Source: an optimization exercise on an open RTL-to-GDS flow (aim: small area and a short achievable clock period). Production flows keep margins and buffers that such runs may drop. RTL that was checked went through simulation tests only; none was proved equivalent to the original. Some runs may be left out. An edit can pass the tests and still lose a function that they never use. Only the layout flow was run in runs 7, 8 and 10 to 13; the RTL was not checked for function there.

==> flow/design.v <==
module FIR_Filter_16tap #(parameter N = 16)(
    input clk, reset, enable,
    input [N-1:0] data_in,
    output [31:0] data_out
);
  wire clr = reset | ~enable;
  wire clrn = ~clr;
  reg [15:0] x1;
  reg [15:0] x2;
  reg [15:0] x3;
  reg [15:0] xn4;
  reg [15:0] xn5;
  reg [15:0] xn6;
  reg [15:0] xn7;
  reg [15:0] xn8;
  reg [15:0] xn9;
  reg [15:0] xn10;
  reg [15:0] x11;
  reg [15:0] x12;
  reg [15:0] x13;
  reg [15:0] x14;
  reg [15:0] x15;
  reg [15:0] x16;
  reg [24:0] y1, C;
  wire [24:0] y1n = ~y1;
  wire t1;
  wire t2;
  wire t3;
  wire t4;
  wire t5;
  wire t6;
  wire t7;
  wire t8;
  wire t9;
  wire t10;
  wire t11;
  wire t12;
  wire t13;
  wire t14;
  wire t15;
  wire t16;
  wire t17;
  wire t18;
  wire t19;
  wire t20;
  wire t21;
  wire t22;
  wire t23;
  wire t24;
  wire t25;
  wire t26;
  wire t27;
  wire t28;
  wire t29;
  wire t30;
  wire t31;
  wire t32;
  wire t33;
  wire t34;
  wire t35;
  wire t36;
  wire t37;
  wire t38;
  wire t39;
  wire t40;
  wire t41;
  wire t42;
  wire t43;
  wire t44;
  wire t45;
  wire t46;
  wire t47;
  wire t48;
  wire t49;
  wire t50;
  wire t51;
  wire t52;
  wire t53;
  wire t54;
  wire t55;
  wire t56;
  wire t57;
  wire t58;
  wire t59;
  wire t60;
  wire t61;
  wire t62;
  wire t63;
  wire t64;
  wire t65;
  wire t66;
  wire t67;
  wire t68;
  wire t69;
  wire t70;
  wire t71;
  wire t72;
  wire t73;
  wire t74;
  wire t75;
  wire t76;
  wire t77;
  wire t78;
  wire t79;
  wire t80;
  wire t81;
  wire t82;
  wire t83;
  wire t84;
  wire t85;
  wire t86;
  wire t87;
  wire t88;
  wire t89;
  wire t90;
  wire t91;
  wire t92;
  wire t93;
  wire t94;
  wire t95;
  wire t96;
  wire t97;
  wire t98;
  wire t99;
  wire t100;
  wire t101;
  wire t102;
  wire t103;
  wire t104;
  wire t105;
  wire t106;
  wire t107;
  wire t108;
  wire t109;
  wire t110;
  wire t111;
  wire t112;
  wire t113;
  wire t114;
  wire t115;
  wire t116;
  wire t117;
  wire t118;
  wire t119;
  wire t120;
  wire t121;
  wire t122;
  wire t123;
  wire t124;
  wire t125;
  wire t126;
  wire t127;
  wire t128;
  wire t129;
  wire t130;
  wire t131;
  wire t132;
  wire t133;
  wire t134;
  wire t135;
  wire t136;
  wire t137;
  wire t138;
  wire t139;
  wire t140;
  wire t141;
  wire t142;
  wire t143;
  wire t144;
  wire t145;
  wire t146;
  wire t147;
  wire t148;
  wire t149;
  wire t150;
  wire t151;
  wire t152;
  wire t153;
  wire t154;
  wire t155;
  wire t156;
  wire t157;
  wire t158;
  wire t159;
  wire t160;
  wire t161;
  wire t162;
  wire t163;
  wire t164;
  wire t165;
  wire t166;
  wire t167;
  wire t168;
  wire t169;
  wire t170;
  wire t171;
  wire t172;
  wire t173;
  wire t174;
  wire t175;
  wire t176;
  wire t177;
  wire t178;
  wire t179;
  wire t180;
  wire t181;
  wire t182;
  wire t183;
  wire t184;
  wire t185;
  wire t186;
  wire t187;
  wire t188;
  wire t189;
  wire t190;
  wire t191;
  wire t192;
  wire t193;
  wire t194;
  wire t195;
  wire t196;
  wire t197;
  wire t198;
  wire t199;
  wire t200;
  wire t201;
  wire t202;
  wire t203;
  wire t204;
  wire t205;
  wire t206;
  wire t207;
  wire t208;
  wire t209;
  wire t210;
  wire t211;
  wire t212;
  wire t213;
  wire t214;
  wire t215;
  wire t216;
  wire t217;
  wire t218;
  wire t219;
  wire t220;
  wire t221;
  wire t222;
  wire t223;
  wire t224;
  wire t225;
  wire t226;
  wire t227;
  wire t228;
  wire t229;
  wire t230;
  wire t231;
  wire t232;
  wire t233;
  wire t234;
  wire t235;
  wire t236;
  wire t237;
  wire t238;
  wire t239;
  wire t240;
  wire t241;
  wire t242;
  wire t243;
  wire t244;
  wire t245;
  wire t246;
  wire t247;
  wire t248;
  wire t249;
  wire t250;
  wire t251;
  wire t252;
  wire t253;
  wire t254;
  wire t255;
  wire t256;
  wire t257;
  wire t258;
  wire t259;
  wire t260;
  wire t261;
  wire t262;
  wire t263;
  wire t264;
  wire t265;
  wire t266;
  wire t267;
  wire t268;
  wire t269;
  wire t270;
  wire t271;
  wire t272;
  wire t273;
  wire t274;
  wire t275;
  wire t276;
  wire t277;
  wire t278;
  wire t279;
  wire t280;
  wire t281;
  wire t282;
  wire t283;
  wire t284;
  wire t285;
  wire t286;
  wire t287;
  wire t288;
  wire t289;
  wire t290;
  wire t291;
  wire t292;
  wire t293;
  wire t294;
  wire t295;
  wire t296;
  wire t297;
  wire t298;
  wire t299;
  wire t300;
  wire t301;
  wire t302;
  wire t303;
  wire t304;
  wire t305;
  wire t306;
  wire t307;
  wire t308;
  wire t309;
  wire t310;
  wire t311;
  wire t312;
  wire t313;
  wire t314;
  wire t315;
  wire t316;
  wire t317;
  wire t318;
  wire t319;
  wire t320;
  wire t321;
  wire t322;
  wire t323;
  wire t324;
  wire t325;
  wire t326;
  wire t327;
  wire t328;
  wire t329;
  wire t330;
  wire t331;
  wire t332;
  wire t333;
  wire t334;
  wire t335;
  wire t336;
  wire t337;
  wire t338;
  wire t339;
  wire t340;
  wire t341;
  wire t342;
  wire t343;
  wire t344;
  wire t345;
  wire t346;
  wire t347;
  wire t348;
  wire t349;
  wire t350;
  wire t351;
  wire t352;
  wire t353;
  wire t354;
  wire t355;
  wire t356;
  wire t357;
  wire t358;
  wire t359;
  wire t360;
  wire t361;
  wire t362;
  wire t363;
  wire t364;
  wire t365;
  wire t366;
  wire t367;
  wire t368;
  wire t369;
  wire t370;
  wire t371;
  wire t372;
  wire t373;
  wire t374;
  wire t375;
  wire t376;
  wire t377;
  wire t378;
  wire t379;
  wire t380;
  wire t381;
  wire t382;
  wire t383;
  wire t384;
  wire t385;
  wire t386;
  wire t387;
  wire t388;
  wire t389;
  wire t390;
  wire t391;
  wire t392;
  wire t393;
  wire t394;
  wire t395;
  wire t396;
  wire t397;
  wire t398;
  wire t399;
  wire t400;
  wire t401;
  wire t402;
  wire t403;
  wire t404;
  wire t405;
  wire t406;
  wire t407;
  wire t408;
  wire t409;
  wire t410;
  wire t411;
  wire t412;
  wire t413;
  wire t414;
  wire t415;
  wire t416;
  wire t417;
  wire t418;
  wire t419;
  wire t420;
  wire t421;
  wire t422;
  wire t423;
  wire t424;
  wire t425;
  wire t426;
  wire t427;
  wire t428;
  wire t429;
  wire t430;
  wire t431;
  wire t432;
  wire t433;
  wire t434;
  wire t435;
  wire t436;
  wire t437;
  wire t438;
  wire t439;
  wire t440;
  wire t441;
  wire t442;
  wire t443;
  wire t444;
  wire t445;
  wire t446;
  wire t447;
  wire t448;
  wire t449;
  wire t450;
  wire t451;
  wire t452;
  wire t453;
  wire t454;
  wire t455;
  wire t456;
  wire t457;
  wire t458;
  wire t459;
  wire t460;
  wire t461;
  wire t462;
  wire t463;
  wire t464;
  wire t465;
  wire t466;
  wire t467;
  wire t468;
  wire t469;
  wire t470;
  wire t471;
  wire t472;
  wire t473;
  wire t474;
  wire t475;
  wire t476;
  wire t477;
  wire t478;
  wire t479;
  wire t480;
  wire t481;
  wire t482;
  wire t483;
  wire t484;
  wire t485;
  wire t486;
  wire t487;
  wire t488;
  wire t489;
  wire t490;
  wire t491;
  wire t492;
  wire t493;
  wire t494;
  wire t495;
  wire t496;
  wire t497;
  wire t498;
  wire t499;
  wire t500;
  wire t501;
  wire t502;
  wire t503;
  wire t504;
  wire t505;
  wire t506;
  wire t507;
  wire t508;
  wire t509;
  wire t510;
  wire t511;
  wire t512;
  wire t513;
  wire t514;
  wire t515;
  wire t516;
  wire t517;
  wire t518;
  wire t519;
  wire t520;
  wire t521;
  wire t522;
  wire t523;
  wire t524;
  wire t525;
  wire t526;
  wire t527;
  wire t528;
  wire t529;
  wire t530;
  wire t531;
  wire t532;
  wire t533;
  wire t534;
  wire t535;
  wire t536;
  wire t537;
  wire t538;
  wire t539;
  wire t540;
  wire t541;
  wire t542;
  wire t543;
  wire t544;
  assign t1 = y1[0] ^ x1[1] ^ C[1];
  assign t2 = (y1[0] & x1[1]) | (y1[0] & C[1]) | (x1[1] & C[1]);
  assign t3 = y1[1] ^ x1[2] ^ C[2];
  assign t4 = (y1[1] & x1[2]) | (y1[1] & C[2]) | (x1[2] & C[2]);
  assign t5 = y1[2] ^ x1[3] ^ C[3];
  assign t6 = (y1[2] & x1[3]) | (y1[2] & C[3]) | (x1[3] & C[3]);
  assign t7 = y1[3] ^ x1[4] ^ C[4];
  assign t8 = (y1[3] & x1[4]) | (y1[3] & C[4]) | (x1[4] & C[4]);
  assign t9 = y1[4] ^ x1[5] ^ C[5];
  assign t10 = (y1[4] & x1[5]) | (y1[4] & C[5]) | (x1[5] & C[5]);
  assign t11 = y1[5] ^ x1[6] ^ C[6];
  assign t12 = (y1[5] & x1[6]) | (y1[5] & C[6]) | (x1[6] & C[6]);
  assign t13 = y1[6] ^ x1[7] ^ C[7];
  assign t14 = (y1[6] & x1[7]) | (y1[6] & C[7]) | (x1[7] & C[7]);
  assign t15 = y1[7] ^ x1[8] ^ C[8];
  assign t16 = (y1[7] & x1[8]) | (y1[7] & C[8]) | (x1[8] & C[8]);
  assign t17 = y1[8] ^ x1[9] ^ C[9];
  assign t18 = (y1[8] & x1[9]) | (y1[8] & C[9]) | (x1[9] & C[9]);
  assign t19 = y1[9] ^ x1[10] ^ C[10];
  assign t20 = (y1[9] & x1[10]) | (y1[9] & C[10]) | (x1[10] & C[10]);
  assign t21 = y1[10] ^ x1[11] ^ C[11];
  assign t22 = (y1[10] & x1[11]) | (y1[10] & C[11]) | (x1[11] & C[11]);
  assign t23 = y1[11] ^ x1[12] ^ C[12];
  assign t24 = (y1[11] & x1[12]) | (y1[11] & C[12]) | (x1[12] & C[12]);
  assign t25 = y1[12] ^ x1[13] ^ C[13];
  assign t26 = (y1[12] & x1[13]) | (y1[12] & C[13]) | (x1[13] & C[13]);
  assign t27 = y1[13] ^ x1[14] ^ C[14];
  assign t28 = (y1[13] & x1[14]) | (y1[13] & C[14]) | (x1[14] & C[14]);
  assign t29 = y1[14] ^ x1[15] ^ C[15];
  assign t30 = (y1[14] & x1[15]) | (y1[14] & C[15]) | (x1[15] & C[15]);
  assign t31 = y1[15] ^ C[16] ^ t30;
  assign t32 = (y1[15] & C[16]) | (y1[15] & t30) | (C[16] & t30);
  assign t33 = y1[16] ^ C[17] ^ t32;
  assign t34 = (y1[16] & C[17]) | (y1[16] & t32) | (C[17] & t32);
  assign t35 = y1[17] ^ C[18] ^ t34;
  assign t36 = (y1[17] & C[18]) | (y1[17] & t34) | (C[18] & t34);
  assign t37 = y1[18] ^ C[19] ^ t36;
  assign t38 = (y1[18] & C[19]) | (y1[18] & t36) | (C[19] & t36);
  assign t39 = y1[19] ^ C[20] ^ t38;
  assign t40 = (y1[19] & C[20]) | (y1[19] & t38) | (C[20] & t38);
  assign t41 = y1[20] ^ C[21] ^ t40;
  assign t42 = (y1[20] & C[21]) | (y1[20] & t40) | (C[21] & t40);
  assign t43 = y1[21] ^ C[22] ^ t42;
  assign t44 = (y1[21] & C[22]) | (y1[21] & t42) | (C[22] & t42);
  assign t45 = y1[22] ^ C[23] ^ t44;
  assign t46 = (y1[22] & C[23]) | (y1[22] & t44) | (C[23] & t44);
  assign t47 = y1[23] ^ C[24] ^ t46;
  assign t48 = (y1[23] & C[24]) | (y1[23] & t46) | (C[24] & t46);
  wire [24:0] sA_a = {t47, t45, t43, t41, t39, t37, t35, t33, t31, t28, t26, t24, t22, t20, t18, t16, t14, t12, t10, t8, t6, t4, t2, t1, x1[0]};
  wire [24:0] sA_b = {1'b0, 1'b0, 1'b0, 1'b0, 1'b0, 1'b0, 1'b0, 1'b0, 1'b0, t29, t27, t25, t23, t21, t19, t17, t15, t13, t11, t9, t7, t5, t3, 1'b0, C[0]};
  wire [24:0] sA = sA_a + sA_b;
  assign t49 = data_in[1] ^ data_in[0] ^ sA[1];
  assign t50 = (data_in[1] & data_in[0]) | (data_in[1] & sA[1]) | (data_in[0] & sA[1]);
  assign t51 = data_in[2] ^ data_in[1] ^ sA[2];
  assign t52 = (data_in[2] & data_in[1]) | (data_in[2] & sA[2]) | (data_in[1] & sA[2]);
  assign t53 = data_in[3] ^ data_in[2] ^ sA[3];
  assign t54 = (data_in[3] & data_in[2]) | (data_in[3] & sA[3]) | (data_in[2] & sA[3]);
  assign t55 = data_in[4] ^ data_in[3] ^ sA[4];
  assign t56 = (data_in[4] & data_in[3]) | (data_in[4] & sA[4]) | (data_in[3] & sA[4]);
  assign t57 = data_in[5] ^ data_in[4] ^ sA[5];
  assign t58 = (data_in[5] & data_in[4]) | (data_in[5] & sA[5]) | (data_in[4] & sA[5]);
  assign t59 = data_in[6] ^ data_in[5] ^ sA[6];
  assign t60 = (data_in[6] & data_in[5]) | (data_in[6] & sA[6]) | (data_in[5] & sA[6]);
  assign t61 = data_in[7] ^ data_in[6] ^ sA[7];
  assign t62 = (data_in[7] & data_in[6]) | (data_in[7] & sA[7]) | (data_in[6] & sA[7]);
  assign t63 = data_in[8] ^ data_in[7] ^ sA[8];
  assign t64 = (data_in[8] & data_in[7]) | (data_in[8] & sA[8]) | (data_in[7] & sA[8]);
  assign t65 = data_in[9] ^ data_in[8] ^ sA[9];
  assign t66 = (data_in[9] & data_in[8]) | (data_in[9] & sA[9]) | (data_in[8] & sA[9]);
  assign t67 = data_in[10] ^ data_in[9] ^ sA[10];
  assign t68 = (data_in[10] & data_in[9]) | (data_in[10] & sA[10]) | (data_in[9] & sA[10]);
  assign t69 = data_in[11] ^ data_in[10] ^ sA[11];
  assign t70 = (data_in[11] & data_in[10]) | (data_in[11] & sA[11]) | (data_in[10] & sA[11]);
  assign t71 = data_in[12] ^ data_in[11] ^ sA[12];
  assign t72 = (data_in[12] & data_in[11]) | (data_in[12] & sA[12]) | (data_in[11] & sA[12]);
  assign t73 = data_in[13] ^ data_in[12] ^ sA[13];
  assign t74 = (data_in[13] & data_in[12]) | (data_in[13] & sA[13]) | (data_in[12] & sA[13]);
  assign t75 = data_in[14] ^ data_in[13] ^ sA[14];
  assign t76 = (data_in[14] & data_in[13]) | (data_in[14] & sA[14]) | (data_in[13] & sA[14]);
  assign t77 = data_in[15] ^ data_in[14] ^ sA[15];
  assign t78 = (data_in[15] & data_in[14]) | (data_in[15] & sA[15]) | (data_in[14] & sA[15]);
  assign t79 = data_in[15] ^ sA[16] ^ t78;
  assign t80 = (data_in[15] & sA[16]) | (data_in[15] & t78) | (sA[16] & t78);
  wire [24:0] sY_a = {sA[24], sA[23], sA[22], sA[21], sA[20], sA[19], sA[18], sA[17], t79, t76, t74, t72, t70, t68, t66, t64, t62, t60, t58, t56, t54, t52, t50, t49, data_in[0]};
  wire [24:0] sY_b = {1'b0, 1'b0, 1'b0, 1'b0, 1'b0, 1'b0, 1'b0, t80, 1'b0, t77, t75, t73, t71, t69, t67, t65, t63, t61, t59, t57, t55, t53, t51, 1'b0, sA[0]};
  wire [24:0] sY = sY_a + sY_b;
  assign t81 = 1'b1 ^ y1n[0] ^ x1[0];
  assign t82 = (1'b1 & y1n[0]) | (1'b1 & x1[0]) | (y1n[0] & x1[0]);
  assign t83 = x2[0] ^ x3[0] ^ xn5[0];
  assign t84 = (x2[0] & x3[0]) | (x2[0] & xn5[0]) | (x3[0] & xn5[0]);
  assign t85 = xn10[0] ^ x12[0] ^ x13[0];
  assign t86 = (xn10[0] & x12[0]) | (xn10[0] & x13[0]) | (x12[0] & x13[0]);
  assign t87 = x14[0] ^ x15[0] ^ x16[0];
  assign t88 = (x14[0] & x15[0]) | (x14[0] & x16[0]) | (x15[0] & x16[0]);
  assign t89 = t81 ^ t83 ^ t85;
  assign t90 = (t81 & t83) | (t81 & t85) | (t83 & t85);
  assign t91 = 1'b1 ^ y1n[1] ^ x1[1];
  assign t92 = (1'b1 & y1n[1]) | (1'b1 & x1[1]) | (y1n[1] & x1[1]);
  assign t93 = x2[1] ^ x3[1] ^ xn5[1];
  assign t94 = (x2[1] & x3[1]) | (x2[1] & xn5[1]) | (x3[1] & xn5[1]);
  assign t95 = xn6[0] ^ xn9[0] ^ xn10[1];
  assign t96 = (xn6[0] & xn9[0]) | (xn6[0] & xn10[1]) | (xn9[0] & xn10[1]);
  assign t97 = x12[1] ^ x13[1] ^ x14[1];
  assign t98 = (x12[1] & x13[1]) | (x12[1] & x14[1]) | (x13[1] & x14[1]);
  assign t99 = x15[1] ^ x16[1] ^ x16[0];
  assign t100 = (x15[1] & x16[1]) | (x15[1] & x16[0]) | (x16[1] & x16[0]);
  assign t101 = t82 ^ t84 ^ t86;
  assign t102 = (t82 & t84) | (t82 & t86) | (t84 & t86);
  assign t103 = t88 ^ t91 ^ t93;
  assign t104 = (t88 & t91) | (t88 & t93) | (t91 & t93);
  assign t105 = t95 ^ t97 ^ t99;
  assign t106 = (t95 & t97) | (t95 & t99) | (t97 & t99);
  assign t107 = t90 ^ t101 ^ t103;
  assign t108 = (t90 & t101) | (t90 & t103) | (t101 & t103);
  assign t109 = 1'b1 ^ y1n[2] ^ x1[2];
  assign t110 = (1'b1 & y1n[2]) | (1'b1 & x1[2]) | (y1n[2] & x1[2]);
  assign t111 = x2[2] ^ x3[2] ^ xn5[2];
  assign t112 = (x2[2] & x3[2]) | (x2[2] & xn5[2]) | (x3[2] & xn5[2]);
  assign t113 = xn6[1] ^ xn7[0] ^ xn8[0];
  assign t114 = (xn6[1] & xn7[0]) | (xn6[1] & xn8[0]) | (xn7[0] & xn8[0]);
  assign t115 = xn9[1] ^ xn10[2] ^ x12[2];
  assign t116 = (xn9[1] & xn10[2]) | (xn9[1] & x12[2]) | (xn10[2] & x12[2]);
  assign t117 = x13[2] ^ x14[2] ^ x15[2];
  assign t118 = (x13[2] & x14[2]) | (x13[2] & x15[2]) | (x14[2] & x15[2]);
  assign t119 = x16[2] ^ x16[1] ^ t92;
  assign t120 = (x16[2] & x16[1]) | (x16[2] & t92) | (x16[1] & t92);
  assign t121 = t94 ^ t96 ^ t98;
  assign t122 = (t94 & t96) | (t94 & t98) | (t96 & t98);
  assign t123 = t100 ^ t109 ^ t111;
  assign t124 = (t100 & t109) | (t100 & t111) | (t109 & t111);
  assign t125 = t113 ^ t115 ^ t117;
  assign t126 = (t113 & t115) | (t113 & t117) | (t115 & t117);
  assign t127 = t102 ^ t104 ^ t106;
  assign t128 = (t102 & t104) | (t102 & t106) | (t104 & t106);
  assign t129 = t119 ^ t121 ^ t123;
  assign t130 = (t119 & t121) | (t119 & t123) | (t121 & t123);
  assign t131 = t125 ^ t108 ^ t127;
  assign t132 = (t125 & t108) | (t125 & t127) | (t108 & t127);
  assign t133 = 1'b1 ^ y1n[3] ^ x1[3];
  assign t134 = (1'b1 & y1n[3]) | (1'b1 & x1[3]) | (y1n[3] & x1[3]);
  assign t135 = x2[3] ^ x3[3] ^ xn5[3];
  assign t136 = (x2[3] & x3[3]) | (x2[3] & xn5[3]) | (x3[3] & xn5[3]);
  assign t137 = xn6[2] ^ xn7[1] ^ xn8[1];
  assign t138 = (xn6[2] & xn7[1]) | (xn6[2] & xn8[1]) | (xn7[1] & xn8[1]);
  assign t139 = xn9[2] ^ xn10[3] ^ x12[3];
  assign t140 = (xn9[2] & xn10[3]) | (xn9[2] & x12[3]) | (xn10[3] & x12[3]);
  assign t141 = x13[3] ^ x14[3] ^ x15[3];
  assign t142 = (x13[3] & x14[3]) | (x13[3] & x15[3]) | (x14[3] & x15[3]);
  assign t143 = x16[3] ^ x16[2] ^ t110;
  assign t144 = (x16[3] & x16[2]) | (x16[3] & t110) | (x16[2] & t110);
  assign t145 = t112 ^ t114 ^ t116;
  assign t146 = (t112 & t114) | (t112 & t116) | (t114 & t116);
  assign t147 = t118 ^ t133 ^ t135;
  assign t148 = (t118 & t133) | (t118 & t135) | (t133 & t135);
  assign t149 = t137 ^ t139 ^ t141;
  assign t150 = (t137 & t139) | (t137 & t141) | (t139 & t141);
  assign t151 = t120 ^ t122 ^ t124;
  assign t152 = (t120 & t122) | (t120 & t124) | (t122 & t124);
  assign t153 = t126 ^ t143 ^ t145;
  assign t154 = (t126 & t143) | (t126 & t145) | (t143 & t145);
  assign t155 = t147 ^ t149 ^ t128;
  assign t156 = (t147 & t149) | (t147 & t128) | (t149 & t128);
  assign t157 = t130 ^ t151 ^ t153;
  assign t158 = (t130 & t151) | (t130 & t153) | (t151 & t153);
  assign t159 = t132 ^ t155 ^ t157;
  assign t160 = (t132 & t155) | (t132 & t157) | (t155 & t157);
  assign t161 = y1n[4] ^ x1[4] ^ x2[4];
  assign t162 = (y1n[4] & x1[4]) | (y1n[4] & x2[4]) | (x1[4] & x2[4]);
  assign t163 = x3[4] ^ xn5[4] ^ xn6[3];
  assign t164 = (x3[4] & xn5[4]) | (x3[4] & xn6[3]) | (xn5[4] & xn6[3]);
  assign t165 = xn7[2] ^ xn8[2] ^ xn9[3];
  assign t166 = (xn7[2] & xn8[2]) | (xn7[2] & xn9[3]) | (xn8[2] & xn9[3]);
  assign t167 = xn10[4] ^ x12[4] ^ x13[4];
  assign t168 = (xn10[4] & x12[4]) | (xn10[4] & x13[4]) | (x12[4] & x13[4]);
  assign t169 = x14[4] ^ x15[4] ^ x16[4];
  assign t170 = (x14[4] & x15[4]) | (x14[4] & x16[4]) | (x15[4] & x16[4]);
  assign t171 = x16[3] ^ t134 ^ t136;
  assign t172 = (x16[3] & t134) | (x16[3] & t136) | (t134 & t136);
  assign t173 = t138 ^ t140 ^ t142;
  assign t174 = (t138 & t140) | (t138 & t142) | (t140 & t142);
  assign t175 = t161 ^ t163 ^ t165;
  assign t176 = (t161 & t163) | (t161 & t165) | (t163 & t165);
  assign t177 = t167 ^ t169 ^ t144;
  assign t178 = (t167 & t169) | (t167 & t144) | (t169 & t144);
  assign t179 = t146 ^ t148 ^ t150;
  assign t180 = (t146 & t148) | (t146 & t150) | (t148 & t150);
  assign t181 = t171 ^ t173 ^ t175;
  assign t182 = (t171 & t173) | (t171 & t175) | (t173 & t175);
  assign t183 = t152 ^ t154 ^ t177;
  assign t184 = (t152 & t154) | (t152 & t177) | (t154 & t177);
  assign t185 = t179 ^ t181 ^ t156;
  assign t186 = (t179 & t181) | (t179 & t156) | (t181 & t156);
  assign t187 = t158 ^ t183 ^ t185;
  assign t188 = (t158 & t183) | (t158 & t185) | (t183 & t185);
  assign t189 = y1n[5] ^ x1[5] ^ x2[5];
  assign t190 = (y1n[5] & x1[5]) | (y1n[5] & x2[5]) | (x1[5] & x2[5]);
  assign t191 = x3[5] ^ xn5[5] ^ xn6[4];
  assign t192 = (x3[5] & xn5[5]) | (x3[5] & xn6[4]) | (xn5[5] & xn6[4]);
  assign t193 = xn7[3] ^ xn8[3] ^ xn9[4];
  assign t194 = (xn7[3] & xn8[3]) | (xn7[3] & xn9[4]) | (xn8[3] & xn9[4]);
  assign t195 = xn10[5] ^ x12[5] ^ x13[5];
  assign t196 = (xn10[5] & x12[5]) | (xn10[5] & x13[5]) | (x12[5] & x13[5]);
  assign t197 = x14[5] ^ x15[5] ^ x16[5];
  assign t198 = (x14[5] & x15[5]) | (x14[5] & x16[5]) | (x15[5] & x16[5]);
  assign t199 = x16[4] ^ t162 ^ t164;
  assign t200 = (x16[4] & t162) | (x16[4] & t164) | (t162 & t164);
  assign t201 = t166 ^ t168 ^ t170;
  assign t202 = (t166 & t168) | (t166 & t170) | (t168 & t170);
  assign t203 = t189 ^ t191 ^ t193;
  assign t204 = (t189 & t191) | (t189 & t193) | (t191 & t193);
  assign t205 = t195 ^ t197 ^ t172;
  assign t206 = (t195 & t197) | (t195 & t172) | (t197 & t172);
  assign t207 = t174 ^ t176 ^ t199;
  assign t208 = (t174 & t176) | (t174 & t199) | (t176 & t199);
  assign t209 = t201 ^ t203 ^ t178;
  assign t210 = (t201 & t203) | (t201 & t178) | (t203 & t178);
  assign t211 = t180 ^ t205 ^ t182;
  assign t212 = (t180 & t205) | (t180 & t182) | (t205 & t182);
  assign t213 = t207 ^ t184 ^ t209;
  assign t214 = (t207 & t184) | (t207 & t209) | (t184 & t209);
  assign t215 = t211 ^ t186 ^ t213;
  assign t216 = (t211 & t186) | (t211 & t213) | (t186 & t213);
  assign t217 = y1n[6] ^ x1[6] ^ x2[6];
  assign t218 = (y1n[6] & x1[6]) | (y1n[6] & x2[6]) | (x1[6] & x2[6]);
  assign t219 = x3[6] ^ xn5[6] ^ xn6[5];
  assign t220 = (x3[6] & xn5[6]) | (x3[6] & xn6[5]) | (xn5[6] & xn6[5]);
  assign t221 = xn7[4] ^ xn8[4] ^ xn9[5];
  assign t222 = (xn7[4] & xn8[4]) | (xn7[4] & xn9[5]) | (xn8[4] & xn9[5]);
  assign t223 = xn10[6] ^ x12[6] ^ x13[6];
  assign t224 = (xn10[6] & x12[6]) | (xn10[6] & x13[6]) | (x12[6] & x13[6]);
  assign t225 = x14[6] ^ x15[6] ^ x16[6];
  assign t226 = (x14[6] & x15[6]) | (x14[6] & x16[6]) | (x15[6] & x16[6]);
  assign t227 = x16[5] ^ t190 ^ t192;
  assign t228 = (x16[5] & t190) | (x16[5] & t192) | (t190 & t192);
  assign t229 = t194 ^ t196 ^ t198;
  assign t230 = (t194 & t196) | (t194 & t198) | (t196 & t198);
  assign t231 = t217 ^ t219 ^ t221;
  assign t232 = (t217 & t219) | (t217 & t221) | (t219 & t221);
  assign t233 = t223 ^ t225 ^ t200;
  assign t234 = (t223 & t225) | (t223 & t200) | (t225 & t200);
  assign t235 = t202 ^ t204 ^ t227;
  assign t236 = (t202 & t204) | (t202 & t227) | (t204 & t227);
  assign t237 = t229 ^ t231 ^ t206;
  assign t238 = (t229 & t231) | (t229 & t206) | (t231 & t206);
  assign t239 = t208 ^ t233 ^ t235;
  assign t240 = (t208 & t233) | (t208 & t235) | (t233 & t235);
  assign t241 = t210 ^ t237 ^ t212;
  assign t242 = (t210 & t237) | (t210 & t212) | (t237 & t212);
  assign t243 = t239 ^ t214 ^ t241;
  assign t244 = (t239 & t214) | (t239 & t241) | (t214 & t241);
  assign t245 = y1n[7] ^ x1[7] ^ x2[7];
  assign t246 = (y1n[7] & x1[7]) | (y1n[7] & x2[7]) | (x1[7] & x2[7]);
  assign t247 = x3[7] ^ xn5[7] ^ xn6[6];
  assign t248 = (x3[7] & xn5[7]) | (x3[7] & xn6[6]) | (xn5[7] & xn6[6]);
  assign t249 = xn7[5] ^ xn8[5] ^ xn9[6];
  assign t250 = (xn7[5] & xn8[5]) | (xn7[5] & xn9[6]) | (xn8[5] & xn9[6]);
  assign t251 = xn10[7] ^ x12[7] ^ x13[7];
  assign t252 = (xn10[7] & x12[7]) | (xn10[7] & x13[7]) | (x12[7] & x13[7]);
  assign t253 = x14[7] ^ x15[7] ^ x16[7];
  assign t254 = (x14[7] & x15[7]) | (x14[7] & x16[7]) | (x15[7] & x16[7]);
  assign t255 = x16[6] ^ t218 ^ t220;
  assign t256 = (x16[6] & t218) | (x16[6] & t220) | (t218 & t220);
  assign t257 = t222 ^ t224 ^ t226;
  assign t258 = (t222 & t224) | (t222 & t226) | (t224 & t226);
  assign t259 = t245 ^ t247 ^ t249;
  assign t260 = (t245 & t247) | (t245 & t249) | (t247 & t249);
  assign t261 = t251 ^ t253 ^ t228;
  assign t262 = (t251 & t253) | (t251 & t228) | (t253 & t228);
  assign t263 = t230 ^ t232 ^ t255;
  assign t264 = (t230 & t232) | (t230 & t255) | (t232 & t255);
  assign t265 = t257 ^ t259 ^ t234;
  assign t266 = (t257 & t259) | (t257 & t234) | (t259 & t234);
  assign t267 = t236 ^ t261 ^ t263;
  assign t268 = (t236 & t261) | (t236 & t263) | (t261 & t263);
  assign t269 = t238 ^ t265 ^ t240;
  assign t270 = (t238 & t265) | (t238 & t240) | (t265 & t240);
  assign t271 = t267 ^ t242 ^ t269;
  assign t272 = (t267 & t242) | (t267 & t269) | (t242 & t269);
  assign t273 = y1n[8] ^ x1[8] ^ x2[8];
  assign t274 = (y1n[8] & x1[8]) | (y1n[8] & x2[8]) | (x1[8] & x2[8]);
  assign t275 = x3[8] ^ xn5[8] ^ xn6[7];
  assign t276 = (x3[8] & xn5[8]) | (x3[8] & xn6[7]) | (xn5[8] & xn6[7]);
  assign t277 = xn7[6] ^ xn8[6] ^ xn9[7];
  assign t278 = (xn7[6] & xn8[6]) | (xn7[6] & xn9[7]) | (xn8[6] & xn9[7]);
  assign t279 = xn10[8] ^ x12[8] ^ x13[8];
  assign t280 = (xn10[8] & x12[8]) | (xn10[8] & x13[8]) | (x12[8] & x13[8]);
  assign t281 = x14[8] ^ x15[8] ^ x16[8];
  assign t282 = (x14[8] & x15[8]) | (x14[8] & x16[8]) | (x15[8] & x16[8]);
  assign t283 = x16[7] ^ t246 ^ t248;
  assign t284 = (x16[7] & t246) | (x16[7] & t248) | (t246 & t248);
  assign t285 = t250 ^ t252 ^ t254;
  assign t286 = (t250 & t252) | (t250 & t254) | (t252 & t254);
  assign t287 = t273 ^ t275 ^ t277;
  assign t288 = (t273 & t275) | (t273 & t277) | (t275 & t277);
  assign t289 = t279 ^ t281 ^ t256;
  assign t290 = (t279 & t281) | (t279 & t256) | (t281 & t256);
  assign t291 = t258 ^ t260 ^ t283;
  assign t292 = (t258 & t260) | (t258 & t283) | (t260 & t283);
  assign t293 = t285 ^ t287 ^ t262;
  assign t294 = (t285 & t287) | (t285 & t262) | (t287 & t262);
  assign t295 = t264 ^ t289 ^ t291;
  assign t296 = (t264 & t289) | (t264 & t291) | (t289 & t291);
  assign t297 = t266 ^ t293 ^ t268;
  assign t298 = (t266 & t293) | (t266 & t268) | (t293 & t268);
  assign t299 = t295 ^ t270 ^ t297;
  assign t300 = (t295 & t270) | (t295 & t297) | (t270 & t297);
  assign t301 = y1n[9] ^ x1[9] ^ x2[9];
  assign t302 = (y1n[9] & x1[9]) | (y1n[9] & x2[9]) | (x1[9] & x2[9]);
  assign t303 = x3[9] ^ xn5[9] ^ xn6[8];
  assign t304 = (x3[9] & xn5[9]) | (x3[9] & xn6[8]) | (xn5[9] & xn6[8]);
  assign t305 = xn7[7] ^ xn8[7] ^ xn9[8];
  assign t306 = (xn7[7] & xn8[7]) | (xn7[7] & xn9[8]) | (xn8[7] & xn9[8]);
  assign t307 = xn10[9] ^ x12[9] ^ x13[9];
  assign t308 = (xn10[9] & x12[9]) | (xn10[9] & x13[9]) | (x12[9] & x13[9]);
  assign t309 = x14[9] ^ x15[9] ^ x16[9];
  assign t310 = (x14[9] & x15[9]) | (x14[9] & x16[9]) | (x15[9] & x16[9]);
  assign t311 = x16[8] ^ t274 ^ t276;
  assign t312 = (x16[8] & t274) | (x16[8] & t276) | (t274 & t276);
  assign t313 = t278 ^ t280 ^ t282;
  assign t314 = (t278 & t280) | (t278 & t282) | (t280 & t282);
  assign t315 = t301 ^ t303 ^ t305;
  assign t316 = (t301 & t303) | (t301 & t305) | (t303 & t305);
  assign t317 = t307 ^ t309 ^ t284;
  assign t318 = (t307 & t309) | (t307 & t284) | (t309 & t284);
  assign t319 = t286 ^ t288 ^ t311;
  assign t320 = (t286 & t288) | (t286 & t311) | (t288 & t311);
  assign t321 = t313 ^ t315 ^ t290;
  assign t322 = (t313 & t315) | (t313 & t290) | (t315 & t290);
  assign t323 = t292 ^ t317 ^ t319;
  assign t324 = (t292 & t317) | (t292 & t319) | (t317 & t319);
  assign t325 = t294 ^ t321 ^ t296;
  assign t326 = (t294 & t321) | (t294 & t296) | (t321 & t296);
  assign t327 = t323 ^ t298 ^ t325;
  assign t328 = (t323 & t298) | (t323 & t325) | (t298 & t325);
  assign t329 = y1n[10] ^ x1[10] ^ x2[10];
  assign t330 = (y1n[10] & x1[10]) | (y1n[10] & x2[10]) | (x1[10] & x2[10]);
  assign t331 = x3[10] ^ xn5[10] ^ xn6[9];
  assign t332 = (x3[10] & xn5[10]) | (x3[10] & xn6[9]) | (xn5[10] & xn6[9]);
  assign t333 = xn7[8] ^ xn8[8] ^ xn9[9];
  assign t334 = (xn7[8] & xn8[8]) | (xn7[8] & xn9[9]) | (xn8[8] & xn9[9]);
  assign t335 = xn10[10] ^ x12[10] ^ x13[10];
  assign t336 = (xn10[10] & x12[10]) | (xn10[10] & x13[10]) | (x12[10] & x13[10]);
  assign t337 = x14[10] ^ x15[10] ^ x16[10];
  assign t338 = (x14[10] & x15[10]) | (x14[10] & x16[10]) | (x15[10] & x16[10]);
  assign t339 = x16[9] ^ t302 ^ t304;
  assign t340 = (x16[9] & t302) | (x16[9] & t304) | (t302 & t304);
  assign t341 = t306 ^ t308 ^ t310;
  assign t342 = (t306 & t308) | (t306 & t310) | (t308 & t310);
  assign t343 = t329 ^ t331 ^ t333;
  assign t344 = (t329 & t331) | (t329 & t333) | (t331 & t333);
  assign t345 = t335 ^ t337 ^ t312;
  assign t346 = (t335 & t337) | (t335 & t312) | (t337 & t312);
  assign t347 = t314 ^ t316 ^ t339;
  assign t348 = (t314 & t316) | (t314 & t339) | (t316 & t339);
  assign t349 = t341 ^ t343 ^ t318;
  assign t350 = (t341 & t343) | (t341 & t318) | (t343 & t318);
  assign t351 = t320 ^ t345 ^ t347;
  assign t352 = (t320 & t345) | (t320 & t347) | (t345 & t347);
  assign t353 = t322 ^ t349 ^ t324;
  assign t354 = (t322 & t349) | (t322 & t324) | (t349 & t324);
  assign t355 = t351 ^ t326 ^ t353;
  assign t356 = (t351 & t326) | (t351 & t353) | (t326 & t353);
  assign t357 = y1n[11] ^ x1[11] ^ x2[11];
  assign t358 = (y1n[11] & x1[11]) | (y1n[11] & x2[11]) | (x1[11] & x2[11]);
  assign t359 = x3[11] ^ xn5[11] ^ xn6[10];
  assign t360 = (x3[11] & xn5[11]) | (x3[11] & xn6[10]) | (xn5[11] & xn6[10]);
  assign t361 = xn7[9] ^ xn8[9] ^ xn9[10];
  assign t362 = (xn7[9] & xn8[9]) | (xn7[9] & xn9[10]) | (xn8[9] & xn9[10]);
  assign t363 = xn10[11] ^ x12[11] ^ x13[11];
  assign t364 = (xn10[11] & x12[11]) | (xn10[11] & x13[11]) | (x12[11] & x13[11]);
  assign t365 = x14[11] ^ x15[11] ^ x16[11];
  assign t366 = (x14[11] & x15[11]) | (x14[11] & x16[11]) | (x15[11] & x16[11]);
  assign t367 = x16[10] ^ t330 ^ t332;
  assign t368 = (x16[10] & t330) | (x16[10] & t332) | (t330 & t332);
  assign t369 = t334 ^ t336 ^ t338;
  assign t370 = (t334 & t336) | (t334 & t338) | (t336 & t338);
  assign t371 = t357 ^ t359 ^ t361;
  assign t372 = (t357 & t359) | (t357 & t361) | (t359 & t361);
  assign t373 = t363 ^ t365 ^ t340;
  assign t374 = (t363 & t365) | (t363 & t340) | (t365 & t340);
  assign t375 = t342 ^ t344 ^ t367;
  assign t376 = (t342 & t344) | (t342 & t367) | (t344 & t367);
  assign t377 = t369 ^ t371 ^ t346;
  assign t378 = (t369 & t371) | (t369 & t346) | (t371 & t346);
  assign t379 = t348 ^ t373 ^ t375;
  assign t380 = (t348 & t373) | (t348 & t375) | (t373 & t375);
  assign t381 = t350 ^ t377 ^ t352;
  assign t382 = (t350 & t377) | (t350 & t352) | (t377 & t352);
  assign t383 = t379 ^ t354 ^ t381;
  assign t384 = (t379 & t354) | (t379 & t381) | (t354 & t381);
  assign t385 = y1n[12] ^ x1[12] ^ x2[12];
  assign t386 = (y1n[12] & x1[12]) | (y1n[12] & x2[12]) | (x1[12] & x2[12]);
  assign t387 = x3[12] ^ xn5[12] ^ xn6[11];
  assign t388 = (x3[12] & xn5[12]) | (x3[12] & xn6[11]) | (xn5[12] & xn6[11]);
  assign t389 = xn7[10] ^ xn8[10] ^ xn9[11];
  assign t390 = (xn7[10] & xn8[10]) | (xn7[10] & xn9[11]) | (xn8[10] & xn9[11]);
  assign t391 = xn10[12] ^ x12[12] ^ x13[12];
  assign t392 = (xn10[12] & x12[12]) | (xn10[12] & x13[12]) | (x12[12] & x13[12]);
  assign t393 = x14[12] ^ x15[12] ^ x16[12];
  assign t394 = (x14[12] & x15[12]) | (x14[12] & x16[12]) | (x15[12] & x16[12]);
  assign t395 = x16[11] ^ t358 ^ t360;
  assign t396 = (x16[11] & t358) | (x16[11] & t360) | (t358 & t360);
  assign t397 = t362 ^ t364 ^ t366;
  assign t398 = (t362 & t364) | (t362 & t366) | (t364 & t366);
  assign t399 = t385 ^ t387 ^ t389;
  assign t400 = (t385 & t387) | (t385 & t389) | (t387 & t389);
  assign t401 = t391 ^ t393 ^ t368;
  assign t402 = (t391 & t393) | (t391 & t368) | (t393 & t368);
  assign t403 = t370 ^ t372 ^ t395;
  assign t404 = (t370 & t372) | (t370 & t395) | (t372 & t395);
  assign t405 = t397 ^ t399 ^ t374;
  assign t406 = (t397 & t399) | (t397 & t374) | (t399 & t374);
  assign t407 = t376 ^ t401 ^ t403;
  assign t408 = (t376 & t401) | (t376 & t403) | (t401 & t403);
  assign t409 = t378 ^ t405 ^ t380;
  assign t410 = (t378 & t405) | (t378 & t380) | (t405 & t380);
  assign t411 = t407 ^ t382 ^ t409;
  assign t412 = (t407 & t382) | (t407 & t409) | (t382 & t409);
  assign t413 = y1n[13] ^ x1[13] ^ x2[13];
  assign t414 = (y1n[13] & x1[13]) | (y1n[13] & x2[13]) | (x1[13] & x2[13]);
  assign t415 = x3[13] ^ xn5[13] ^ xn6[12];
  assign t416 = (x3[13] & xn5[13]) | (x3[13] & xn6[12]) | (xn5[13] & xn6[12]);
  assign t417 = xn7[11] ^ xn8[11] ^ xn9[12];
  assign t418 = (xn7[11] & xn8[11]) | (xn7[11] & xn9[12]) | (xn8[11] & xn9[12]);
  assign t419 = xn10[13] ^ x12[13] ^ x13[13];
  assign t420 = (xn10[13] & x12[13]) | (xn10[13] & x13[13]) | (x12[13] & x13[13]);
  assign t421 = x14[13] ^ x15[13] ^ x16[13];
  assign t422 = (x14[13] & x15[13]) | (x14[13] & x16[13]) | (x15[13] & x16[13]);
  assign t423 = x16[12] ^ t386 ^ t388;
  assign t424 = (x16[12] & t386) | (x16[12] & t388) | (t386 & t388);
  assign t425 = t390 ^ t392 ^ t394;
  assign t426 = (t390 & t392) | (t390 & t394) | (t392 & t394);
  assign t427 = t413 ^ t415 ^ t417;
  assign t428 = (t413 & t415) | (t413 & t417) | (t415 & t417);
  assign t429 = t419 ^ t421 ^ t396;
  assign t430 = (t419 & t421) | (t419 & t396) | (t421 & t396);
  assign t431 = t398 ^ t400 ^ t423;
  assign t432 = (t398 & t400) | (t398 & t423) | (t400 & t423);
  assign t433 = t425 ^ t427 ^ t402;
  assign t434 = (t425 & t427) | (t425 & t402) | (t427 & t402);
  assign t435 = t404 ^ t429 ^ t431;
  assign t436 = (t404 & t429) | (t404 & t431) | (t429 & t431);
  assign t437 = t406 ^ t433 ^ t408;
  assign t438 = (t406 & t433) | (t406 & t408) | (t433 & t408);
  assign t439 = t435 ^ t410 ^ t437;
  assign t440 = (t435 & t410) | (t435 & t437) | (t410 & t437);
  assign t441 = y1n[14] ^ x1[14] ^ x2[14];
  assign t442 = (y1n[14] & x1[14]) | (y1n[14] & x2[14]) | (x1[14] & x2[14]);
  assign t443 = x3[14] ^ xn5[14] ^ xn6[13];
  assign t444 = (x3[14] & xn5[14]) | (x3[14] & xn6[13]) | (xn5[14] & xn6[13]);
  assign t445 = xn7[12] ^ xn8[12] ^ xn9[13];
  assign t446 = (xn7[12] & xn8[12]) | (xn7[12] & xn9[13]) | (xn8[12] & xn9[13]);
  assign t447 = xn10[14] ^ x12[14] ^ x13[14];
  assign t448 = (xn10[14] & x12[14]) | (xn10[14] & x13[14]) | (x12[14] & x13[14]);
  assign t449 = x14[14] ^ x15[14] ^ x16[14];
  assign t450 = (x14[14] & x15[14]) | (x14[14] & x16[14]) | (x15[14] & x16[14]);
  assign t451 = x16[13] ^ t414 ^ t416;
  assign t452 = (x16[13] & t414) | (x16[13] & t416) | (t414 & t416);
  assign t453 = t418 ^ t420 ^ t422;
  assign t454 = (t418 & t420) | (t418 & t422) | (t420 & t422);
  assign t455 = t441 ^ t443 ^ t445;
  assign t456 = (t441 & t443) | (t441 & t445) | (t443 & t445);
  assign t457 = t447 ^ t449 ^ t424;
  assign t458 = (t447 & t449) | (t447 & t424) | (t449 & t424);
  assign t459 = t426 ^ t428 ^ t451;
  assign t460 = (t426 & t428) | (t426 & t451) | (t428 & t451);
  assign t461 = t453 ^ t455 ^ t430;
  assign t462 = (t453 & t455) | (t453 & t430) | (t455 & t430);
  assign t463 = t432 ^ t457 ^ t459;
  assign t464 = (t432 & t457) | (t432 & t459) | (t457 & t459);
  assign t465 = t434 ^ t461 ^ t436;
  assign t466 = (t434 & t461) | (t434 & t436) | (t461 & t436);
  assign t467 = t463 ^ t438 ^ t465;
  assign t468 = (t463 & t438) | (t463 & t465) | (t438 & t465);
  assign t469 = y1n[15] ^ x1[15] ^ x2[15];
  assign t470 = (y1n[15] & x1[15]) | (y1n[15] & x2[15]) | (x1[15] & x2[15]);
  assign t471 = x3[15] ^ xn5[15] ^ xn6[14];
  assign t472 = (x3[15] & xn5[15]) | (x3[15] & xn6[14]) | (xn5[15] & xn6[14]);
  assign t473 = xn7[13] ^ xn8[13] ^ xn9[14];
  assign t474 = (xn7[13] & xn8[13]) | (xn7[13] & xn9[14]) | (xn8[13] & xn9[14]);
  assign t475 = xn10[15] ^ x12[15] ^ x13[15];
  assign t476 = (xn10[15] & x12[15]) | (xn10[15] & x13[15]) | (x12[15] & x13[15]);
  assign t477 = x14[15] ^ x15[15] ^ x16[15];
  assign t478 = (x14[15] & x15[15]) | (x14[15] & x16[15]) | (x15[15] & x16[15]);
  assign t479 = x16[14] ^ t442 ^ t444;
  assign t480 = (x16[14] & t442) | (x16[14] & t444) | (t442 & t444);
  assign t481 = t446 ^ t448 ^ t450;
  assign t482 = (t446 & t448) | (t446 & t450) | (t448 & t450);
  assign t483 = t469 ^ t471 ^ t473;
  assign t484 = (t469 & t471) | (t469 & t473) | (t471 & t473);
  assign t485 = t475 ^ t477 ^ t452;
  assign t486 = (t475 & t477) | (t475 & t452) | (t477 & t452);
  assign t487 = t454 ^ t456 ^ t479;
  assign t488 = (t454 & t456) | (t454 & t479) | (t456 & t479);
  assign t489 = t481 ^ t483 ^ t458;
  assign t490 = (t481 & t483) | (t481 & t458) | (t483 & t458);
  assign t491 = t460 ^ t485 ^ t487;
  assign t492 = (t460 & t485) | (t460 & t487) | (t485 & t487);
  assign t493 = t462 ^ t489 ^ t464;
  assign t494 = (t462 & t489) | (t462 & t464) | (t489 & t464);
  assign t495 = t491 ^ t466 ^ t493;
  assign t496 = (t491 & t466) | (t491 & t493) | (t466 & t493);
  assign t497 = y1n[16] ^ xn6[15] ^ xn7[14];
  assign t498 = (y1n[16] & xn6[15]) | (y1n[16] & xn7[14]) | (xn6[15] & xn7[14]);
  assign t499 = xn8[14] ^ xn9[15] ^ x16[15];
  assign t500 = (xn8[14] & xn9[15]) | (xn8[14] & x16[15]) | (xn9[15] & x16[15]);
  assign t501 = t470 ^ t472 ^ t474;
  assign t502 = (t470 & t472) | (t470 & t474) | (t472 & t474);
  assign t503 = t476 ^ t478 ^ t497;
  assign t504 = (t476 & t478) | (t476 & t497) | (t478 & t497);
  assign t505 = t499 ^ t480 ^ t482;
  assign t506 = (t499 & t480) | (t499 & t482) | (t480 & t482);
  assign t507 = t484 ^ t501 ^ t503;
  assign t508 = (t484 & t501) | (t484 & t503) | (t501 & t503);
  assign t509 = t486 ^ t488 ^ t505;
  assign t510 = (t486 & t488) | (t486 & t505) | (t488 & t505);
  assign t511 = t507 ^ t490 ^ t492;
  assign t512 = (t507 & t490) | (t507 & t492) | (t490 & t492);
  assign t513 = t509 ^ t494 ^ t511;
  assign t514 = (t509 & t494) | (t509 & t511) | (t494 & t511);
  assign t515 = 1'b1 ^ y1n[17] ^ xn7[15];
  assign t516 = (1'b1 & y1n[17]) | (1'b1 & xn7[15]) | (y1n[17] & xn7[15]);
  assign t517 = xn8[15] ^ t498 ^ t500;
  assign t518 = (xn8[15] & t498) | (xn8[15] & t500) | (t498 & t500);
  assign t519 = t515 ^ t502 ^ t504;
  assign t520 = (t515 & t502) | (t515 & t504) | (t502 & t504);
  assign t521 = t517 ^ t506 ^ t508;
  assign t522 = (t517 & t506) | (t517 & t508) | (t506 & t508);
  assign t523 = t519 ^ t510 ^ t521;
  assign t524 = (t519 & t510) | (t519 & t521) | (t510 & t521);
  assign t525 = t512 ^ t523 ^ t514;
  assign t526 = (t512 & t523) | (t512 & t514) | (t523 & t514);
  assign t527 = y1n[18] ^ t516 ^ t518;
  assign t528 = (y1n[18] & t516) | (y1n[18] & t518) | (t516 & t518);
  assign t529 = t520 ^ t527 ^ t522;
  assign t530 = (t520 & t527) | (t520 & t522) | (t527 & t522);
  assign t531 = t524 ^ t529 ^ t526;
  assign t532 = (t524 & t529) | (t524 & t526) | (t529 & t526);
  assign t533 = y1n[19] ^ t528 ^ t530;
  assign t534 = (y1n[19] & t528) | (y1n[19] & t530) | (t528 & t530);
  assign t535 = 1'b1 ^ y1n[20] ^ t534;
  assign t536 = (1'b1 & y1n[20]) | (1'b1 & t534) | (y1n[20] & t534);
  assign t537 = 1'b1 ^ y1n[21] ^ t536;
  assign t538 = (1'b1 & y1n[21]) | (1'b1 & t536) | (y1n[21] & t536);
  assign t539 = 1'b1 ^ y1n[22] ^ t538;
  assign t540 = (1'b1 & y1n[22]) | (1'b1 & t538) | (y1n[22] & t538);
  assign t541 = 1'b1 ^ y1n[23] ^ t540;
  assign t542 = (1'b1 & y1n[23]) | (1'b1 & t540) | (y1n[23] & t540);
  assign t543 = 1'b1 ^ y1n[24] ^ t542;
  assign t544 = (1'b1 & y1n[24]) | (1'b1 & t542) | (y1n[24] & t542);
  wire [24:0] sC_a = {t543, t541, t539, t537, t535, t532, t531, t525, t496, t468, t440, t412, t384, t356, t328, t300, t272, t244, t216, t188, t160, t159, t129, t105, t87};
  wire [24:0] sC_b = {1'b0, 1'b0, 1'b0, 1'b0, 1'b0, t533, 1'b0, 1'b0, t513, t495, t467, t439, t411, t383, t355, t327, t299, t271, t243, t215, t187, 1'b0, t131, t107, t89};
  wire [24:0] sC = sC_a + sC_b;
  always @(posedge clk) begin
    x1 <= data_in & {16{clrn}};
    x2 <= x1 & {16{clrn}};
    x3 <= x2 & {16{clrn}};
    xn4 <= ~(x3 & {16{clrn}});
    xn5 <= xn4 | {16{clr}};
    xn6 <= xn5 | {16{clr}};
    xn7 <= xn6 | {16{clr}};
    xn8 <= xn7 | {16{clr}};
    xn9 <= xn8 | {16{clr}};
    xn10 <= xn9 | {16{clr}};
    x11 <= ~(xn10 | {16{clr}});
    x12 <= x11 & {16{clrn}};
    x13 <= x12 & {16{clrn}};
    x14 <= x13 & {16{clrn}};
    x15 <= x14 & {16{clrn}};
    x16 <= x15 & {16{clrn}};
    y1 <= sY & {25{clrn}};
    C <= sC & {25{clrn}};
  end
  assign data_out = {7'd0, y1};
endmodule
==> flow/flow/run.sh <==
#!/bin/bash
# Layout flow: the standard flow, plus
#  - after synthesis, flow/fixpol.py removes the inverters Yosys leaves
#    between full adders (a full adder is self-dual, so each fa cell can work
#    on complemented signals); the logic function is unchanged;
#  - timing repair aims at a tighter setup margin than the 16 ns clock needs,
#    and ports are buffered with buf_2 cells.
set -euo pipefail
MARGIN=${MARGIN:-11}
R=orfs/results/sky130hd/FIR_Filter_16tap/base
bash standard.sh synth > make_synth.log 2>&1
python3 flow/fixpol.py $R/1_2_yosys.v > fixpol.log 2>&1
touch $R/1_2_yosys.v
bash standard.sh finish SETUP_SLACK_MARGIN=$MARGIN "BUFFER_PORTS_ARGS=-buffer_cell sky130_fd_sc_hd__buf_2" > make_finish.log 2>&1
==> flow/flow/fixpol.py <==
#!/usr/bin/env python3
"""Remove inverters around full adders in a mapped sky130hd netlist.

A full adder is self-dual: FA(~a,~b,~c) = (~cout, ~sum).  Yosys' extract_fa
often leaves inverters between adders; this picks, for every fa cell, whether
it works on true or complemented signals so that as few inverters as
possible remain.  The logic function of the netlist is unchanged.
usage: fixpol.py netlist.v  (rewritten in place)
"""
import re, sys, collections, random

path = sys.argv[1]
text = open(path).read()
m = re.search(r'^module\s.*?^endmodule', text, re.S | re.M)
body = m.group(0)

cell_re = re.compile(r'^\s*(sky130_fd_sc_hd__\w+)\s+(\S+)\s*\((.*?)\);\s*$', re.S | re.M)
pin_re = re.compile(r'\.(\w+)\(\s*(.*?)\s*\)\s*(?:,|$)', re.S)
OUTPINS = {'X', 'Y', 'Q', 'Q_N', 'SUM', 'COUT', 'HI', 'LO'}

cells = []
for cm in cell_re.finditer(body):
    typ, name, pins = cm.group(1), cm.group(2), cm.group(3)
    pl = [(p, n.strip()) for p, n in pin_re.findall(pins.strip())]
    cells.append([typ, name, pl, cm.start(), cm.end()])

assigns = [(a.start(), a.end(), a.group(1).strip(), a.group(2).strip())
           for a in re.finditer(r'^\s*assign\s+(.*?)\s*=\s*(.*?)\s*;\s*$', body, re.M)]
ports = set()
for pm in re.finditer(r'^\s*(?:input|output|inout)\s+(?:\[[^\]]*\]\s*)?(.*?);', body, re.M):
    for n in pm.group(1).split(','):
        ports.add(n.strip())
def is_port(net):
    base = net.split('[')[0].strip()
    return base in ports or net in ports

inv_of = {}                      # inverter output net -> input net
inv_cells = set()
for i, c in enumerate(cells):
    if re.match(r'sky130_fd_sc_hd__inv_\d+$', c[0]):
        d = dict(c[2])
        if is_port(d['Y']):
            continue             # keep: drives a port
        inv_of[d['Y']] = d['A']
        inv_cells.add(i)

def resolve(n):
    pol = 0
    while n in inv_of:
        n = inv_of[n]; pol ^= 1
    return n, pol

driver_fa = {}                   # root net -> fa cell index
fas = [i for i, c in enumerate(cells) if re.match(r'sky130_fd_sc_hd__fa_\d+$', c[0])]
for i in fas:
    for p, n in cells[i][2]:
        if p in ('SUM', 'COUT'):
            driver_fa[n] = i

# consumers: (cell index or None, pin index or assign idx, root, pol, is_fa)
cons = []
for i, c in enumerate(cells):
    if i in inv_cells: continue
    isfa = i in driver_fa.values() or c[0].startswith('sky130_fd_sc_hd__fa_')
    for k, (p, n) in enumerate(c[2]):
        if p in OUTPINS: continue
        if not n or n.startswith("1'") or n.startswith("'"): continue
        r, pol = resolve(n)
        cons.append(('c', i, k, r, pol, isfa))
for k, (s, e, lhs, rhs) in enumerate(assigns):
    if rhs.startswith("1'") or rhs.startswith('{'): continue
    r, pol = resolve(rhs)
    cons.append(('a', k, None, r, pol, False))

flip = collections.defaultdict(int)
by_root = collections.defaultdict(list)
by_cell = collections.defaultdict(list)
for ci, cn in enumerate(cons):
    by_root[cn[3]].append(ci)
    if cn[0] == 'c' and cn[5]: by_cell[cn[1]].append(ci)

def parity(ci):
    kind, i, k, r, pol, isfa = cons[ci]
    p = pol ^ (flip[driver_fa[r]] if r in driver_fa else 0)
    if isfa: p ^= flip[i]
    return p
def root_cost(r):
    return 1 if any(parity(ci) for ci in by_root[r]) else 0
def fa_roots(i):
    rs = set(cons[ci][3] for ci in by_cell[i])
    for p, n in cells[i][2]:
        if p in ('SUM', 'COUT'): rs.add(n)
    return rs
def total():
    return sum(root_cost(r) for r in by_root)

before = total()
random.seed(1)
improved = True
while improved:
    improved = False
    for i in fas:
        rs = fa_roots(i)
        c0 = sum(root_cost(r) for r in rs)
        flip[i] ^= 1
        c1 = sum(root_cost(r) for r in rs)
        if c1 < c0: improved = True
        else: flip[i] ^= 1
after = total()

# rewrite
invnet = {}
newcells = []
def comp(r):
    if r not in invnet:
        invnet[r] = '_fixpol_%d_' % len(invnet)
    return invnet[r]
pinrep = {}
for ci, cn in enumerate(cons):
    kind, i, k, r, pol, isfa = cn
    net = comp(r) if parity(ci) else r
    pinrep[(kind, i, k)] = net

out = []
pos = 0
edits = []
for i, c in enumerate(cells):
    if i in inv_cells:
        edits.append((c[3], c[4], ''))
        continue
    pl = []
    for k, (p, n) in enumerate(c[2]):
        pl.append((p, pinrep.get(('c', i, k), n)))
    s = '  %s %s (\n%s\n  );' % (c[0], c[1], ',\n'.join('    .%s(%s)' % (p, n if not n.startswith('\\') else n + ' ') for p, n in pl))
    edits.append((c[3], c[4], s))
for k, (s, e, lhs, rhs) in enumerate(assigns):
    if ('a', k, None) in pinrep:
        n = pinrep[('a', k, None)]
        edits.append((s, e, '  assign %s = %s;' % (lhs, n if not n.startswith('\\') else n + ' ')))
edits.sort()
nb = []
for s, e, rep in edits:
    nb.append(body[pos:s]); nb.append(rep); pos = e
nb.append(body[pos:])
nb = ''.join(nb)
decl = ''.join('  wire %s;\n' % w for w in invnet.values())
invs = ''.join('  sky130_fd_sc_hd__inv_1 _fixpol_inv_%d_ (\n    .A(%s),\n    .Y(%s)\n  );\n' % (j, r if not r.startswith('\\') else r + ' ', w) for j, (r, w) in enumerate(invnet.items()))
nb = nb.replace('endmodule', decl + invs + 'endmodule')
# declarations must come before use for some readers: insert after the port list
hdr_end = nb.index(');') + 2
nb = nb[:hdr_end] + '\n' + decl + nb[hdr_end:].replace(decl + invs + 'endmodule', invs + 'endmodule')
open(path, 'w').write(text[:m.start()] + nb + text[m.end():])
print('fixpol: fa %d, inverters %d -> %d' % (len(fas), len(inv_cells), len(invnet)), file=sys.stderr)
==> flow/standard.sh <==
#!/bin/bash
# synth_recipe.tcl (not shown) runs the flow's synth.tcl, then flattens the netlist and writes it again
# the make line also repeats each setting of config.mk as NAME=value (left out here)
make -C /OpenROAD-flow-scripts/flow DESIGN_CONFIG=/design/flow/config.mk WORK_HOME=/design/flow/orfs CLKGATE_MAP_FILE= SYNTH_SCRIPT=/design/flow/synth_recipe.tcl "${@:-finish}"
==> flow/config.mk <==
export PLATFORM = sky130hd
export DESIGN_NAME = FIR_Filter_16tap
export DESIGN_NICKNAME = FIR_Filter_16tap
export VERILOG_FILES = /design/flow/design.v
export SDC_FILE = /design/flow/constraint.sdc
export NUM_CORES = 4
export LEC_CHECK = 0
export CAP_MARGIN = 20
export CORE_MARGIN = 2
export CORE_UTILIZATION = 40
export SLEW_MARGIN = 20
==> flow/constraint.sdc <==
create_clock -name core_clock -period 16.0 [get_ports {clk}]
set_input_delay 3.2000 -clock core_clock [delete_from_list [all_inputs] [get_ports {clk}]]
set_output_delay 3.2000 -clock core_clock [all_outputs]
set_load 0.01 [all_outputs]
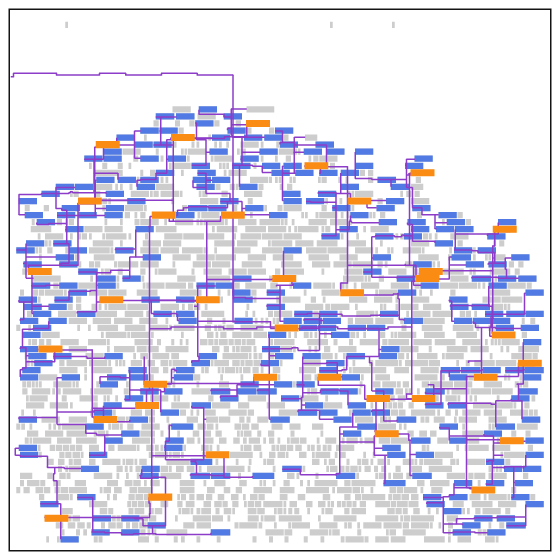
Figure 1: run 1, clock wires, drivers and flops.
[purple] clock wires | length: 4250 um
[orange] cells driving clock nets | count: 35
[blue] flip-flops | count: 306
routed clock nets: 36
Clock Latency Late Sink: 0.54 ns
skew final: 0.0277 ns

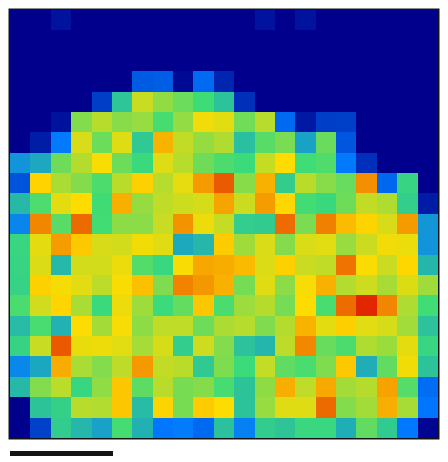
Figure 2: run 1, cell area per tile.
The bar under the picture is 50 um long. 21 x 21 tiles, from dark blue (low) to red (high), 0 to 100% covered.
mean over tiles: 44%
emptiest ninth of the die: upper right
densest ninth of the die: center

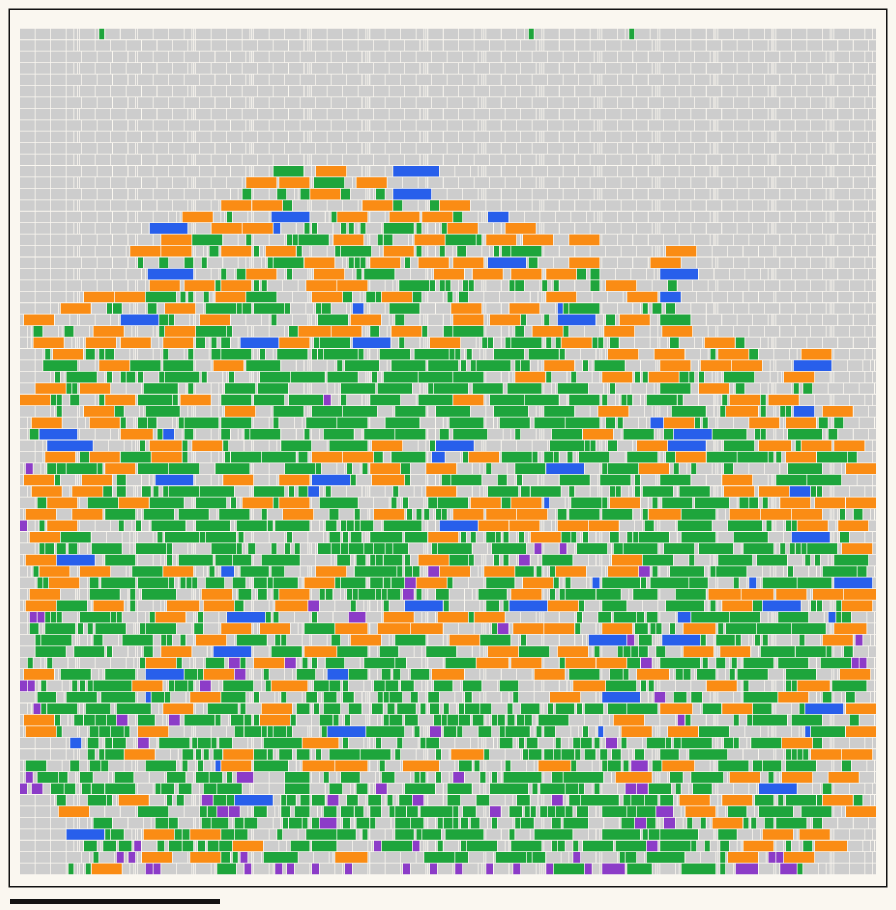
Figure 3: run 1, cells colored by class.
The bar under the picture is 50 um long. Fill, decap, tap and diode cells in gray.
[purple] other buffers and delay cells | cells: 81 | share of their area: 2.8%
[green] all other logic | cells: 1184 | share of their area: 59%
[blue] clock drivers and dummy loads | cells: 61 | share of their area: 6.0%
[orange] flops | cells: 306 | share of their area: 32%

==> metrics.md, run 1 <==
| Metric | Value |
|---|---|
| Hold buffer count at cts | `0` |
| Rows | `74` |
| Die area | `43400 um^2` |
| CP Class | `in2reg` |
| Via count | `9971` |
| Crit Reg-Reg Endpoint | `C[23]` |
| Worst setup SP type | `input pin` |
| Clock Pin Slew Worst Setup and Hold Paths | `0.06 ns` |
| Clock Tree Root | `clkbuf_16` |
| Critical path required time | `16.38 ns` |
| Buffers on Ports | `43` |
| Crit path cell chain | `buf_8, fa_1, ha_4, buf_6, o21ai_2, nor2_2, o21ai_2, o21ai_2, a41o_1, a41oi_2, buf_4, nor3b_2, xnor2_1, nor2_1` |
| Worst Min Path Start | `x3[10]` |
| Worst path bufs/invs | `3` |
| Vias in the first global route | `10.9k` |
| CTS Buf Count | `35` |
| Via-to-Cell Ratio | `4.61` |
| Launch point of the worst path | `data_in[2]` |
| Crit path time final | `5.24 ns` |
| Clk buf depth | `3` |
| First-pass GRT wire length | `54200 um` |
| Initial antenna violation count | `0` |
| CP max stage cell | `fa_1` |
| N_diodes | `0` |
| Crit-path leading delay family | `adder cells` |
| Final Hold Vio Count | `0` |
| Worst Hold Path Cells | `1` |
| H-tree Lvls | `2` |
| Layout cells sized above 1 | `22.1%` |
| Endpoints failing setup | `0` |
| Crit Reg-Reg Startpoint | `x3[13]` |
| Worst endpoint data arrival time | `5.63 ns` |
| Die height | `208 um` |
| Max FO, Critical Path | `3` |
| Hold path endpoint | `xn4[10]` |
| Worst path max stage delay | `0.50 ns` |
| Slew Limit Fails | `0` |
| Core box area | `41000 um^2` |
| Top Ports | `51` |
| Max-capacitance violation count | `0` |
| FF-to-FF path depth | `16` |
| Status | `finished clean` |
| Starting Density | `40.7%` |
[run 1: sequential cells by signal, summed over array words and instances (netlist names)]
signal  count
C          25
x1         16
x11        16
x12        16
x13        16
x14        16
x15        16
x16        16
x2         16
x3         16
xn10       16
xn4        16
xn5        16
xn6        16
xn7        16
xn8        16
xn9        16
y1         25
[run 1: worst max-delay path by stage]
stage	to	slack [ns]	cells past startpoint
detailed placement	y1[23]	10.04	12
finish	y1[20]	10.76	14
floorplan	y1[23]	10.45	11
CTS	y1[23]	10.69	12
global placement	y1[23]	10.07	12
global route	y1[20]	10.67	14
[run 1: metrics by stage]
stage / instances / hold slack [ns] / cell area [um^2]
2_1_floorplan: 1532 / 0.380 / 17000
3_3_place_gp: 2068 / 0.387 / 17700
3_5_place_dp: 2068 / 0.389 / 17700
4_1_cts: 2153 / 0.402 / 19400
5_1_grt: 2164 / 0.412 / 19800
6_report: 2164 / 0.397 / 19800
[run 1: worst reg2reg max path: cells and delay by family (launching register included)]
family | cells | cell delay [ns]
AO/OA/AOI/OAI | 1 | 0.18
AND/OR/NAND/NOR | 4 | 0.76
flip-flops | 1 | 0.33
adder cells (fa/ha/maj) | 9 | 3.56
buffers and inverters | 2 | 0.09
[run 1: layout make-up]
class                           count  area, um^2  area share, %
Clock buffer                       46         967           4.87
Clock inverter                     15         175          0.883
Inverter                          253         950           4.79
Multi-Input combinational cell    931       10400           52.2
Sequential cell                   306        6180           31.1
Tap cell                          532         666           3.35
Timing Repair Buffer               81         546           2.75
[run 1: cells in the final DEF, fill, tap and decap left out, drive strengths merged, types with 5 or more instances in the layout]
| master | count |
|---|---|
| nand2 | 85 |
| nand2b | 56 |
| dfxtp | 306 |
| xor2 | 23 |
| and2 | 80 |
| o21ai | 25 |
| nor2b | 6 |
| nor3 | 10 |
| a211oi | 8 |
| clkbuf | 46 |
| inv | 257 |
| buf | 81 |
| conb | 7 |
| ha | 59 |
| nand4 | 6 |
| a21o | 13 |
| nor4 | 5 |
| a21oi | 48 |
| and3 | 6 |
| nor3b | 5 |
| fa | 262 |
| o21bai | 8 |
| xnor2 | 36 |
| o21a | 9 |
| nor2 | 133 |
| or3 | 8 |
[run 1: layer usage]
layer / GRT usage (%) / vias up / share of wire, %
li1: - / 4808 / -
met1: 19.4 / 5002 / 43
met2: 27.8 / 107 / 52
met3: 2.58 / 54 / 2.9
met4: 4.52 / 0 / 2.3
met5: 0 / - / 0
[run 1: timing repair]
| item | 4_1_cts | 5_1_grt |
|---|---|---|
| endpoints found under the setup margin | 22 | 24 |
| setup buffers | 24 | 11 |
| gates cloned | 0 | 0 |
| resized for setup | 112 | 101 |
| pin swaps | 90 | 100 |
## Run 2: what changed since run 1
--- a/flow/flow/fixpol.py
+++ b/flow/flow/fixpol.py
@@ -8,5 +8,5 @@
 usage: fixpol.py netlist.v  (rewritten in place)
 """
-import re, sys, collections, random
+import re, sys, os, collections, random
 
 path = sys.argv[1]
@@ -96,15 +96,35 @@
 
 before = total()
-random.seed(1)
-improved = True
-while improved:
-    improved = False
-    for i in fas:
-        rs = fa_roots(i)
-        c0 = sum(root_cost(r) for r in rs)
-        flip[i] ^= 1
-        c1 = sum(root_cost(r) for r in rs)
-        if c1 < c0: improved = True
-        else: flip[i] ^= 1
+rng = random.Random(1)
+roots_of = {i: fa_roots(i) for i in fas}
+def delta(i):
+    rs = roots_of[i]
+    c0 = sum(root_cost(r) for r in rs)
+    flip[i] ^= 1
+    c1 = sum(root_cost(r) for r in rs)
+    flip[i] ^= 1
+    return c1 - c0
+def greedy():
+    improved = True
+    while improved:
+        improved = False
+        for i in fas:
+            if delta(i) < 0:
+                flip[i] ^= 1; improved = True
+greedy()
+cur = total(); best = cur; bestflip = dict(flip)
+if fas:
+    T = 2.0
+    steps = int(os.environ.get("FIXPOL_STEPS", "1000")) * len(fas)
+    for step in range(steps):
+        T = 2.0 * (1 - step / steps) + 0.05
+        i = rng.choice(fas)
+        d = delta(i)
+        if d <= 0 or rng.random() < pow(2.718, -d / T):
+            flip[i] ^= 1; cur += d
+            if cur < best:
+                best = cur; bestflip = dict(flip)
+    flip.clear(); flip.update(bestflip)
+    greedy()
 after = total()
 
--- a/flow/config.mk
+++ b/flow/config.mk
@@ -8,4 +8,4 @@
 export CAP_MARGIN = 20
 export CORE_MARGIN = 2
-export CORE_UTILIZATION = 40
+export CORE_UTILIZATION = 60
 export SLEW_MARGIN = 20
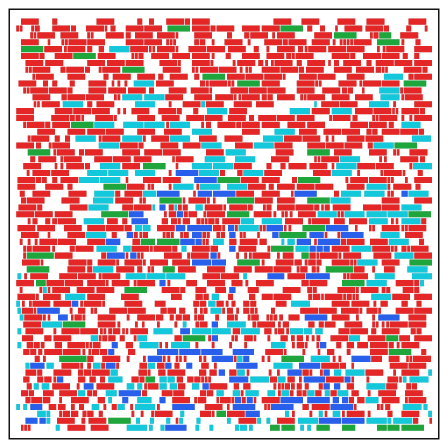
Figure 4: run 2, sizing map.
[blue] drive 3 to 4 | cells: 96 | share: 6.2%
[green] drive 6 and up | cells: 56 | share: 3.6%
[cyan] drive 2 | cells: 206 | share: 13%
[red] drive 1 or less | cells: 1181 | share: 77%
final setup margin: 10.73 ns
Non-clk bufs: 83
design area: 19300 um^2

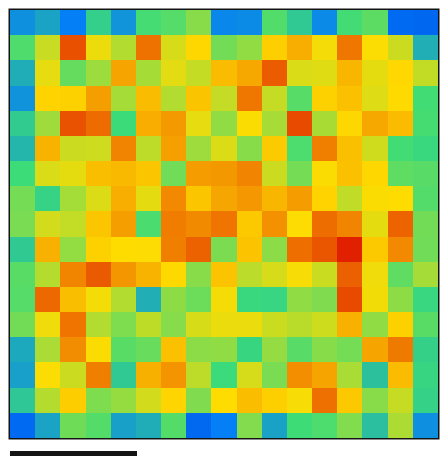
Figure 5: run 2, cell area per tile.
The bar under the picture is 50 um long. 17 x 17 tiles, from dark blue (low) to red (high), 0 to 100% covered.
mean over tiles: 66%
fullest tile: 96%
tiles over 75% full: 35%
Starting Density: 60.9%
core box area: 26900 um^2

==> metrics.md, run 2 <==
| Metric | Value |
|---|---|
| N_diodes | `0` |
| GPL Wtd Cong | `0.834` |
| Worst path max stage delay | `0.50 ns` |
| Via count | `9674` |
| Die height | `169 um` |
| Die area | `28600 um^2` |
| Clock Pin Slew Worst Setup and Hold Paths | `0.06 ns` |
| Critical path required time | `16.43 ns` |
| Routed len/inst | `17.1 um` |
| Min-delay worst type | `reg2reg` |
| Top sig layer | `met4` |
| CTS Buf Count | `35` |
| Via-to-Cell Ratio | `5.15` |
| First-pass GRT wire length | `54000 um` |
| WL met2 | `17900 um` |
| Buffers on Ports | `43` |
| Clk buf depth | `3` |
| DRT met1 WL | `12600 um` |
| Vias in the first global route | `10.8k` |
| Initial antenna violation count | `0` |
| DRT iter0 DRCs | `282` |
| Pre-antenna DRT Iters | `4` |
| Hold buffer count at cts | `0` |
| Layout cells sized above 1 | `23.3%` |
| Chip Width | `169 um` |
| Endpoints failing setup | `0` |
| H-tree Lvls | `2` |
| Syn Area/Cell | `11.4 um^2` |
| Commonest non-fill, non-tap cell in the layout | `dfxtp_1` |
| Final Hold Vio Count | `0` |
| Slew Limit Fails | `0` |
| Max-capacitance violation count | `0` |
| Clock Tree Root | `clkbuf_16` |
| Largest regs | `C: 25 flops, y1: 25 flops` |
| Crit path cell chain | `buf_8, fa_1, ha_4, nand4b_1, a21oi_2, o31ai_4, o21ai_2, a21oi_2, nor2_2, o21ai_2, buf_4, or3_4, a21oi_2` |
| Crit path time final | `5.27 ns` |
| Rows | `60` |
| Commonest non-fill, non-tap cells in the layout | `dfxtp_1, fa_1, inv_1` |
| Max FO, Critical Path | `4` |
| Worst endpoint data arrival time | `5.70 ns` |
| Status | `finished clean` |
| CP max stage cell | `fa_1` |
| CP Class | `in2reg` |
| WL met3 | `857 um` |
| Largest net degree at the start of global routing | `107` |
| Worst setup SP type | `input pin` |
| Setup_tns | `0 ns` |
| Top Ports | `51` |
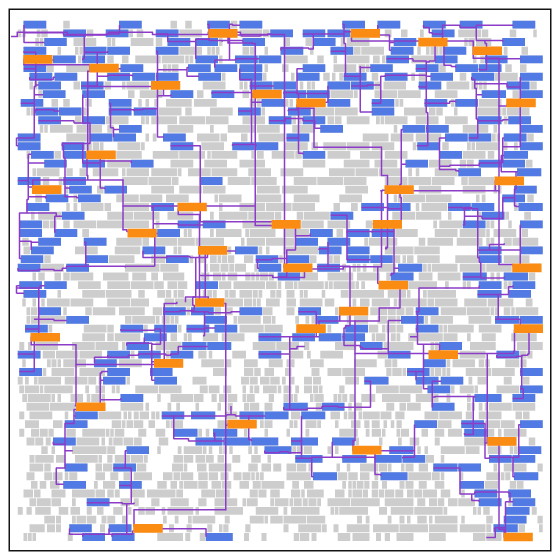
Figure 6: run 2, clock wires, drivers and flops.
[orange] cells driving clock nets | count: 35
[blue] flip-flops | count: 306
[purple] clock wires | length: 3840 um
routed clock nets: 36
flops lie: spread over the die
Clock Latency Late Sink: 0.51 ns
skew final: 0.0112 ns

==> run 2: final cells by class <==
class / instances / area, um^2 / area share, %
multi-input cells: 931 / 10300 / 53.4
flip-flops and latches: 306 / 6200 / 32.0
clock buffers: 42 / 963 / 4.98
inverters: 163 / 612 / 3.16
well taps: 341 / 427 / 2.21
clock inverters: 14 / 238 / 1.23
repair buffers: 83 / 572 / 2.96
==> run 2: layer usage <==
metal  up-vias  track usage, %
met5         -               0
met4         0            5.65
met3        56            3.06
met2       112            45.9
met1      4879            28.7
li1       4627               -
==> run 2: final timing paths <==
check | endpoint | cells after the start | from
setup / recovery | y1[21] | 13 | data_in[2]
hold / removal | xn5[11] | 1 | xn4[11]
setup reg to reg | C[23] | 15 | x2[3]
hold reg to reg | xn5[11] | 1 | xn4[11]
==> run 2: what timing repair did <==
action                     in CTS  in global routing
gates resized for setup       124                 89
pin swaps                      78                 99
buffers inserted               22                 15
cloned                          0                  0
setup endpoints to repair      23                 82
==> run 2: critical path: cells and delay by family <==
kind | cells | cell delay, ns
and+or+nand+nor | 3 | 0.60
adders and majority gates | 2 | 0.81
AOI/OAI and AO/OA | 6 | 0.83
buffers and inverters | 2 | 0.27
==> run 2: metrics by stage <==
| stage | hold slack, ns | instances | util [%] | cell area, um^2 |
|---|---|---|---|---|
| detailed placement | 0.393 | 1787 | 63.6 | 17100 |
| global placement | 0.388 | 1787 | 63.6 | 17100 |
| floorplan | 0.380 | 1442 | - | 16600 |
| global route | 0.419 | 1880 | 72.0 | 19300 |
| finish | 0.405 | 1880 | 72.0 | 19300 |
| CTS | 0.406 | 1865 | 70.4 | 18900 |
## Run 3: what changed since run 2
--- a/flow/flow/run.sh
+++ b/flow/flow/run.sh
@@ -7,5 +7,5 @@
 #    and ports are buffered with buf_2 cells.
 set -euo pipefail
-MARGIN=${MARGIN:-11}
+MARGIN=${MARGIN:-11.5}
 R=orfs/results/sky130hd/FIR_Filter_16tap/base
 bash standard.sh synth > make_synth.log 2>&1
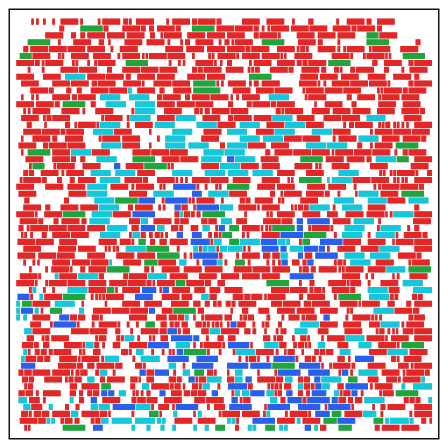
Figure 7: run 3, sizing map.
[red] drive 1 or less | cells: 1193 | share: 77%
[blue] drive 3 to 4 | cells: 91 | share: 5.9%
[green] drive 6 and up | cells: 64 | share: 4.1%
[cyan] drive 2 | cells: 200 | share: 13%
Non-clk bufs: 86
area grow syn2layout: 18.2%
final setup margin: 10.67 ns
design area: 19300 um^2

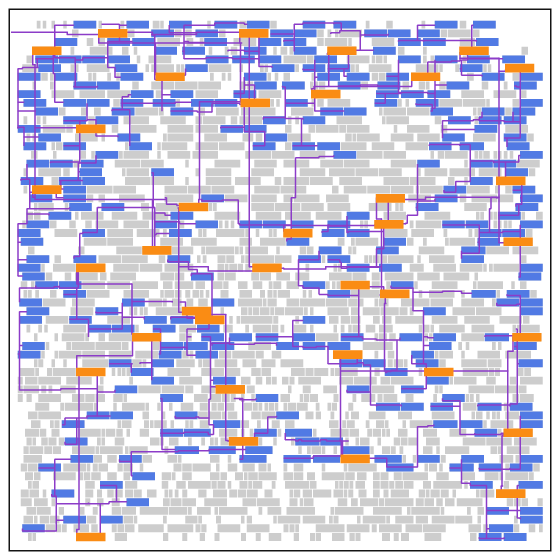
Figure 8: run 3, clock wires, drivers and flops.
[purple] clock wires | length: 3790 um
[orange] cells driving clock nets | count: 36
[blue] flip-flops | count: 306
flops lie: spread over the die
routed clock nets: 37
skew final: 0.0226 ns

==> metrics.md, run 3 <==
| Metric | Value |
|---|---|
| Via-to-Cell Ratio | `5.15` |
| Core box area | `26900 um^2` |
| Worst-margin pin slew | `0.963 ns` |
| Worst endpoint data arrival time | `5.76 ns` |
| DRT iter0 DRCs | `348` |
| Largest net degree at the start of global routing | `104` |
| CP Class | `in2reg` |
| First-pass GRT wire length | `53200 um` |
| Layout cells sized above 1 | `22.9%` |
| Largest regs | `C: 25 flops, y1: 25 flops` |
| Hold path endpoint | `xn5[7]` |
| Clock Pin Slew Worst Setup and Hold Paths | `0.06 ns` |
| Status | `finished clean` |
| Setup_tns | `0 ns` |
| Top Ports | `51` |
| Buffers on Ports | `43` |
| Routed len/inst | `16.9 um` |
| Worst Min Path Start | `xn4[7]` |
| Via count | `9721` |
| Endpoints failing setup | `0` |
| Worst setup SP type | `input pin` |
| Worst Hold Path Cells | `1` |
| Commonest non-fill, non-tap cell in the layout | `dfxtp_1` |
| Flop2flop setup slack | `10.99 ns` |
| Vias in the first global route | `10.7k` |
| Die area | `28600 um^2` |
| Crit path time final | `5.33 ns` |
| Pre-antenna DRT Iters | `4` |
| Initial antenna violation count | `0` |
| Max Clock Freq | `187 MHz` |
| Clk buf depth | `3` |
| FF-to-FF path depth | `21` |
| N_diodes | `0` |
| Final Hold Vio Count | `0` |
| Critical path required time | `16.43 ns` |
| Max FO, Critical Path | `3` |
| Final hold slack | `0.404 ns` |
| Crit Reg-Reg Startpoint | `y1[1]` |
| Rows | `60` |
| Commonest non-fill, non-tap cells in the layout | `dfxtp_1, fa_1, inv_1` |
| Hold buffer count at cts | `0` |
| Min-delay worst type | `reg2reg` |
| Chip Width | `169 um` |
| Slew Limit Fails | `0` |
| Die height | `169 um` |
| Tcrit/Tclk final | `33.3%` |
| Max-capacitance violation count | `0` |
| Slew headroom | `35.8%` |
| GPL Wtd Cong | `0.851` |
| Fin util | `72.0%` |
| Clock Latency Late Sink | `0.51 ns` |
| Clock Tree Root | `clkbuf_16` |
| Crit Reg-Reg Endpoint | `y1[20]` |
| Starting Density | `60.9%` |
| Syn Area/Cell | `11.4 um^2` |
| H-tree Lvls | `2` |
| CTS Buf Count | `36` |
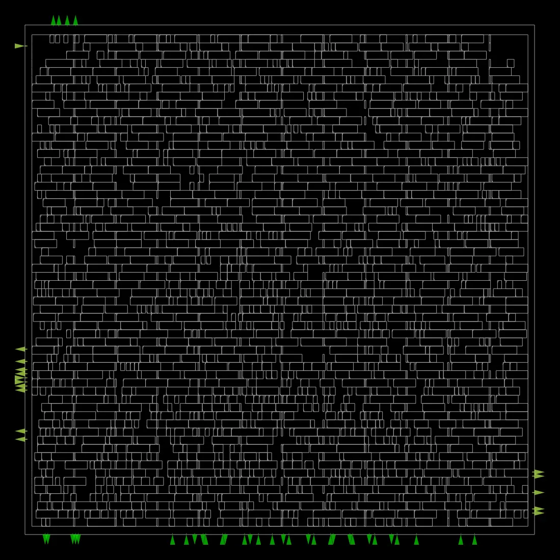
Figure 9: run 3, placement view.
Seq Cell Count: 306
Taps Inserted: 341

run 3: area by class of cell:
cell class | count | area [um^2] | share of cell area, %
Clock inverter | 10 | 92.6 | 0.479
Inverter | 163 | 614 | 3.18
Multi-Input combinational cell | 931 | 10400 | 53.6
Tap cell | 341 | 427 | 2.21
Timing Repair Buffer | 86 | 632 | 3.27
Clock buffer | 52 | 1030 | 5.34
Sequential cell | 306 | 6180 | 32.0
run 3: worst max-delay path, stage by stage:
cell,delay (ns)
buf_8,0.10
fa_1,0.49
ha_4,0.30
nand4b_1,0.19
a21oi_4,0.24
o31ai_4,0.11
o21ai_2,0.17
a21oi_2,0.08
nor2_1,0.12
o21ai_2,0.08
or4_4,0.52
a21oi_2,0.14
run 3: worst max-delay path by stage:
stage | startpoint | endpoint | slack (ns) | depth (start not counted)
5_1_grt | data_in[2] | y1[23] | 10.58 | 12
3_3_place_gp | data_in[2] | y1[23] | 10.09 | 12
3_5_place_dp | data_in[2] | y1[23] | 10.07 | 12
4_1_cts | data_in[2] | y1[23] | 10.68 | 12
6_report | data_in[2] | y1[23] | 10.67 | 12
2_1_floorplan | data_in[2] | y1[23] | 10.45 | 11
run 3: metal layers:
layer	vias to the layer above	wire length (um)	GRT usage (%)
met1	4887	12700	28.7
met4	0	1060	8.14
met3	77	801	2.92
met5	-	0	0
met2	122	17300	43.6
li1	4635	-	-
run 3: through the flow:
stage	instance area, um^2	instances
global placement	17400	1787
global route	19300	1889
finish	19300	1889
floorplan	16900	1442
detailed placement	17400	1787
CTS	19100	1877
run 3: timing repair:
action	CTS	global route
setup buffers	28	12
endpoints found under the setup margin	134	136
gates cloned	0	0
gates resized for setup	79	42
pin swaps	70	47
hold endpoints to repair	0	0
Figure 10. Cell area per tile (run 3).
The bar under the picture is 50 um long. 17 x 17 tiles, from dark blue (low) to red (high), 0 to 100% covered.
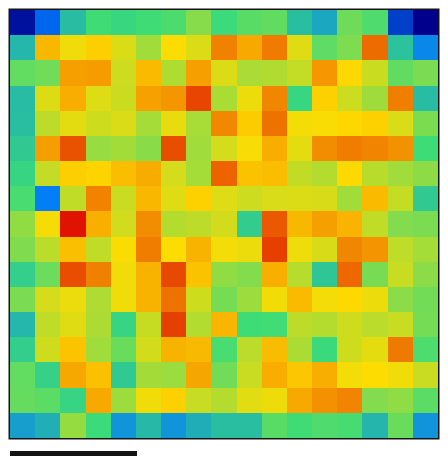

## Run 4: what changed since run 3
--- a/flow/flow/run.sh
+++ b/flow/flow/run.sh
@@ -7,5 +7,5 @@
 #    and ports are buffered with buf_2 cells.
 set -euo pipefail
-MARGIN=${MARGIN:-11.5}
+MARGIN=${MARGIN:-11}
 R=orfs/results/sky130hd/FIR_Filter_16tap/base
 bash standard.sh synth > make_synth.log 2>&1
--- a/flow/config.mk
+++ b/flow/config.mk
@@ -9,3 +9,5 @@
 export CORE_MARGIN = 2
 export CORE_UTILIZATION = 60
+export CTS_BUF_LIST = sky130_fd_sc_hd__clkbuf_8
+export CTS_CLUSTER_SIZE = 30
 export SLEW_MARGIN = 20
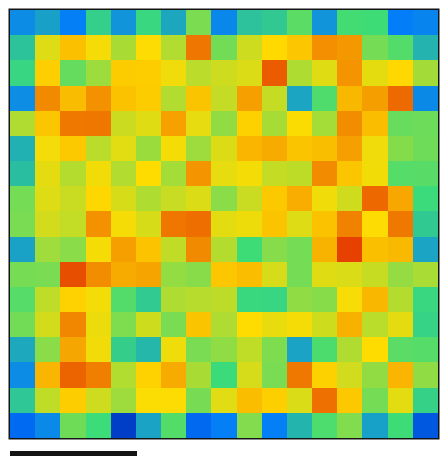
Figure 11: run 4, cell area per tile.
The bar under the picture is 50 um long. 17 x 17 tiles, from dark blue (low) to red (high), 0 to 100% covered.
tiles over 75% full: 28%
mean over tiles: 65%
fullest tile: 93%

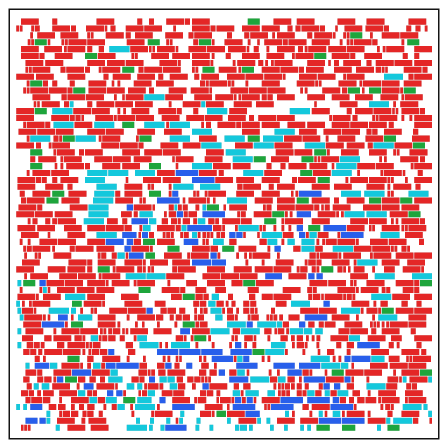
Figure 12: run 4, sizing map.
[green] drive 6 and up | cells: 68 | share: 4.3%
[blue] drive 3 to 4 | cells: 90 | share: 5.8%
[cyan] drive 2 | cells: 179 | share: 11%
[red] drive 1 or less | cells: 1227 | share: 78%

==> metrics.md, run 4 <==
| Metric | Value |
|---|---|
| Crit-path most repeated cell | `a21oi_2` |
| Min-delay worst type | `reg2reg` |
| Crit path time final | `5.24 ns` |
| Clock Pin Slew Worst Setup and Hold Paths | `0.06 ns` |
| Status | `finished clean` |
| Chip Width | `169 um` |
| Worst endpoint data arrival time | `5.72 ns` |
| Initial antenna violation count | `0` |
| Endpoints failing setup | `0` |
| Worst-margin pin slew | `0.967 ns` |
| Clk buf depth | `3` |
| Setup_tns | `0 ns` |
| FF-to-FF path depth | `16` |
| Via-to-Cell Ratio | `5.12` |
| Flop2flop setup slack | `10.97 ns` |
| Largest net degree at the start of global routing | `107` |
| Starting Density | `60.9%` |
| Pre-antenna DRT Iters | `4` |
| Core box area | `26900 um^2` |
| Launch point of the worst path | `data_in[2]` |
| Crit Reg-Reg Endpoint | `C[23]` |
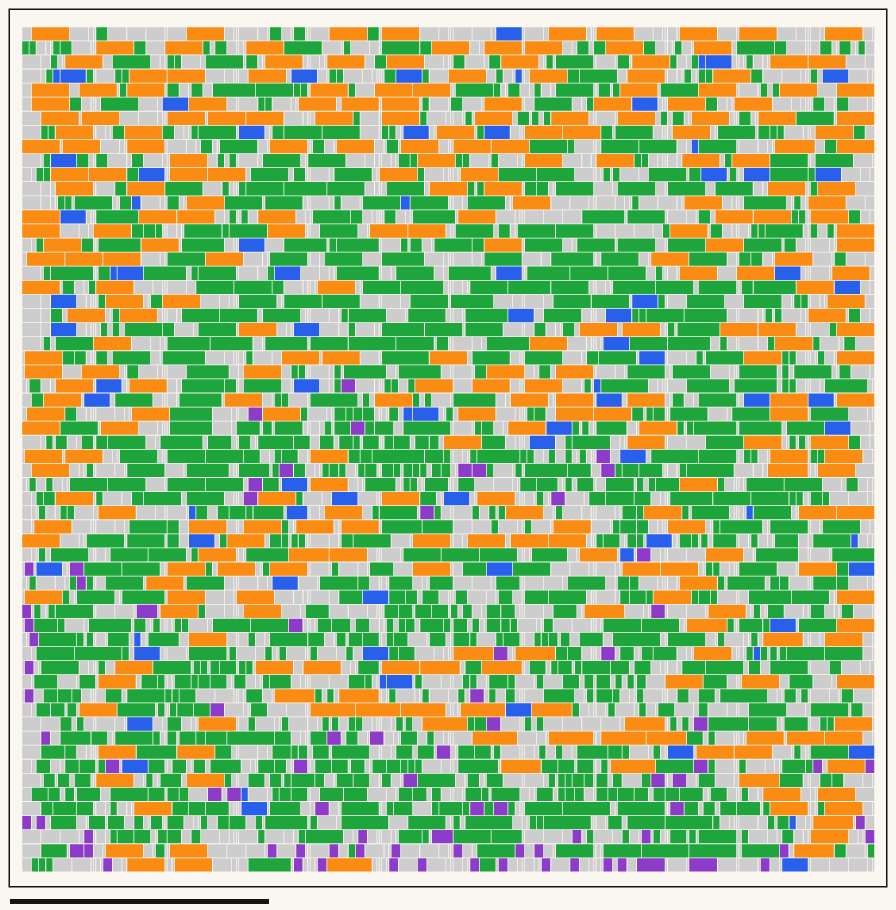
Figure 13: run 4, cells colored by class.
The bar under the picture is 50 um long. Fill, decap, tap and diode cells in gray.
[purple] other buffers and delay cells | cells: 82 | share of their area: 2.9%
[blue] clock drivers and dummy loads | cells: 82 | share of their area: 5.1%
[orange] flops | cells: 306 | share of their area: 33%
[green] all other logic | cells: 1094 | share of their area: 59%

## run 4: routing by layer
layer  wire [um]  global-route usage (%)
met1       12600                    28.5
met2       17600                    45.2
met3         928                    3.43
met4         643                    6.50
met5           0                       0
## run 4: how the worst min path moves through the flow
| stage | slack (ns) | from | endpoint | cells after the start |
|---|---|---|---|---|
| after floorplan | 0.38 | x3[0] | xn4[0] | 1 |
| after global placement | 0.39 | xn4[5] | xn5[5] | 1 |
| after detailed placement | 0.39 | xn4[11] | xn5[11] | 1 |
| after CTS | 0.40 | xn4[2] | xn5[2] | 1 |
| after global routing | 0.41 | xn4[5] | xn5[5] | 1 |
| final | 0.41 | xn4[3] | xn5[3] | 1 |
## run 4: per-stage QoR
step / hold slack [ns] / instances / setup slack (ns) / area, um^2 / util (%)
floorplan: 0.380 / 1442 / 10.45 / 16600 / -
global placement: 0.388 / 1787 / 10.10 / 17100 / 63.6
detailed placement: 0.393 / 1787 / 10.07 / 17100 / 63.6
CTS: 0.401 / 1893 / 10.77 / 18700 / 69.4
global route: 0.414 / 1905 / 10.68 / 19000 / 70.5
finish: 0.405 / 1905 / 10.76 / 19000 / 70.5
## run 4: cell type report
class / count / area, um^2
Clock inverter: 19 / 86.3
Sequential cell: 306 / 6190
Multi-Input combinational cell: 931 / 10200
Fill cell: 2004 / 7920
Tap cell: 341 / 427
Clock buffer: 63 / 867
Timing Repair Buffer: 82 / 538
Inverter: 163 / 612
## run 4: what timing repair did
action,CTS,global route
gates cloned,0,0
hold buffers,0,0
setup endpoints to repair,22,23
gates resized for setup,113,55
setup buffers,24,12
pin swaps,79,58
Figure 14. Clock wires, drivers and flops (run 4).
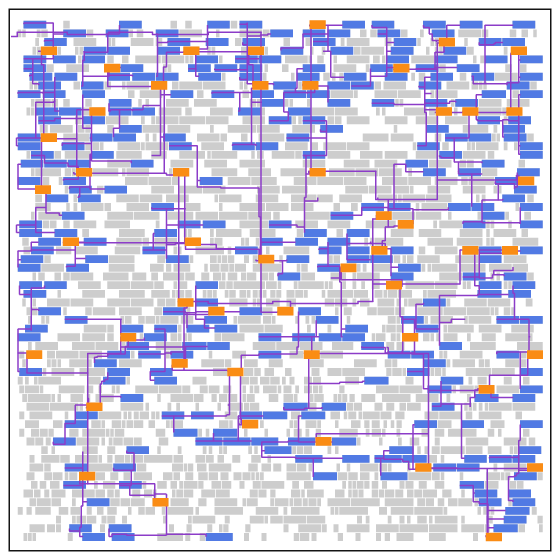

## Run 5: what changed since run 4
--- a/flow/config.mk
+++ b/flow/config.mk
@@ -9,5 +9,4 @@
 export CORE_MARGIN = 2
 export CORE_UTILIZATION = 60
-export CTS_BUF_LIST = sky130_fd_sc_hd__clkbuf_8
-export CTS_CLUSTER_SIZE = 30
+export CTS_BUF_LIST = sky130_fd_sc_hd__clkbuf_4
 export SLEW_MARGIN = 20
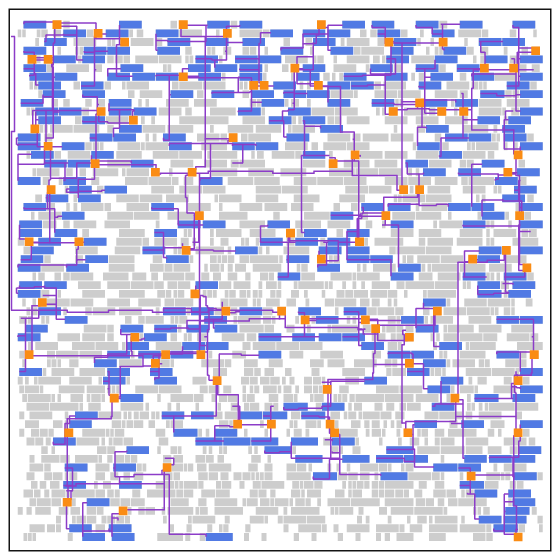
Figure 15: run 5, clock wires, drivers and flops.
[purple] clock wires | length: 4270 um
[orange] cells driving clock nets | count: 82
[blue] flip-flops | count: 306
routed clock nets: 83
flops lie: spread over the die

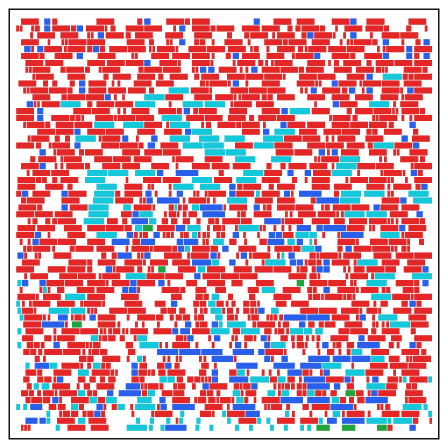
Figure 16: run 5, sizing map.
[green] drive 6 and up | cells: 8 | share: 0.49%
[red] drive 1 or less | cells: 1219 | share: 75%
[blue] drive 3 to 4 | cells: 210 | share: 13%
[cyan] drive 2 | cells: 181 | share: 11%
final setup margin: 10.82 ns
area grow syn2layout: 16.2%
design area: 19000 um^2
Non-clk bufs: 78

==> metrics.md, run 5 <==
| Metric | Value |
|---|---|
| Status | `finished clean` |
| Tcrit/Tclk final | `32.4%` |
| FF-to-FF path depth | `16` |
| Routed len/inst | `16.3 um` |
| Worst endpoint data arrival time | `5.82 ns` |
| Endpoints failing setup | `0` |
| Worst-margin pin slew | `0.957 ns` |
| Worst Hold Path Cells | `1` |
| Clock Latency Late Sink | `0.71 ns` |
| Die area | `28600 um^2` |
| Commonest non-fill, non-tap cell in the layout | `dfxtp_1` |
| Crit path time final | `5.18 ns` |
| GPL Wtd Cong | `0.834` |
| Top Ports | `51` |
| Max-capacitance violation count | `0` |
| Crit-path most repeated cell | `a21oi_2` |
| Vias in the first global route | `11.1k` |
| First-pass GRT wire length | `54100 um` |
| Commonest non-fill, non-tap cells in the layout | `dfxtp_1, fa_1, inv_1` |
| Fin util | `70.8%` |
| Flop2flop setup slack | `10.96 ns` |
| Min-delay worst type | `reg2reg` |
| Max Clock Freq | `193 MHz` |
| CP max stage cell | `or4_1` |
| Worst setup SP type | `input pin` |
| Die height | `169 um` |
| Clock Pin Slew Worst Setup and Hold Paths | `0.08 ns` |
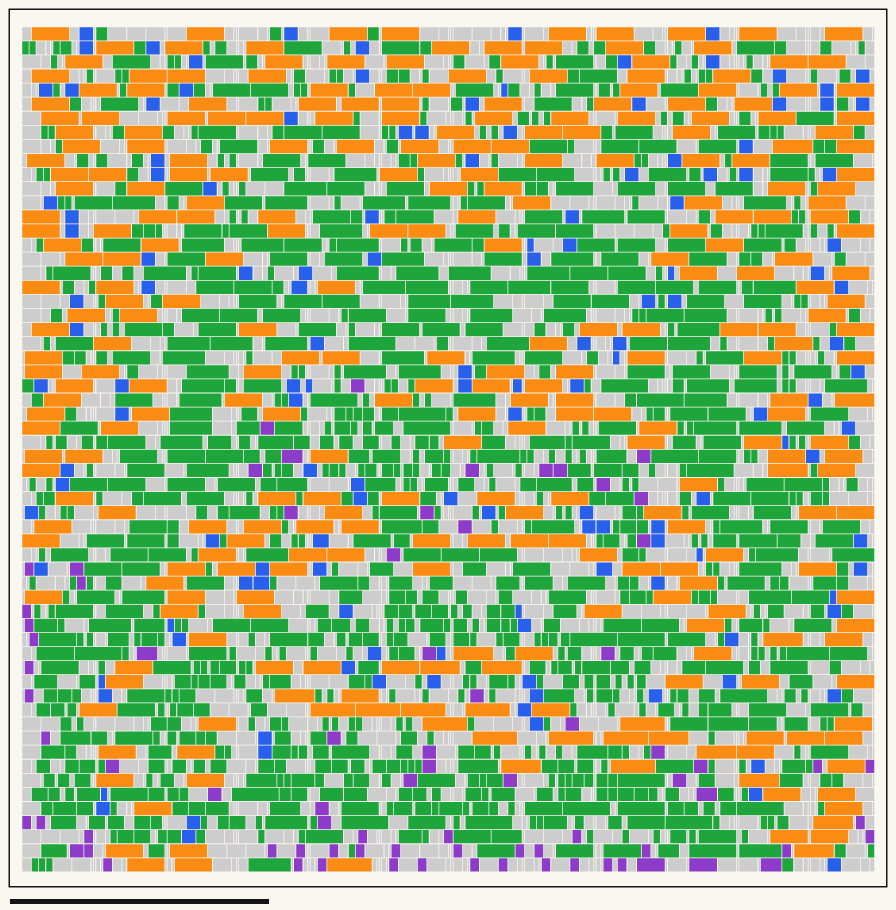
Figure 17: run 5, cells colored by class.
The bar under the picture is 50 um long. Fill, decap, tap and diode cells in gray.
[blue] clock drivers and dummy loads | cells: 140 | share of their area: 5.4%
[purple] other buffers and delay cells | cells: 78 | share of their area: 2.8%
[green] all other logic | cells: 1094 | share of their area: 59%
[orange] flops | cells: 306 | share of their area: 33%

## run 5: cell types whose count changed in the layout (fill, tap and decap cells not counted), moves of 6 or more
| cell | before | now |
|---|---|---|
| fa_1 | 203 | 195 |
| inv_1 | 176 | 160 |
| buf_4 | 38 | 32 |
| clkbuf_8 | 63 | 0 |
| fa_2 | 59 | 67 |
| clkinv_1 | 0 | 12 |
| clkbuf_4 | 0 | 120 |
## run 5: timing repair
item                                    in CTS  in global routing
setup buffers                               16                 16
endpoints found under the setup margin      22                 23
resized for setup                          109                 70
hold endpoints to repair                     0                  0
cloned                                       0                  0
pin swaps                                   73                 67
## run 5: worst max-delay path by stage
stage | startpoint | endpoint | cells after the start
after floorplan | data_in[2] | y1[23] | 11
after global placement | data_in[2] | y1[23] | 12
after detailed placement | data_in[2] | y1[23] | 12
after CTS | data_in[3] | y1[23] | 12
after global routing | data_in[2] | y1[23] | 12
final | data_in[2] | y1[23] | 12
## run 5: layer usage
| layer | GRT usage (%) | share of wire [%] |
|---|---|---|
| met3 | 4.52 | 2.8 |
| met4 | 7.17 | 1.8 |
| met5 | 0 | 0 |
| met2 | 44.9 | 56 |
| met1 | 28.6 | 40 |
## run 5: layout make-up
| class | count | area (um^2) |
|---|---|---|
| multi-input combinational | 931 | 10300 |
| fill | 2013 | 7850 |
| sequential | 306 | 6180 |
| clock buffer | 120 | 901 |
| inverter | 163 | 612 |
| timing repair buffer | 78 | 515 |
| tap | 341 | 427 |
| clock inverter | 20 | 105 |
| antenna | 1 | 2.50 |
## run 5: through the flow
step,setup slack (ns),area (um^2),cells
after floorplan,10.45,16600,1442
after global placement,10.10,17100,1787
after detailed placement,10.07,17100,1787
after CTS,10.94,18600,1943
after global routing,10.78,19000,1960
final,10.82,19000,1960
## run 5: worst max-delay path, delay by kind of cell
family / cells / cell delay [ns]
buffers and inverters: 1 / 0.10
adders and majority gates: 2 / 0.81
AOI/OAI and AO/OA: 6 / 0.84
and+or+nand+nor: 3 / 0.86
## Run 6: what changed since run 5
==> flow/run.sh (new file) <==
#!/bin/bash
# synth_recipe.tcl (not shown) runs the flow's synth.tcl, then flattens the netlist and writes it again
# the make line also repeats each setting of config.mk as NAME=value (left out here)
make -C /OpenROAD-flow-scripts/flow DESIGN_CONFIG=/design/flow/config.mk WORK_HOME=/design/flow/orfs CLKGATE_MAP_FILE= SYNTH_SCRIPT=/design/flow/synth_recipe.tcl finish
--- a/flow/config.mk
+++ b/flow/config.mk
@@ -8,5 +8,4 @@
 export CAP_MARGIN = 20
 export CORE_MARGIN = 2
-export CORE_UTILIZATION = 60
-export CTS_BUF_LIST = sky130_fd_sc_hd__clkbuf_4
+export CORE_UTILIZATION = 40
 export SLEW_MARGIN = 20
removed: flow/flow/run.sh
removed: flow/flow/fixpol.py
removed: flow/standard.sh
==> metrics.md, run 6 <==
| Metric | Value |
|---|---|
| Slew headroom | `38.6%` |
| Top sig layer | `met4` |
| Setup_tns | `0 ns` |
| Buffers on Ports | `43` |
| Layout cells sized above 1 | `3.93%` |
| GPL Wtd Cong | `0.817` |
| CP Class | `in2reg` |
| DRT met1 WL | `13900 um` |
| Worst path max stage delay | `0.54 ns` |
| Die area | `44700 um^2` |
| Vias in the first global route | `11.1k` |
| Clock Pin Slew Worst Setup and Hold Paths | `0.06 ns` |
| Commonest non-fill, non-tap cells in the layout | `inv_1, dfxtp_1, fa_1` |
| DRT iter0 DRCs | `354` |
| Worst-margin pin slew | `0.921 ns` |
| Clk buf depth | `3` |
| Crit path time final | `6.42 ns` |
| Crit path cell chain | `clkdlybuf4s50_1, inv_1, fa_1, inv_1, ha_1, a21oi_1, o21ai_0, o31ai_1, o21ai_0, a21oi_1, nor2_1, o21ai_0, or4_1, a21oi_1` |
| Worst setup SP type | `input pin` |
| Area grow syn2layout | `11.8%` |
| Min-delay worst type | `reg2reg` |
| Clock Tree Root | `clkbuf_16` |
| Final Hold Vio Count | `0` |
| Routed len/inst | `14.1 um` |
| Slew Limit Fails | `0` |
| First-pass GRT wire length | `54600 um` |
| Largest regs | `C: 25 flops, y1: 25 flops` |
| CTS Buf Count | `31` |
| Status | `finished clean` |
| N_diodes | `0` |
| Max-capacitance violation count | `0` |
| Max Clock Freq | `156 MHz` |
| Syn Area/Cell | `10.4 um^2` |
| Via-to-Cell Ratio | `4.47` |
| Via count | `10.2k` |
| Critical path required time | `16.41 ns` |
## run 6: per-layer routing
| metal | global-route usage (%) | up-vias |
|---|---|---|
| met5 | 0 | - |
| met4 | 4.08 | 0 |
| met3 | 2.52 | 47 |
| met2 | 27.1 | 105 |
| met1 | 19.6 | 5005 |
| li1 | - | 5005 |
## run 6: layout make-up
class | instances | area (um^2)
clock buffers | 40 | 860
repair buffers | 46 | 453
inverters | 390 | 1460
multi-input cells | 931 | 9460
fillers | 4077 | 23500
flip-flops and latches | 306 | 6130
clock inverters | 16 | 200
well taps | 546 | 683
## run 6: final timing paths
check | slack, ns | from | endpoint | depth (start not counted)
min reg2reg | 0.39 | x3[2] | xn4[2] | 1
max reg2reg | 10.01 | x1[14] | C[23] | 19
min | 0.39 | x3[2] | xn4[2] | 1
max | 9.58 | data_in[5] | y1[23] | 14
## run 6: logic make-up (layout without fill, tap and decap cells)
group | Yosys count | count (layout) | share of synthesized area [%]
buf+inv | 432 | 492 | 9.67
flops | 306 | 306 | 35.6
fa+ha+maj | 321 | 321 | 34.8
compound gates | 134 | 134 | 5.18
xor+xnor | 59 | 59 | 3.00
other cells | 1 | 7 | 0.0218
simple gates | 409 | 409 | 11.7
mux | 1 | 1 | 0.0581
## run 6: critical path: cells and delay by family
kind	cells	cell delay (ns)
compound gates	7	1.92
fa+ha+maj	2	0.90
buf+inv	3	0.57
simple gates	2	0.25
## run 6: per-stage QoR
step	hold WS (ns)	instance area [um^2]	cells	setup slack, ns
finish	0.387	19200	2275	9.58
global route	0.409	19200	2275	9.28
CTS	0.383	19200	2275	9.66
detailed placement	0.372	18200	2219	9.08
global placement	0.370	18200	2219	9.15
floorplan	0.358	17200	1669	10.01
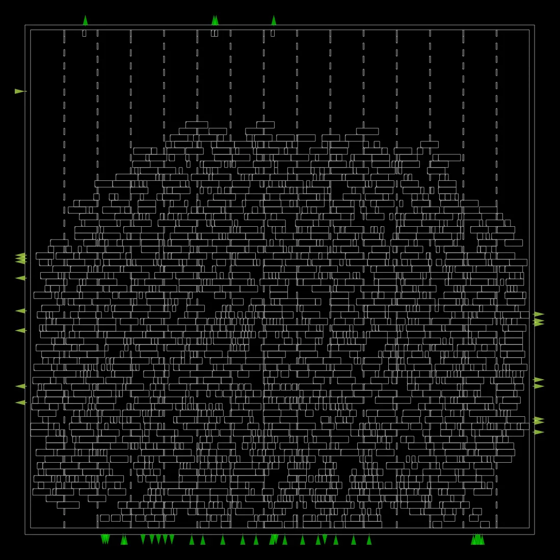
Figure 18: run 6, placement view.
Taps Inserted: 546
fillers: 4077
fin util: 45.0%

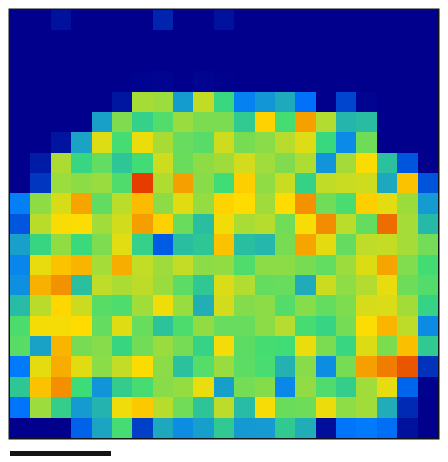
Figure 19: run 6, cell area per tile.
The bar under the picture is 50 um long. 21 x 21 tiles, from dark blue (low) to red (high), 0 to 100% covered.
tiles over 75% full: 8.4%
mean over tiles: 42%
nearly empty tiles: 25%
fullest tile: 93%
Starting Density: 40.2%
core box area: 42800 um^2

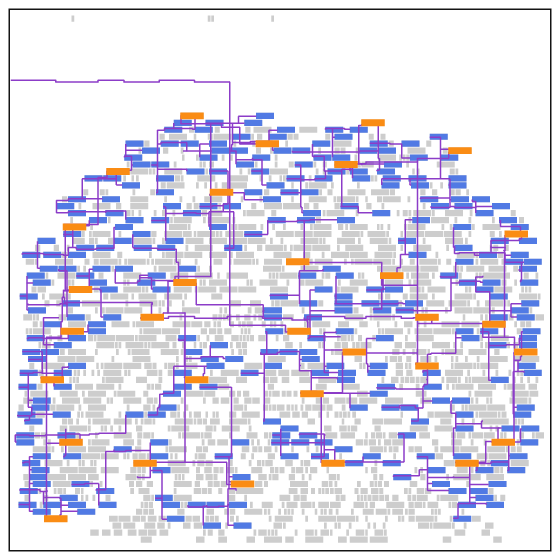
Figure 20: run 6, clock wires, drivers and flops.
[purple] clock wires | length: 4020 um
[orange] cells driving clock nets | count: 31
[blue] flip-flops | count: 306
routed clock nets: 32
Clock Latency Late Sink: 0.57 ns
skew final: 0.00953 ns

--- run 7 (changed files replaced; the others as in run 6) ---
removed: flow/run.sh
==> flow/design.v <==
module FIR_Filter_16tap #(parameter N = 16)(
    input clk, reset, enable,
    input [N-1:0] data_in,
    output [31:0] data_out
);
  wire clr = reset | ~enable;
  wire clrn = ~clr;
  reg [15:0] x1;
  reg [15:0] xn2;
  reg [15:0] x3;
  reg [15:0] xn4;
  reg [15:0] x5;
  reg [15:0] xn6;
  reg [15:0] x7;
  reg [15:0] xn8;
  reg [15:0] x9;
  reg [15:0] xn10;
  reg [15:0] x11;
  reg [15:0] xn12;
  reg [15:0] x13;
  reg [15:0] xn14;
  reg [15:0] x15;
  reg [15:0] xn16;
  reg [24:0] y1, C;
  wire [24:0] y1n = ~y1;
  wire t1;
  wire t2;
  wire t3;
  wire t4;
  wire t5;
  wire t6;
  wire t7;
  wire t8;
  wire t9;
  wire t10;
  wire t11;
  wire t12;
  wire t13;
  wire t14;
  wire t15;
  wire t16;
  wire t17;
  wire t18;
  wire t19;
  wire t20;
  wire t21;
  wire t22;
  wire t23;
  wire t24;
  wire t25;
  wire t26;
  wire t27;
  wire t28;
  wire t29;
  wire t30;
  wire t31;
  wire t32;
  wire t33;
  wire t34;
  wire t35;
  wire t36;
  wire t37;
  wire t38;
  wire t39;
  wire t40;
  wire t41;
  wire t42;
  wire t43;
  wire t44;
  wire t45;
  wire t46;
  wire t47;
  wire t48;
  wire t49;
  wire t50;
  wire t51;
  wire t52;
  wire t53;
  wire t54;
  wire t55;
  wire t56;
  wire t57;
  wire t58;
  wire t59;
  wire t60;
  wire t61;
  wire t62;
  wire t63;
  wire t64;
  wire t65;
  wire t66;
  wire t67;
  wire t68;
  wire t69;
  wire t70;
  wire t71;
  wire t72;
  wire t73;
  wire t74;
  wire t75;
  wire t76;
  wire t77;
  wire t78;
  wire t79;
  wire t80;
  wire t81;
  wire t82;
  wire t83;
  wire t84;
  wire t85;
  wire t86;
  wire t87;
  wire t88;
  wire t89;
  wire t90;
  wire t91;
  wire t92;
  wire t93;
  wire t94;
  wire t95;
  wire t96;
  wire t97;
  wire t98;
  wire t99;
  wire t100;
  wire t101;
  wire t102;
  wire t103;
  wire t104;
  wire t105;
  wire t106;
  wire t107;
  wire t108;
  wire t109;
  wire t110;
  wire t111;
  wire t112;
  wire t113;
  wire t114;
  wire t115;
  wire t116;
  wire t117;
  wire t118;
  wire t119;
  wire t120;
  wire t121;
  wire t122;
  wire t123;
  wire t124;
  wire t125;
  wire t126;
  wire t127;
  wire t128;
  wire t129;
  wire t130;
  wire t131;
  wire t132;
  wire t133;
  wire t134;
  wire t135;
  wire t136;
  wire t137;
  wire t138;
  wire t139;
  wire t140;
  wire t141;
  wire t142;
  wire t143;
  wire t144;
  wire t145;
  wire t146;
  wire t147;
  wire t148;
  wire t149;
  wire t150;
  wire t151;
  wire t152;
  wire t153;
  wire t154;
  wire t155;
  wire t156;
  wire t157;
  wire t158;
  wire t159;
  wire t160;
  wire t161;
  wire t162;
  wire t163;
  wire t164;
  wire t165;
  wire t166;
  wire t167;
  wire t168;
  wire t169;
  wire t170;
  wire t171;
  wire t172;
  wire t173;
  wire t174;
  wire t175;
  wire t176;
  wire t177;
  wire t178;
  wire t179;
  wire t180;
  wire t181;
  wire t182;
  wire t183;
  wire t184;
  wire t185;
  wire t186;
  wire t187;
  wire t188;
  wire t189;
  wire t190;
  wire t191;
  wire t192;
  wire t193;
  wire t194;
  wire t195;
  wire t196;
  wire t197;
  wire t198;
  wire t199;
  wire t200;
  wire t201;
  wire t202;
  wire t203;
  wire t204;
  wire t205;
  wire t206;
  wire t207;
  wire t208;
  wire t209;
  wire t210;
  wire t211;
  wire t212;
  wire t213;
  wire t214;
  wire t215;
  wire t216;
  wire t217;
  wire t218;
  wire t219;
  wire t220;
  wire t221;
  wire t222;
  wire t223;
  wire t224;
  wire t225;
  wire t226;
  wire t227;
  wire t228;
  wire t229;
  wire t230;
  wire t231;
  wire t232;
  wire t233;
  wire t234;
  wire t235;
  wire t236;
  wire t237;
  wire t238;
  wire t239;
  wire t240;
  wire t241;
  wire t242;
  wire t243;
  wire t244;
  wire t245;
  wire t246;
  wire t247;
  wire t248;
  wire t249;
  wire t250;
  wire t251;
  wire t252;
  wire t253;
  wire t254;
  wire t255;
  wire t256;
  wire t257;
  wire t258;
  wire t259;
  wire t260;
  wire t261;
  wire t262;
  wire t263;
  wire t264;
  wire t265;
  wire t266;
  wire t267;
  wire t268;
  wire t269;
  wire t270;
  wire t271;
  wire t272;
  wire t273;
  wire t274;
  wire t275;
  wire t276;
  wire t277;
  wire t278;
  wire t279;
  wire t280;
  wire t281;
  wire t282;
  wire t283;
  wire t284;
  wire t285;
  wire t286;
  wire t287;
  wire t288;
  wire t289;
  wire t290;
  wire t291;
  wire t292;
  wire t293;
  wire t294;
  wire t295;
  wire t296;
  wire t297;
  wire t298;
  wire t299;
  wire t300;
  wire t301;
  wire t302;
  wire t303;
  wire t304;
  wire t305;
  wire t306;
  wire t307;
  wire t308;
  wire t309;
  wire t310;
  wire t311;
  wire t312;
  wire t313;
  wire t314;
  wire t315;
  wire t316;
  wire t317;
  wire t318;
  wire t319;
  wire t320;
  wire t321;
  wire t322;
  wire t323;
  wire t324;
  wire t325;
  wire t326;
  wire t327;
  wire t328;
  wire t329;
  wire t330;
  wire t331;
  wire t332;
  wire t333;
  wire t334;
  wire t335;
  wire t336;
  wire t337;
  wire t338;
  wire t339;
  wire t340;
  wire t341;
  wire t342;
  wire t343;
  wire t344;
  wire t345;
  wire t346;
  wire t347;
  wire t348;
  wire t349;
  wire t350;
  wire t351;
  wire t352;
  wire t353;
  wire t354;
  wire t355;
  wire t356;
  wire t357;
  wire t358;
  wire t359;
  wire t360;
  wire t361;
  wire t362;
  wire t363;
  wire t364;
  wire t365;
  wire t366;
  wire t367;
  wire t368;
  wire t369;
  wire t370;
  wire t371;
  wire t372;
  wire t373;
  wire t374;
  wire t375;
  wire t376;
  wire t377;
  wire t378;
  wire t379;
  wire t380;
  wire t381;
  wire t382;
  wire t383;
  wire t384;
  wire t385;
  wire t386;
  wire t387;
  wire t388;
  wire t389;
  wire t390;
  wire t391;
  wire t392;
  wire t393;
  wire t394;
  wire t395;
  wire t396;
  wire t397;
  wire t398;
  wire t399;
  wire t400;
  wire t401;
  wire t402;
  wire t403;
  wire t404;
  wire t405;
  wire t406;
  wire t407;
  wire t408;
  wire t409;
  wire t410;
  wire t411;
  wire t412;
  wire t413;
  wire t414;
  wire t415;
  wire t416;
  wire t417;
  wire t418;
  wire t419;
  wire t420;
  wire t421;
  wire t422;
  wire t423;
  wire t424;
  wire t425;
  wire t426;
  wire t427;
  wire t428;
  wire t429;
  wire t430;
  wire t431;
  wire t432;
  wire t433;
  wire t434;
  wire t435;
  wire t436;
  wire t437;
  wire t438;
  wire t439;
  wire t440;
  wire t441;
  wire t442;
  wire t443;
  wire t444;
  wire t445;
  wire t446;
  wire t447;
  wire t448;
  wire t449;
  wire t450;
  wire t451;
  wire t452;
  wire t453;
  wire t454;
  wire t455;
  wire t456;
  wire t457;
  wire t458;
  wire t459;
  wire t460;
  wire t461;
  wire t462;
  wire t463;
  wire t464;
  wire t465;
  wire t466;
  wire t467;
  wire t468;
  wire t469;
  wire t470;
  wire t471;
  wire t472;
  wire t473;
  wire t474;
  wire t475;
  wire t476;
  wire t477;
  wire t478;
  wire t479;
  wire t480;
  wire t481;
  wire t482;
  wire t483;
  wire t484;
  wire t485;
  wire t486;
  wire t487;
  wire t488;
  wire t489;
  wire t490;
  wire t491;
  wire t492;
  wire t493;
  wire t494;
  wire t495;
  wire t496;
  wire t497;
  wire t498;
  wire t499;
  wire t500;
  wire t501;
  wire t502;
  wire t503;
  wire t504;
  wire t505;
  wire t506;
  wire t507;
  wire t508;
  wire t509;
  wire t510;
  wire t511;
  wire t512;
  wire t513;
  wire t514;
  wire t515;
  wire t516;
  wire t517;
  wire t518;
  wire t519;
  wire t520;
  wire t521;
  wire t522;
  wire t523;
  wire t524;
  wire t525;
  wire t526;
  wire t527;
  wire t528;
  wire t529;
  wire t530;
  wire t531;
  wire t532;
  wire t533;
  wire t534;
  wire t535;
  wire t536;
  wire t537;
  wire t538;
  wire t539;
  wire t540;
  wire t541;
  wire t542;
  wire t543;
  wire t544;
  assign t1 = y1[0] ^ x1[1] ^ C[1];
  assign t2 = (y1[0] & x1[1]) | (y1[0] & C[1]) | (x1[1] & C[1]);
  assign t3 = y1[1] ^ x1[2] ^ C[2];
  assign t4 = (y1[1] & x1[2]) | (y1[1] & C[2]) | (x1[2] & C[2]);
  assign t5 = y1[2] ^ x1[3] ^ C[3];
  assign t6 = (y1[2] & x1[3]) | (y1[2] & C[3]) | (x1[3] & C[3]);
  assign t7 = y1[3] ^ x1[4] ^ C[4];
  assign t8 = (y1[3] & x1[4]) | (y1[3] & C[4]) | (x1[4] & C[4]);
  assign t9 = y1[4] ^ x1[5] ^ C[5];
  assign t10 = (y1[4] & x1[5]) | (y1[4] & C[5]) | (x1[5] & C[5]);
  assign t11 = y1[5] ^ x1[6] ^ C[6];
  assign t12 = (y1[5] & x1[6]) | (y1[5] & C[6]) | (x1[6] & C[6]);
  assign t13 = y1[6] ^ x1[7] ^ C[7];
  assign t14 = (y1[6] & x1[7]) | (y1[6] & C[7]) | (x1[7] & C[7]);
  assign t15 = y1[7] ^ x1[8] ^ C[8];
  assign t16 = (y1[7] & x1[8]) | (y1[7] & C[8]) | (x1[8] & C[8]);
  assign t17 = y1[8] ^ x1[9] ^ C[9];
  assign t18 = (y1[8] & x1[9]) | (y1[8] & C[9]) | (x1[9] & C[9]);
  assign t19 = y1[9] ^ x1[10] ^ C[10];
  assign t20 = (y1[9] & x1[10]) | (y1[9] & C[10]) | (x1[10] & C[10]);
  assign t21 = y1[10] ^ x1[11] ^ C[11];
  assign t22 = (y1[10] & x1[11]) | (y1[10] & C[11]) | (x1[11] & C[11]);
  assign t23 = y1[11] ^ x1[12] ^ C[12];
  assign t24 = (y1[11] & x1[12]) | (y1[11] & C[12]) | (x1[12] & C[12]);
  assign t25 = y1[12] ^ x1[13] ^ C[13];
  assign t26 = (y1[12] & x1[13]) | (y1[12] & C[13]) | (x1[13] & C[13]);
  assign t27 = y1[13] ^ x1[14] ^ C[14];
  assign t28 = (y1[13] & x1[14]) | (y1[13] & C[14]) | (x1[14] & C[14]);
  assign t29 = y1[14] ^ x1[15] ^ C[15];
  assign t30 = (y1[14] & x1[15]) | (y1[14] & C[15]) | (x1[15] & C[15]);
  assign t31 = y1[15] ^ C[16] ^ t30;
  assign t32 = (y1[15] & C[16]) | (y1[15] & t30) | (C[16] & t30);
  assign t33 = y1[16] ^ C[17] ^ t32;
  assign t34 = (y1[16] & C[17]) | (y1[16] & t32) | (C[17] & t32);
  assign t35 = y1[17] ^ C[18] ^ t34;
  assign t36 = (y1[17] & C[18]) | (y1[17] & t34) | (C[18] & t34);
  assign t37 = y1[18] ^ C[19] ^ t36;
  assign t38 = (y1[18] & C[19]) | (y1[18] & t36) | (C[19] & t36);
  assign t39 = y1[19] ^ C[20] ^ t38;
  assign t40 = (y1[19] & C[20]) | (y1[19] & t38) | (C[20] & t38);
  assign t41 = y1[20] ^ C[21] ^ t40;
  assign t42 = (y1[20] & C[21]) | (y1[20] & t40) | (C[21] & t40);
  assign t43 = y1[21] ^ C[22] ^ t42;
  assign t44 = (y1[21] & C[22]) | (y1[21] & t42) | (C[22] & t42);
  assign t45 = y1[22] ^ C[23] ^ t44;
  assign t46 = (y1[22] & C[23]) | (y1[22] & t44) | (C[23] & t44);
  assign t47 = y1[23] ^ C[24] ^ t46;
  assign t48 = (y1[23] & C[24]) | (y1[23] & t46) | (C[24] & t46);
  wire [24:0] sA_a = {t47, t45, t43, t41, t39, t37, t35, t33, t31, t28, t26, t24, t22, t20, t18, t16, t14, t12, t10, t8, t6, t4, t2, t1, x1[0]};
  wire [24:0] sA_b = {1'b0, 1'b0, 1'b0, 1'b0, 1'b0, 1'b0, 1'b0, 1'b0, 1'b0, t29, t27, t25, t23, t21, t19, t17, t15, t13, t11, t9, t7, t5, t3, 1'b0, C[0]};
  wire [24:0] sA_p = sA_a ^ sA_b;
  wire [24:0] sA_g = sA_a & sA_b;
  wire sA_G1 = sA_g[1] | (sA_p[1] & sA_g[0]);
  wire sA_P1 = sA_p[1] & sA_p[0];
  wire sA_G2 = sA_g[3] | (sA_p[3] & sA_g[2]);
  wire sA_P2 = sA_p[3] & sA_p[2];
  wire sA_G3 = sA_g[5] | (sA_p[5] & sA_g[4]);
  wire sA_P3 = sA_p[5] & sA_p[4];
  wire sA_G4 = sA_g[7] | (sA_p[7] & sA_g[6]);
  wire sA_P4 = sA_p[7] & sA_p[6];
  wire sA_G5 = sA_g[9] | (sA_p[9] & sA_g[8]);
  wire sA_P5 = sA_p[9] & sA_p[8];
  wire sA_G6 = sA_g[11] | (sA_p[11] & sA_g[10]);
  wire sA_P6 = sA_p[11] & sA_p[10];
  wire sA_G7 = sA_g[13] | (sA_p[13] & sA_g[12]);
  wire sA_P7 = sA_p[13] & sA_p[12];
  wire sA_G8 = sA_g[15] | (sA_p[15] & sA_g[14]);
  wire sA_P8 = sA_p[15] & sA_p[14];
  wire sA_G9 = sA_g[17] | (sA_p[17] & sA_g[16]);
  wire sA_P9 = sA_p[17] & sA_p[16];
  wire sA_G10 = sA_g[19] | (sA_p[19] & sA_g[18]);
  wire sA_P10 = sA_p[19] & sA_p[18];
  wire sA_G11 = sA_g[21] | (sA_p[21] & sA_g[20]);
  wire sA_P11 = sA_p[21] & sA_p[20];
  wire sA_G12 = sA_g[23] | (sA_p[23] & sA_g[22]);
  wire sA_P12 = sA_p[23] & sA_p[22];
  wire sA_G13 = sA_g[2] | (sA_p[2] & sA_G1);
  wire sA_P13 = sA_p[2] & sA_P1;
  wire sA_G14 = sA_G2 | (sA_P2 & sA_G1);
  wire sA_P14 = sA_P2 & sA_P1;
  wire sA_G15 = sA_g[6] | (sA_p[6] & sA_G3);
  wire sA_P15 = sA_p[6] & sA_P3;
  wire sA_G16 = sA_G4 | (sA_P4 & sA_G3);
  wire sA_P16 = sA_P4 & sA_P3;
  wire sA_G17 = sA_g[10] | (sA_p[10] & sA_G5);
  wire sA_P17 = sA_p[10] & sA_P5;
  wire sA_G18 = sA_G6 | (sA_P6 & sA_G5);
  wire sA_P18 = sA_P6 & sA_P5;
  wire sA_G19 = sA_g[14] | (sA_p[14] & sA_G7);
  wire sA_P19 = sA_p[14] & sA_P7;
  wire sA_G20 = sA_G8 | (sA_P8 & sA_G7);
  wire sA_P20 = sA_P8 & sA_P7;
  wire sA_G21 = sA_g[18] | (sA_p[18] & sA_G9);
  wire sA_P21 = sA_p[18] & sA_P9;
  wire sA_G22 = sA_G10 | (sA_P10 & sA_G9);
  wire sA_P22 = sA_P10 & sA_P9;
  wire sA_G23 = sA_g[22] | (sA_p[22] & sA_G11);
  wire sA_P23 = sA_p[22] & sA_P11;
  wire sA_G24 = sA_G12 | (sA_P12 & sA_G11);
  wire sA_P24 = sA_P12 & sA_P11;
  wire sA_G25 = sA_g[4] | (sA_p[4] & sA_G14);
  wire sA_P25 = sA_p[4] & sA_P14;
  wire sA_G26 = sA_G3 | (sA_P3 & sA_G14);
  wire sA_P26 = sA_P3 & sA_P14;
  wire sA_G27 = sA_G15 | (sA_P15 & sA_G14);
  wire sA_P27 = sA_P15 & sA_P14;
  wire sA_G28 = sA_G16 | (sA_P16 & sA_G14);
  wire sA_P28 = sA_P16 & sA_P14;
  wire sA_G29 = sA_g[12] | (sA_p[12] & sA_G18);
  wire sA_P29 = sA_p[12] & sA_P18;
  wire sA_G30 = sA_G7 | (sA_P7 & sA_G18);
  wire sA_P30 = sA_P7 & sA_P18;
  wire sA_G31 = sA_G19 | (sA_P19 & sA_G18);
  wire sA_P31 = sA_P19 & sA_P18;
  wire sA_G32 = sA_G20 | (sA_P20 & sA_G18);
  wire sA_P32 = sA_P20 & sA_P18;
  wire sA_G33 = sA_g[20] | (sA_p[20] & sA_G22);
  wire sA_P33 = sA_p[20] & sA_P22;
  wire sA_G34 = sA_G11 | (sA_P11 & sA_G22);
  wire sA_P34 = sA_P11 & sA_P22;
  wire sA_G35 = sA_G23 | (sA_P23 & sA_G22);
  wire sA_P35 = sA_P23 & sA_P22;
  wire sA_G36 = sA_G24 | (sA_P24 & sA_G22);
  wire sA_P36 = sA_P24 & sA_P22;
  wire sA_G37 = sA_g[8] | (sA_p[8] & sA_G28);
  wire sA_P37 = sA_p[8] & sA_P28;
  wire sA_G38 = sA_G5 | (sA_P5 & sA_G28);
  wire sA_P38 = sA_P5 & sA_P28;
  wire sA_G39 = sA_G17 | (sA_P17 & sA_G28);
  wire sA_P39 = sA_P17 & sA_P28;
  wire sA_G40 = sA_G18 | (sA_P18 & sA_G28);
  wire sA_P40 = sA_P18 & sA_P28;
  wire sA_G41 = sA_G29 | (sA_P29 & sA_G28);
  wire sA_P41 = sA_P29 & sA_P28;
  wire sA_G42 = sA_G30 | (sA_P30 & sA_G28);
  wire sA_P42 = sA_P30 & sA_P28;
  wire sA_G43 = sA_G31 | (sA_P31 & sA_G28);
  wire sA_P43 = sA_P31 & sA_P28;
  wire sA_G44 = sA_G32 | (sA_P32 & sA_G28);
  wire sA_P44 = sA_P32 & sA_P28;
  wire sA_G45 = sA_g[24] | (sA_p[24] & sA_G36);
  wire sA_P45 = sA_p[24] & sA_P36;
  wire sA_G46 = sA_g[16] | (sA_p[16] & sA_G44);
  wire sA_P46 = sA_p[16] & sA_P44;
  wire sA_G47 = sA_G9 | (sA_P9 & sA_G44);
  wire sA_P47 = sA_P9 & sA_P44;
  wire sA_G48 = sA_G21 | (sA_P21 & sA_G44);
  wire sA_P48 = sA_P21 & sA_P44;
  wire sA_G49 = sA_G22 | (sA_P22 & sA_G44);
  wire sA_P49 = sA_P22 & sA_P44;
  wire sA_G50 = sA_G33 | (sA_P33 & sA_G44);
  wire sA_P50 = sA_P33 & sA_P44;
  wire sA_G51 = sA_G34 | (sA_P34 & sA_G44);
  wire sA_P51 = sA_P34 & sA_P44;
  wire sA_G52 = sA_G35 | (sA_P35 & sA_G44);
  wire sA_P52 = sA_P35 & sA_P44;
  wire sA_G53 = sA_G36 | (sA_P36 & sA_G44);
  wire sA_P53 = sA_P36 & sA_P44;
  wire sA_G54 = sA_G45 | (sA_P45 & sA_G44);
  wire sA_P54 = sA_P45 & sA_P44;
  wire [24:0] sA = {sA_p[24] ^ sA_G53, sA_p[23] ^ sA_G52, sA_p[22] ^ sA_G51, sA_p[21] ^ sA_G50, sA_p[20] ^ sA_G49, sA_p[19] ^ sA_G48, sA_p[18] ^ sA_G47, sA_p[17] ^ sA_G46, sA_p[16] ^ sA_G44, sA_p[15] ^ sA_G43, sA_p[14] ^ sA_G42, sA_p[13] ^ sA_G41, sA_p[12] ^ sA_G40, sA_p[11] ^ sA_G39, sA_p[10] ^ sA_G38, sA_p[9] ^ sA_G37, sA_p[8] ^ sA_G28, sA_p[7] ^ sA_G27, sA_p[6] ^ sA_G26, sA_p[5] ^ sA_G25, sA_p[4] ^ sA_G14, sA_p[3] ^ sA_G13, sA_p[2] ^ sA_G1, sA_p[1] ^ sA_g[0], sA_p[0]};
  assign t49 = data_in[1] ^ data_in[0] ^ sA[1];
  assign t50 = (data_in[1] & data_in[0]) | (data_in[1] & sA[1]) | (data_in[0] & sA[1]);
  assign t51 = data_in[2] ^ data_in[1] ^ sA[2];
  assign t52 = (data_in[2] & data_in[1]) | (data_in[2] & sA[2]) | (data_in[1] & sA[2]);
  assign t53 = data_in[3] ^ data_in[2] ^ sA[3];
  assign t54 = (data_in[3] & data_in[2]) | (data_in[3] & sA[3]) | (data_in[2] & sA[3]);
  assign t55 = data_in[4] ^ data_in[3] ^ sA[4];
  assign t56 = (data_in[4] & data_in[3]) | (data_in[4] & sA[4]) | (data_in[3] & sA[4]);
  assign t57 = data_in[5] ^ data_in[4] ^ sA[5];
  assign t58 = (data_in[5] & data_in[4]) | (data_in[5] & sA[5]) | (data_in[4] & sA[5]);
  assign t59 = data_in[6] ^ data_in[5] ^ sA[6];
  assign t60 = (data_in[6] & data_in[5]) | (data_in[6] & sA[6]) | (data_in[5] & sA[6]);
  assign t61 = data_in[7] ^ data_in[6] ^ sA[7];
  assign t62 = (data_in[7] & data_in[6]) | (data_in[7] & sA[7]) | (data_in[6] & sA[7]);
  assign t63 = data_in[8] ^ data_in[7] ^ sA[8];
  assign t64 = (data_in[8] & data_in[7]) | (data_in[8] & sA[8]) | (data_in[7] & sA[8]);
  assign t65 = data_in[9] ^ data_in[8] ^ sA[9];
  assign t66 = (data_in[9] & data_in[8]) | (data_in[9] & sA[9]) | (data_in[8] & sA[9]);
  assign t67 = data_in[10] ^ data_in[9] ^ sA[10];
  assign t68 = (data_in[10] & data_in[9]) | (data_in[10] & sA[10]) | (data_in[9] & sA[10]);
  assign t69 = data_in[11] ^ data_in[10] ^ sA[11];
  assign t70 = (data_in[11] & data_in[10]) | (data_in[11] & sA[11]) | (data_in[10] & sA[11]);
  assign t71 = data_in[12] ^ data_in[11] ^ sA[12];
  assign t72 = (data_in[12] & data_in[11]) | (data_in[12] & sA[12]) | (data_in[11] & sA[12]);
  assign t73 = data_in[13] ^ data_in[12] ^ sA[13];
  assign t74 = (data_in[13] & data_in[12]) | (data_in[13] & sA[13]) | (data_in[12] & sA[13]);
  assign t75 = data_in[14] ^ data_in[13] ^ sA[14];
  assign t76 = (data_in[14] & data_in[13]) | (data_in[14] & sA[14]) | (data_in[13] & sA[14]);
  assign t77 = data_in[15] ^ data_in[14] ^ sA[15];
  assign t78 = (data_in[15] & data_in[14]) | (data_in[15] & sA[15]) | (data_in[14] & sA[15]);
  assign t79 = data_in[15] ^ sA[16] ^ t78;
  assign t80 = (data_in[15] & sA[16]) | (data_in[15] & t78) | (sA[16] & t78);
  wire [24:0] sY_a = {sA[24], sA[23], sA[22], sA[21], sA[20], sA[19], sA[18], sA[17], t79, t76, t74, t72, t70, t68, t66, t64, t62, t60, t58, t56, t54, t52, t50, t49, data_in[0]};
  wire [24:0] sY_b = {1'b0, 1'b0, 1'b0, 1'b0, 1'b0, 1'b0, 1'b0, t80, 1'b0, t77, t75, t73, t71, t69, t67, t65, t63, t61, t59, t57, t55, t53, t51, 1'b0, sA[0]};
  wire [24:0] sY = sY_a + sY_b;
  assign t81 = 1'b1 ^ ~y1[0] ^ x1[0];
  assign t82 = (1'b1 & ~y1[0]) | (1'b1 & x1[0]) | (~y1[0] & x1[0]);
  assign t83 = xn2[0] ^ x5[0] ^ xn12[0];
  assign t84 = (xn2[0] & x5[0]) | (xn2[0] & xn12[0]) | (x5[0] & xn12[0]);
  assign t85 = x3[0] ^ xn10[0] ^ x13[0];
  assign t86 = (x3[0] & xn10[0]) | (x3[0] & x13[0]) | (xn10[0] & x13[0]);
  assign t87 = xn14[0] ^ ~x15[0] ^ xn16[0];
  assign t88 = (xn14[0] & ~x15[0]) | (xn14[0] & xn16[0]) | (~x15[0] & xn16[0]);
  assign t89 = t81 ^ ~t83 ^ t85;
  assign t90 = (t81 & ~t83) | (t81 & t85) | (~t83 & t85);
  assign t91 = 1'b1 ^ ~y1[1] ^ x1[1];
  assign t92 = (1'b1 & ~y1[1]) | (1'b1 & x1[1]) | (~y1[1] & x1[1]);
  assign t93 = xn2[1] ^ x5[1] ^ x9[0];
  assign t94 = (xn2[1] & x5[1]) | (xn2[1] & x9[0]) | (x5[1] & x9[0]);
  assign t95 = x3[1] ^ xn6[0] ^ xn10[1];
  assign t96 = (x3[1] & xn6[0]) | (x3[1] & xn10[1]) | (xn6[0] & xn10[1]);
  assign t97 = xn12[1] ^ xn14[1] ^ xn16[1];
  assign t98 = (xn12[1] & xn14[1]) | (xn12[1] & xn16[1]) | (xn14[1] & xn16[1]);
  assign t99 = x13[1] ^ x15[1] ^ ~xn16[0];
  assign t100 = (x13[1] & x15[1]) | (x13[1] & ~xn16[0]) | (x15[1] & ~xn16[0]);
  assign t101 = t82 ^ t86 ^ t91;
  assign t102 = (t82 & t86) | (t82 & t91) | (t86 & t91);
  assign t103 = t84 ^ t88 ^ t93;
  assign t104 = (t84 & t88) | (t84 & t93) | (t88 & t93);
  assign t105 = t95 ^ ~t97 ^ t99;
  assign t106 = (t95 & ~t97) | (t95 & t99) | (~t97 & t99);
  assign t107 = t90 ^ t101 ^ t105;
  assign t108 = (t90 & t101) | (t90 & t105) | (t101 & t105);
  assign t109 = 1'b1 ^ ~y1[2] ^ x1[2];
  assign t110 = (1'b1 & ~y1[2]) | (1'b1 & x1[2]) | (~y1[2] & x1[2]);
  assign t111 = xn2[2] ^ x5[2] ^ x7[0];
  assign t112 = (xn2[2] & x5[2]) | (xn2[2] & x7[0]) | (x5[2] & x7[0]);
  assign t113 = x3[2] ^ xn6[1] ^ xn8[0];
  assign t114 = (x3[2] & xn6[1]) | (x3[2] & xn8[0]) | (xn6[1] & xn8[0]);
  assign t115 = x9[1] ^ xn12[2] ^ xn14[2];
  assign t116 = (x9[1] & xn12[2]) | (x9[1] & xn14[2]) | (xn12[2] & xn14[2]);
  assign t117 = xn10[2] ^ x13[2] ^ x15[2];
  assign t118 = (xn10[2] & x13[2]) | (xn10[2] & x15[2]) | (x13[2] & x15[2]);
  assign t119 = xn16[2] ^ xn16[1] ^ ~t92;
  assign t120 = (xn16[2] & xn16[1]) | (xn16[2] & ~t92) | (xn16[1] & ~t92);
  assign t121 = t94 ^ t98 ^ t111;
  assign t122 = (t94 & t98) | (t94 & t111) | (t98 & t111);
  assign t123 = t96 ^ t100 ^ t109;
  assign t124 = (t96 & t100) | (t96 & t109) | (t100 & t109);
  assign t125 = t113 ^ ~t115 ^ t117;
  assign t126 = (t113 & ~t115) | (t113 & t117) | (~t115 & t117);
  assign t127 = t102 ^ t106 ^ t123;
  assign t128 = (t102 & t106) | (t102 & t123) | (t106 & t123);
  assign t129 = t104 ^ t119 ^ t121;
  assign t130 = (t104 & t119) | (t104 & t121) | (t119 & t121);
  assign t131 = t125 ^ t108 ^ t127;
  assign t132 = (t125 & t108) | (t125 & t127) | (t108 & t127);
  assign t133 = 1'b1 ^ ~y1[3] ^ x1[3];
  assign t134 = (1'b1 & ~y1[3]) | (1'b1 & x1[3]) | (~y1[3] & x1[3]);
  assign t135 = xn2[3] ^ x5[3] ^ x7[1];
  assign t136 = (xn2[3] & x5[3]) | (xn2[3] & x7[1]) | (x5[3] & x7[1]);
  assign t137 = x3[3] ^ xn6[2] ^ xn8[1];
  assign t138 = (x3[3] & xn6[2]) | (x3[3] & xn8[1]) | (xn6[2] & xn8[1]);
  assign t139 = x9[2] ^ xn12[3] ^ xn14[3];
  assign t140 = (x9[2] & xn12[3]) | (x9[2] & xn14[3]) | (xn12[3] & xn14[3]);
  assign t141 = xn10[3] ^ x13[3] ^ x15[3];
  assign t142 = (xn10[3] & x13[3]) | (xn10[3] & x15[3]) | (x13[3] & x15[3]);
  assign t143 = xn16[3] ^ xn16[2] ^ ~t110;
  assign t144 = (xn16[3] & xn16[2]) | (xn16[3] & ~t110) | (xn16[2] & ~t110);
  assign t145 = t112 ^ t116 ^ t135;
  assign t146 = (t112 & t116) | (t112 & t135) | (t116 & t135);
  assign t147 = t114 ^ t118 ^ t133;
  assign t148 = (t114 & t118) | (t114 & t133) | (t118 & t133);
  assign t149 = t137 ^ ~t139 ^ t141;
  assign t150 = (t137 & ~t139) | (t137 & t141) | (~t139 & t141);
  assign t151 = t120 ^ t122 ^ t143;
  assign t152 = (t120 & t122) | (t120 & t143) | (t122 & t143);
  assign t153 = t124 ^ t126 ^ t147;
  assign t154 = (t124 & t126) | (t124 & t147) | (t126 & t147);
  assign t155 = ~t145 ^ t149 ^ t128;
  assign t156 = (~t145 & t149) | (~t145 & t128) | (t149 & t128);
  assign t157 = t130 ^ t151 ^ ~t153;
  assign t158 = (t130 & t151) | (t130 & ~t153) | (t151 & ~t153);
  assign t159 = t155 ^ t132 ^ ~t157;
  assign t160 = (t155 & t132) | (t155 & ~t157) | (t132 & ~t157);
  assign t161 = y1[4] ^ xn2[4] ^ x5[4];
  assign t162 = (y1[4] & xn2[4]) | (y1[4] & x5[4]) | (xn2[4] & x5[4]);
  assign t163 = x1[4] ^ x3[4] ^ xn6[3];
  assign t164 = (x1[4] & x3[4]) | (x1[4] & xn6[3]) | (x3[4] & xn6[3]);
  assign t165 = x7[2] ^ x9[3] ^ xn12[4];
  assign t166 = (x7[2] & x9[3]) | (x7[2] & xn12[4]) | (x9[3] & xn12[4]);
  assign t167 = xn8[2] ^ xn10[4] ^ x13[4];
  assign t168 = (xn8[2] & xn10[4]) | (xn8[2] & x13[4]) | (xn10[4] & x13[4]);
  assign t169 = xn14[4] ^ xn16[4] ^ xn16[3];
  assign t170 = (xn14[4] & xn16[4]) | (xn14[4] & xn16[3]) | (xn16[4] & xn16[3]);
  assign t171 = x15[4] ^ t134 ^ ~t136;
  assign t172 = (x15[4] & t134) | (x15[4] & ~t136) | (t134 & ~t136);
  assign t173 = t138 ^ t142 ^ t163;
  assign t174 = (t138 & t142) | (t138 & t163) | (t142 & t163);
  assign t175 = t140 ^ t161 ^ t165;
  assign t176 = (t140 & t161) | (t140 & t165) | (t161 & t165);
  assign t177 = ~t167 ^ t169 ^ t144;
  assign t178 = (~t167 & t169) | (~t167 & t144) | (t169 & t144);
  assign t179 = ~t146 ^ t148 ^ t150;
  assign t180 = (~t146 & t148) | (~t146 & t150) | (t148 & t150);
  assign t181 = t171 ^ t173 ^ ~t175;
  assign t182 = (t171 & t173) | (t171 & ~t175) | (t173 & ~t175);
  assign t183 = t152 ^ t177 ^ ~t154;
  assign t184 = (t152 & t177) | (t152 & ~t154) | (t177 & ~t154);
  assign t185 = t179 ^ t181 ^ t156;
  assign t186 = (t179 & t181) | (t179 & t156) | (t181 & t156);
  assign t187 = t183 ^ t158 ^ ~t185;
  assign t188 = (t183 & t158) | (t183 & ~t185) | (t158 & ~t185);
  assign t189 = y1[5] ^ xn2[5] ^ x5[5];
  assign t190 = (y1[5] & xn2[5]) | (y1[5] & x5[5]) | (xn2[5] & x5[5]);
  assign t191 = x1[5] ^ x3[5] ^ xn6[4];
  assign t192 = (x1[5] & x3[5]) | (x1[5] & xn6[4]) | (x3[5] & xn6[4]);
  assign t193 = x7[3] ^ x9[4] ^ xn12[5];
  assign t194 = (x7[3] & x9[4]) | (x7[3] & xn12[5]) | (x9[4] & xn12[5]);
  assign t195 = xn8[3] ^ xn10[5] ^ x13[5];
  assign t196 = (xn8[3] & xn10[5]) | (xn8[3] & x13[5]) | (xn10[5] & x13[5]);
  assign t197 = xn14[5] ^ xn16[5] ^ xn16[4];
  assign t198 = (xn14[5] & xn16[5]) | (xn14[5] & xn16[4]) | (xn16[5] & xn16[4]);
  assign t199 = x15[5] ^ ~t162 ^ t164;
  assign t200 = (x15[5] & ~t162) | (x15[5] & t164) | (~t162 & t164);
  assign t201 = t166 ^ t170 ^ t189;
  assign t202 = (t166 & t170) | (t166 & t189) | (t170 & t189);
  assign t203 = t168 ^ t191 ^ t195;
  assign t204 = (t168 & t191) | (t168 & t195) | (t191 & t195);
  assign t205 = t193 ^ t197 ^ ~t172;
  assign t206 = (t193 & t197) | (t193 & ~t172) | (t197 & ~t172);
  assign t207 = t174 ^ t199 ^ t203;
  assign t208 = (t174 & t199) | (t174 & t203) | (t199 & t203);
  assign t209 = t176 ^ t201 ^ t178;
  assign t210 = (t176 & t201) | (t176 & t178) | (t201 & t178);
  assign t211 = t180 ^ t182 ^ t207;
  assign t212 = (t180 & t182) | (t180 & t207) | (t182 & t207);
  assign t213 = t205 ^ t209 ^ t184;
  assign t214 = (t205 & t209) | (t205 & t184) | (t209 & t184);
  assign t215 = t211 ^ t186 ^ ~t213;
  assign t216 = (t211 & t186) | (t211 & ~t213) | (t186 & ~t213);
  assign t217 = y1[6] ^ xn2[6] ^ x5[6];
  assign t218 = (y1[6] & xn2[6]) | (y1[6] & x5[6]) | (xn2[6] & x5[6]);
  assign t219 = x1[6] ^ x3[6] ^ xn6[5];
  assign t220 = (x1[6] & x3[6]) | (x1[6] & xn6[5]) | (x3[6] & xn6[5]);
  assign t221 = x7[4] ^ x9[5] ^ xn12[6];
  assign t222 = (x7[4] & x9[5]) | (x7[4] & xn12[6]) | (x9[5] & xn12[6]);
  assign t223 = xn8[4] ^ xn10[6] ^ x13[6];
  assign t224 = (xn8[4] & xn10[6]) | (xn8[4] & x13[6]) | (xn10[6] & x13[6]);
  assign t225 = xn14[6] ^ xn16[6] ^ xn16[5];
  assign t226 = (xn14[6] & xn16[6]) | (xn14[6] & xn16[5]) | (xn16[6] & xn16[5]);
  assign t227 = x15[6] ^ ~t190 ^ t192;
  assign t228 = (x15[6] & ~t190) | (x15[6] & t192) | (~t190 & t192);
  assign t229 = t194 ^ t198 ^ t217;
  assign t230 = (t194 & t198) | (t194 & t217) | (t198 & t217);
  assign t231 = t196 ^ t219 ^ t223;
  assign t232 = (t196 & t219) | (t196 & t223) | (t219 & t223);
  assign t233 = t221 ^ t225 ^ ~t200;
  assign t234 = (t221 & t225) | (t221 & ~t200) | (t225 & ~t200);
  assign t235 = ~t202 ^ t204 ^ t227;
  assign t236 = (~t202 & t204) | (~t202 & t227) | (t204 & t227);
  assign t237 = t229 ^ ~t231 ^ t206;
  assign t238 = (t229 & ~t231) | (t229 & t206) | (~t231 & t206);
  assign t239 = ~t233 ^ t208 ^ t235;
  assign t240 = (~t233 & t208) | (~t233 & t235) | (t208 & t235);
  assign t241 = t210 ^ t237 ^ ~t239;
  assign t242 = (t210 & t237) | (t210 & ~t239) | (t237 & ~t239);
  assign t243 = ~t212 ^ t214 ^ t241;
  assign t244 = (~t212 & t214) | (~t212 & t241) | (t214 & t241);
  assign t245 = y1[7] ^ xn2[7] ^ x5[7];
  assign t246 = (y1[7] & xn2[7]) | (y1[7] & x5[7]) | (xn2[7] & x5[7]);
  assign t247 = x1[7] ^ x3[7] ^ xn6[6];
  assign t248 = (x1[7] & x3[7]) | (x1[7] & xn6[6]) | (x3[7] & xn6[6]);
  assign t249 = x7[5] ^ x9[6] ^ xn12[7];
  assign t250 = (x7[5] & x9[6]) | (x7[5] & xn12[7]) | (x9[6] & xn12[7]);
  assign t251 = xn8[5] ^ xn10[7] ^ x13[7];
  assign t252 = (xn8[5] & xn10[7]) | (xn8[5] & x13[7]) | (xn10[7] & x13[7]);
  assign t253 = xn14[7] ^ xn16[7] ^ xn16[6];
  assign t254 = (xn14[7] & xn16[7]) | (xn14[7] & xn16[6]) | (xn16[7] & xn16[6]);
  assign t255 = x15[7] ^ ~t218 ^ t220;
  assign t256 = (x15[7] & ~t218) | (x15[7] & t220) | (~t218 & t220);
  assign t257 = t222 ^ t226 ^ t245;
  assign t258 = (t222 & t226) | (t222 & t245) | (t226 & t245);
  assign t259 = t224 ^ t247 ^ t251;
  assign t260 = (t224 & t247) | (t224 & t251) | (t247 & t251);
  assign t261 = t249 ^ t253 ^ ~t228;
  assign t262 = (t249 & t253) | (t249 & ~t228) | (t253 & ~t228);
  assign t263 = ~t230 ^ t232 ^ t255;
  assign t264 = (~t230 & t232) | (~t230 & t255) | (t232 & t255);
  assign t265 = t257 ^ ~t259 ^ t234;
  assign t266 = (t257 & ~t259) | (t257 & t234) | (~t259 & t234);
  assign t267 = t236 ^ ~t261 ^ t263;
  assign t268 = (t236 & ~t261) | (t236 & t263) | (~t261 & t263);
  assign t269 = t238 ^ t265 ^ ~t240;
  assign t270 = (t238 & t265) | (t238 & ~t240) | (t265 & ~t240);
  assign t271 = ~t267 ^ t242 ^ t269;
  assign t272 = (~t267 & t242) | (~t267 & t269) | (t242 & t269);
  assign t273 = y1[8] ^ xn2[8] ^ x5[8];
  assign t274 = (y1[8] & xn2[8]) | (y1[8] & x5[8]) | (xn2[8] & x5[8]);
  assign t275 = x1[8] ^ x3[8] ^ xn6[7];
  assign t276 = (x1[8] & x3[8]) | (x1[8] & xn6[7]) | (x3[8] & xn6[7]);
  assign t277 = x7[6] ^ x9[7] ^ xn12[8];
  assign t278 = (x7[6] & x9[7]) | (x7[6] & xn12[8]) | (x9[7] & xn12[8]);
  assign t279 = xn8[6] ^ xn10[8] ^ x13[8];
  assign t280 = (xn8[6] & xn10[8]) | (xn8[6] & x13[8]) | (xn10[8] & x13[8]);
  assign t281 = xn14[8] ^ xn16[8] ^ xn16[7];
  assign t282 = (xn14[8] & xn16[8]) | (xn14[8] & xn16[7]) | (xn16[8] & xn16[7]);
  assign t283 = x15[8] ^ ~t246 ^ t248;
  assign t284 = (x15[8] & ~t246) | (x15[8] & t248) | (~t246 & t248);
  assign t285 = t250 ^ t254 ^ t273;
  assign t286 = (t250 & t254) | (t250 & t273) | (t254 & t273);
  assign t287 = t252 ^ t275 ^ t279;
  assign t288 = (t252 & t275) | (t252 & t279) | (t275 & t279);
  assign t289 = t277 ^ t281 ^ ~t256;
  assign t290 = (t277 & t281) | (t277 & ~t256) | (t281 & ~t256);
  assign t291 = ~t258 ^ t260 ^ t283;
  assign t292 = (~t258 & t260) | (~t258 & t283) | (t260 & t283);
  assign t293 = t285 ^ ~t287 ^ t262;
  assign t294 = (t285 & ~t287) | (t285 & t262) | (~t287 & t262);
  assign t295 = t264 ^ ~t289 ^ t291;
  assign t296 = (t264 & ~t289) | (t264 & t291) | (~t289 & t291);
  assign t297 = t266 ^ t293 ^ ~t268;
  assign t298 = (t266 & t293) | (t266 & ~t268) | (t293 & ~t268);
  assign t299 = ~t295 ^ t270 ^ t297;
  assign t300 = (~t295 & t270) | (~t295 & t297) | (t270 & t297);
  assign t301 = y1[9] ^ xn2[9] ^ x5[9];
  assign t302 = (y1[9] & xn2[9]) | (y1[9] & x5[9]) | (xn2[9] & x5[9]);
  assign t303 = x1[9] ^ x3[9] ^ xn6[8];
  assign t304 = (x1[9] & x3[9]) | (x1[9] & xn6[8]) | (x3[9] & xn6[8]);
  assign t305 = x7[7] ^ x9[8] ^ xn12[9];
  assign t306 = (x7[7] & x9[8]) | (x7[7] & xn12[9]) | (x9[8] & xn12[9]);
  assign t307 = xn8[7] ^ xn10[9] ^ x13[9];
  assign t308 = (xn8[7] & xn10[9]) | (xn8[7] & x13[9]) | (xn10[9] & x13[9]);
  assign t309 = xn14[9] ^ xn16[9] ^ xn16[8];
  assign t310 = (xn14[9] & xn16[9]) | (xn14[9] & xn16[8]) | (xn16[9] & xn16[8]);
  assign t311 = x15[9] ^ ~t274 ^ t276;
  assign t312 = (x15[9] & ~t274) | (x15[9] & t276) | (~t274 & t276);
  assign t313 = t278 ^ t282 ^ t301;
  assign t314 = (t278 & t282) | (t278 & t301) | (t282 & t301);
  assign t315 = t280 ^ t303 ^ t307;
  assign t316 = (t280 & t303) | (t280 & t307) | (t303 & t307);
  assign t317 = t305 ^ t309 ^ ~t284;
  assign t318 = (t305 & t309) | (t305 & ~t284) | (t309 & ~t284);
  assign t319 = ~t286 ^ t288 ^ t311;
  assign t320 = (~t286 & t288) | (~t286 & t311) | (t288 & t311);
  assign t321 = t313 ^ ~t315 ^ t290;
  assign t322 = (t313 & ~t315) | (t313 & t290) | (~t315 & t290);
  assign t323 = t292 ^ ~t317 ^ t319;
  assign t324 = (t292 & ~t317) | (t292 & t319) | (~t317 & t319);
  assign t325 = t294 ^ t321 ^ ~t296;
  assign t326 = (t294 & t321) | (t294 & ~t296) | (t321 & ~t296);
  assign t327 = ~t323 ^ t298 ^ t325;
  assign t328 = (~t323 & t298) | (~t323 & t325) | (t298 & t325);
  assign t329 = y1[10] ^ xn2[10] ^ x5[10];
  assign t330 = (y1[10] & xn2[10]) | (y1[10] & x5[10]) | (xn2[10] & x5[10]);
  assign t331 = x1[10] ^ x3[10] ^ xn6[9];
  assign t332 = (x1[10] & x3[10]) | (x1[10] & xn6[9]) | (x3[10] & xn6[9]);
  assign t333 = x7[8] ^ x9[9] ^ xn12[10];
  assign t334 = (x7[8] & x9[9]) | (x7[8] & xn12[10]) | (x9[9] & xn12[10]);
  assign t335 = xn8[8] ^ xn10[10] ^ x13[10];
  assign t336 = (xn8[8] & xn10[10]) | (xn8[8] & x13[10]) | (xn10[10] & x13[10]);
  assign t337 = xn14[10] ^ xn16[10] ^ xn16[9];
  assign t338 = (xn14[10] & xn16[10]) | (xn14[10] & xn16[9]) | (xn16[10] & xn16[9]);
  assign t339 = x15[10] ^ ~t302 ^ t304;
  assign t340 = (x15[10] & ~t302) | (x15[10] & t304) | (~t302 & t304);
  assign t341 = t306 ^ t310 ^ t329;
  assign t342 = (t306 & t310) | (t306 & t329) | (t310 & t329);
  assign t343 = t308 ^ t331 ^ t335;
  assign t344 = (t308 & t331) | (t308 & t335) | (t331 & t335);
  assign t345 = t333 ^ t337 ^ ~t312;
  assign t346 = (t333 & t337) | (t333 & ~t312) | (t337 & ~t312);
  assign t347 = ~t314 ^ t316 ^ t339;
  assign t348 = (~t314 & t316) | (~t314 & t339) | (t316 & t339);
  assign t349 = t341 ^ ~t343 ^ t318;
  assign t350 = (t341 & ~t343) | (t341 & t318) | (~t343 & t318);
  assign t351 = t320 ^ ~t345 ^ t347;
  assign t352 = (t320 & ~t345) | (t320 & t347) | (~t345 & t347);
  assign t353 = t322 ^ t349 ^ ~t324;
  assign t354 = (t322 & t349) | (t322 & ~t324) | (t349 & ~t324);
  assign t355 = ~t351 ^ t326 ^ t353;
  assign t356 = (~t351 & t326) | (~t351 & t353) | (t326 & t353);
  assign t357 = y1[11] ^ xn2[11] ^ x5[11];
  assign t358 = (y1[11] & xn2[11]) | (y1[11] & x5[11]) | (xn2[11] & x5[11]);
  assign t359 = x1[11] ^ x3[11] ^ xn6[10];
  assign t360 = (x1[11] & x3[11]) | (x1[11] & xn6[10]) | (x3[11] & xn6[10]);
  assign t361 = x7[9] ^ x9[10] ^ xn12[11];
  assign t362 = (x7[9] & x9[10]) | (x7[9] & xn12[11]) | (x9[10] & xn12[11]);
  assign t363 = xn8[9] ^ xn10[11] ^ x13[11];
  assign t364 = (xn8[9] & xn10[11]) | (xn8[9] & x13[11]) | (xn10[11] & x13[11]);
  assign t365 = xn14[11] ^ xn16[11] ^ xn16[10];
  assign t366 = (xn14[11] & xn16[11]) | (xn14[11] & xn16[10]) | (xn16[11] & xn16[10]);
  assign t367 = x15[11] ^ ~t330 ^ t332;
  assign t368 = (x15[11] & ~t330) | (x15[11] & t332) | (~t330 & t332);
  assign t369 = t334 ^ t338 ^ t357;
  assign t370 = (t334 & t338) | (t334 & t357) | (t338 & t357);
  assign t371 = t336 ^ t359 ^ t363;
  assign t372 = (t336 & t359) | (t336 & t363) | (t359 & t363);
  assign t373 = t361 ^ t365 ^ ~t340;
  assign t374 = (t361 & t365) | (t361 & ~t340) | (t365 & ~t340);
  assign t375 = ~t342 ^ t344 ^ t367;
  assign t376 = (~t342 & t344) | (~t342 & t367) | (t344 & t367);
  assign t377 = t369 ^ ~t371 ^ t346;
  assign t378 = (t369 & ~t371) | (t369 & t346) | (~t371 & t346);
  assign t379 = t348 ^ ~t373 ^ t375;
  assign t380 = (t348 & ~t373) | (t348 & t375) | (~t373 & t375);
  assign t381 = t350 ^ t377 ^ ~t352;
  assign t382 = (t350 & t377) | (t350 & ~t352) | (t377 & ~t352);
  assign t383 = ~t379 ^ t354 ^ t381;
  assign t384 = (~t379 & t354) | (~t379 & t381) | (t354 & t381);
  assign t385 = y1[12] ^ xn2[12] ^ x5[12];
  assign t386 = (y1[12] & xn2[12]) | (y1[12] & x5[12]) | (xn2[12] & x5[12]);
  assign t387 = x1[12] ^ x3[12] ^ xn6[11];
  assign t388 = (x1[12] & x3[12]) | (x1[12] & xn6[11]) | (x3[12] & xn6[11]);
  assign t389 = x7[10] ^ x9[11] ^ xn12[12];
  assign t390 = (x7[10] & x9[11]) | (x7[10] & xn12[12]) | (x9[11] & xn12[12]);
  assign t391 = xn8[10] ^ xn10[12] ^ x13[12];
  assign t392 = (xn8[10] & xn10[12]) | (xn8[10] & x13[12]) | (xn10[12] & x13[12]);
  assign t393 = xn14[12] ^ xn16[12] ^ xn16[11];
  assign t394 = (xn14[12] & xn16[12]) | (xn14[12] & xn16[11]) | (xn16[12] & xn16[11]);
  assign t395 = x15[12] ^ ~t358 ^ t360;
  assign t396 = (x15[12] & ~t358) | (x15[12] & t360) | (~t358 & t360);
  assign t397 = t362 ^ t366 ^ t385;
  assign t398 = (t362 & t366) | (t362 & t385) | (t366 & t385);
  assign t399 = t364 ^ t387 ^ t391;
  assign t400 = (t364 & t387) | (t364 & t391) | (t387 & t391);
  assign t401 = t389 ^ t393 ^ ~t368;
  assign t402 = (t389 & t393) | (t389 & ~t368) | (t393 & ~t368);
  assign t403 = ~t370 ^ t372 ^ t395;
  assign t404 = (~t370 & t372) | (~t370 & t395) | (t372 & t395);
  assign t405 = t397 ^ ~t399 ^ t374;
  assign t406 = (t397 & ~t399) | (t397 & t374) | (~t399 & t374);
  assign t407 = t376 ^ ~t401 ^ t403;
  assign t408 = (t376 & ~t401) | (t376 & t403) | (~t401 & t403);
  assign t409 = t378 ^ t405 ^ ~t380;
  assign t410 = (t378 & t405) | (t378 & ~t380) | (t405 & ~t380);
  assign t411 = ~t407 ^ t382 ^ t409;
  assign t412 = (~t407 & t382) | (~t407 & t409) | (t382 & t409);
  assign t413 = y1[13] ^ xn2[13] ^ x5[13];
  assign t414 = (y1[13] & xn2[13]) | (y1[13] & x5[13]) | (xn2[13] & x5[13]);
  assign t415 = x1[13] ^ x3[13] ^ xn6[12];
  assign t416 = (x1[13] & x3[13]) | (x1[13] & xn6[12]) | (x3[13] & xn6[12]);
  assign t417 = x7[11] ^ x9[12] ^ xn12[13];
  assign t418 = (x7[11] & x9[12]) | (x7[11] & xn12[13]) | (x9[12] & xn12[13]);
  assign t419 = xn8[11] ^ xn10[13] ^ x13[13];
  assign t420 = (xn8[11] & xn10[13]) | (xn8[11] & x13[13]) | (xn10[13] & x13[13]);
  assign t421 = xn14[13] ^ xn16[13] ^ xn16[12];
  assign t422 = (xn14[13] & xn16[13]) | (xn14[13] & xn16[12]) | (xn16[13] & xn16[12]);
  assign t423 = x15[13] ^ ~t386 ^ t388;
  assign t424 = (x15[13] & ~t386) | (x15[13] & t388) | (~t386 & t388);
  assign t425 = t390 ^ t394 ^ t413;
  assign t426 = (t390 & t394) | (t390 & t413) | (t394 & t413);
  assign t427 = t392 ^ t415 ^ t419;
  assign t428 = (t392 & t415) | (t392 & t419) | (t415 & t419);
  assign t429 = t417 ^ t421 ^ ~t396;
  assign t430 = (t417 & t421) | (t417 & ~t396) | (t421 & ~t396);
  assign t431 = ~t398 ^ t400 ^ t423;
  assign t432 = (~t398 & t400) | (~t398 & t423) | (t400 & t423);
  assign t433 = t425 ^ ~t427 ^ t402;
  assign t434 = (t425 & ~t427) | (t425 & t402) | (~t427 & t402);
  assign t435 = t404 ^ ~t429 ^ t431;
  assign t436 = (t404 & ~t429) | (t404 & t431) | (~t429 & t431);
  assign t437 = t406 ^ t433 ^ ~t408;
  assign t438 = (t406 & t433) | (t406 & ~t408) | (t433 & ~t408);
  assign t439 = ~t435 ^ t410 ^ t437;
  assign t440 = (~t435 & t410) | (~t435 & t437) | (t410 & t437);
  assign t441 = y1[14] ^ xn2[14] ^ x5[14];
  assign t442 = (y1[14] & xn2[14]) | (y1[14] & x5[14]) | (xn2[14] & x5[14]);
  assign t443 = x1[14] ^ x3[14] ^ xn6[13];
  assign t444 = (x1[14] & x3[14]) | (x1[14] & xn6[13]) | (x3[14] & xn6[13]);
  assign t445 = x7[12] ^ x9[13] ^ xn12[14];
  assign t446 = (x7[12] & x9[13]) | (x7[12] & xn12[14]) | (x9[13] & xn12[14]);
  assign t447 = xn8[12] ^ xn10[14] ^ x13[14];
  assign t448 = (xn8[12] & xn10[14]) | (xn8[12] & x13[14]) | (xn10[14] & x13[14]);
  assign t449 = xn14[14] ^ xn16[14] ^ xn16[13];
  assign t450 = (xn14[14] & xn16[14]) | (xn14[14] & xn16[13]) | (xn16[14] & xn16[13]);
  assign t451 = x15[14] ^ ~t414 ^ t416;
  assign t452 = (x15[14] & ~t414) | (x15[14] & t416) | (~t414 & t416);
  assign t453 = t418 ^ t422 ^ t441;
  assign t454 = (t418 & t422) | (t418 & t441) | (t422 & t441);
  assign t455 = t420 ^ t443 ^ t447;
  assign t456 = (t420 & t443) | (t420 & t447) | (t443 & t447);
  assign t457 = t445 ^ t449 ^ ~t424;
  assign t458 = (t445 & t449) | (t445 & ~t424) | (t449 & ~t424);
  assign t459 = ~t426 ^ t428 ^ t451;
  assign t460 = (~t426 & t428) | (~t426 & t451) | (t428 & t451);
  assign t461 = t453 ^ ~t455 ^ t430;
  assign t462 = (t453 & ~t455) | (t453 & t430) | (~t455 & t430);
  assign t463 = t432 ^ ~t457 ^ t459;
  assign t464 = (t432 & ~t457) | (t432 & t459) | (~t457 & t459);
  assign t465 = t434 ^ t461 ^ ~t436;
  assign t466 = (t434 & t461) | (t434 & ~t436) | (t461 & ~t436);
  assign t467 = ~t463 ^ t438 ^ t465;
  assign t468 = (~t463 & t438) | (~t463 & t465) | (t438 & t465);
  assign t469 = y1[15] ^ xn2[15] ^ x5[15];
  assign t470 = (y1[15] & xn2[15]) | (y1[15] & x5[15]) | (xn2[15] & x5[15]);
  assign t471 = x1[15] ^ x3[15] ^ xn6[14];
  assign t472 = (x1[15] & x3[15]) | (x1[15] & xn6[14]) | (x3[15] & xn6[14]);
  assign t473 = x7[13] ^ x9[14] ^ xn12[15];
  assign t474 = (x7[13] & x9[14]) | (x7[13] & xn12[15]) | (x9[14] & xn12[15]);
  assign t475 = xn8[13] ^ xn10[15] ^ x13[15];
  assign t476 = (xn8[13] & xn10[15]) | (xn8[13] & x13[15]) | (xn10[15] & x13[15]);
  assign t477 = xn14[15] ^ xn16[15] ^ xn16[14];
  assign t478 = (xn14[15] & xn16[15]) | (xn14[15] & xn16[14]) | (xn16[15] & xn16[14]);
  assign t479 = x15[15] ^ ~t442 ^ t444;
  assign t480 = (x15[15] & ~t442) | (x15[15] & t444) | (~t442 & t444);
  assign t481 = t446 ^ t450 ^ t469;
  assign t482 = (t446 & t450) | (t446 & t469) | (t450 & t469);
  assign t483 = t448 ^ t471 ^ t475;
  assign t484 = (t448 & t471) | (t448 & t475) | (t471 & t475);
  assign t485 = t473 ^ t477 ^ ~t452;
  assign t486 = (t473 & t477) | (t473 & ~t452) | (t477 & ~t452);
  assign t487 = ~t454 ^ t456 ^ t479;
  assign t488 = (~t454 & t456) | (~t454 & t479) | (t456 & t479);
  assign t489 = t481 ^ ~t483 ^ t458;
  assign t490 = (t481 & ~t483) | (t481 & t458) | (~t483 & t458);
  assign t491 = t460 ^ ~t485 ^ t487;
  assign t492 = (t460 & ~t485) | (t460 & t487) | (~t485 & t487);
  assign t493 = t462 ^ t489 ^ ~t464;
  assign t494 = (t462 & t489) | (t462 & ~t464) | (t489 & ~t464);
  assign t495 = ~t491 ^ t466 ^ t493;
  assign t496 = (~t491 & t466) | (~t491 & t493) | (t466 & t493);
  assign t497 = y1[16] ^ x7[14] ^ x9[15];
  assign t498 = (y1[16] & x7[14]) | (y1[16] & x9[15]) | (x7[14] & x9[15]);
  assign t499 = xn6[15] ^ xn8[14] ^ ~xn16[15];
  assign t500 = (xn6[15] & xn8[14]) | (xn6[15] & ~xn16[15]) | (xn8[14] & ~xn16[15]);
  assign t501 = t470 ^ t474 ^ t478;
  assign t502 = (t470 & t474) | (t470 & t478) | (t474 & t478);
  assign t503 = t472 ^ t476 ^ t499;
  assign t504 = (t472 & t476) | (t472 & t499) | (t476 & t499);
  assign t505 = t497 ^ ~t480 ^ t482;
  assign t506 = (t497 & ~t480) | (t497 & t482) | (~t480 & t482);
  assign t507 = t484 ^ ~t501 ^ t503;
  assign t508 = (t484 & ~t501) | (t484 & t503) | (~t501 & t503);
  assign t509 = t486 ^ ~t488 ^ t505;
  assign t510 = (t486 & ~t488) | (t486 & t505) | (~t488 & t505);
  assign t511 = t507 ^ ~t490 ^ t492;
  assign t512 = (t507 & ~t490) | (t507 & t492) | (~t490 & t492);
  assign t513 = t509 ^ t494 ^ ~t511;
  assign t514 = (t509 & t494) | (t509 & ~t511) | (t494 & ~t511);
  assign t515 = 1'b0 ^ y1[17] ^ x7[15];
  assign t516 = (1'b0 & y1[17]) | (1'b0 & x7[15]) | (y1[17] & x7[15]);
  assign t517 = xn8[15] ^ ~t498 ^ t500;
  assign t518 = (xn8[15] & ~t498) | (xn8[15] & t500) | (~t498 & t500);
  assign t519 = t515 ^ t502 ^ ~t504;
  assign t520 = (t515 & t502) | (t515 & ~t504) | (t502 & ~t504);
  assign t521 = t517 ^ ~t506 ^ t508;
  assign t522 = (t517 & ~t506) | (t517 & t508) | (~t506 & t508);
  assign t523 = t519 ^ t510 ^ ~t521;
  assign t524 = (t519 & t510) | (t519 & ~t521) | (t510 & ~t521);
  assign t525 = ~t512 ^ t523 ^ t514;
  assign t526 = (~t512 & t523) | (~t512 & t514) | (t523 & t514);
  assign t527 = y1[18] ^ t516 ^ ~t518;
  assign t528 = (y1[18] & t516) | (y1[18] & ~t518) | (t516 & ~t518);
  assign t529 = t520 ^ t527 ^ ~t522;
  assign t530 = (t520 & t527) | (t520 & ~t522) | (t527 & ~t522);
  assign t531 = t524 ^ t529 ^ t526;
  assign t532 = (t524 & t529) | (t524 & t526) | (t529 & t526);
  assign t533 = y1[19] ^ t528 ^ t530;
  assign t534 = (y1[19] & t528) | (y1[19] & t530) | (t528 & t530);
  assign t535 = 1'b0 ^ y1[20] ^ t534;
  assign t536 = (1'b0 & y1[20]) | (1'b0 & t534) | (y1[20] & t534);
  assign t537 = 1'b0 ^ y1[21] ^ t536;
  assign t538 = (1'b0 & y1[21]) | (1'b0 & t536) | (y1[21] & t536);
  assign t539 = 1'b0 ^ y1[22] ^ t538;
  assign t540 = (1'b0 & y1[22]) | (1'b0 & t538) | (y1[22] & t538);
  assign t541 = 1'b0 ^ y1[23] ^ t540;
  assign t542 = (1'b0 & y1[23]) | (1'b0 & t540) | (y1[23] & t540);
  assign t543 = 1'b0 ^ y1[24] ^ t542;
  assign t544 = (1'b0 & y1[24]) | (1'b0 & t542) | (y1[24] & t542);
  wire [24:0] sC_a = {~t543, ~t541, ~t539, ~t537, ~t535, ~t532, ~t531, ~t525, ~t496, ~t468, ~t440, ~t412, ~t384, ~t356, ~t328, ~t300, ~t272, ~t244, t216, ~t188, t160, t159, ~t129, ~t103, ~t87};
  wire [24:0] sC_b = {1'b0, 1'b0, 1'b0, 1'b0, 1'b0, ~t533, 1'b0, 1'b0, ~t513, ~t495, ~t467, ~t439, ~t411, ~t383, ~t355, ~t327, ~t299, ~t271, ~t243, t215, ~t187, 1'b0, t131, t107, t89};
  wire [24:0] sC_p = sC_a ^ sC_b;
  wire [24:0] sC_g = sC_a & sC_b;
  wire sC_G1 = sC_g[1] | (sC_p[1] & sC_g[0]);
  wire sC_P1 = sC_p[1] & sC_p[0];
  wire sC_G2 = sC_g[3] | (sC_p[3] & sC_g[2]);
  wire sC_P2 = sC_p[3] & sC_p[2];
  wire sC_G3 = sC_g[5] | (sC_p[5] & sC_g[4]);
  wire sC_P3 = sC_p[5] & sC_p[4];
  wire sC_G4 = sC_g[7] | (sC_p[7] & sC_g[6]);
  wire sC_P4 = sC_p[7] & sC_p[6];
  wire sC_G5 = sC_g[9] | (sC_p[9] & sC_g[8]);
  wire sC_P5 = sC_p[9] & sC_p[8];
  wire sC_G6 = sC_g[11] | (sC_p[11] & sC_g[10]);
  wire sC_P6 = sC_p[11] & sC_p[10];
  wire sC_G7 = sC_g[13] | (sC_p[13] & sC_g[12]);
  wire sC_P7 = sC_p[13] & sC_p[12];
  wire sC_G8 = sC_g[15] | (sC_p[15] & sC_g[14]);
  wire sC_P8 = sC_p[15] & sC_p[14];
  wire sC_G9 = sC_g[17] | (sC_p[17] & sC_g[16]);
  wire sC_P9 = sC_p[17] & sC_p[16];
  wire sC_G10 = sC_g[19] | (sC_p[19] & sC_g[18]);
  wire sC_P10 = sC_p[19] & sC_p[18];
  wire sC_G11 = sC_g[21] | (sC_p[21] & sC_g[20]);
  wire sC_P11 = sC_p[21] & sC_p[20];
  wire sC_G12 = sC_g[23] | (sC_p[23] & sC_g[22]);
  wire sC_P12 = sC_p[23] & sC_p[22];
  wire sC_G13 = sC_g[2] | (sC_p[2] & sC_G1);
  wire sC_P13 = sC_p[2] & sC_P1;
  wire sC_G14 = sC_G2 | (sC_P2 & sC_G1);
  wire sC_P14 = sC_P2 & sC_P1;
  wire sC_G15 = sC_g[6] | (sC_p[6] & sC_G3);
  wire sC_P15 = sC_p[6] & sC_P3;
  wire sC_G16 = sC_G4 | (sC_P4 & sC_G3);
  wire sC_P16 = sC_P4 & sC_P3;
  wire sC_G17 = sC_g[10] | (sC_p[10] & sC_G5);
  wire sC_P17 = sC_p[10] & sC_P5;
  wire sC_G18 = sC_G6 | (sC_P6 & sC_G5);
  wire sC_P18 = sC_P6 & sC_P5;
  wire sC_G19 = sC_g[14] | (sC_p[14] & sC_G7);
  wire sC_P19 = sC_p[14] & sC_P7;
  wire sC_G20 = sC_G8 | (sC_P8 & sC_G7);
  wire sC_P20 = sC_P8 & sC_P7;
  wire sC_G21 = sC_g[18] | (sC_p[18] & sC_G9);
  wire sC_P21 = sC_p[18] & sC_P9;
  wire sC_G22 = sC_G10 | (sC_P10 & sC_G9);
  wire sC_P22 = sC_P10 & sC_P9;
  wire sC_G23 = sC_g[22] | (sC_p[22] & sC_G11);
  wire sC_P23 = sC_p[22] & sC_P11;
  wire sC_G24 = sC_G12 | (sC_P12 & sC_G11);
  wire sC_P24 = sC_P12 & sC_P11;
  wire sC_G25 = sC_g[4] | (sC_p[4] & sC_G14);
  wire sC_P25 = sC_p[4] & sC_P14;
  wire sC_G26 = sC_G3 | (sC_P3 & sC_G14);
  wire sC_P26 = sC_P3 & sC_P14;
  wire sC_G27 = sC_G15 | (sC_P15 & sC_G14);
  wire sC_P27 = sC_P15 & sC_P14;
  wire sC_G28 = sC_G16 | (sC_P16 & sC_G14);
  wire sC_P28 = sC_P16 & sC_P14;
  wire sC_G29 = sC_g[12] | (sC_p[12] & sC_G18);
  wire sC_P29 = sC_p[12] & sC_P18;
  wire sC_G30 = sC_G7 | (sC_P7 & sC_G18);
  wire sC_P30 = sC_P7 & sC_P18;
  wire sC_G31 = sC_G19 | (sC_P19 & sC_G18);
  wire sC_P31 = sC_P19 & sC_P18;
  wire sC_G32 = sC_G20 | (sC_P20 & sC_G18);
  wire sC_P32 = sC_P20 & sC_P18;
  wire sC_G33 = sC_g[20] | (sC_p[20] & sC_G22);
  wire sC_P33 = sC_p[20] & sC_P22;
  wire sC_G34 = sC_G11 | (sC_P11 & sC_G22);
  wire sC_P34 = sC_P11 & sC_P22;
  wire sC_G35 = sC_G23 | (sC_P23 & sC_G22);
  wire sC_P35 = sC_P23 & sC_P22;
  wire sC_G36 = sC_G24 | (sC_P24 & sC_G22);
  wire sC_P36 = sC_P24 & sC_P22;
  wire sC_G37 = sC_g[8] | (sC_p[8] & sC_G28);
  wire sC_P37 = sC_p[8] & sC_P28;
  wire sC_G38 = sC_G5 | (sC_P5 & sC_G28);
  wire sC_P38 = sC_P5 & sC_P28;
  wire sC_G39 = sC_G17 | (sC_P17 & sC_G28);
  wire sC_P39 = sC_P17 & sC_P28;
  wire sC_G40 = sC_G18 | (sC_P18 & sC_G28);
  wire sC_P40 = sC_P18 & sC_P28;
  wire sC_G41 = sC_G29 | (sC_P29 & sC_G28);
  wire sC_P41 = sC_P29 & sC_P28;
  wire sC_G42 = sC_G30 | (sC_P30 & sC_G28);
  wire sC_P42 = sC_P30 & sC_P28;
  wire sC_G43 = sC_G31 | (sC_P31 & sC_G28);
  wire sC_P43 = sC_P31 & sC_P28;
  wire sC_G44 = sC_G32 | (sC_P32 & sC_G28);
  wire sC_P44 = sC_P32 & sC_P28;
  wire sC_G45 = sC_g[24] | (sC_p[24] & sC_G36);
  wire sC_P45 = sC_p[24] & sC_P36;
  wire sC_G46 = sC_g[16] | (sC_p[16] & sC_G44);
  wire sC_P46 = sC_p[16] & sC_P44;
  wire sC_G47 = sC_G9 | (sC_P9 & sC_G44);
  wire sC_P47 = sC_P9 & sC_P44;
  wire sC_G48 = sC_G21 | (sC_P21 & sC_G44);
  wire sC_P48 = sC_P21 & sC_P44;
  wire sC_G49 = sC_G22 | (sC_P22 & sC_G44);
  wire sC_P49 = sC_P22 & sC_P44;
  wire sC_G50 = sC_G33 | (sC_P33 & sC_G44);
  wire sC_P50 = sC_P33 & sC_P44;
  wire sC_G51 = sC_G34 | (sC_P34 & sC_G44);
  wire sC_P51 = sC_P34 & sC_P44;
  wire sC_G52 = sC_G35 | (sC_P35 & sC_G44);
  wire sC_P52 = sC_P35 & sC_P44;
  wire sC_G53 = sC_G36 | (sC_P36 & sC_G44);
  wire sC_P53 = sC_P36 & sC_P44;
  wire sC_G54 = sC_G45 | (sC_P45 & sC_G44);
  wire sC_P54 = sC_P45 & sC_P44;
  wire [24:0] sC = {sC_p[24] ^ sC_G53, sC_p[23] ^ sC_G52, sC_p[22] ^ sC_G51, sC_p[21] ^ sC_G50, sC_p[20] ^ sC_G49, sC_p[19] ^ sC_G48, sC_p[18] ^ sC_G47, sC_p[17] ^ sC_G46, sC_p[16] ^ sC_G44, sC_p[15] ^ sC_G43, sC_p[14] ^ sC_G42, sC_p[13] ^ sC_G41, sC_p[12] ^ sC_G40, sC_p[11] ^ sC_G39, sC_p[10] ^ sC_G38, sC_p[9] ^ sC_G37, sC_p[8] ^ sC_G28, sC_p[7] ^ sC_G27, sC_p[6] ^ sC_G26, sC_p[5] ^ sC_G25, sC_p[4] ^ sC_G14, sC_p[3] ^ sC_G13, sC_p[2] ^ sC_G1, sC_p[1] ^ sC_g[0], sC_p[0]};
  always @(posedge clk) begin
    x1 <= data_in & {16{clrn}};
    xn2 <= ~(x1 & {16{clrn}});
    x3 <= ~(xn2 | {16{clr}});
    xn4 <= ~(x3 & {16{clrn}});
    x5 <= ~(xn4 | {16{clr}});
    xn6 <= ~(x5 & {16{clrn}});
    x7 <= ~(xn6 | {16{clr}});
    xn8 <= ~(x7 & {16{clrn}});
    x9 <= ~(xn8 | {16{clr}});
    xn10 <= ~(x9 & {16{clrn}});
    x11 <= ~(xn10 | {16{clr}});
    xn12 <= ~(x11 & {16{clrn}});
    x13 <= ~(xn12 | {16{clr}});
    xn14 <= ~(x13 & {16{clrn}});
    x15 <= ~(xn14 | {16{clr}});
    xn16 <= ~(x15 & {16{clrn}});
    y1 <= sY & {25{clrn}};
    C <= sC & {25{clrn}};
  end
  assign data_out = {7'd0, y1};
endmodule
==> flow/flow/run.sh <==
#!/bin/bash
# Layout flow: the standard flow, plus
#  - after synthesis, flow/fixpol.py removes the inverters Yosys leaves
#    between full adders (a full adder is self-dual, so each fa cell can work
#    on complemented signals); the logic function is unchanged;
#  - timing repair aims at a tighter setup margin than the 16 ns clock needs,
#    and ports are buffered with buf_2 cells.
set -euo pipefail
MARGIN=${MARGIN:-11}
R=orfs/results/sky130hd/FIR_Filter_16tap/base
bash standard.sh synth > make_synth.log 2>&1
python3 flow/fixpol.py $R/1_2_yosys.v > fixpol.log 2>&1
touch $R/1_2_yosys.v
bash standard.sh finish SETUP_SLACK_MARGIN=$MARGIN "BUFFER_PORTS_ARGS=-buffer_cell sky130_fd_sc_hd__buf_2" > make_finish.log 2>&1
==> flow/flow/fixpol.py <==
#!/usr/bin/env python3
"""Remove inverters around full adders in a mapped sky130hd netlist.

A full adder is self-dual: FA(~a,~b,~c) = (~cout, ~sum).  Yosys' extract_fa
often leaves inverters between adders; this picks, for every fa cell, whether
it works on true or complemented signals so that as few inverters as
possible remain.  The logic function of the netlist is unchanged.
usage: fixpol.py netlist.v  (rewritten in place)
"""
import re, sys, os, collections, random

path = sys.argv[1]
text = open(path).read()
m = re.search(r'^module\s.*?^endmodule', text, re.S | re.M)
body = m.group(0)

cell_re = re.compile(r'^\s*(sky130_fd_sc_hd__\w+)\s+(\S+)\s*\((.*?)\);\s*$', re.S | re.M)
pin_re = re.compile(r'\.(\w+)\(\s*(.*?)\s*\)\s*(?:,|$)', re.S)
OUTPINS = {'X', 'Y', 'Q', 'Q_N', 'SUM', 'COUT', 'HI', 'LO'}

cells = []
for cm in cell_re.finditer(body):
    typ, name, pins = cm.group(1), cm.group(2), cm.group(3)
    pl = [(p, n.strip()) for p, n in pin_re.findall(pins.strip())]
    cells.append([typ, name, pl, cm.start(), cm.end()])

assigns = [(a.start(), a.end(), a.group(1).strip(), a.group(2).strip())
           for a in re.finditer(r'^\s*assign\s+(.*?)\s*=\s*(.*?)\s*;\s*$', body, re.M)]
ports = set()
for pm in re.finditer(r'^\s*(?:input|output|inout)\s+(?:\[[^\]]*\]\s*)?(.*?);', body, re.M):
    for n in pm.group(1).split(','):
        ports.add(n.strip())
def is_port(net):
    base = net.split('[')[0].strip()
    return base in ports or net in ports

inv_of = {}                      # inverter output net -> input net
inv_cells = set()
for i, c in enumerate(cells):
    if re.match(r'sky130_fd_sc_hd__inv_\d+$', c[0]):
        d = dict(c[2])
        if is_port(d['Y']):
            continue             # keep: drives a port
        inv_of[d['Y']] = d['A']
        inv_cells.add(i)

def resolve(n):
    pol = 0
    while n in inv_of:
        n = inv_of[n]; pol ^= 1
    return n, pol

driver_fa = {}                   # root net -> fa cell index
fas = [i for i, c in enumerate(cells) if re.match(r'sky130_fd_sc_hd__fa_\d+$', c[0])]
for i in fas:
    for p, n in cells[i][2]:
        if p in ('SUM', 'COUT'):
            driver_fa[n] = i

# consumers: (cell index or None, pin index or assign idx, root, pol, is_fa)
cons = []
for i, c in enumerate(cells):
    if i in inv_cells: continue
    isfa = i in driver_fa.values() or c[0].startswith('sky130_fd_sc_hd__fa_')
    for k, (p, n) in enumerate(c[2]):
        if p in OUTPINS: continue
        if not n or n.startswith("1'") or n.startswith("'"): continue
        r, pol = resolve(n)
        cons.append(('c', i, k, r, pol, isfa))
for k, (s, e, lhs, rhs) in enumerate(assigns):
    if rhs.startswith("1'") or rhs.startswith('{'): continue
    r, pol = resolve(rhs)
    cons.append(('a', k, None, r, pol, False))

flip = collections.defaultdict(int)
by_root = collections.defaultdict(list)
by_cell = collections.defaultdict(list)
for ci, cn in enumerate(cons):
    by_root[cn[3]].append(ci)
    if cn[0] == 'c' and cn[5]: by_cell[cn[1]].append(ci)

def parity(ci):
    kind, i, k, r, pol, isfa = cons[ci]
    p = pol ^ (flip[driver_fa[r]] if r in driver_fa else 0)
    if isfa: p ^= flip[i]
    return p
def root_cost(r):
    return 1 if any(parity(ci) for ci in by_root[r]) else 0
def fa_roots(i):
    rs = set(cons[ci][3] for ci in by_cell[i])
    for p, n in cells[i][2]:
        if p in ('SUM', 'COUT'): rs.add(n)
    return rs
def total():
    return sum(root_cost(r) for r in by_root)

before = total()
rng = random.Random(1)
roots_of = {i: fa_roots(i) for i in fas}
def delta(i):
    rs = roots_of[i]
    c0 = sum(root_cost(r) for r in rs)
    flip[i] ^= 1
    c1 = sum(root_cost(r) for r in rs)
    flip[i] ^= 1
    return c1 - c0
def greedy():
    improved = True
    while improved:
        improved = False
        for i in fas:
            if delta(i) < 0:
                flip[i] ^= 1; improved = True
greedy()
cur = total(); best = cur; bestflip = dict(flip)
if fas:
    T = 2.0
    steps = int(os.environ.get("FIXPOL_STEPS", "1000")) * len(fas)
    for step in range(steps):
        T = 2.0 * (1 - step / steps) + 0.05
        i = rng.choice(fas)
        d = delta(i)
        if d <= 0 or rng.random() < pow(2.718, -d / T):
            flip[i] ^= 1; cur += d
            if cur < best:
                best = cur; bestflip = dict(flip)
    flip.clear(); flip.update(bestflip)
    greedy()
after = total()

# rewrite
invnet = {}
newcells = []
def comp(r):
    if r not in invnet:
        invnet[r] = '_fixpol_%d_' % len(invnet)
    return invnet[r]
pinrep = {}
for ci, cn in enumerate(cons):
    kind, i, k, r, pol, isfa = cn
    net = comp(r) if parity(ci) else r
    pinrep[(kind, i, k)] = net

out = []
pos = 0
edits = []
for i, c in enumerate(cells):
    if i in inv_cells:
        edits.append((c[3], c[4], ''))
        continue
    pl = []
    for k, (p, n) in enumerate(c[2]):
        pl.append((p, pinrep.get(('c', i, k), n)))
    s = '  %s %s (\n%s\n  );' % (c[0], c[1], ',\n'.join('    .%s(%s)' % (p, n if not n.startswith('\\') else n + ' ') for p, n in pl))
    edits.append((c[3], c[4], s))
for k, (s, e, lhs, rhs) in enumerate(assigns):
    if ('a', k, None) in pinrep:
        n = pinrep[('a', k, None)]
        edits.append((s, e, '  assign %s = %s;' % (lhs, n if not n.startswith('\\') else n + ' ')))
edits.sort()
nb = []
for s, e, rep in edits:
    nb.append(body[pos:s]); nb.append(rep); pos = e
nb.append(body[pos:])
nb = ''.join(nb)
decl = ''.join('  wire %s;\n' % w for w in invnet.values())
invs = ''.join('  sky130_fd_sc_hd__inv_1 _fixpol_inv_%d_ (\n    .A(%s),\n    .Y(%s)\n  );\n' % (j, r if not r.startswith('\\') else r + ' ', w) for j, (r, w) in enumerate(invnet.items()))
nb = nb.replace('endmodule', decl + invs + 'endmodule')
# declarations must come before use for some readers: insert after the port list
hdr_end = nb.index(');') + 2
nb = nb[:hdr_end] + '\n' + decl + nb[hdr_end:].replace(decl + invs + 'endmodule', invs + 'endmodule')
open(path, 'w').write(text[:m.start()] + nb + text[m.end():])
print('fixpol: fa %d, inverters %d -> %d' % (len(fas), len(inv_cells), len(invnet)), file=sys.stderr)
==> flow/standard.sh <==
#!/bin/bash
# synth_recipe.tcl (not shown) runs the flow's synth.tcl, then flattens the netlist and writes it again
# the make line also repeats each setting of config.mk as NAME=value (left out here)
make -C /OpenROAD-flow-scripts/flow DESIGN_CONFIG=/design/flow/config.mk WORK_HOME=/design/flow/orfs CLKGATE_MAP_FILE= SYNTH_SCRIPT=/design/flow/synth_recipe.tcl "${@:-finish}"
==> flow/config.mk <==
export PLATFORM = sky130hd
export DESIGN_NAME = FIR_Filter_16tap
export DESIGN_NICKNAME = FIR_Filter_16tap
export VERILOG_FILES = /design/flow/design.v
export SDC_FILE = /design/flow/constraint.sdc
export NUM_CORES = 4
export LEC_CHECK = 0
export CAP_MARGIN = 20
export CORE_MARGIN = 2
export CORE_UTILIZATION = 60
export CTS_BUF_LIST = sky130_fd_sc_hd__clkbuf_4
export SLEW_MARGIN = 20
==> metrics.md, run 7 <==
| Metric | Value |
|---|---|
| Hold path endpoint | `x5[1]` |
| Crit Reg-Reg Startpoint | `y1[4]` |
| GR Layer Usage met2 | `45.3%` |
| Hold buffer count at cts | `0` |
| Largest net degree at the start of global routing | `90` |
| Worst endpoint data arrival time | `5.95 ns` |
| Status | `finished clean` |
| Max Clock Freq | `184 MHz` |
| Clock Pin Slew Worst Setup and Hold Paths | `0.07 ns` |
| Largest regs | `C: 25 flops, y1: 25 flops` |
| Layout cells sized above 1 | `23.6%` |
| Worst Hold Path Cells | `1` |
| Sequential Area | `6170 um^2` |
| Rows | `59` |
| CTS Buf Count | `81` |
| Top Ports | `51` |
| Worst-margin pin slew | `0.988 ns` |
| Crit path cell chain | `fa_1, inv_1, fa_2, fa_2, fa_2, fa_2, fa_2, ha_4, o21a_1, o22a_2, and3_4, a221oi_4, and2b_2, o21a_1, nor2_2, xor2_1, nor2_1` |
| Tcrit/Tclk final | `34.0%` |
| Crit-path most repeated cell | `fa_2` |
| Flop2flop setup slack | `10.56 ns` |
| DRT iter0 DRCs | `317` |
| GPL Wtd Cong | `0.839` |
| Vias in the first global route | `10.3k` |
| H-tree Lvls | `3` |
| CP max stage cell | `fa_2` |
| Via count | `9301` |
| Clock Tree Root | `clkbuf_4` |
| Via-to-Cell Ratio | `5.01` |
| Routed len/inst | `16.5 um` |
| CP Class | `reg2reg` |
| Critical path required time | `16.51 ns` |
| Setup_tns | `0 ns` |
| Area grow syn2layout | `16.0%` |
| Fillers | `2027` |
| Syn Area/Cell | `11.7 um^2` |
| Buffers on Ports | `43` |
| Max-capacitance violation count | `0` |
| Pre-antenna DRT Iters | `4` |
| Grt peak-use layer | `met2` |
[run 7: cell count changes in the layout (fill, tap and decap cells not counted), sizes merged, moves of 8 or more]
cell,delta
inv,-250
a21oi,-21
xnor2,-13
nand2b,-53
o21ai,-8
buf,+81
nand2,+57
nor2,+42
clkbuf,+78
and2,-70
clkdlybuf4s50,-43
[run 7: timing repair]
| action | 4_1_cts | 5_1_grt |
|---|---|---|
| endpoints found under the setup margin | 22 | 26 |
| setup buffers | 17 | 21 |
| resized for setup | 63 | 64 |
| hold endpoints to repair | 0 | 0 |
| pin swaps | 39 | 69 |
[run 7: worst max-delay path by stage]
stage | from | to | slack [ns]
global route | y1[6] | C[14] | 10.40
global placement | data_in[1] | y1[21] | 10.00
finish | y1[4] | C[14] | 10.56
CTS | xn6[4] | C[14] | 10.52
floorplan | data_in[2] | y1[21] | 10.45
detailed placement | data_in[1] | y1[21] | 9.94
[run 7: final cells by class]
cell class	instances	area share, %
diodes	2	0.0276
clock buffers	118	4.89
clock inverters	14	0.546
inverters	141	2.92
multi-input cells	855	51.9
flip-flops and latches	306	34.1
well taps	335	2.31
repair buffers	84	3.37
[run 7: critical path, delay by kind of cell (launching register included)]
family / cells / cell delay [ns]
xor+xnor: 1 / 0.16
simple gates: 4 / 0.65
buf+inv: 1 / 0.08
fa+ha+maj: 7 / 3.07
compound gates: 4 / 0.92
flops: 1 / 0.37
[run 7: through the flow]
| stage | instances | worst slack (ns) | utilization [%] | cell area, um^2 | hold slack (ns) |
|---|---|---|---|---|---|
| final | 1855 | 10.56 | 70.1 | 18100 | 0.336 |
| after floorplan | 1344 | 10.45 | - | 15800 | 0.343 |
| after detailed placement | 1683 | 9.94 | 63.2 | 16300 | 0.351 |
| after CTS | 1832 | 10.52 | 68.5 | 17700 | 0.334 |
| after global placement | 1683 | 10.00 | 63.2 | 16300 | 0.344 |
| after global routing | 1855 | 10.40 | 70.1 | 18100 | 0.365 |
[run 7: metal layers]
layer	up-vias	share of wire, %	wire, um
li1	4415	-	-
met1	4662	38	11800
met2	149	55	16900
met3	75	3.1	962
met4	0	3.2	977
met5	-	0	0
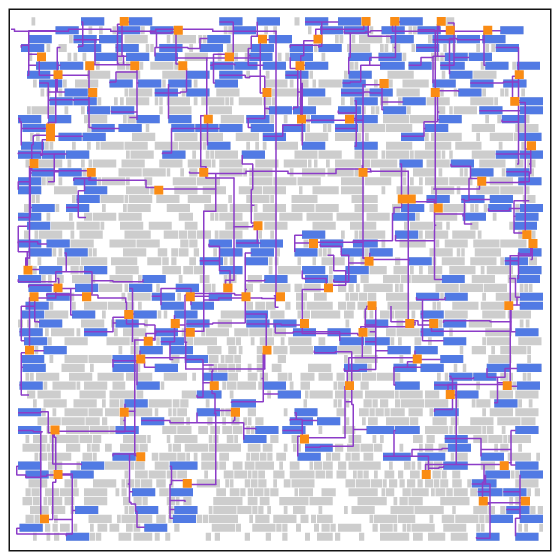
Figure 21: run 7, clock wires, drivers and flops.
[blue] flip-flops | count: 306
[orange] cells driving clock nets | count: 81
[purple] clock wires | length: 4210 um
flops lie: spread over the die
skew final: 0.0555 ns

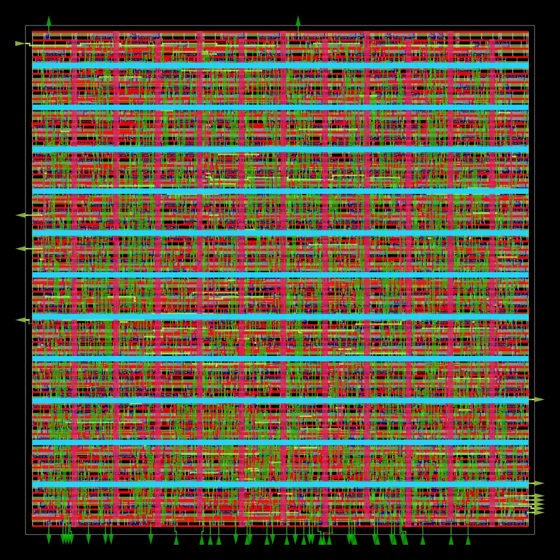
Figure 22: run 7, final layout.
total wire length: 30600 um
die height: 165 um
Chip Width: 165 um
design area: 18100 um^2
fin cells: 1855

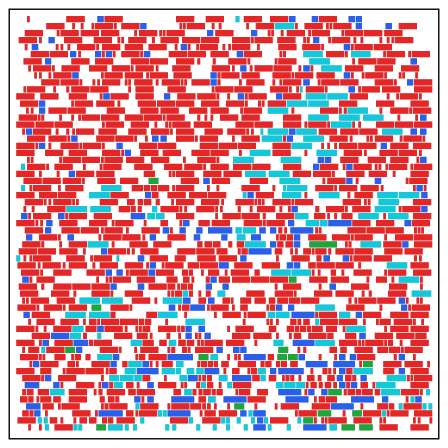
Figure 23: run 7, sizing map.
[blue] drive 3 to 4 | cells: 186 | share: 12%
[cyan] drive 2 | cells: 154 | share: 10%
[green] drive 6 and up | cells: 18 | share: 1.2%
[red] drive 1 or less | cells: 1160 | share: 76%

## Run 8: what changed since run 7
--- a/flow/config.mk
+++ b/flow/config.mk
@@ -8,5 +8,5 @@
 export CAP_MARGIN = 20
 export CORE_MARGIN = 2
-export CORE_UTILIZATION = 60
+export CORE_UTILIZATION = 70
 export CTS_BUF_LIST = sky130_fd_sc_hd__clkbuf_4
 export SLEW_MARGIN = 20
==> metrics.md, run 8 <==
| Metric | Value |
|---|---|
| Status | `finished clean` |
| Endpoints failing setup | `0` |
| Inst Count DP | `1628` |
| Worst-margin pin slew | `1.05 ns` |
| Via-to-Cell Ratio | `5.32` |
| Via count | `9491` |
| Die area | `23500 um^2` |
| Layout cells sized above 1 | `22.7%` |
| Clock Latency Late Sink | `0.69 ns` |
| GPL Wtd Cong | `0.878` |
| Min-delay worst type | `reg2reg` |
| Chip Width | `153 um` |
| Clock Tree Root | `clkbuf_4` |
| DRT met1 WL | `11900 um` |
| CTS tree | `done` |
| Commonest non-fill, non-tap cell in the layout | `dfxtp_1` |
| Max Clock Freq | `186 MHz` |
| Max-capacitance violation count | `0` |
| Hold buffer count at cts | `0` |
| Syn Area/Cell | `11.7 um^2` |
| Tcrit/Tclk final | `33.5%` |
| Worst endpoint data arrival time | `5.90 ns` |
| Dpl cell area | `16300 um^2` |
| First-pass GRT wire length | `51100 um` |
| Clk buf depth | `3` |
| Slew headroom | `30.1%` |
| Setup_tns | `0 ns` |
| Final hold slack | `0.347 ns` |
| Commonest non-fill, non-tap cells in the layout | `dfxtp_1, fa_1, nor2_1` |
| Top Ports | `51` |
| Total wire length | `30900 um` |
| WL met3 | `867 um` |
| Skew final | `0.0480 ns` |
| DRT iter0 DRCs | `318` |
| Largest regs | `C: 25 flops, y1: 25 flops` |
| Largest net degree at the start of global routing | `97` |
| Max FO, Critical Path | `3` |
| Starting Density | `71.3%` |
| Die height | `153 um` |
| Top sig layer | `met4` |
| Area grow syn2layout | `15.2%` |
| Crit path time final | `5.36 ns` |
| Pre-antenna DRT Iters | `6` |
| WL met2 | `17000 um` |
| Final Hold Vio Count | `0` |
| H-tree Lvls | `3` |
| CTS Buf Count | `79` |
| Buffers on Ports | `43` |
| Clock Pin Slew Worst Setup and Hold Paths | `0.07 ns` |
| Worst setup SP type | `flop` |
| Slew Limit Fails | `0` |
| Initial antenna violation count | `1` |
| Critical path required time | `16.53 ns` |
| Vias in the first global route | `10.7k` |
## run 8: changes by cell type in the layout (fill, tap and decap cells not counted), sizes merged
cell and delta:
inv -1, clkinvlp -1, diode -1, bufinv +1, clkbuf -12, clkinv +9
buf -11
## run 8: final cells by class
type | instances | area, um^2
inverters | 141 | 529
well taps | 280 | 350
clock buffers | 106 | 796
multi-input cells | 855 | 9480
flip-flops and latches | 306 | 6170
diodes | 1 | 2.50
repair buffers | 73 | 503
clock inverters | 22 | 158
fillers | 1324 | 3900
## run 8: through the flow
| stage | worst slack (ns) | utilization (%) |
|---|---|---|
| after detailed placement | 9.95 | 74.3 |
| after global placement | 10.03 | 74.3 |
| after CTS | 10.62 | 80.7 |
| after floorplan | 10.45 | - |
| after global routing | 10.45 | 82.2 |
| final | 10.64 | 82.2 |
## run 8: worst paths after layout
path | from | slack [ns] | to | depth (start not counted)
worst max-delay path | x5[5] | 10.64 | C[14] | 17
worst min-delay path | xn4[5] | 0.35 | x5[5] | 1
worst max register to register | x5[5] | 10.64 | C[14] | 17
worst min register to register | xn4[5] | 0.35 | x5[5] | 1
## run 8: critical path: stages, from the launching register on
cell and delay [ns]:
dfxtp_2 0.34, fa_1 0.51, fa_2 0.40, inv_2 0.07
fa_2 0.43, fa_2 0.55, fa_2 0.44, fa_2 0.57
ha_4 0.20, o21a_1 0.17, o22a_2 0.23, and3_4 0.18
a221oi_4 0.33, and2b_2 0.28, o21a_1 0.19, nor2_1 0.11
xor2_1 0.16, nor2_1 0.05
## run 8: routing by layer
| metal | vias up | track usage (%) |
|---|---|---|
| met5 | - | 0 |
| met4 | 0 | 11.8 |
| met3 | 92 | 4.62 |
| met2 | 207 | 50.6 |
| met1 | 4791 | 33.0 |
| li1 | 4401 | - |
## run 8: timing repair
action,CTS,global route
gates cloned,0,0
buffers inserted,19,8
resized for setup,77,55
setup endpoints to repair,21,26
pin swaps,51,49
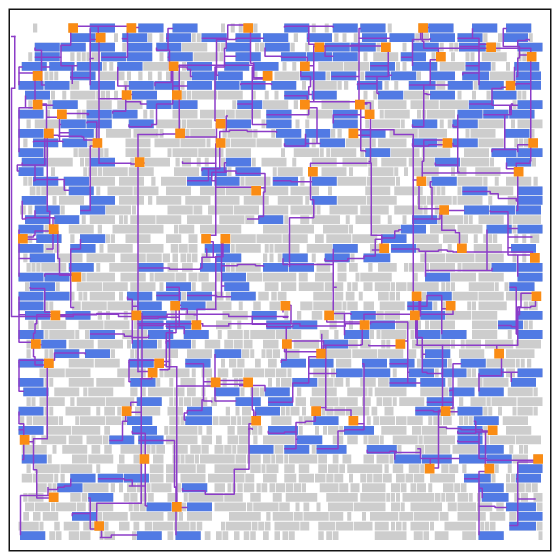
Figure 24: run 8, clock wires, drivers and flops.
[purple] clock wires | length: 3980 um
[orange] cells driving clock nets | count: 79
[blue] flip-flops | count: 306
flops lie: spread over the die

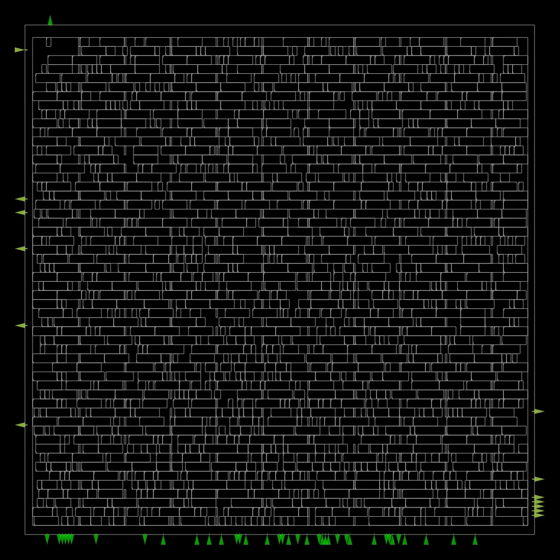
Figure 25: run 8, placement view.
fin cells: 1784
Rows: 54
register share of the cell area: 34.3%
fin util: 82.2%

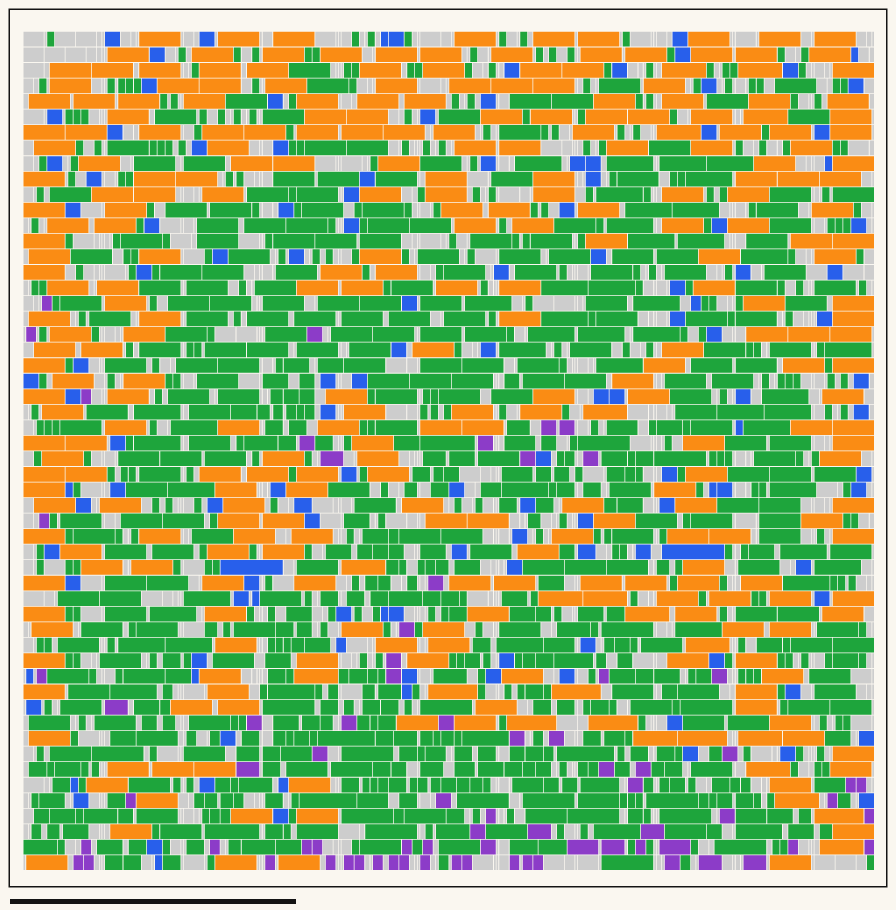
Figure 26: run 8, cells colored by class.
The bar under the picture is 50 um long. Fill, decap, tap and diode cells in gray.
[purple] other buffers and delay cells | cells: 73 | share of their area: 2.9%
[blue] clock drivers and dummy loads | cells: 128 | share of their area: 5.4%
[green] all other logic | cells: 996 | share of their area: 57%
[orange] flops | cells: 306 | share of their area: 35%
design area: 18000 um^2
core box area: 21900 um^2

Figure 27. Final layout (run 8).
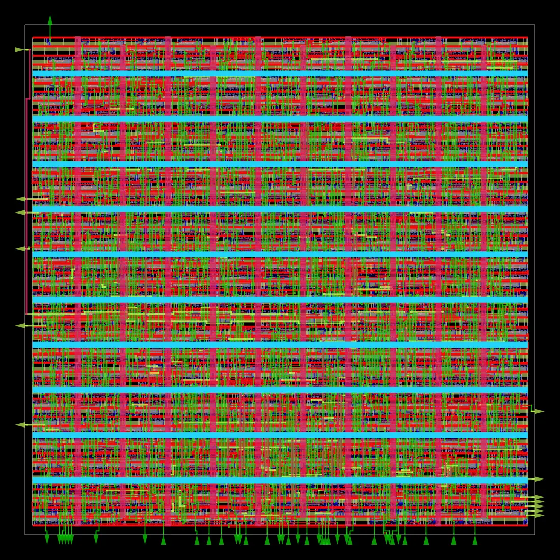

--- run 9: outline of the changes from run 8 ---
flow/design.v: 1364 -> 3236 lines; modules unchanged: 0
  FIR_Filter_16tap: edited, 1364 -> 3236 lines
changed, not shown: flow/flow/run.sh
new, not shown: flow/flow/hand.py
--- a/flow/config.mk
+++ b/flow/config.mk
@@ -9,4 +9,3 @@
 export CORE_MARGIN = 2
 export CORE_UTILIZATION = 70
-export CTS_BUF_LIST = sky130_fd_sc_hd__clkbuf_4
 export SLEW_MARGIN = 20
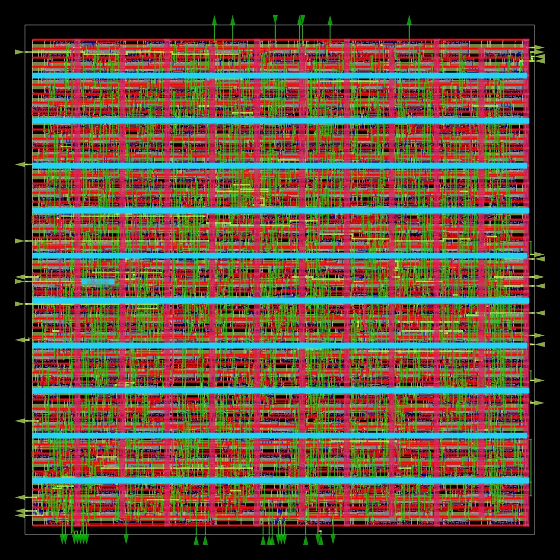
Figure 28: run 9, final layout.
Top Ports: 51
fin util: 77.9%
design area: 17100 um^2
die height: 154 um

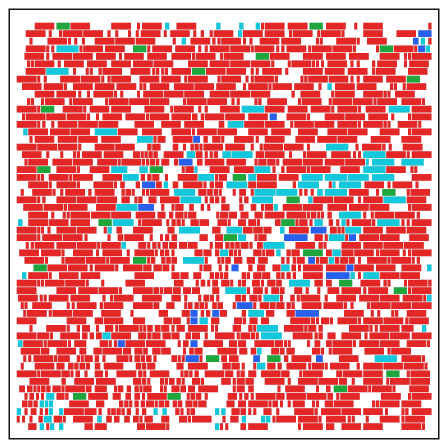
Figure 29: run 9, sizing map.
[cyan] drive 2 | cells: 112 | share: 7.2%
[blue] drive 3 to 4 | cells: 25 | share: 1.6%
[red] drive 1 or less | cells: 1384 | share: 89%
[green] drive 6 and up | cells: 27 | share: 1.7%

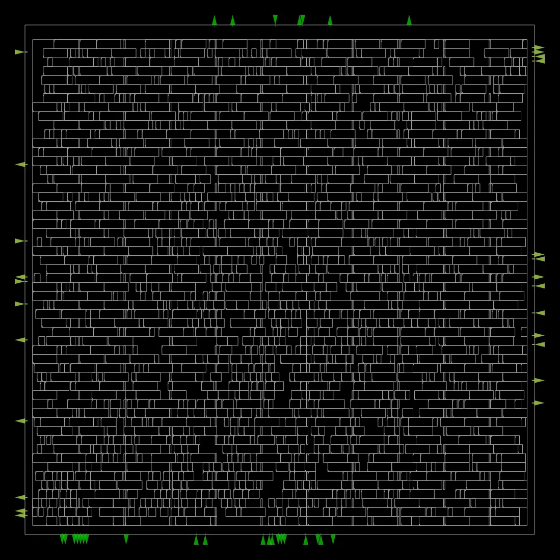
Figure 30: run 9, placement view.
register share of the cell area: 36.0%
fillers: 1478

==> metrics.md, run 9 <==
| Metric | Value |
|---|---|
| Chip Width | `154 um` |
| Tcrit/Tclk final | `30.8%` |
| Final Hold Vio Count | `0` |
| Skew final | `0.0347 ns` |
| Crit path cell chain | `fa_2, fa_2, fa_1, fa_1, fa_1, fa_2, xnor2_2, inv_1, nor2b_1, inv_1, o21ai_2, a21oi_4, buf_12, o21ai_4, buf_4, a21oi_2, xor2_1, nor2_1` |
| Largest net degree at the start of global routing | `91` |
| FF-to-FF path depth | `18` |
| Commonest non-fill, non-tap cells in the layout | `dfxtp_1, fa_1, nor2_1` |
| Via-to-Cell Ratio | `5.23` |
| Clock Latency Late Sink | `0.58 ns` |
| Endpoints failing setup | `0` |
| Die area | `23700 um^2` |
| Initial antenna violation count | `3` |
| CP Depth | `18` |
| CP endpoint | `C[17]` |
| Core box area | `22000 um^2` |
| Hold buffer count at cts | `0` |
| Crit Reg-Reg Startpoint | `y1[5]` |
| Clock Pin Slew Worst Setup and Hold Paths | `0.09 ns` |
| Worst-margin pin slew | `1.04 ns` |
| Buffers on Ports | `43` |
| Crit-path leading delay family | `adder cells` |
| Syn Area/Cell | `10.8 um^2` |
| WL met3 | `792 um` |
| Status | `finished clean` |
| CP max stage cell | `fa_1` |
| Worst endpoint data arrival time | `5.32 ns` |
| Max FO, Critical Path | `8` |
| Worst setup SP type | `flop` |
| Starting Density | `71.8%` |
| Crit path time final | `4.93 ns` |
| Largest regs | `C: 25 flops, y1: 25 flops` |
| Routed len/inst | `16.2 um` |
| CTS tree | `done` |
| WL met2 | `14700 um` |
| Layout cells sized above 1 | `10.6%` |
| Dpl cell area | `16400 um^2` |
| Max-capacitance violation count | `0` |
| Slew headroom | `30.5%` |
| Launch point of the worst path | `y1[5]` |
| H-tree Lvls | `1` |
| Min-delay worst type | `reg2reg` |
| DRT iter0 DRCs | `390` |
| CP Class | `reg2reg` |
| Setup WS pre-CTS | `9.87 ns` |
| Flop2flop setup slack | `11.07 ns` |
| Worst path bufs/invs | `4` |
| Slew Limit Fails | `0` |
| Final setup margin | `11.07 ns` |
| CTS Buf Count | `26` |
| Commonest non-fill, non-tap cell in the layout | `dfxtp_1` |
==> run 9: what timing repair did <==
action / in CTS / in global routing
gates resized for setup: 18 / 78
pin swaps: 2 / 23
gates cloned: 0 / 0
setup buffers: 3 / 9
setup endpoints to repair: 28 / 25
==> run 9: worst min-delay path by stage <==
stage | start | endpoint | slack, ns | depth (start not counted)
final | x11[3] | xn12[3] | 0.37 | 1
after global routing | x11[5] | xn12[5] | 0.38 | 1
after CTS | x11[9] | xn12[9] | 0.37 | 1
after detailed placement | x11[9] | xn12[9] | 0.35 | 1
after global placement | x11[8] | xn12[8] | 0.34 | 1
after floorplan | x11[0] | xn12[0] | 0.34 | 1
==> run 9: cell type report <==
cell class | count | area (um^2) | share of cell area [%]
Antenna cell | 2 | 5.00 | 0.0293
Clock buffer | 26 | 358 | 2.09
Inverter | 120 | 453 | 2.65
Multi-Input combinational cell | 1038 | 9430 | 55.2
Sequential cell | 306 | 6160 | 36.0
Tap cell | 280 | 350 | 2.05
Timing Repair Buffer | 58 | 340 | 1.99
==> run 9: layer usage <==
metal / vias to the layer above / global-route usage [%]
met5: - / 0
met4: 2 / 6.72
met3: 59 / 3.27
met2: 112 / 44.9
met1: 4771 / 36.3
li1: 4629 / -
==> run 9: stage by stage <==
step | cells | hold slack [ns]
after detailed placement | 1790 | 0.349
final | 1830 | 0.370
after global placement | 1790 | 0.345
after CTS | 1819 | 0.372
after floorplan | 1464 | 0.343
after global routing | 1828 | 0.376
## Run 10: large edit since run 9, in outline
flow/design.v: 3236 -> 3066 lines; modules unchanged: 0
  FIR_Filter_16tap: edited, 3236 -> 3066 lines
--- a/flow/flow/run.sh
+++ b/flow/flow/run.sh
@@ -15,5 +15,5 @@
 bash standard.sh synth > make_synth.log 2>&1
 cp $R/1_2_yosys.v std_synth.v
-python3 flow/hand.py --pol alt --khi 20 -o hand.v > hand.log 2>&1
+python3 flow/hand.py --pol alt --csC -o hand.v > hand.log 2>&1
 regs() { grep -o 'dfxtp_1 [^ ]*' "$1" | sort; }
 if [[ "$(regs std_synth.v)" == "$(regs hand.v)" ]] && [[ $(regs hand.v | wc -l) -gt 0 ]]; then
--- a/flow/flow/hand.py
+++ b/flow/flow/hand.py
@@ -15,7 +15,9 @@
 ap = argparse.ArgumentParser()
 ap.add_argument('-o', default='hand.v')
+ap.add_argument('--rtl', default=None, help='also write the RTL with the same structure')
 ap.add_argument('--pol', default='alt')
 ap.add_argument('--khi', type=int, default=20)
 ap.add_argument('--cpaA', default='sk')
+ap.add_argument('--csC', action='store_true')
 ap.add_argument('--cpaC', default='sk')
 ap.add_argument('--cpaY', default='sk')
@@ -314,4 +316,5 @@
         m >>= 1; sh += 1
 K = const % (1 << W)
+if args.csC: args.khi = W
 KHI = K & ~((1 << args.khi) - 1) & ((1 << W) - 1)
 KLO = K - KHI
@@ -320,20 +323,42 @@
     for i in range(W):
         if (k >> i) & 1: cols[i].append((('1', None), -1.0))
-addconst(colsC, KLO)
-rowsC = tree(colsC, 'C')
-sC = sklansky(rowsC, True, args.cpaC)          # complemented sums
-for i in range(W):
-    s = sC[i]
-    if s[1] is None:
-        v = int(s[0]) ^ 1            # value of the sum bit
-        # D = clr ? CCLR_i : v
-        cb = (CCLR >> i) & 1
-        if v == cb: d = gate('conb_1', 'HI' if v else 'LO')
-        else: d = clr if cb else clrn
-    elif (CCLR >> i) & 1:
-        d = NAND2(s[0], clrn)        # ~(~sum & clrn) = sum | clr
-    else:
-        d = NOR2(s[0], clr)          # ~(~sum | clr) = sum & clrn
-    flops.append(('C[%d]' % i, d, 'C[%d]' % i))
+if args.csC:
+    # C kept in carry-save form: the tree's two rows are registered as they
+    # are (Cs, Cc); the tree's constant K is added in the A tree instead, so
+    # the pair holds C - K and clears to -K.
+    rowsC = tree(colsC, 'C')
+    CCLR2 = (-K) % (1 << W)
+    cregs = []                       # (name, pol) per column
+    for i in range(W):
+        bits = rowsC[i]
+        assert all(b[0][1] is not None for b in bits)
+        for k, (sig, t) in enumerate(bits):
+            name = ('Cs[%d]' if k == 0 else 'Cc[%d]') % i
+            regpol = 1 ^ sig[1]          # the register holds ~net
+            lclr = ((CCLR2 >> i) & 1) if k == 0 else 0
+            if lclr ^ regpol: d = NAND2(sig[0], clrn)
+            else: d = NOR2(sig[0], clr)
+            flops.append((name, d, name))
+            cregs.append((i, name, regpol))
+        if len(bits) == 0 and (CCLR2 >> i) & 1:
+            raise SystemExit('no register for the clear value in column %d' % i)
+else:
+    addconst(colsC, KLO)
+    rowsC = tree(colsC, 'C')
+    sC = sklansky(rowsC, True, args.cpaC)          # complemented sums
+    for i in range(W):
+        s = sC[i]
+        if s[1] is None:
+            v = int(s[0]) ^ 1            # value of the sum bit
+            # D = clr ? CCLR_i : v
+            cb = (CCLR >> i) & 1
+            if v == cb: d = gate('conb_1', 'HI' if v else 'LO')
+            else: d = clr if cb else clrn
+        elif (CCLR >> i) & 1:
+            d = NAND2(s[0], clrn)        # ~(~sum & clrn) = sum | clr
+        else:
+            d = NOR2(s[0], clr)          # ~(~sum | clr) = sum & clrn
+        flops.append(('C[%d]' % i, d, 'C[%d]' % i))
+
 
 # A = 2*y1 + x1 + C
@@ -341,5 +366,10 @@
 addrow(colsA, [y1bit(i) for i in range(W)], 1, False, T_REG)
 addrow(colsA, [xbit(1, i) for i in range(16)], 0, False, T_REG)
-addrow(colsA, [Cbit(i) for i in range(W)], 0, False, T_REG)
+if args.csC:
+    for i, name, regpol in cregs:
+        colsA[i].append(((name, regpol), T_REG))
+    addconst(colsA, K)
+else:
+    addrow(colsA, [Cbit(i) for i in range(W)], 0, False, T_REG)
 rowsA = tree(colsA, 'A')
 sA = sklansky(rowsA, False, args.cpaA)
@@ -428,2 +458,80 @@
 cnt = collections.Counter(t for t, n, p in cells)
 print('hand: %d flops, cells %s' % (len(flops), dict(cnt)), file=sys.stderr)
+
+# ---------------------------------------------------------------- RTL
+FUN = {
+    'inv_1': lambda p: ('Y', '~%s' % p['A']),
+    'nand2_1': lambda p: ('Y', '~(%s & %s)' % (p['A'], p['B'])),
+    'nor2_1': lambda p: ('Y', '~(%s | %s)' % (p['A'], p['B'])),
+    'and2_1': lambda p: ('X', '%s & %s' % (p['A'], p['B'])),
+    'or2_1': lambda p: ('X', '%s | %s' % (p['A'], p['B'])),
+    'xor2_1': lambda p: ('X', '%s ^ %s' % (p['A'], p['B'])),
+    'xnor2_1': lambda p: ('Y', '~(%s ^ %s)' % (p['A'], p['B'])),
+    'maj3_1': lambda p: ('X', '(%s & %s) | (%s & %s) | (%s & %s)' % (p['A'], p['B'], p['A'], p['C'], p['B'], p['C'])),
+    'a21oi_1': lambda p: ('Y', '~((%s & %s) | %s)' % (p['A1'], p['A2'], p['B1'])),
+    'o21ai_0': lambda p: ('Y', '~((%s | %s) & %s)' % (p['A1'], p['A2'], p['B1'])),
+    'a21boi_0': lambda p: ('Y', '~((%s & %s) | ~%s)' % (p['A1'], p['A2'], p['B1_N'])),
+    'o21bai_1': lambda p: ('Y', '~((%s | %s) & ~%s)' % (p['A1'], p['A2'], p['B1_N'])),
+    'nor2b_1': lambda p: ('Y', '~(%s | ~%s)' % (p['A'], p['B_N'])),
+    'nand2b_1': lambda p: ('Y', '~(~%s & %s)' % (p['A_N'], p['B'])),
+}
+def rn(n):
+    if n.startswith('data_out['): return 'y1' + n[len('data_out'):]
+    return n
+if args.rtl:
+    r = []
+    r.append('// Generated by gen/hand.py -- see gen/README.md')
+    r.append('// 16-tap FIR filter, b = 3,7,12,18,25,32,38,42,42,38,32,25,18,12,7,3.')
+    r.append('// All arithmetic is mod 2^25 (the exact output always fits in 25 bits).')
+    r.append('// With P = B*(1-z^-1)^2 = [3,1,1,1,1,0,-1,-2,-4,-4,-2,-1,0,1,1,1,1,3]:')
+    r.append('//   y[n] = 2*y[n-1] - y[n-2] + sum_k P[k]*x[n-k]')
+    r.append('// Registers: x_j = x[n-j] (j=1..16; xnJ hold the complement), y1 = y[n-1]')
+    if args.csC:
+        r.append('// (= data_out), Cs + Cc = -y[n-2] + sum_{k>=2} P[k]*x[n-k] - K (carry-save).')
+        r.append('// Logic: A = 2*y1 + x1 + Cs + Cc + K;  y[n] = 3*data_in + A;')
+        r.append('//        Cs, Cc = the two rows of the tree for -y1 + sum_j P[j+1]*x_j (K = %d).' % K)
+    else:
+        r.append('// (= data_out), C = -y[n-2] + sum_{k>=2} P[k]*x[n-k] - KHI.')
+    if not args.csC:
+        r.append('// Logic: A = 2*y1 + x1 + C;  y[n] = 3*data_in + A + KHI;')
+        r.append('//        C_next = -y1 + sum_j P[j+1]*x_j - KHI  (KHI = %d).' % KHI)
+    r.append('// Each sum is a full-adder tree and a parallel-prefix adder written out')
+    r.append('// gate by gate; reset or enable low clears every register (C to -KHI).')
+    r.append('module FIR_Filter_16tap #(parameter N = 16)(')
+    r.append('    input clk, reset, enable,')
+    r.append('    input [N-1:0] data_in,')
+    r.append('    output [31:0] data_out')
+    r.append(');')
+    for j in range(1, NX+1):
+        r.append('  reg [15:0] %s;' % xname(j))
+    bases = {}
+    for name, d, qn in flops:
+        b, i = name.split('[')
+        bases[b] = max(bases.get(b, 0), int(i.rstrip(']')))
+    for b in sorted(bases):
+        if not b.startswith('x'):
+            r.append('  reg [%d:0] %s;' % (bases[b], b))
+    for w in wires:
+        r.append('  wire %s;' % w)
+    for typ, name, pins in cells:
+        pp = dict((k, rn(v)) for k, v in pins.items())
+        if typ in ('fa_1', 'ha_1'):
+            if typ == 'fa_1':
+                r.append('  assign %s = %s ^ %s ^ %s;' % (pp['SUM'], pp['A'], pp['B'], pp['CIN']))
+                r.append('  assign %s = (%s & %s) | (%s & %s) | (%s & %s);' % (pp['COUT'], pp['A'], pp['B'], pp['A'], pp['CIN'], pp['B'], pp['CIN']))
+            else:
+                r.append('  assign %s = %s ^ %s;' % (pp['SUM'], pp['A'], pp['B']))
+                r.append('  assign %s = %s & %s;' % (pp['COUT'], pp['A'], pp['B']))
+        elif typ == 'conb_1':
+            for k, v in pp.items():
+                r.append("  assign %s = 1'b%d;" % (v, 1 if k == 'HI' else 0))
+        else:
+            o, e = FUN[typ](pp)
+            r.append('  assign %s = %s;' % (pp[o], e))
+    r.append('  always @(posedge clk) begin')
+    for name, d, qn in flops:
+        r.append('    %s <= %s;' % (name, rn(d)))
+    r.append('  end')
+    r.append("  assign data_out = {%d'd0, y1};" % (32 - W))
+    r.append('endmodule')
+    open(args.rtl, 'w').write('\n'.join(r) + '\n')
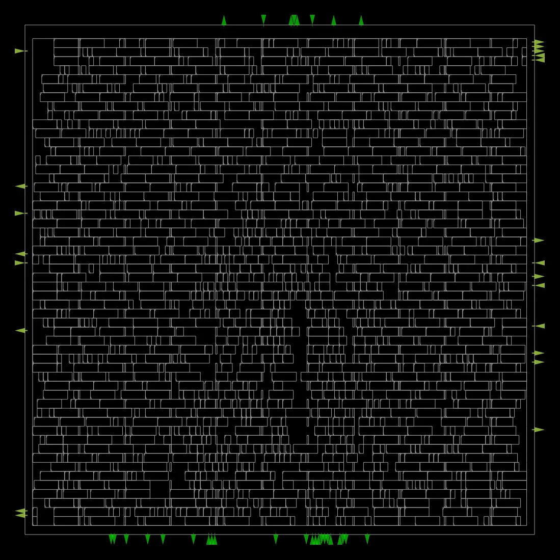
Figure 31: run 10, placement view.
fillers: 1466
Taps Inserted: 280
fin cells: 1734

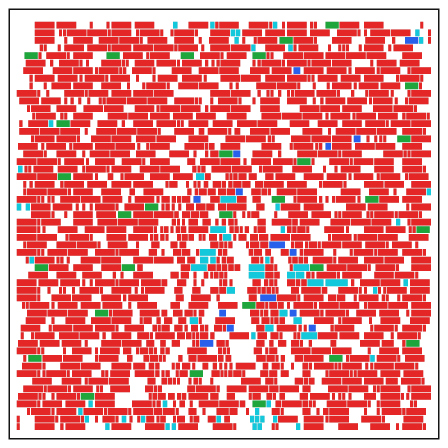
Figure 32: run 10, sizing map.
[cyan] drive 2 | cells: 64 | share: 4.4%
[green] drive 6 and up | cells: 29 | share: 2.0%
[blue] drive 3 to 4 | cells: 15 | share: 1.0%
[red] drive 1 or less | cells: 1345 | share: 93%

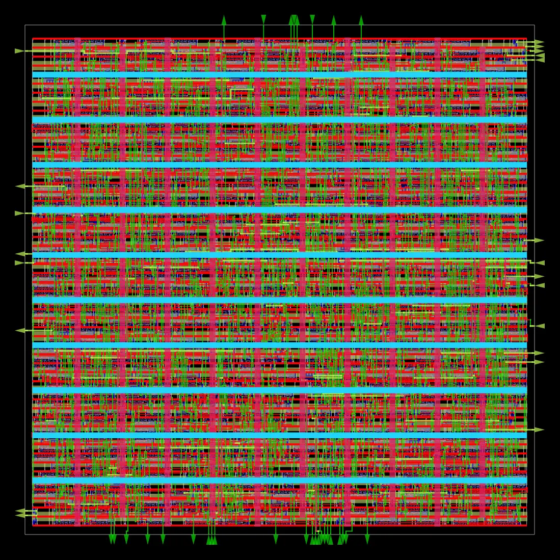
Figure 33: run 10, final layout.
Chip Width: 154 um
fin util: 77.1%
die height: 154 um
die area: 23600 um^2

==> metrics.md, run 10 <==
| Metric | Value |
|---|---|
| Area grow syn2layout | `7.58%` |
| Slew Limit Fails | `0` |
| CP max stage cell | `maj3_1` |
| Via-to-Cell Ratio | `5.21` |
| Status | `finished clean` |
| Slew headroom | `30.1%` |
| H-tree Lvls | `1` |
| Final Hold Vio Count | `0` |
| Top Ports | `51` |
| Pre-antenna DRT Iters | `7` |
| Via count | `9034` |
| Inst Count DP | `1697` |
| Total wire length | `28400 um` |
| Rows | `54` |
| Crit Reg-Reg Startpoint | `y1[1]` |
| Endpoints failing setup | `0` |
| Vias in the first global route | `9721` |
| CP Class | `in2reg` |
| Crit-path leading delay family | `compound AO/OA/AOI/OAI gates` |
| Clk buf depth | `3` |
| Worst Hold Path Cells | `1` |
| Max FO, Critical Path | `8` |
| Flop2flop setup slack | `11.18 ns` |
| Clock Pin Slew Worst Setup and Hold Paths | `0.08 ns` |
| Commonest non-fill, non-tap cells in the layout | `dfxtp_1, fa_1, nand2_1` |
| Critical path required time | `16.44 ns` |
| Worst path bufs/invs | `2` |
## run 10: cell type report
class	count	area [um^2]
Timing Repair Buffer	53	290
Fill cell	1466	5010
Tap cell	280	350
Sequential cell	326	6530
Inverter	103	389
Multi-Input combinational cell	942	8920
Clock buffer	29	399
Antenna cell	1	2.50
## run 10: per-stage QoR
step | instance area (um^2) | setup slack [ns] | util [%]
final | 16900 | 11.12 | 77.1
after global routing | 16900 | 10.94 | 77.1
after CTS | 16700 | 11.02 | 76.5
after detailed placement | 16300 | 9.80 | 74.4
after global placement | 16300 | 9.91 | 74.4
after floorplan | 15700 | 8.33 | -
## run 10: worst max path at each step
stage | start | endpoint | slack (ns) | cells past startpoint
floorplan | enable | Cc[10] | 8.33 | 3
global placement | data_in[2] | y1[20] | 9.91 | 11
detailed placement | data_in[2] | y1[20] | 9.80 | 11
CTS | y1[1] | y1[20] | 11.02 | 21
global route | y1[1] | y1[24] | 10.94 | 20
finish | data_in[2] | y1[20] | 11.12 | 11
## run 10: per-layer routing
layer,global-route usage (%),part of all wire (%),vias to the layer above
met3,3.41,3.6,56
met2,43.7,51,133
met4,6.68,2.6,0
li1,-,-,4300
met5,0,0,-
met1,35.2,43,4545
## run 10: timing repair
action,in CTS,in global routing
pin swaps,2,9
gates resized for setup,12,27
setup endpoints to repair,15,13
buffers inserted,1,6
hold buffers,0,0
## run 10: worst register-to-register path: cells and delay by family (launching register included)
family | cells | cell delay [ns]
xor gates and xnor gates | 4 | 0.66
DFF | 1 | 0.37
adders and majority gates | 3 | 1.44
buffers and inverters | 3 | 0.36
and+or+nand+nor | 5 | 0.77
AOI/OAI and AO/OA | 5 | 1.07
## Run 11: what changed since run 10
--- a/flow/flow/run.sh
+++ b/flow/flow/run.sh
@@ -10,5 +10,5 @@
 # types) differ from the hand netlist's, its own netlist is kept instead.
 set -euo pipefail
-MARGIN=${MARGIN:-11}
+MARGIN=${MARGIN:-10.8}
 CTS="-sink_clustering_enable -repair_clock_nets -dont_use_dummy_load -buf_list {sky130_fd_sc_hd__clkbuf_8} -sink_clustering_size 15 -sink_clustering_max_diameter 60"
 R=orfs/results/sky130hd/FIR_Filter_16tap/base
==> metrics.md, run 11 <==
| Metric | Value |
|---|---|
| Min-delay worst type | `reg2reg` |
| CTS Buf Count | `28` |
| Clock Pin Slew Worst Setup and Hold Paths | `0.09 ns` |
| H-tree Lvls | `1` |
| Max-capacitance violation count | `0` |
| Core box area | `21900 um^2` |
| Via count | `8972` |
| Syn Area/Cell | `11.4 um^2` |
| Via-to-Cell Ratio | `5.18` |
| Buffers on Ports | `43` |
| Final Hold Vio Count | `0` |
| Largest net degree at the start of global routing | `91` |
| Status | `finished clean` |
| Multi-input logic area | `8880 um^2` |
| Hold buffer count at cts | `0` |
| Chip Width | `154 um` |
| Routed len/inst | `16.2 um` |
| N_diodes | `0` |
| WL met3 | `676 um` |
| Worst setup SP type | `input pin` |
| Top sig layer | `met4` |
| Die area | `23600 um^2` |
| Rows | `54` |
| Commonest non-fill, non-tap cells in the layout | `dfxtp_1, fa_1, nand2_1` |
| Max Clock Freq | `199 MHz` |
| Worst path max stage delay | `0.90 ns` |
| Crit path cell chain | `buf_2, nor2b_4, buf_4, inv_4, buf_4, nor2_1` |
| Commonest non-fill, non-tap cell in the layout | `dfxtp_1` |
| Clock Latency Late Sink | `0.59 ns` |
| Setup_tns | `0 ns` |
| Starting Density | `71.7%` |
| First-pass GRT wire length | `47800 um` |
| Sequential Area | `6530 um^2` |
| Skew final | `0.0404 ns` |
| CTS tree | `done` |
| Worst-margin pin slew | `1.04 ns` |
==> run 11: what timing repair did <==
| item | in CTS | in global routing |
|---|---|---|
| buffers inserted | 1 | 6 |
| pin swaps | 1 | 2 |
| gates resized for setup | 6 | 17 |
| setup endpoints to repair | 13 | 16 |
==> run 11: through the flow <==
step	hold WS (ns)	cell area [um^2]
floorplan	0.343	15700
global placement	0.345	16300
detailed placement	0.348	16300
CTS	0.338	16700
global route	0.338	16800
finish	0.339	16800
==> run 11: critical path, delay by kind of cell <==
kind	cells	cell delay [ns]
buffers and inverters	4	1.88
and+or+nand+nor	2	0.22
==> run 11: metal layers <==
metal / vias to the layer above / GRT usage, %
met5: - / 0
met4: 0 / 5.68
met3: 44 / 2.85
met2: 101 / 44.9
met1: 4526 / 34.2
li1: 4301 / -
==> run 11: final cells by class <==
class,instances,area share [%]
clock buffer,28,2.29
inverter,103,2.31
multi-input combinational,942,52.8
sequential,326,38.8
tap,280,2.08
timing repair buffer,54,1.77
==> run 11: worst paths after layout <==
| check | startpoint | to | slack, ns | cells after the start |
|---|---|---|---|---|
| hold / removal | x11[15] | xn12[15] | 0.34 | 1 |
| setup reg to reg | y1[1] | y1[20] | 11.14 | 20 |
| setup / recovery | enable | x7[9] | 10.98 | 6 |
| hold reg to reg | x11[15] | xn12[15] | 0.34 | 1 |
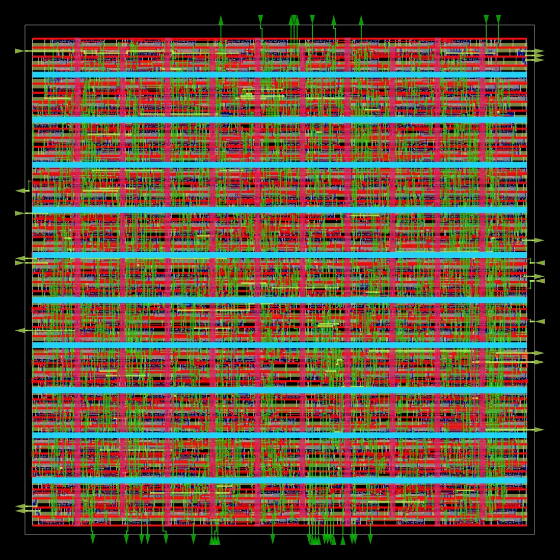
Figure 34: run 11, final layout.
total wire length: 28100 um
fin cells: 1733
design area: 16800 um^2
fin util: 76.9%

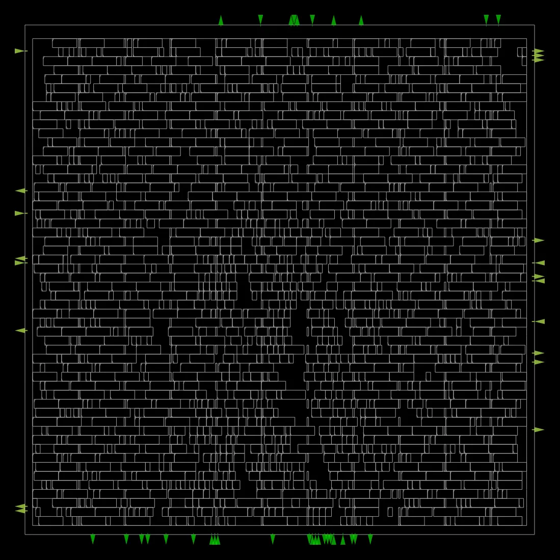
Figure 35: run 11, placement view.
fillers: 1474
register share of the cell area: 38.8%
Seq Cell Count: 326

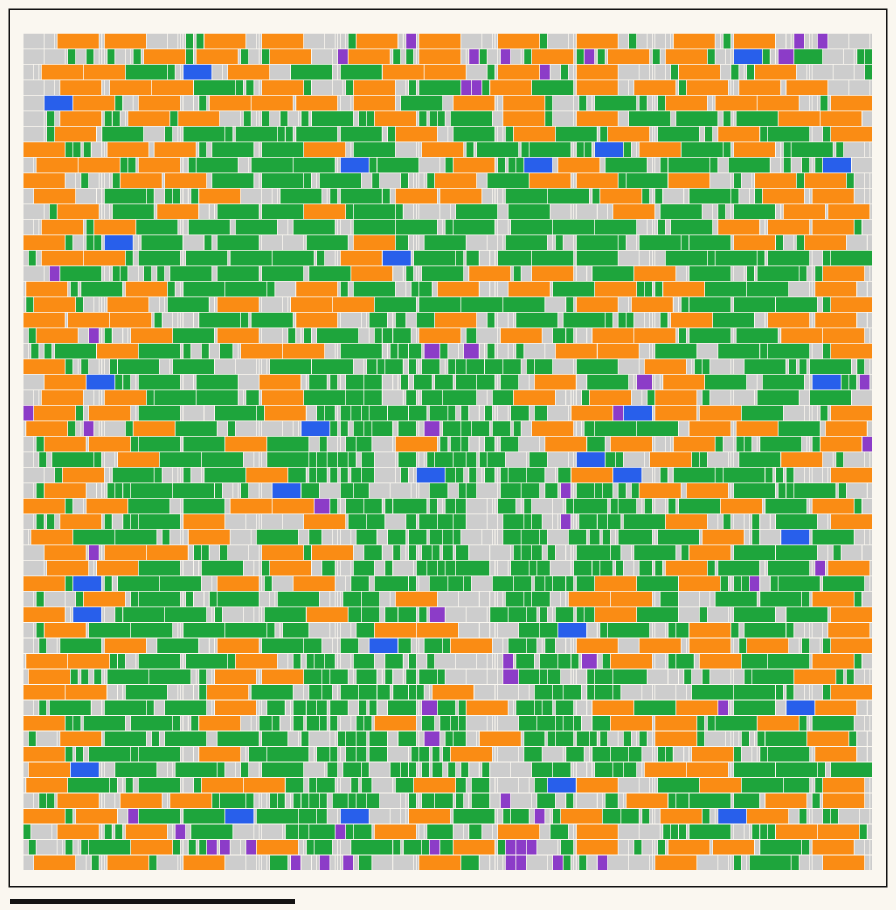
Figure 36: run 11, cells colored by class.
The bar under the picture is 50 um long. Fill, decap, tap and diode cells in gray.
[orange] flops | cells: 326 | share of their area: 40%
[blue] cells driving clock nets | cells: 28 | share of their area: 2.3%
[green] all other logic | cells: 1045 | share of their area: 56%
[purple] other buffers and delay cells | cells: 54 | share of their area: 1.8%

==> run 12: too many edits to list; what changed since run 11 <==
flow/design.v: 3066 -> 3169 lines; modules unchanged: 0
  FIR_Filter_16tap: edited, 3066 -> 3169 lines
--- a/flow/flow/run.sh
+++ b/flow/flow/run.sh
@@ -10,10 +10,10 @@
 # types) differ from the hand netlist's, its own netlist is kept instead.
 set -euo pipefail
-MARGIN=${MARGIN:-10.8}
+MARGIN=${MARGIN:-11}
 CTS="-sink_clustering_enable -repair_clock_nets -dont_use_dummy_load -buf_list {sky130_fd_sc_hd__clkbuf_8} -sink_clustering_size 15 -sink_clustering_max_diameter 60"
 R=orfs/results/sky130hd/FIR_Filter_16tap/base
 bash standard.sh synth > make_synth.log 2>&1
 cp $R/1_2_yosys.v std_synth.v
-python3 flow/hand.py --pol alt --csC -o hand.v > hand.log 2>&1
+python3 flow/hand.py --pol alt --csC --x1c --cpaA bk --cpaY ks -o hand.v > hand.log 2>&1
 regs() { grep -o 'dfxtp_1 [^ ]*' "$1" | sort; }
 if [[ "$(regs std_synth.v)" == "$(regs hand.v)" ]] && [[ $(regs hand.v | wc -l) -gt 0 ]]; then
--- a/flow/flow/hand.py
+++ b/flow/flow/hand.py
@@ -20,4 +20,5 @@
 ap.add_argument('--cpaA', default='sk')
 ap.add_argument('--csC', action='store_true')
+ap.add_argument('--x1c', action='store_true')
 ap.add_argument('--cpaC', default='sk')
 ap.add_argument('--cpaY', default='sk')
@@ -98,7 +99,9 @@
 DS, DC, HS, HC = 0.50, 0.42, 0.30, 0.22
 T_REG = 0.40
+T_IN = 2.85
 HAGAP = 0.25
 import os
 WIN = float(os.environ.get('HAND_WIN', '0.3'))
+WINC = float(os.environ.get('HAND_WINC', str(WIN)))
 
 def tree(cols, name):
@@ -130,5 +133,5 @@
             e0 = real[0]
             p = e0[0][1]
-            rest = [e for e in real[1:] if e[1] <= e0[1] + WIN]
+            rest = [e for e in real[1:] if e[1] <= e0[1] + (WINC if name == 'C' else WIN)]
             same = [e for e in rest if e[0][1] == p]
             if const and len(real) >= 2:
@@ -232,5 +235,16 @@
                 gnew = (gate('o21bai_1', A1=pi[0], A2=gj[0], B1_N=gi[0]), 0)
         return gnew, AND(pi, pj)
-    d = 1
+    if kind == 'bk':
+        d = 1
+        while d < n:
+            for i in range(2*d-1, n, 2*d):
+                G[i], Pp[i] = combine(G[i], Pp[i], G[i-d], Pp[i-d])
+            d *= 2
+        d //= 2
+        while d >= 1:
+            for i in range(3*d-1, n, 2*d):
+                G[i], Pp[i] = combine(G[i], Pp[i], G[i-d], Pp[i-d])
+            d //= 2
+    d = 1 if kind != 'bk' else n
     while d < n:
         NG, NP = list(G), list(Pp)
@@ -315,4 +329,8 @@
         if m & 1: addrow(colsC, [xbit(j, i) for i in range(16)], sh, c < 0, T_REG)
         m >>= 1; sh += 1
+if args.x1c:
+    # P[1]*x[n-1] goes into C one cycle early, from data_in
+    assert P[1] == 1 and args.csC
+    addrow(colsC, [('data_in[%d]' % i, 0) for i in range(16)], 0, False, T_IN)
 K = const % (1 << W)
 if args.csC: args.khi = W
@@ -365,5 +383,6 @@
 colsA = [[] for _ in range(W)]
 addrow(colsA, [y1bit(i) for i in range(W)], 1, False, T_REG)
-addrow(colsA, [xbit(1, i) for i in range(16)], 0, False, T_REG)
+if not args.x1c:
+    addrow(colsA, [xbit(1, i) for i in range(16)], 0, False, T_REG)
 if args.csC:
     for i, name, regpol in cregs:
@@ -487,5 +506,10 @@
     r.append('//   y[n] = 2*y[n-1] - y[n-2] + sum_k P[k]*x[n-k]')
     r.append('// Registers: x_j = x[n-j] (j=1..16; xnJ hold the complement), y1 = y[n-1]')
-    if args.csC:
+    if args.csC and args.x1c:
+        r.append('// (= data_out), Cs + Cc = -y[n-2] + sum_{k>=1} P[k]*x[n-k] - K (carry-save).')
+        r.append('// Logic: A = 2*y1 + Cs + Cc + K;  y[n] = 3*data_in + A;')
+        r.append('//        Cs, Cc = the two rows of the tree for')
+        r.append('//        -y1 + data_in + sum_j P[j+1]*x_j  (K = %d).' % K)
+    elif args.csC:
         r.append('// (= data_out), Cs + Cc = -y[n-2] + sum_{k>=2} P[k]*x[n-k] - K (carry-save).')
         r.append('// Logic: A = 2*y1 + x1 + Cs + Cc + K;  y[n] = 3*data_in + A;')
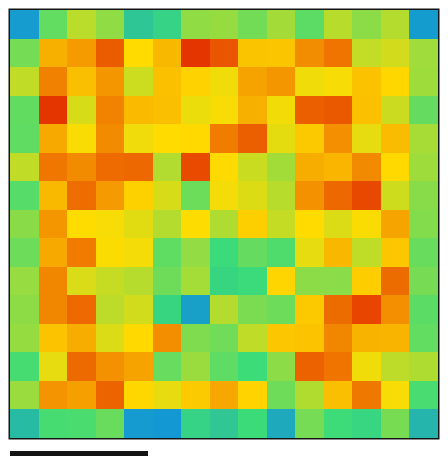
Figure 37: run 12, cell area per tile.
The bar under the picture is 50 um long. 15 x 15 tiles, from dark blue (low) to red (high), 0 to 100% covered.
fullest tile: 94%
mean over tiles: 70%
tiles over 75% full: 42%
core box area: 22400 um^2
Starting Density: 70.8%
fin util: 76.0%

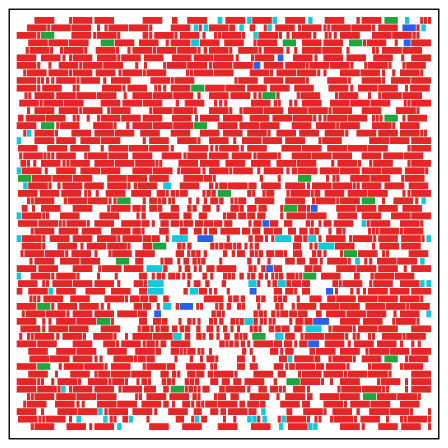
Figure 38: run 12, sizing map.
[red] drive 1 or less | cells: 1403 | share: 93%
[cyan] drive 2 | cells: 60 | share: 4.0%
[green] drive 6 and up | cells: 28 | share: 1.9%
[blue] drive 3 to 4 | cells: 14 | share: 0.93%

==> metrics.md, run 12 <==
| Metric | Value |
|---|---|
| Final Hold Vio Count | `0` |
| Commonest non-fill, non-tap cell in the layout | `dfxtp_1` |
| Largest regs | `Cs: 25 flops, y1: 25 flops, Cc: 19 flops` |
| Worst Hold Path Cells | `1` |
| Die area | `23900 um^2` |
| Endpoints failing setup | `0` |
| Hold buffer count at cts | `0` |
| Worst path bufs/invs | `1` |
| DRT iter0 DRCs | `355` |
| N_diodes | `0` |
| Max FO, Critical Path | `6` |
| Worst setup SP type | `input pin` |
| Max Clock Freq | `205 MHz` |
| Launch point of the worst path | `data_in[15]` |
| Clock Latency Late Sink | `0.59 ns` |
| Top Ports | `51` |
| Crit Reg-Reg Endpoint | `y1[21]` |
| CTS tree | `done` |
| Area grow syn2layout | `7.27%` |
| Layout cells sized above 1 | `6.78%` |
| Skew final | `0.0371 ns` |
| Worst endpoint data arrival time | `5.31 ns` |
| Final hold slack | `0.364 ns` |
| Worst-margin pin slew | `1.07 ns` |
| Slew Limit Fails | `0` |
| Tcrit/Tclk final | `30.5%` |
| Setup_tns | `0 ns` |
| Clk buf depth | `3` |
| Slew headroom | `28.6%` |
| Max-capacitance violation count | `0` |
| FF-to-FF path depth | `22` |
| Status | `finished clean` |
| GPL Wtd Cong | `0.874` |
| Min-delay worst type | `reg2reg` |
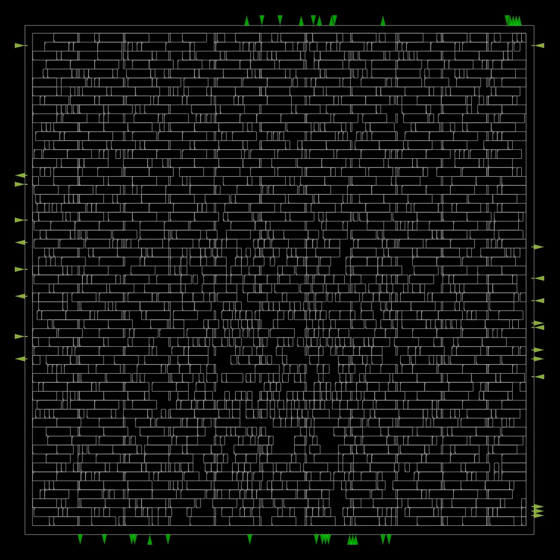
Figure 39: run 12, placement view.
fillers: 1531
Rows: 55

run 12: cell count changes in the layout (fill, tap and decap cells not counted), sizes merged, moves of 3 or more:
cell and delta:
buf -3, inv +17, xor2 -7, nor2 +11
a21oi +8, o21ai +14, nand2 +14
run 12: stage by stage:
stage | area [um^2] | utilization [%] | setup WS, ns
6_report | 17000 | 76.0 | 11.13
5_1_grt | 17000 | 76.0 | 10.94
3_5_place_dp | 16500 | 73.5 | 10.33
2_1_floorplan | 15900 | - | 8.35
4_1_cts | 16900 | 75.4 | 11.02
3_3_place_gp | 16500 | 73.5 | 10.36
run 12: routing by layer:
| layer | up-vias | track usage [%] | wire length [um] |
|---|---|---|---|
| li1 | 4469 | - | - |
| met1 | 4650 | 34.5 | 12600 |
| met2 | 143 | 46.8 | 15300 |
| met3 | 56 | 3.19 | 933 |
| met4 | 0 | 6.83 | 788 |
| met5 | - | 0 | 0 |
run 12: layout make-up:
type | instances | area (um^2) | share of cell area, %
clock buffers | 28 | 385 | 2.26
well taps | 285 | 357 | 2.09
multi-input cells | 981 | 9070 | 53.2
inverters | 120 | 453 | 2.66
repair buffers | 51 | 275 | 1.61
flip-flops and latches | 325 | 6510 | 38.2
run 12: worst register-to-register path, cell delays in order (launching register included):
cell	delay [ns]
dfxtp_1	0.36
or2_1	0.27
xnor2_1	0.17
inv_1	0.07
fa_1	0.51
nor2_4	0.16
a21oi_4	0.09
o21ai_2	0.19
inv_1	0.12
o21ai_4	0.19
a21oi_2	0.10
o21ai_1	0.17
xnor2_1	0.13
maj3_1	0.40
maj3_1	0.40
xnor2_2	0.19
nor2b_2	0.16
nor2b_1	0.17
nor2b_1	0.18
nand2_1	0.06
o21ai_0	0.22
xnor2_1	0.15
nor2_1	0.06
run 12: worst max path at each step:
| stage | endpoint | cells after the start |
|---|---|---|
| floorplan | Cc[10] | 3 |
| global placement | y1[18] | 11 |
| detailed placement | y1[18] | 11 |
| CTS | y1[20] | 11 |
| global route | y1[17] | 22 |
| finish | y1[21] | 11 |
run 12: timing repair:
item                                    CTS  global route
gates resized for setup                   8            31
buffers inserted                          1             4
cloned                                    0             1
endpoints found under the setup margin   10            92
pin swaps                                 1             3
## Run 13: what changed since run 12
--- a/flow/flow/run.sh
+++ b/flow/flow/run.sh
@@ -10,5 +10,5 @@
 # types) differ from the hand netlist's, its own netlist is kept instead.
 set -euo pipefail
-MARGIN=${MARGIN:-11}
+MARGIN=${MARGIN:-11.3}
 CTS="-sink_clustering_enable -repair_clock_nets -dont_use_dummy_load -buf_list {sky130_fd_sc_hd__clkbuf_8} -sink_clustering_size 15 -sink_clustering_max_diameter 60"
 R=orfs/results/sky130hd/FIR_Filter_16tap/base
==> metrics.md, run 13 <==
| Metric | Value |
|---|---|
| Status | `finished clean` |
| Starting Density | `70.8%` |
| Worst path bufs/invs | `1` |
| First-pass GRT wire length | `49900 um` |
| Max-capacitance violation count | `0` |
| Pre-antenna DRT Iters | `5` |
| Die area | `23900 um^2` |
| Clk buf depth | `3` |
| GPL Wtd Cong | `0.874` |
| Rows | `55` |
| Crit-path leading delay family | `adder cells` |
| Initial antenna violation count | `1` |
| Worst setup SP type | `input pin` |
| Vias in the first global route | `10.1k` |
| Final Hold Vio Count | `0` |
| Clock Tree Root | `clkbuf_8` |
| DRT iter0 DRCs | `348` |
| Max Clock Freq | `212 MHz` |
| Slew headroom | `39.1%` |
| Setup WS pre-CTS | `10.33 ns` |
| Via-to-Cell Ratio | `5.25` |
| Chip Width | `155 um` |
| Layout cells sized above 1 | `12.4%` |
| CTS tree | `done` |
| Sequential Area | `6510 um^2` |
| CTS Buf Count | `28` |
| Largest net degree at the start of global routing | `94` |
| CP max stage cell | `maj3_2` |
| Multi-input logic area | `9440 um^2` |
| Commonest non-fill, non-tap cell in the layout | `dfxtp_1` |
| Tcrit/Tclk final | `29.5%` |
| Die height | `155 um` |
| Setup_tns | `0 ns` |
| Core box area | `22400 um^2` |
| Top Ports | `51` |
| Final setup margin | `11.28 ns` |
| H-tree Lvls | `1` |
| Clock Latency Late Sink | `0.59 ns` |
| Buffers on Ports | `43` |
| Area grow syn2layout | `10.3%` |
| Slew Limit Fails | `0` |
| Largest regs | `Cs: 25 flops, y1: 25 flops, Cc: 19 flops` |
| Crit path cell chain | `buf_12, maj3_2, maj3_2, xnor2_4, nor2b_4, nand2_1, o21ai_0, a21oi_1, o21ai_2, xnor2_1, nor2_1` |
| Worst endpoint data arrival time | `5.17 ns` |
| Crit-path most repeated cell | `maj3_2` |
| Max FO, Critical Path | `6` |
| Clock Pin Slew Worst Setup and Hold Paths | `0.09 ns` |
| Total wire length | `30400 um` |
| Critical path required time | `16.45 ns` |
| Fillers | `1451` |
| Endpoints failing setup | `0` |
## run 13: cell type report
| cell class | count | area share [%] |
|---|---|---|
| repair buffers | 63 | 2.23 |
| well taps | 285 | 2.03 |
| clock buffers | 28 | 2.20 |
| flip-flops and latches | 325 | 37.1 |
| multi-input cells | 981 | 53.8 |
| inverters | 120 | 2.58 |
## run 13: final timing paths
check                                 start        to  slack [ns]  depth (start not counted)
worst max-delay path            data_in[15]    y1[18]       11.28                         11
worst min-delay path                x15[13]  xn16[13]        0.36                          1
worst max register to register        y1[0]    y1[18]       11.44                         23
worst min register to register      x15[13]  xn16[13]        0.36                          1
## run 13: timing repair
item                                    in CTS  in global routing
hold buffers                                 0                  0
cloned                                       1                  0
gates resized for setup                     41                115
setup buffers                                3                 14
endpoints found under the setup margin      93                 18
pin swaps                                    4                 27
## run 13: worst register-to-register path: cells and delay by family (launching register included)
family	cells	cell delay (ns)
AOI/OAI and AO/OA	8	1.13
xor gates and xnor gates	4	0.63
buffers and inverters	3	0.35
and+or+nand+nor	5	0.66
adders and majority gates	3	1.28
DFF	1	0.36
## run 13: through the flow
stage / instance area, um^2 / utilization [%] / instances / hold WS, ns
final: 17500 / 78.1 / 1802 / 0.365
after global routing: 17500 / 78.1 / 1802 / 0.381
after CTS: 17100 / 76.0 / 1788 / 0.362
after detailed placement: 16500 / 73.5 / 1756 / 0.355
after global placement: 16500 / 73.5 / 1756 / 0.353
after floorplan: 15900 / - / 1425 / 0.352
## run 13: per-layer routing
| metal | global-route usage, % | vias up | routed length (um) |
|---|---|---|---|
| met4 | 6.92 | 0 | 775 |
| met2 | 47.2 | 157 | 15900 |
| li1 | - | 4486 | - |
| met3 | 3.22 | 56 | 963 |
| met5 | 0 | - | 0 |
| met1 | 35.4 | 4758 | 12700 |
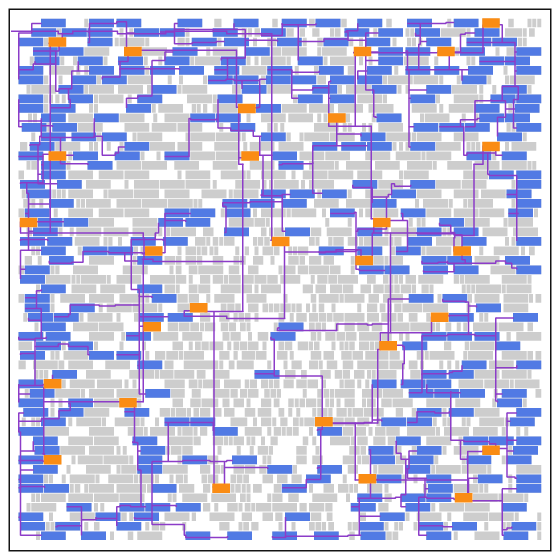
Figure 40: run 13, clock wires, drivers and flops.
[orange] cells driving clock nets | count: 28
[purple] clock wires | length: 3450 um
[blue] flip-flops | count: 325
routed clock nets: 29
skew final: 0.0362 ns

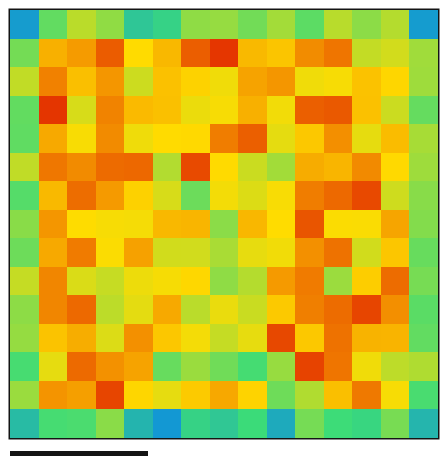
Figure 41: run 13, cell area per tile.
The bar under the picture is 50 um long. 15 x 15 tiles, from dark blue (low) to red (high), 0 to 100% covered.
tiles over 75% full: 46%
fullest tile: 94%
mean over tiles: 72%
fin util: 78.1%

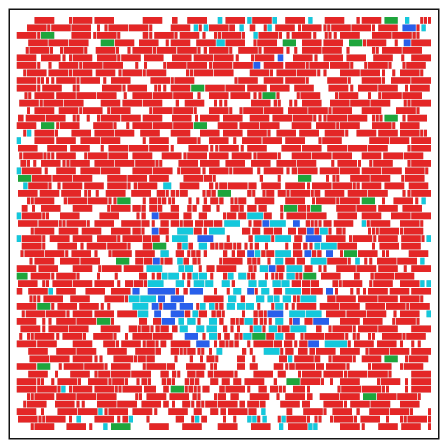
Figure 42: run 13, sizing map.
[cyan] drive 2 | cells: 122 | share: 8.0%
[green] drive 6 and up | cells: 31 | share: 2.0%
[blue] drive 3 to 4 | cells: 35 | share: 2.3%
[red] drive 1 or less | cells: 1329 | share: 88%

--- run 14: outline of the changes from run 13 ---
flow/design.v: 3169 -> 3027 lines; modules unchanged: 0
  FIR_Filter_16tap: edited, 3169 -> 3027 lines
--- a/flow/flow/run.sh
+++ b/flow/flow/run.sh
@@ -10,10 +10,10 @@
 # types) differ from the hand netlist's, its own netlist is kept instead.
 set -euo pipefail
-MARGIN=${MARGIN:-11.3}
+MARGIN=${MARGIN:-11}
 CTS="-sink_clustering_enable -repair_clock_nets -dont_use_dummy_load -buf_list {sky130_fd_sc_hd__clkbuf_8} -sink_clustering_size 15 -sink_clustering_max_diameter 60"
 R=orfs/results/sky130hd/FIR_Filter_16tap/base
 bash standard.sh synth > make_synth.log 2>&1
 cp $R/1_2_yosys.v std_synth.v
-python3 flow/hand.py --pol alt --csC --x1c --cpaA bk --cpaY ks -o hand.v > hand.log 2>&1
+python3 flow/hand.py --pol alt --csC --x1c --cpaA bk -o hand.v > hand.log 2>&1
 regs() { grep -o 'dfxtp_1 [^ ]*' "$1" | sort; }
 if [[ "$(regs std_synth.v)" == "$(regs hand.v)" ]] && [[ $(regs hand.v | wc -l) -gt 0 ]]; then
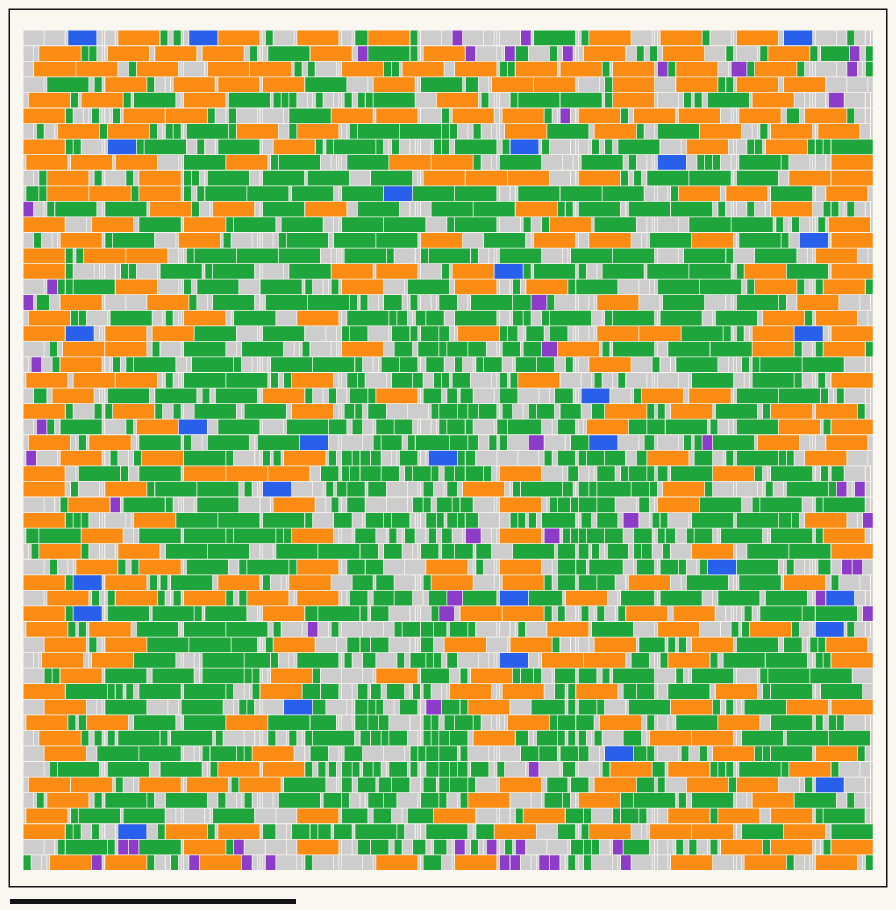
Figure 43: run 14, cells colored by class.
The bar under the picture is 50 um long. Fill, decap, tap and diode cells in gray.
[purple] other buffers and delay cells | cells: 54 | share of their area: 1.8%
[orange] flops | cells: 325 | share of their area: 40%
[blue] cells driving clock nets | cells: 28 | share of their area: 2.4%
[green] all other logic | cells: 1027 | share of their area: 56%
register share of the cell area: 38.9%
fin util: 76.6%
design area: 16700 um^2
core box area: 21800 um^2

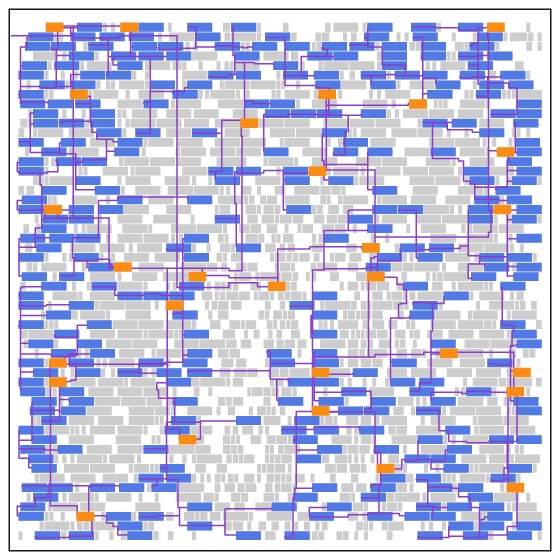
Figure 44: run 14, clock wires, drivers and flops.
[blue] flip-flops | count: 325
[orange] cells driving clock nets | count: 28
[purple] clock wires | length: 3420 um
routed clock nets: 29

==> metrics.md, run 14 <==
| Metric | Value |
|---|---|
| Status | `finished clean` |
| Area grow syn2layout | `7.39%` |
| Die height | `153 um` |
| Max FO, Critical Path | `6` |
| Crit path time final | `4.84 ns` |
| Clock Latency Late Sink | `0.59 ns` |
| DP HPWL | `21500 um` |
| Chip Width | `153 um` |
| Largest net degree at the start of global routing | `100` |
| Commonest non-fill, non-tap cell in the layout | `dfxtp_1` |
| Clock Tree Root | `clkbuf_8` |
| Slew Limit Fails | `0` |
| Clk buf depth | `3` |
| Rows | `54` |
| Syn Area/Cell | `11.5 um^2` |
| Largest regs | `Cs: 25 flops, y1: 25 flops, Cc: 19 flops` |
| H-tree Lvls | `1` |
| N_diodes | `0` |
| Skew final | `0.0582 ns` |
| Hold buffer count at cts | `0` |
| GRT overflow | `0` |
| Min-delay worst type | `reg2reg` |
| GPL Wtd Cong | `0.824` |
| CTS tree | `done` |
| Max-capacitance violation count | `0` |
| Worst setup SP type | `input pin` |
| Via count | `8859` |
| Commonest non-fill, non-tap cells in the layout | `dfxtp_1, fa_1, nand2_1` |
| Sequential Area | `6510 um^2` |
| Flop2flop setup slack | `11.38 ns` |
| Critical path required time | `16.43 ns` |
| Slew headroom | `30.2%` |
| Buffers on Ports | `43` |
| Fillers | `1435` |
| Setup_tns | `0 ns` |
| Starting Density | `71.3%` |
| Final Hold Vio Count | `0` |
| Top Ports | `51` |
| Initial antenna violation count | `0` |
| Layout cells sized above 1 | `7.04%` |
| Final hold slack | `0.363 ns` |
| Worst endpoint data arrival time | `5.27 ns` |
| Via-to-Cell Ratio | `5.17` |
| CP Class | `in2reg` |
| Clock Pin Slew Worst Setup and Hold Paths | `0.07 ns` |
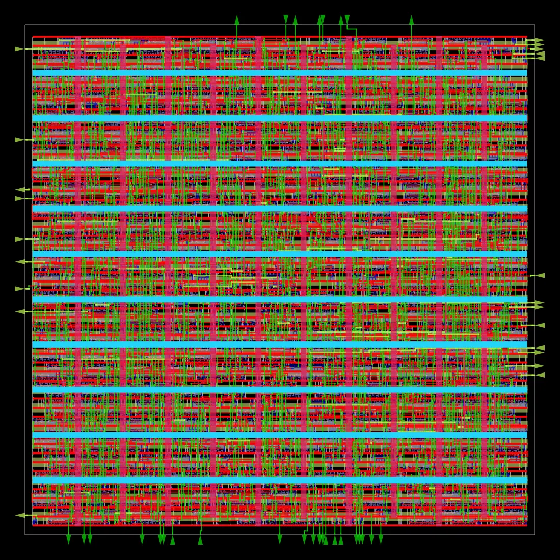
Figure 45: run 14, final layout.
die area: 23400 um^2
total wire length: 28000 um

-- run 14: cell count changes in the layout (fill, tap and decap cells not counted), moves of 7 or more --
cell	change
o21ai_1	-13
nor2_1	-7
nor2_2	-9
xnor2_1	+11
o21ai_2	-15
a21oi_2	-12
nor2b_4	-7
buf_4	-8
o21ai_0	+14
nand2_1	-11
nor2b_1	+7
xnor2_2	-11
-- run 14: worst paths after layout --
check / start / to / cells after the start
hold reg to reg: x11[2] / xn12[2] / 1
setup reg to reg: y1[2] / y1[18] / 21
hold / removal: x11[2] / xn12[2] / 1
setup / recovery: data_in[4] / y1[20] / 12
-- run 14: worst max-delay path, stage by stage --
cell     delay [ns]
buf_2          0.18
xor2_1         0.19
xor2_1         0.29
xnor2_2        0.18
o21ai_0        0.21
a21oi_2        0.24
o21ai_4        0.10
a21oi_4        0.21
inv_1          0.08
a21oi_1        0.18
xor2_1         0.16
nor2_1         0.06
-- run 14: per-layer routing --
layer / part of all wire [%] / vias up / track usage (%)
li1: - / 4204 / -
met1: 44 / 4499 / 36.1
met2: 51 / 115 / 44.2
met3: 3.1 / 41 / 3.15
met4: 1.8 / 0 / 5.25
met5: 0 / - / 0
-- run 14: repair_timing --
action	in CTS	in global routing
setup buffers	3	5
gates resized for setup	7	19
setup endpoints to repair	15	9
pin swaps	2	5
-- run 14: per-stage QoR --
stage | area, um^2 | std cells | setup WS, ns
after floorplan | 15600 | 1352 | 8.35
after global routing | 16700 | 1714 | 10.99
final | 16700 | 1714 | 11.16
after global placement | 16200 | 1678 | 9.88
after detailed placement | 16200 | 1678 | 9.76
after CTS | 16600 | 1709 | 11.00
-- run 14: cell type report --
| class | instances | area share [%] |
|---|---|---|
| inverter | 117 | 2.64 |
| sequential | 325 | 38.9 |
| timing repair buffer | 54 | 1.78 |
| tap | 280 | 2.10 |
| multi-input combinational | 910 | 52.3 |
| clock buffer | 28 | 2.31 |
## Run 15: what changed since run 14
--- a/flow/flow/run.sh
+++ b/flow/flow/run.sh
@@ -10,5 +10,5 @@
 # types) differ from the hand netlist's, its own netlist is kept instead.
 set -euo pipefail
-MARGIN=${MARGIN:-11}
+MARGIN=${MARGIN:-11.3}
 CTS="-sink_clustering_enable -repair_clock_nets -dont_use_dummy_load -buf_list {sky130_fd_sc_hd__clkbuf_8} -sink_clustering_size 15 -sink_clustering_max_diameter 60"
 R=orfs/results/sky130hd/FIR_Filter_16tap/base
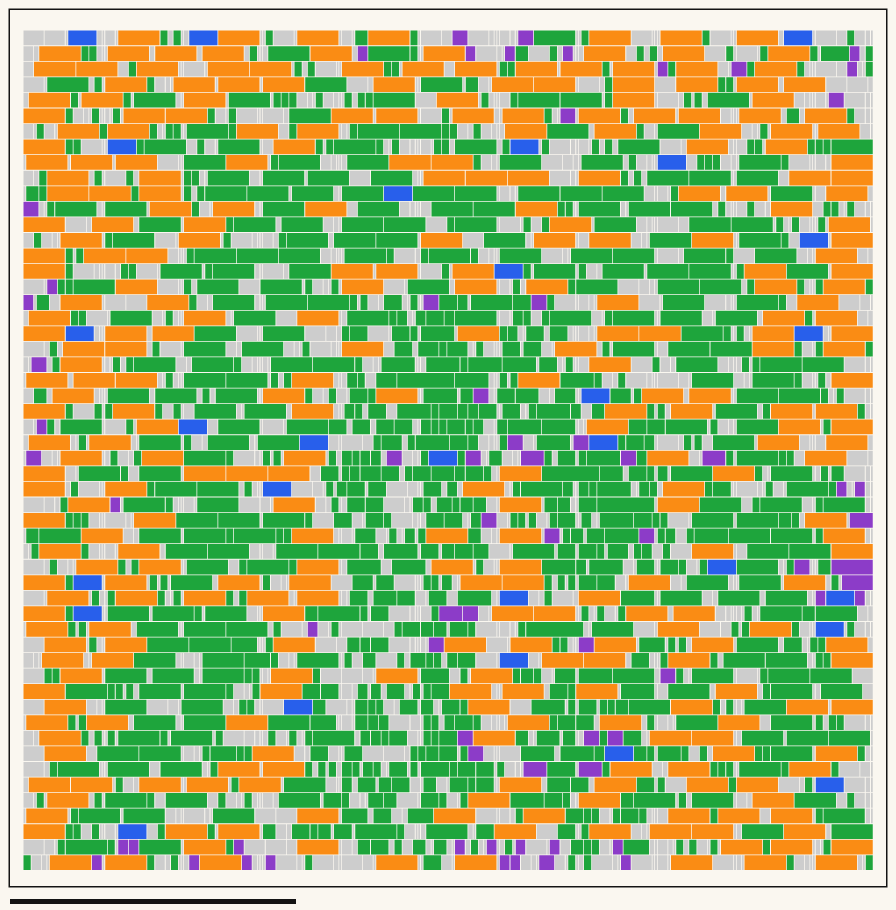
Figure 46: run 15, cells colored by class.
The bar under the picture is 50 um long. Fill, decap, tap and diode cells in gray.
[blue] cells driving clock nets | cells: 28 | share of their area: 2.3%
[orange] flops | cells: 325 | share of their area: 39%
[green] all other logic | cells: 1027 | share of their area: 56%
[purple] other buffers and delay cells | cells: 68 | share of their area: 2.8%

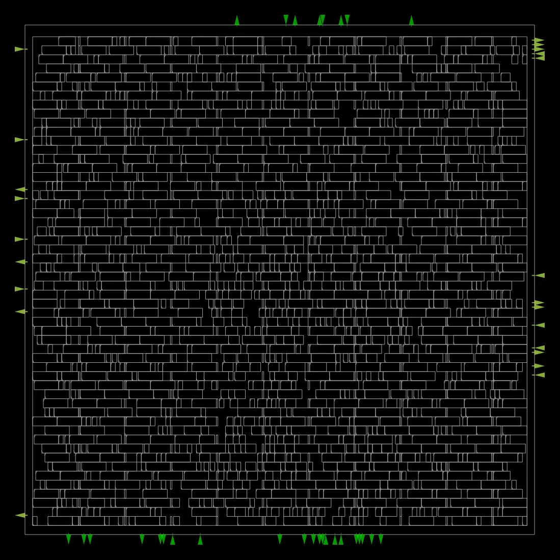
Figure 47: run 15, placement view.
fillers: 1360
Seq Cell Count: 325

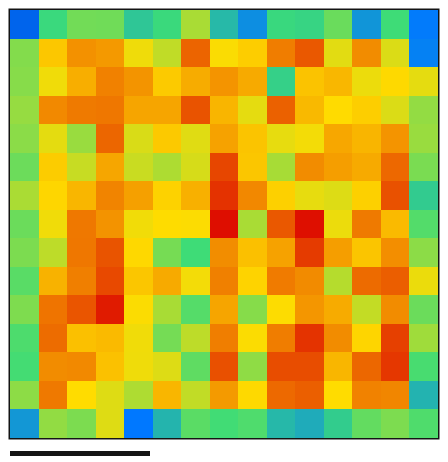
Figure 48: run 15, cell area per tile.
The bar under the picture is 50 um long. 15 x 15 tiles, from dark blue (low) to red (high), 0 to 100% covered.
fullest tile: 98%
tiles over 75% full: 52%
mean over tiles: 72%

==> metrics.md, run 15 <==
| Metric | Value |
|---|---|
| Worst endpoint data arrival time | `5.12 ns` |
| N_diodes | `0` |
| Starting Density | `71.3%` |
| CP Class | `in2reg` |
| Largest net degree at the start of global routing | `100` |
| Core box area | `21800 um^2` |
| Chip Width | `153 um` |
| Initial antenna violation count | `0` |
| Worst setup SP type | `input pin` |
| Clock Pin Slew Worst Setup and Hold Paths | `0.07 ns` |
| Inst Count DP | `1678` |
| Status | `finished clean` |
| Via-to-Cell Ratio | `5.21` |
| FF-to-FF path depth | `20` |
| Die height | `153 um` |
| Die area | `23400 um^2` |
| Via count | `8996` |
| Worst-margin pin slew | `1.05 ns` |
| CTS tree | `done` |
| Area grow syn2layout | `10.7%` |
| Buffers on Ports | `43` |
| CP max stage cell | `xnor2_2` |
| Worst path bufs/invs | `2` |
| Routed len/inst | `16.7 um` |
| Fin cells | `1728` |
| Commonest non-fill, non-tap cell in the layout | `dfxtp_1` |
| Worst Hold Path Cells | `1` |
| Skew final | `0.0629 ns` |
| Worst path max stage delay | `0.26 ns` |
| Slew Limit Fails | `0` |
| Final Hold Vio Count | `0` |
| Clock Tree Root | `clkbuf_8` |
| DRT iter0 DRCs | `338` |
| GR met1 Demand/Resource | `36.2%` |
| Hold buffer count at cts | `0` |
| Setup_tns | `0 ns` |
| First-pass GRT wire length | `48600 um` |
| Endpoints failing setup | `0` |
| Max FO, Critical Path | `6` |
| Grt peak-use layer | `met2` |
## run 15: stage by stage
step | setup WS (ns) | utilization, % | hold slack (ns) | area (um^2)
floorplan | 8.35 | - | 0.352 | 15600
global placement | 9.88 | 74.1 | 0.353 | 16200
detailed placement | 9.76 | 74.1 | 0.355 | 16200
CTS | 11.31 | 76.7 | 0.365 | 16700
global route | 11.21 | 79.0 | 0.391 | 17200
finish | 11.31 | 79.0 | 0.364 | 17200
## run 15: layout make-up
type	instances	area [um^2]	area share [%]
multi-input combinational	910	9070	52.7
sequential	325	6510	37.8
timing repair buffer	68	475	2.76
inverter	117	442	2.56
clock buffer	28	385	2.24
tap	280	350	2.03
## run 15: timing repair
item                                    4_1_cts  5_1_grt
pin swaps                                     7       35
hold endpoints to repair                      0        0
gates resized for setup                      32       93
buffers inserted                              7       15
endpoints found under the setup margin       20       16
## run 15: worst register-to-register path, stage by stage, from the launching register on
cell and delay (ns):
dfxtp_1 0.38, or2_1 0.27, fa_1 0.50, xnor2_1 0.20
nor2_1 0.18, nand2_1 0.09, o21ai_2 0.22, inv_1 0.11
o21ai_2 0.21, a21oi_2 0.10, o21ai_1 0.15, xnor2_1 0.12
maj3_1 0.40, maj3_2 0.32, xnor2_1 0.16, nor2b_1 0.17
nor2b_4 0.22, nand2_1 0.07, o21ai_1 0.17, xnor2_1 0.14
nor2_1 0.06
## run 15: worst paths after layout
check	from	to	slack (ns)
worst max-delay path	data_in[11]	y1[20]	11.31
worst min-delay path	x11[2]	xn12[2]	0.36
worst max register to register	y1[2]	y1[24]	11.59
worst min register to register	x11[2]	xn12[2]	0.36
## run 15: layer usage
layer  share of wire (%)  wire [um]  vias to the layer above
met5                   0          0                        -
met4                 2.2        629                        0
met2                  52      15000                      137
met3                 3.6       1030                       51
li1                    -          -                     4236
met1                  43      12300                     4572

[static timing again, ports no longer ideal]
The flow's constraints put no driver on any port. The routed layouts listed below were extracted and timed again, unchanged, in two steps.
Step 1 sets driving cells, clkbuf_16 on the clock port and buf_2 on the other inputs (assumed; they add their load-dependent delay and slew).
Step 2 times the ports against the registers' clock, not the clock port: input delays grow and output delays shrink by t, the midpoint of the rising clock arrivals with the driver on.
a / b / c = ideal / step 1 / step 2; a / b = the first two.
run | shift t [ns] | slack for setup (ns) | hold slack, ns | latest minus earliest clock arrival (ns) | worst data-port slew with drivers (ns)
run 1 | 0.579 | 10.756 / 10.764 / 10.185 | 0.397 / 0.397 / 0.397 | 0.030 / 0.029 | 0.06
run 2 | 0.558 | 10.731 / 10.744 / 10.186 | 0.405 / 0.405 / 0.405 | 0.013 / 0.013 | 0.05
run 3 | 0.551 | 10.667 / 10.677 / 10.125 | 0.404 / 0.404 / 0.404 | 0.023 / 0.023 | 0.05
run 4 | 0.607 | 10.763 / 10.773 / 10.166 | 0.405 / 0.405 / 0.405 | 0.038 / 0.038 | 0.05
run 5 | 0.713 | 10.815 / 10.820 / 10.107 | 0.394 / 0.394 / 0.394 | 0.083 / 0.083 | 0.05
run 6 | 0.619 | 9.575 / 9.607 / 8.988 | 0.387 / 0.387 / 0.387 | 0.012 / 0.013 | 0.04
run 7 | 0.719 | 10.560 / 10.560 / 10.013 | 0.336 / 0.336 / 0.336 | 0.055 / 0.056 | 0.06
run 8 | 0.709 | 10.636 / 10.636 / 10.096 | 0.347 / 0.347 / 0.347 | 0.051 / 0.051 | 0.05
run 9 | 0.607 | 11.070 / 11.070 / 10.529 | 0.370 / 0.370 / 0.370 | 0.035 / 0.035 | 0.07
run 10 | 0.607 | 11.115 / 11.122 / 10.515 | 0.358 / 0.358 / 0.358 | 0.080 / 0.079 | 0.08
run 11 | 0.616 | 10.979 / 11.004 / 10.388 | 0.339 / 0.339 / 0.339 | 0.040 / 0.040 | 0.07
run 12 | 0.611 | 11.127 / 11.151 / 10.540 | 0.364 / 0.364 / 0.364 | 0.037 / 0.038 | 0.05
run 13 | 0.615 | 11.283 / 11.281 / 10.666 | 0.365 / 0.365 / 0.365 | 0.038 / 0.038 | 0.06
run 14 | 0.609 | 11.162 / 11.186 / 10.577 | 0.363 / 0.363 / 0.363 | 0.059 / 0.059 | 0.05
run 15 | 0.611 | 11.311 / 11.328 / 10.717 | 0.364 / 0.364 / 0.364 | 0.064 / 0.064 | 0.06
After both steps setup and hold are still met in every run listed. For run 5, which loses most, drivers alone change the setup slack by +0.005 ns; drivers and shift together by -0.708 ns.
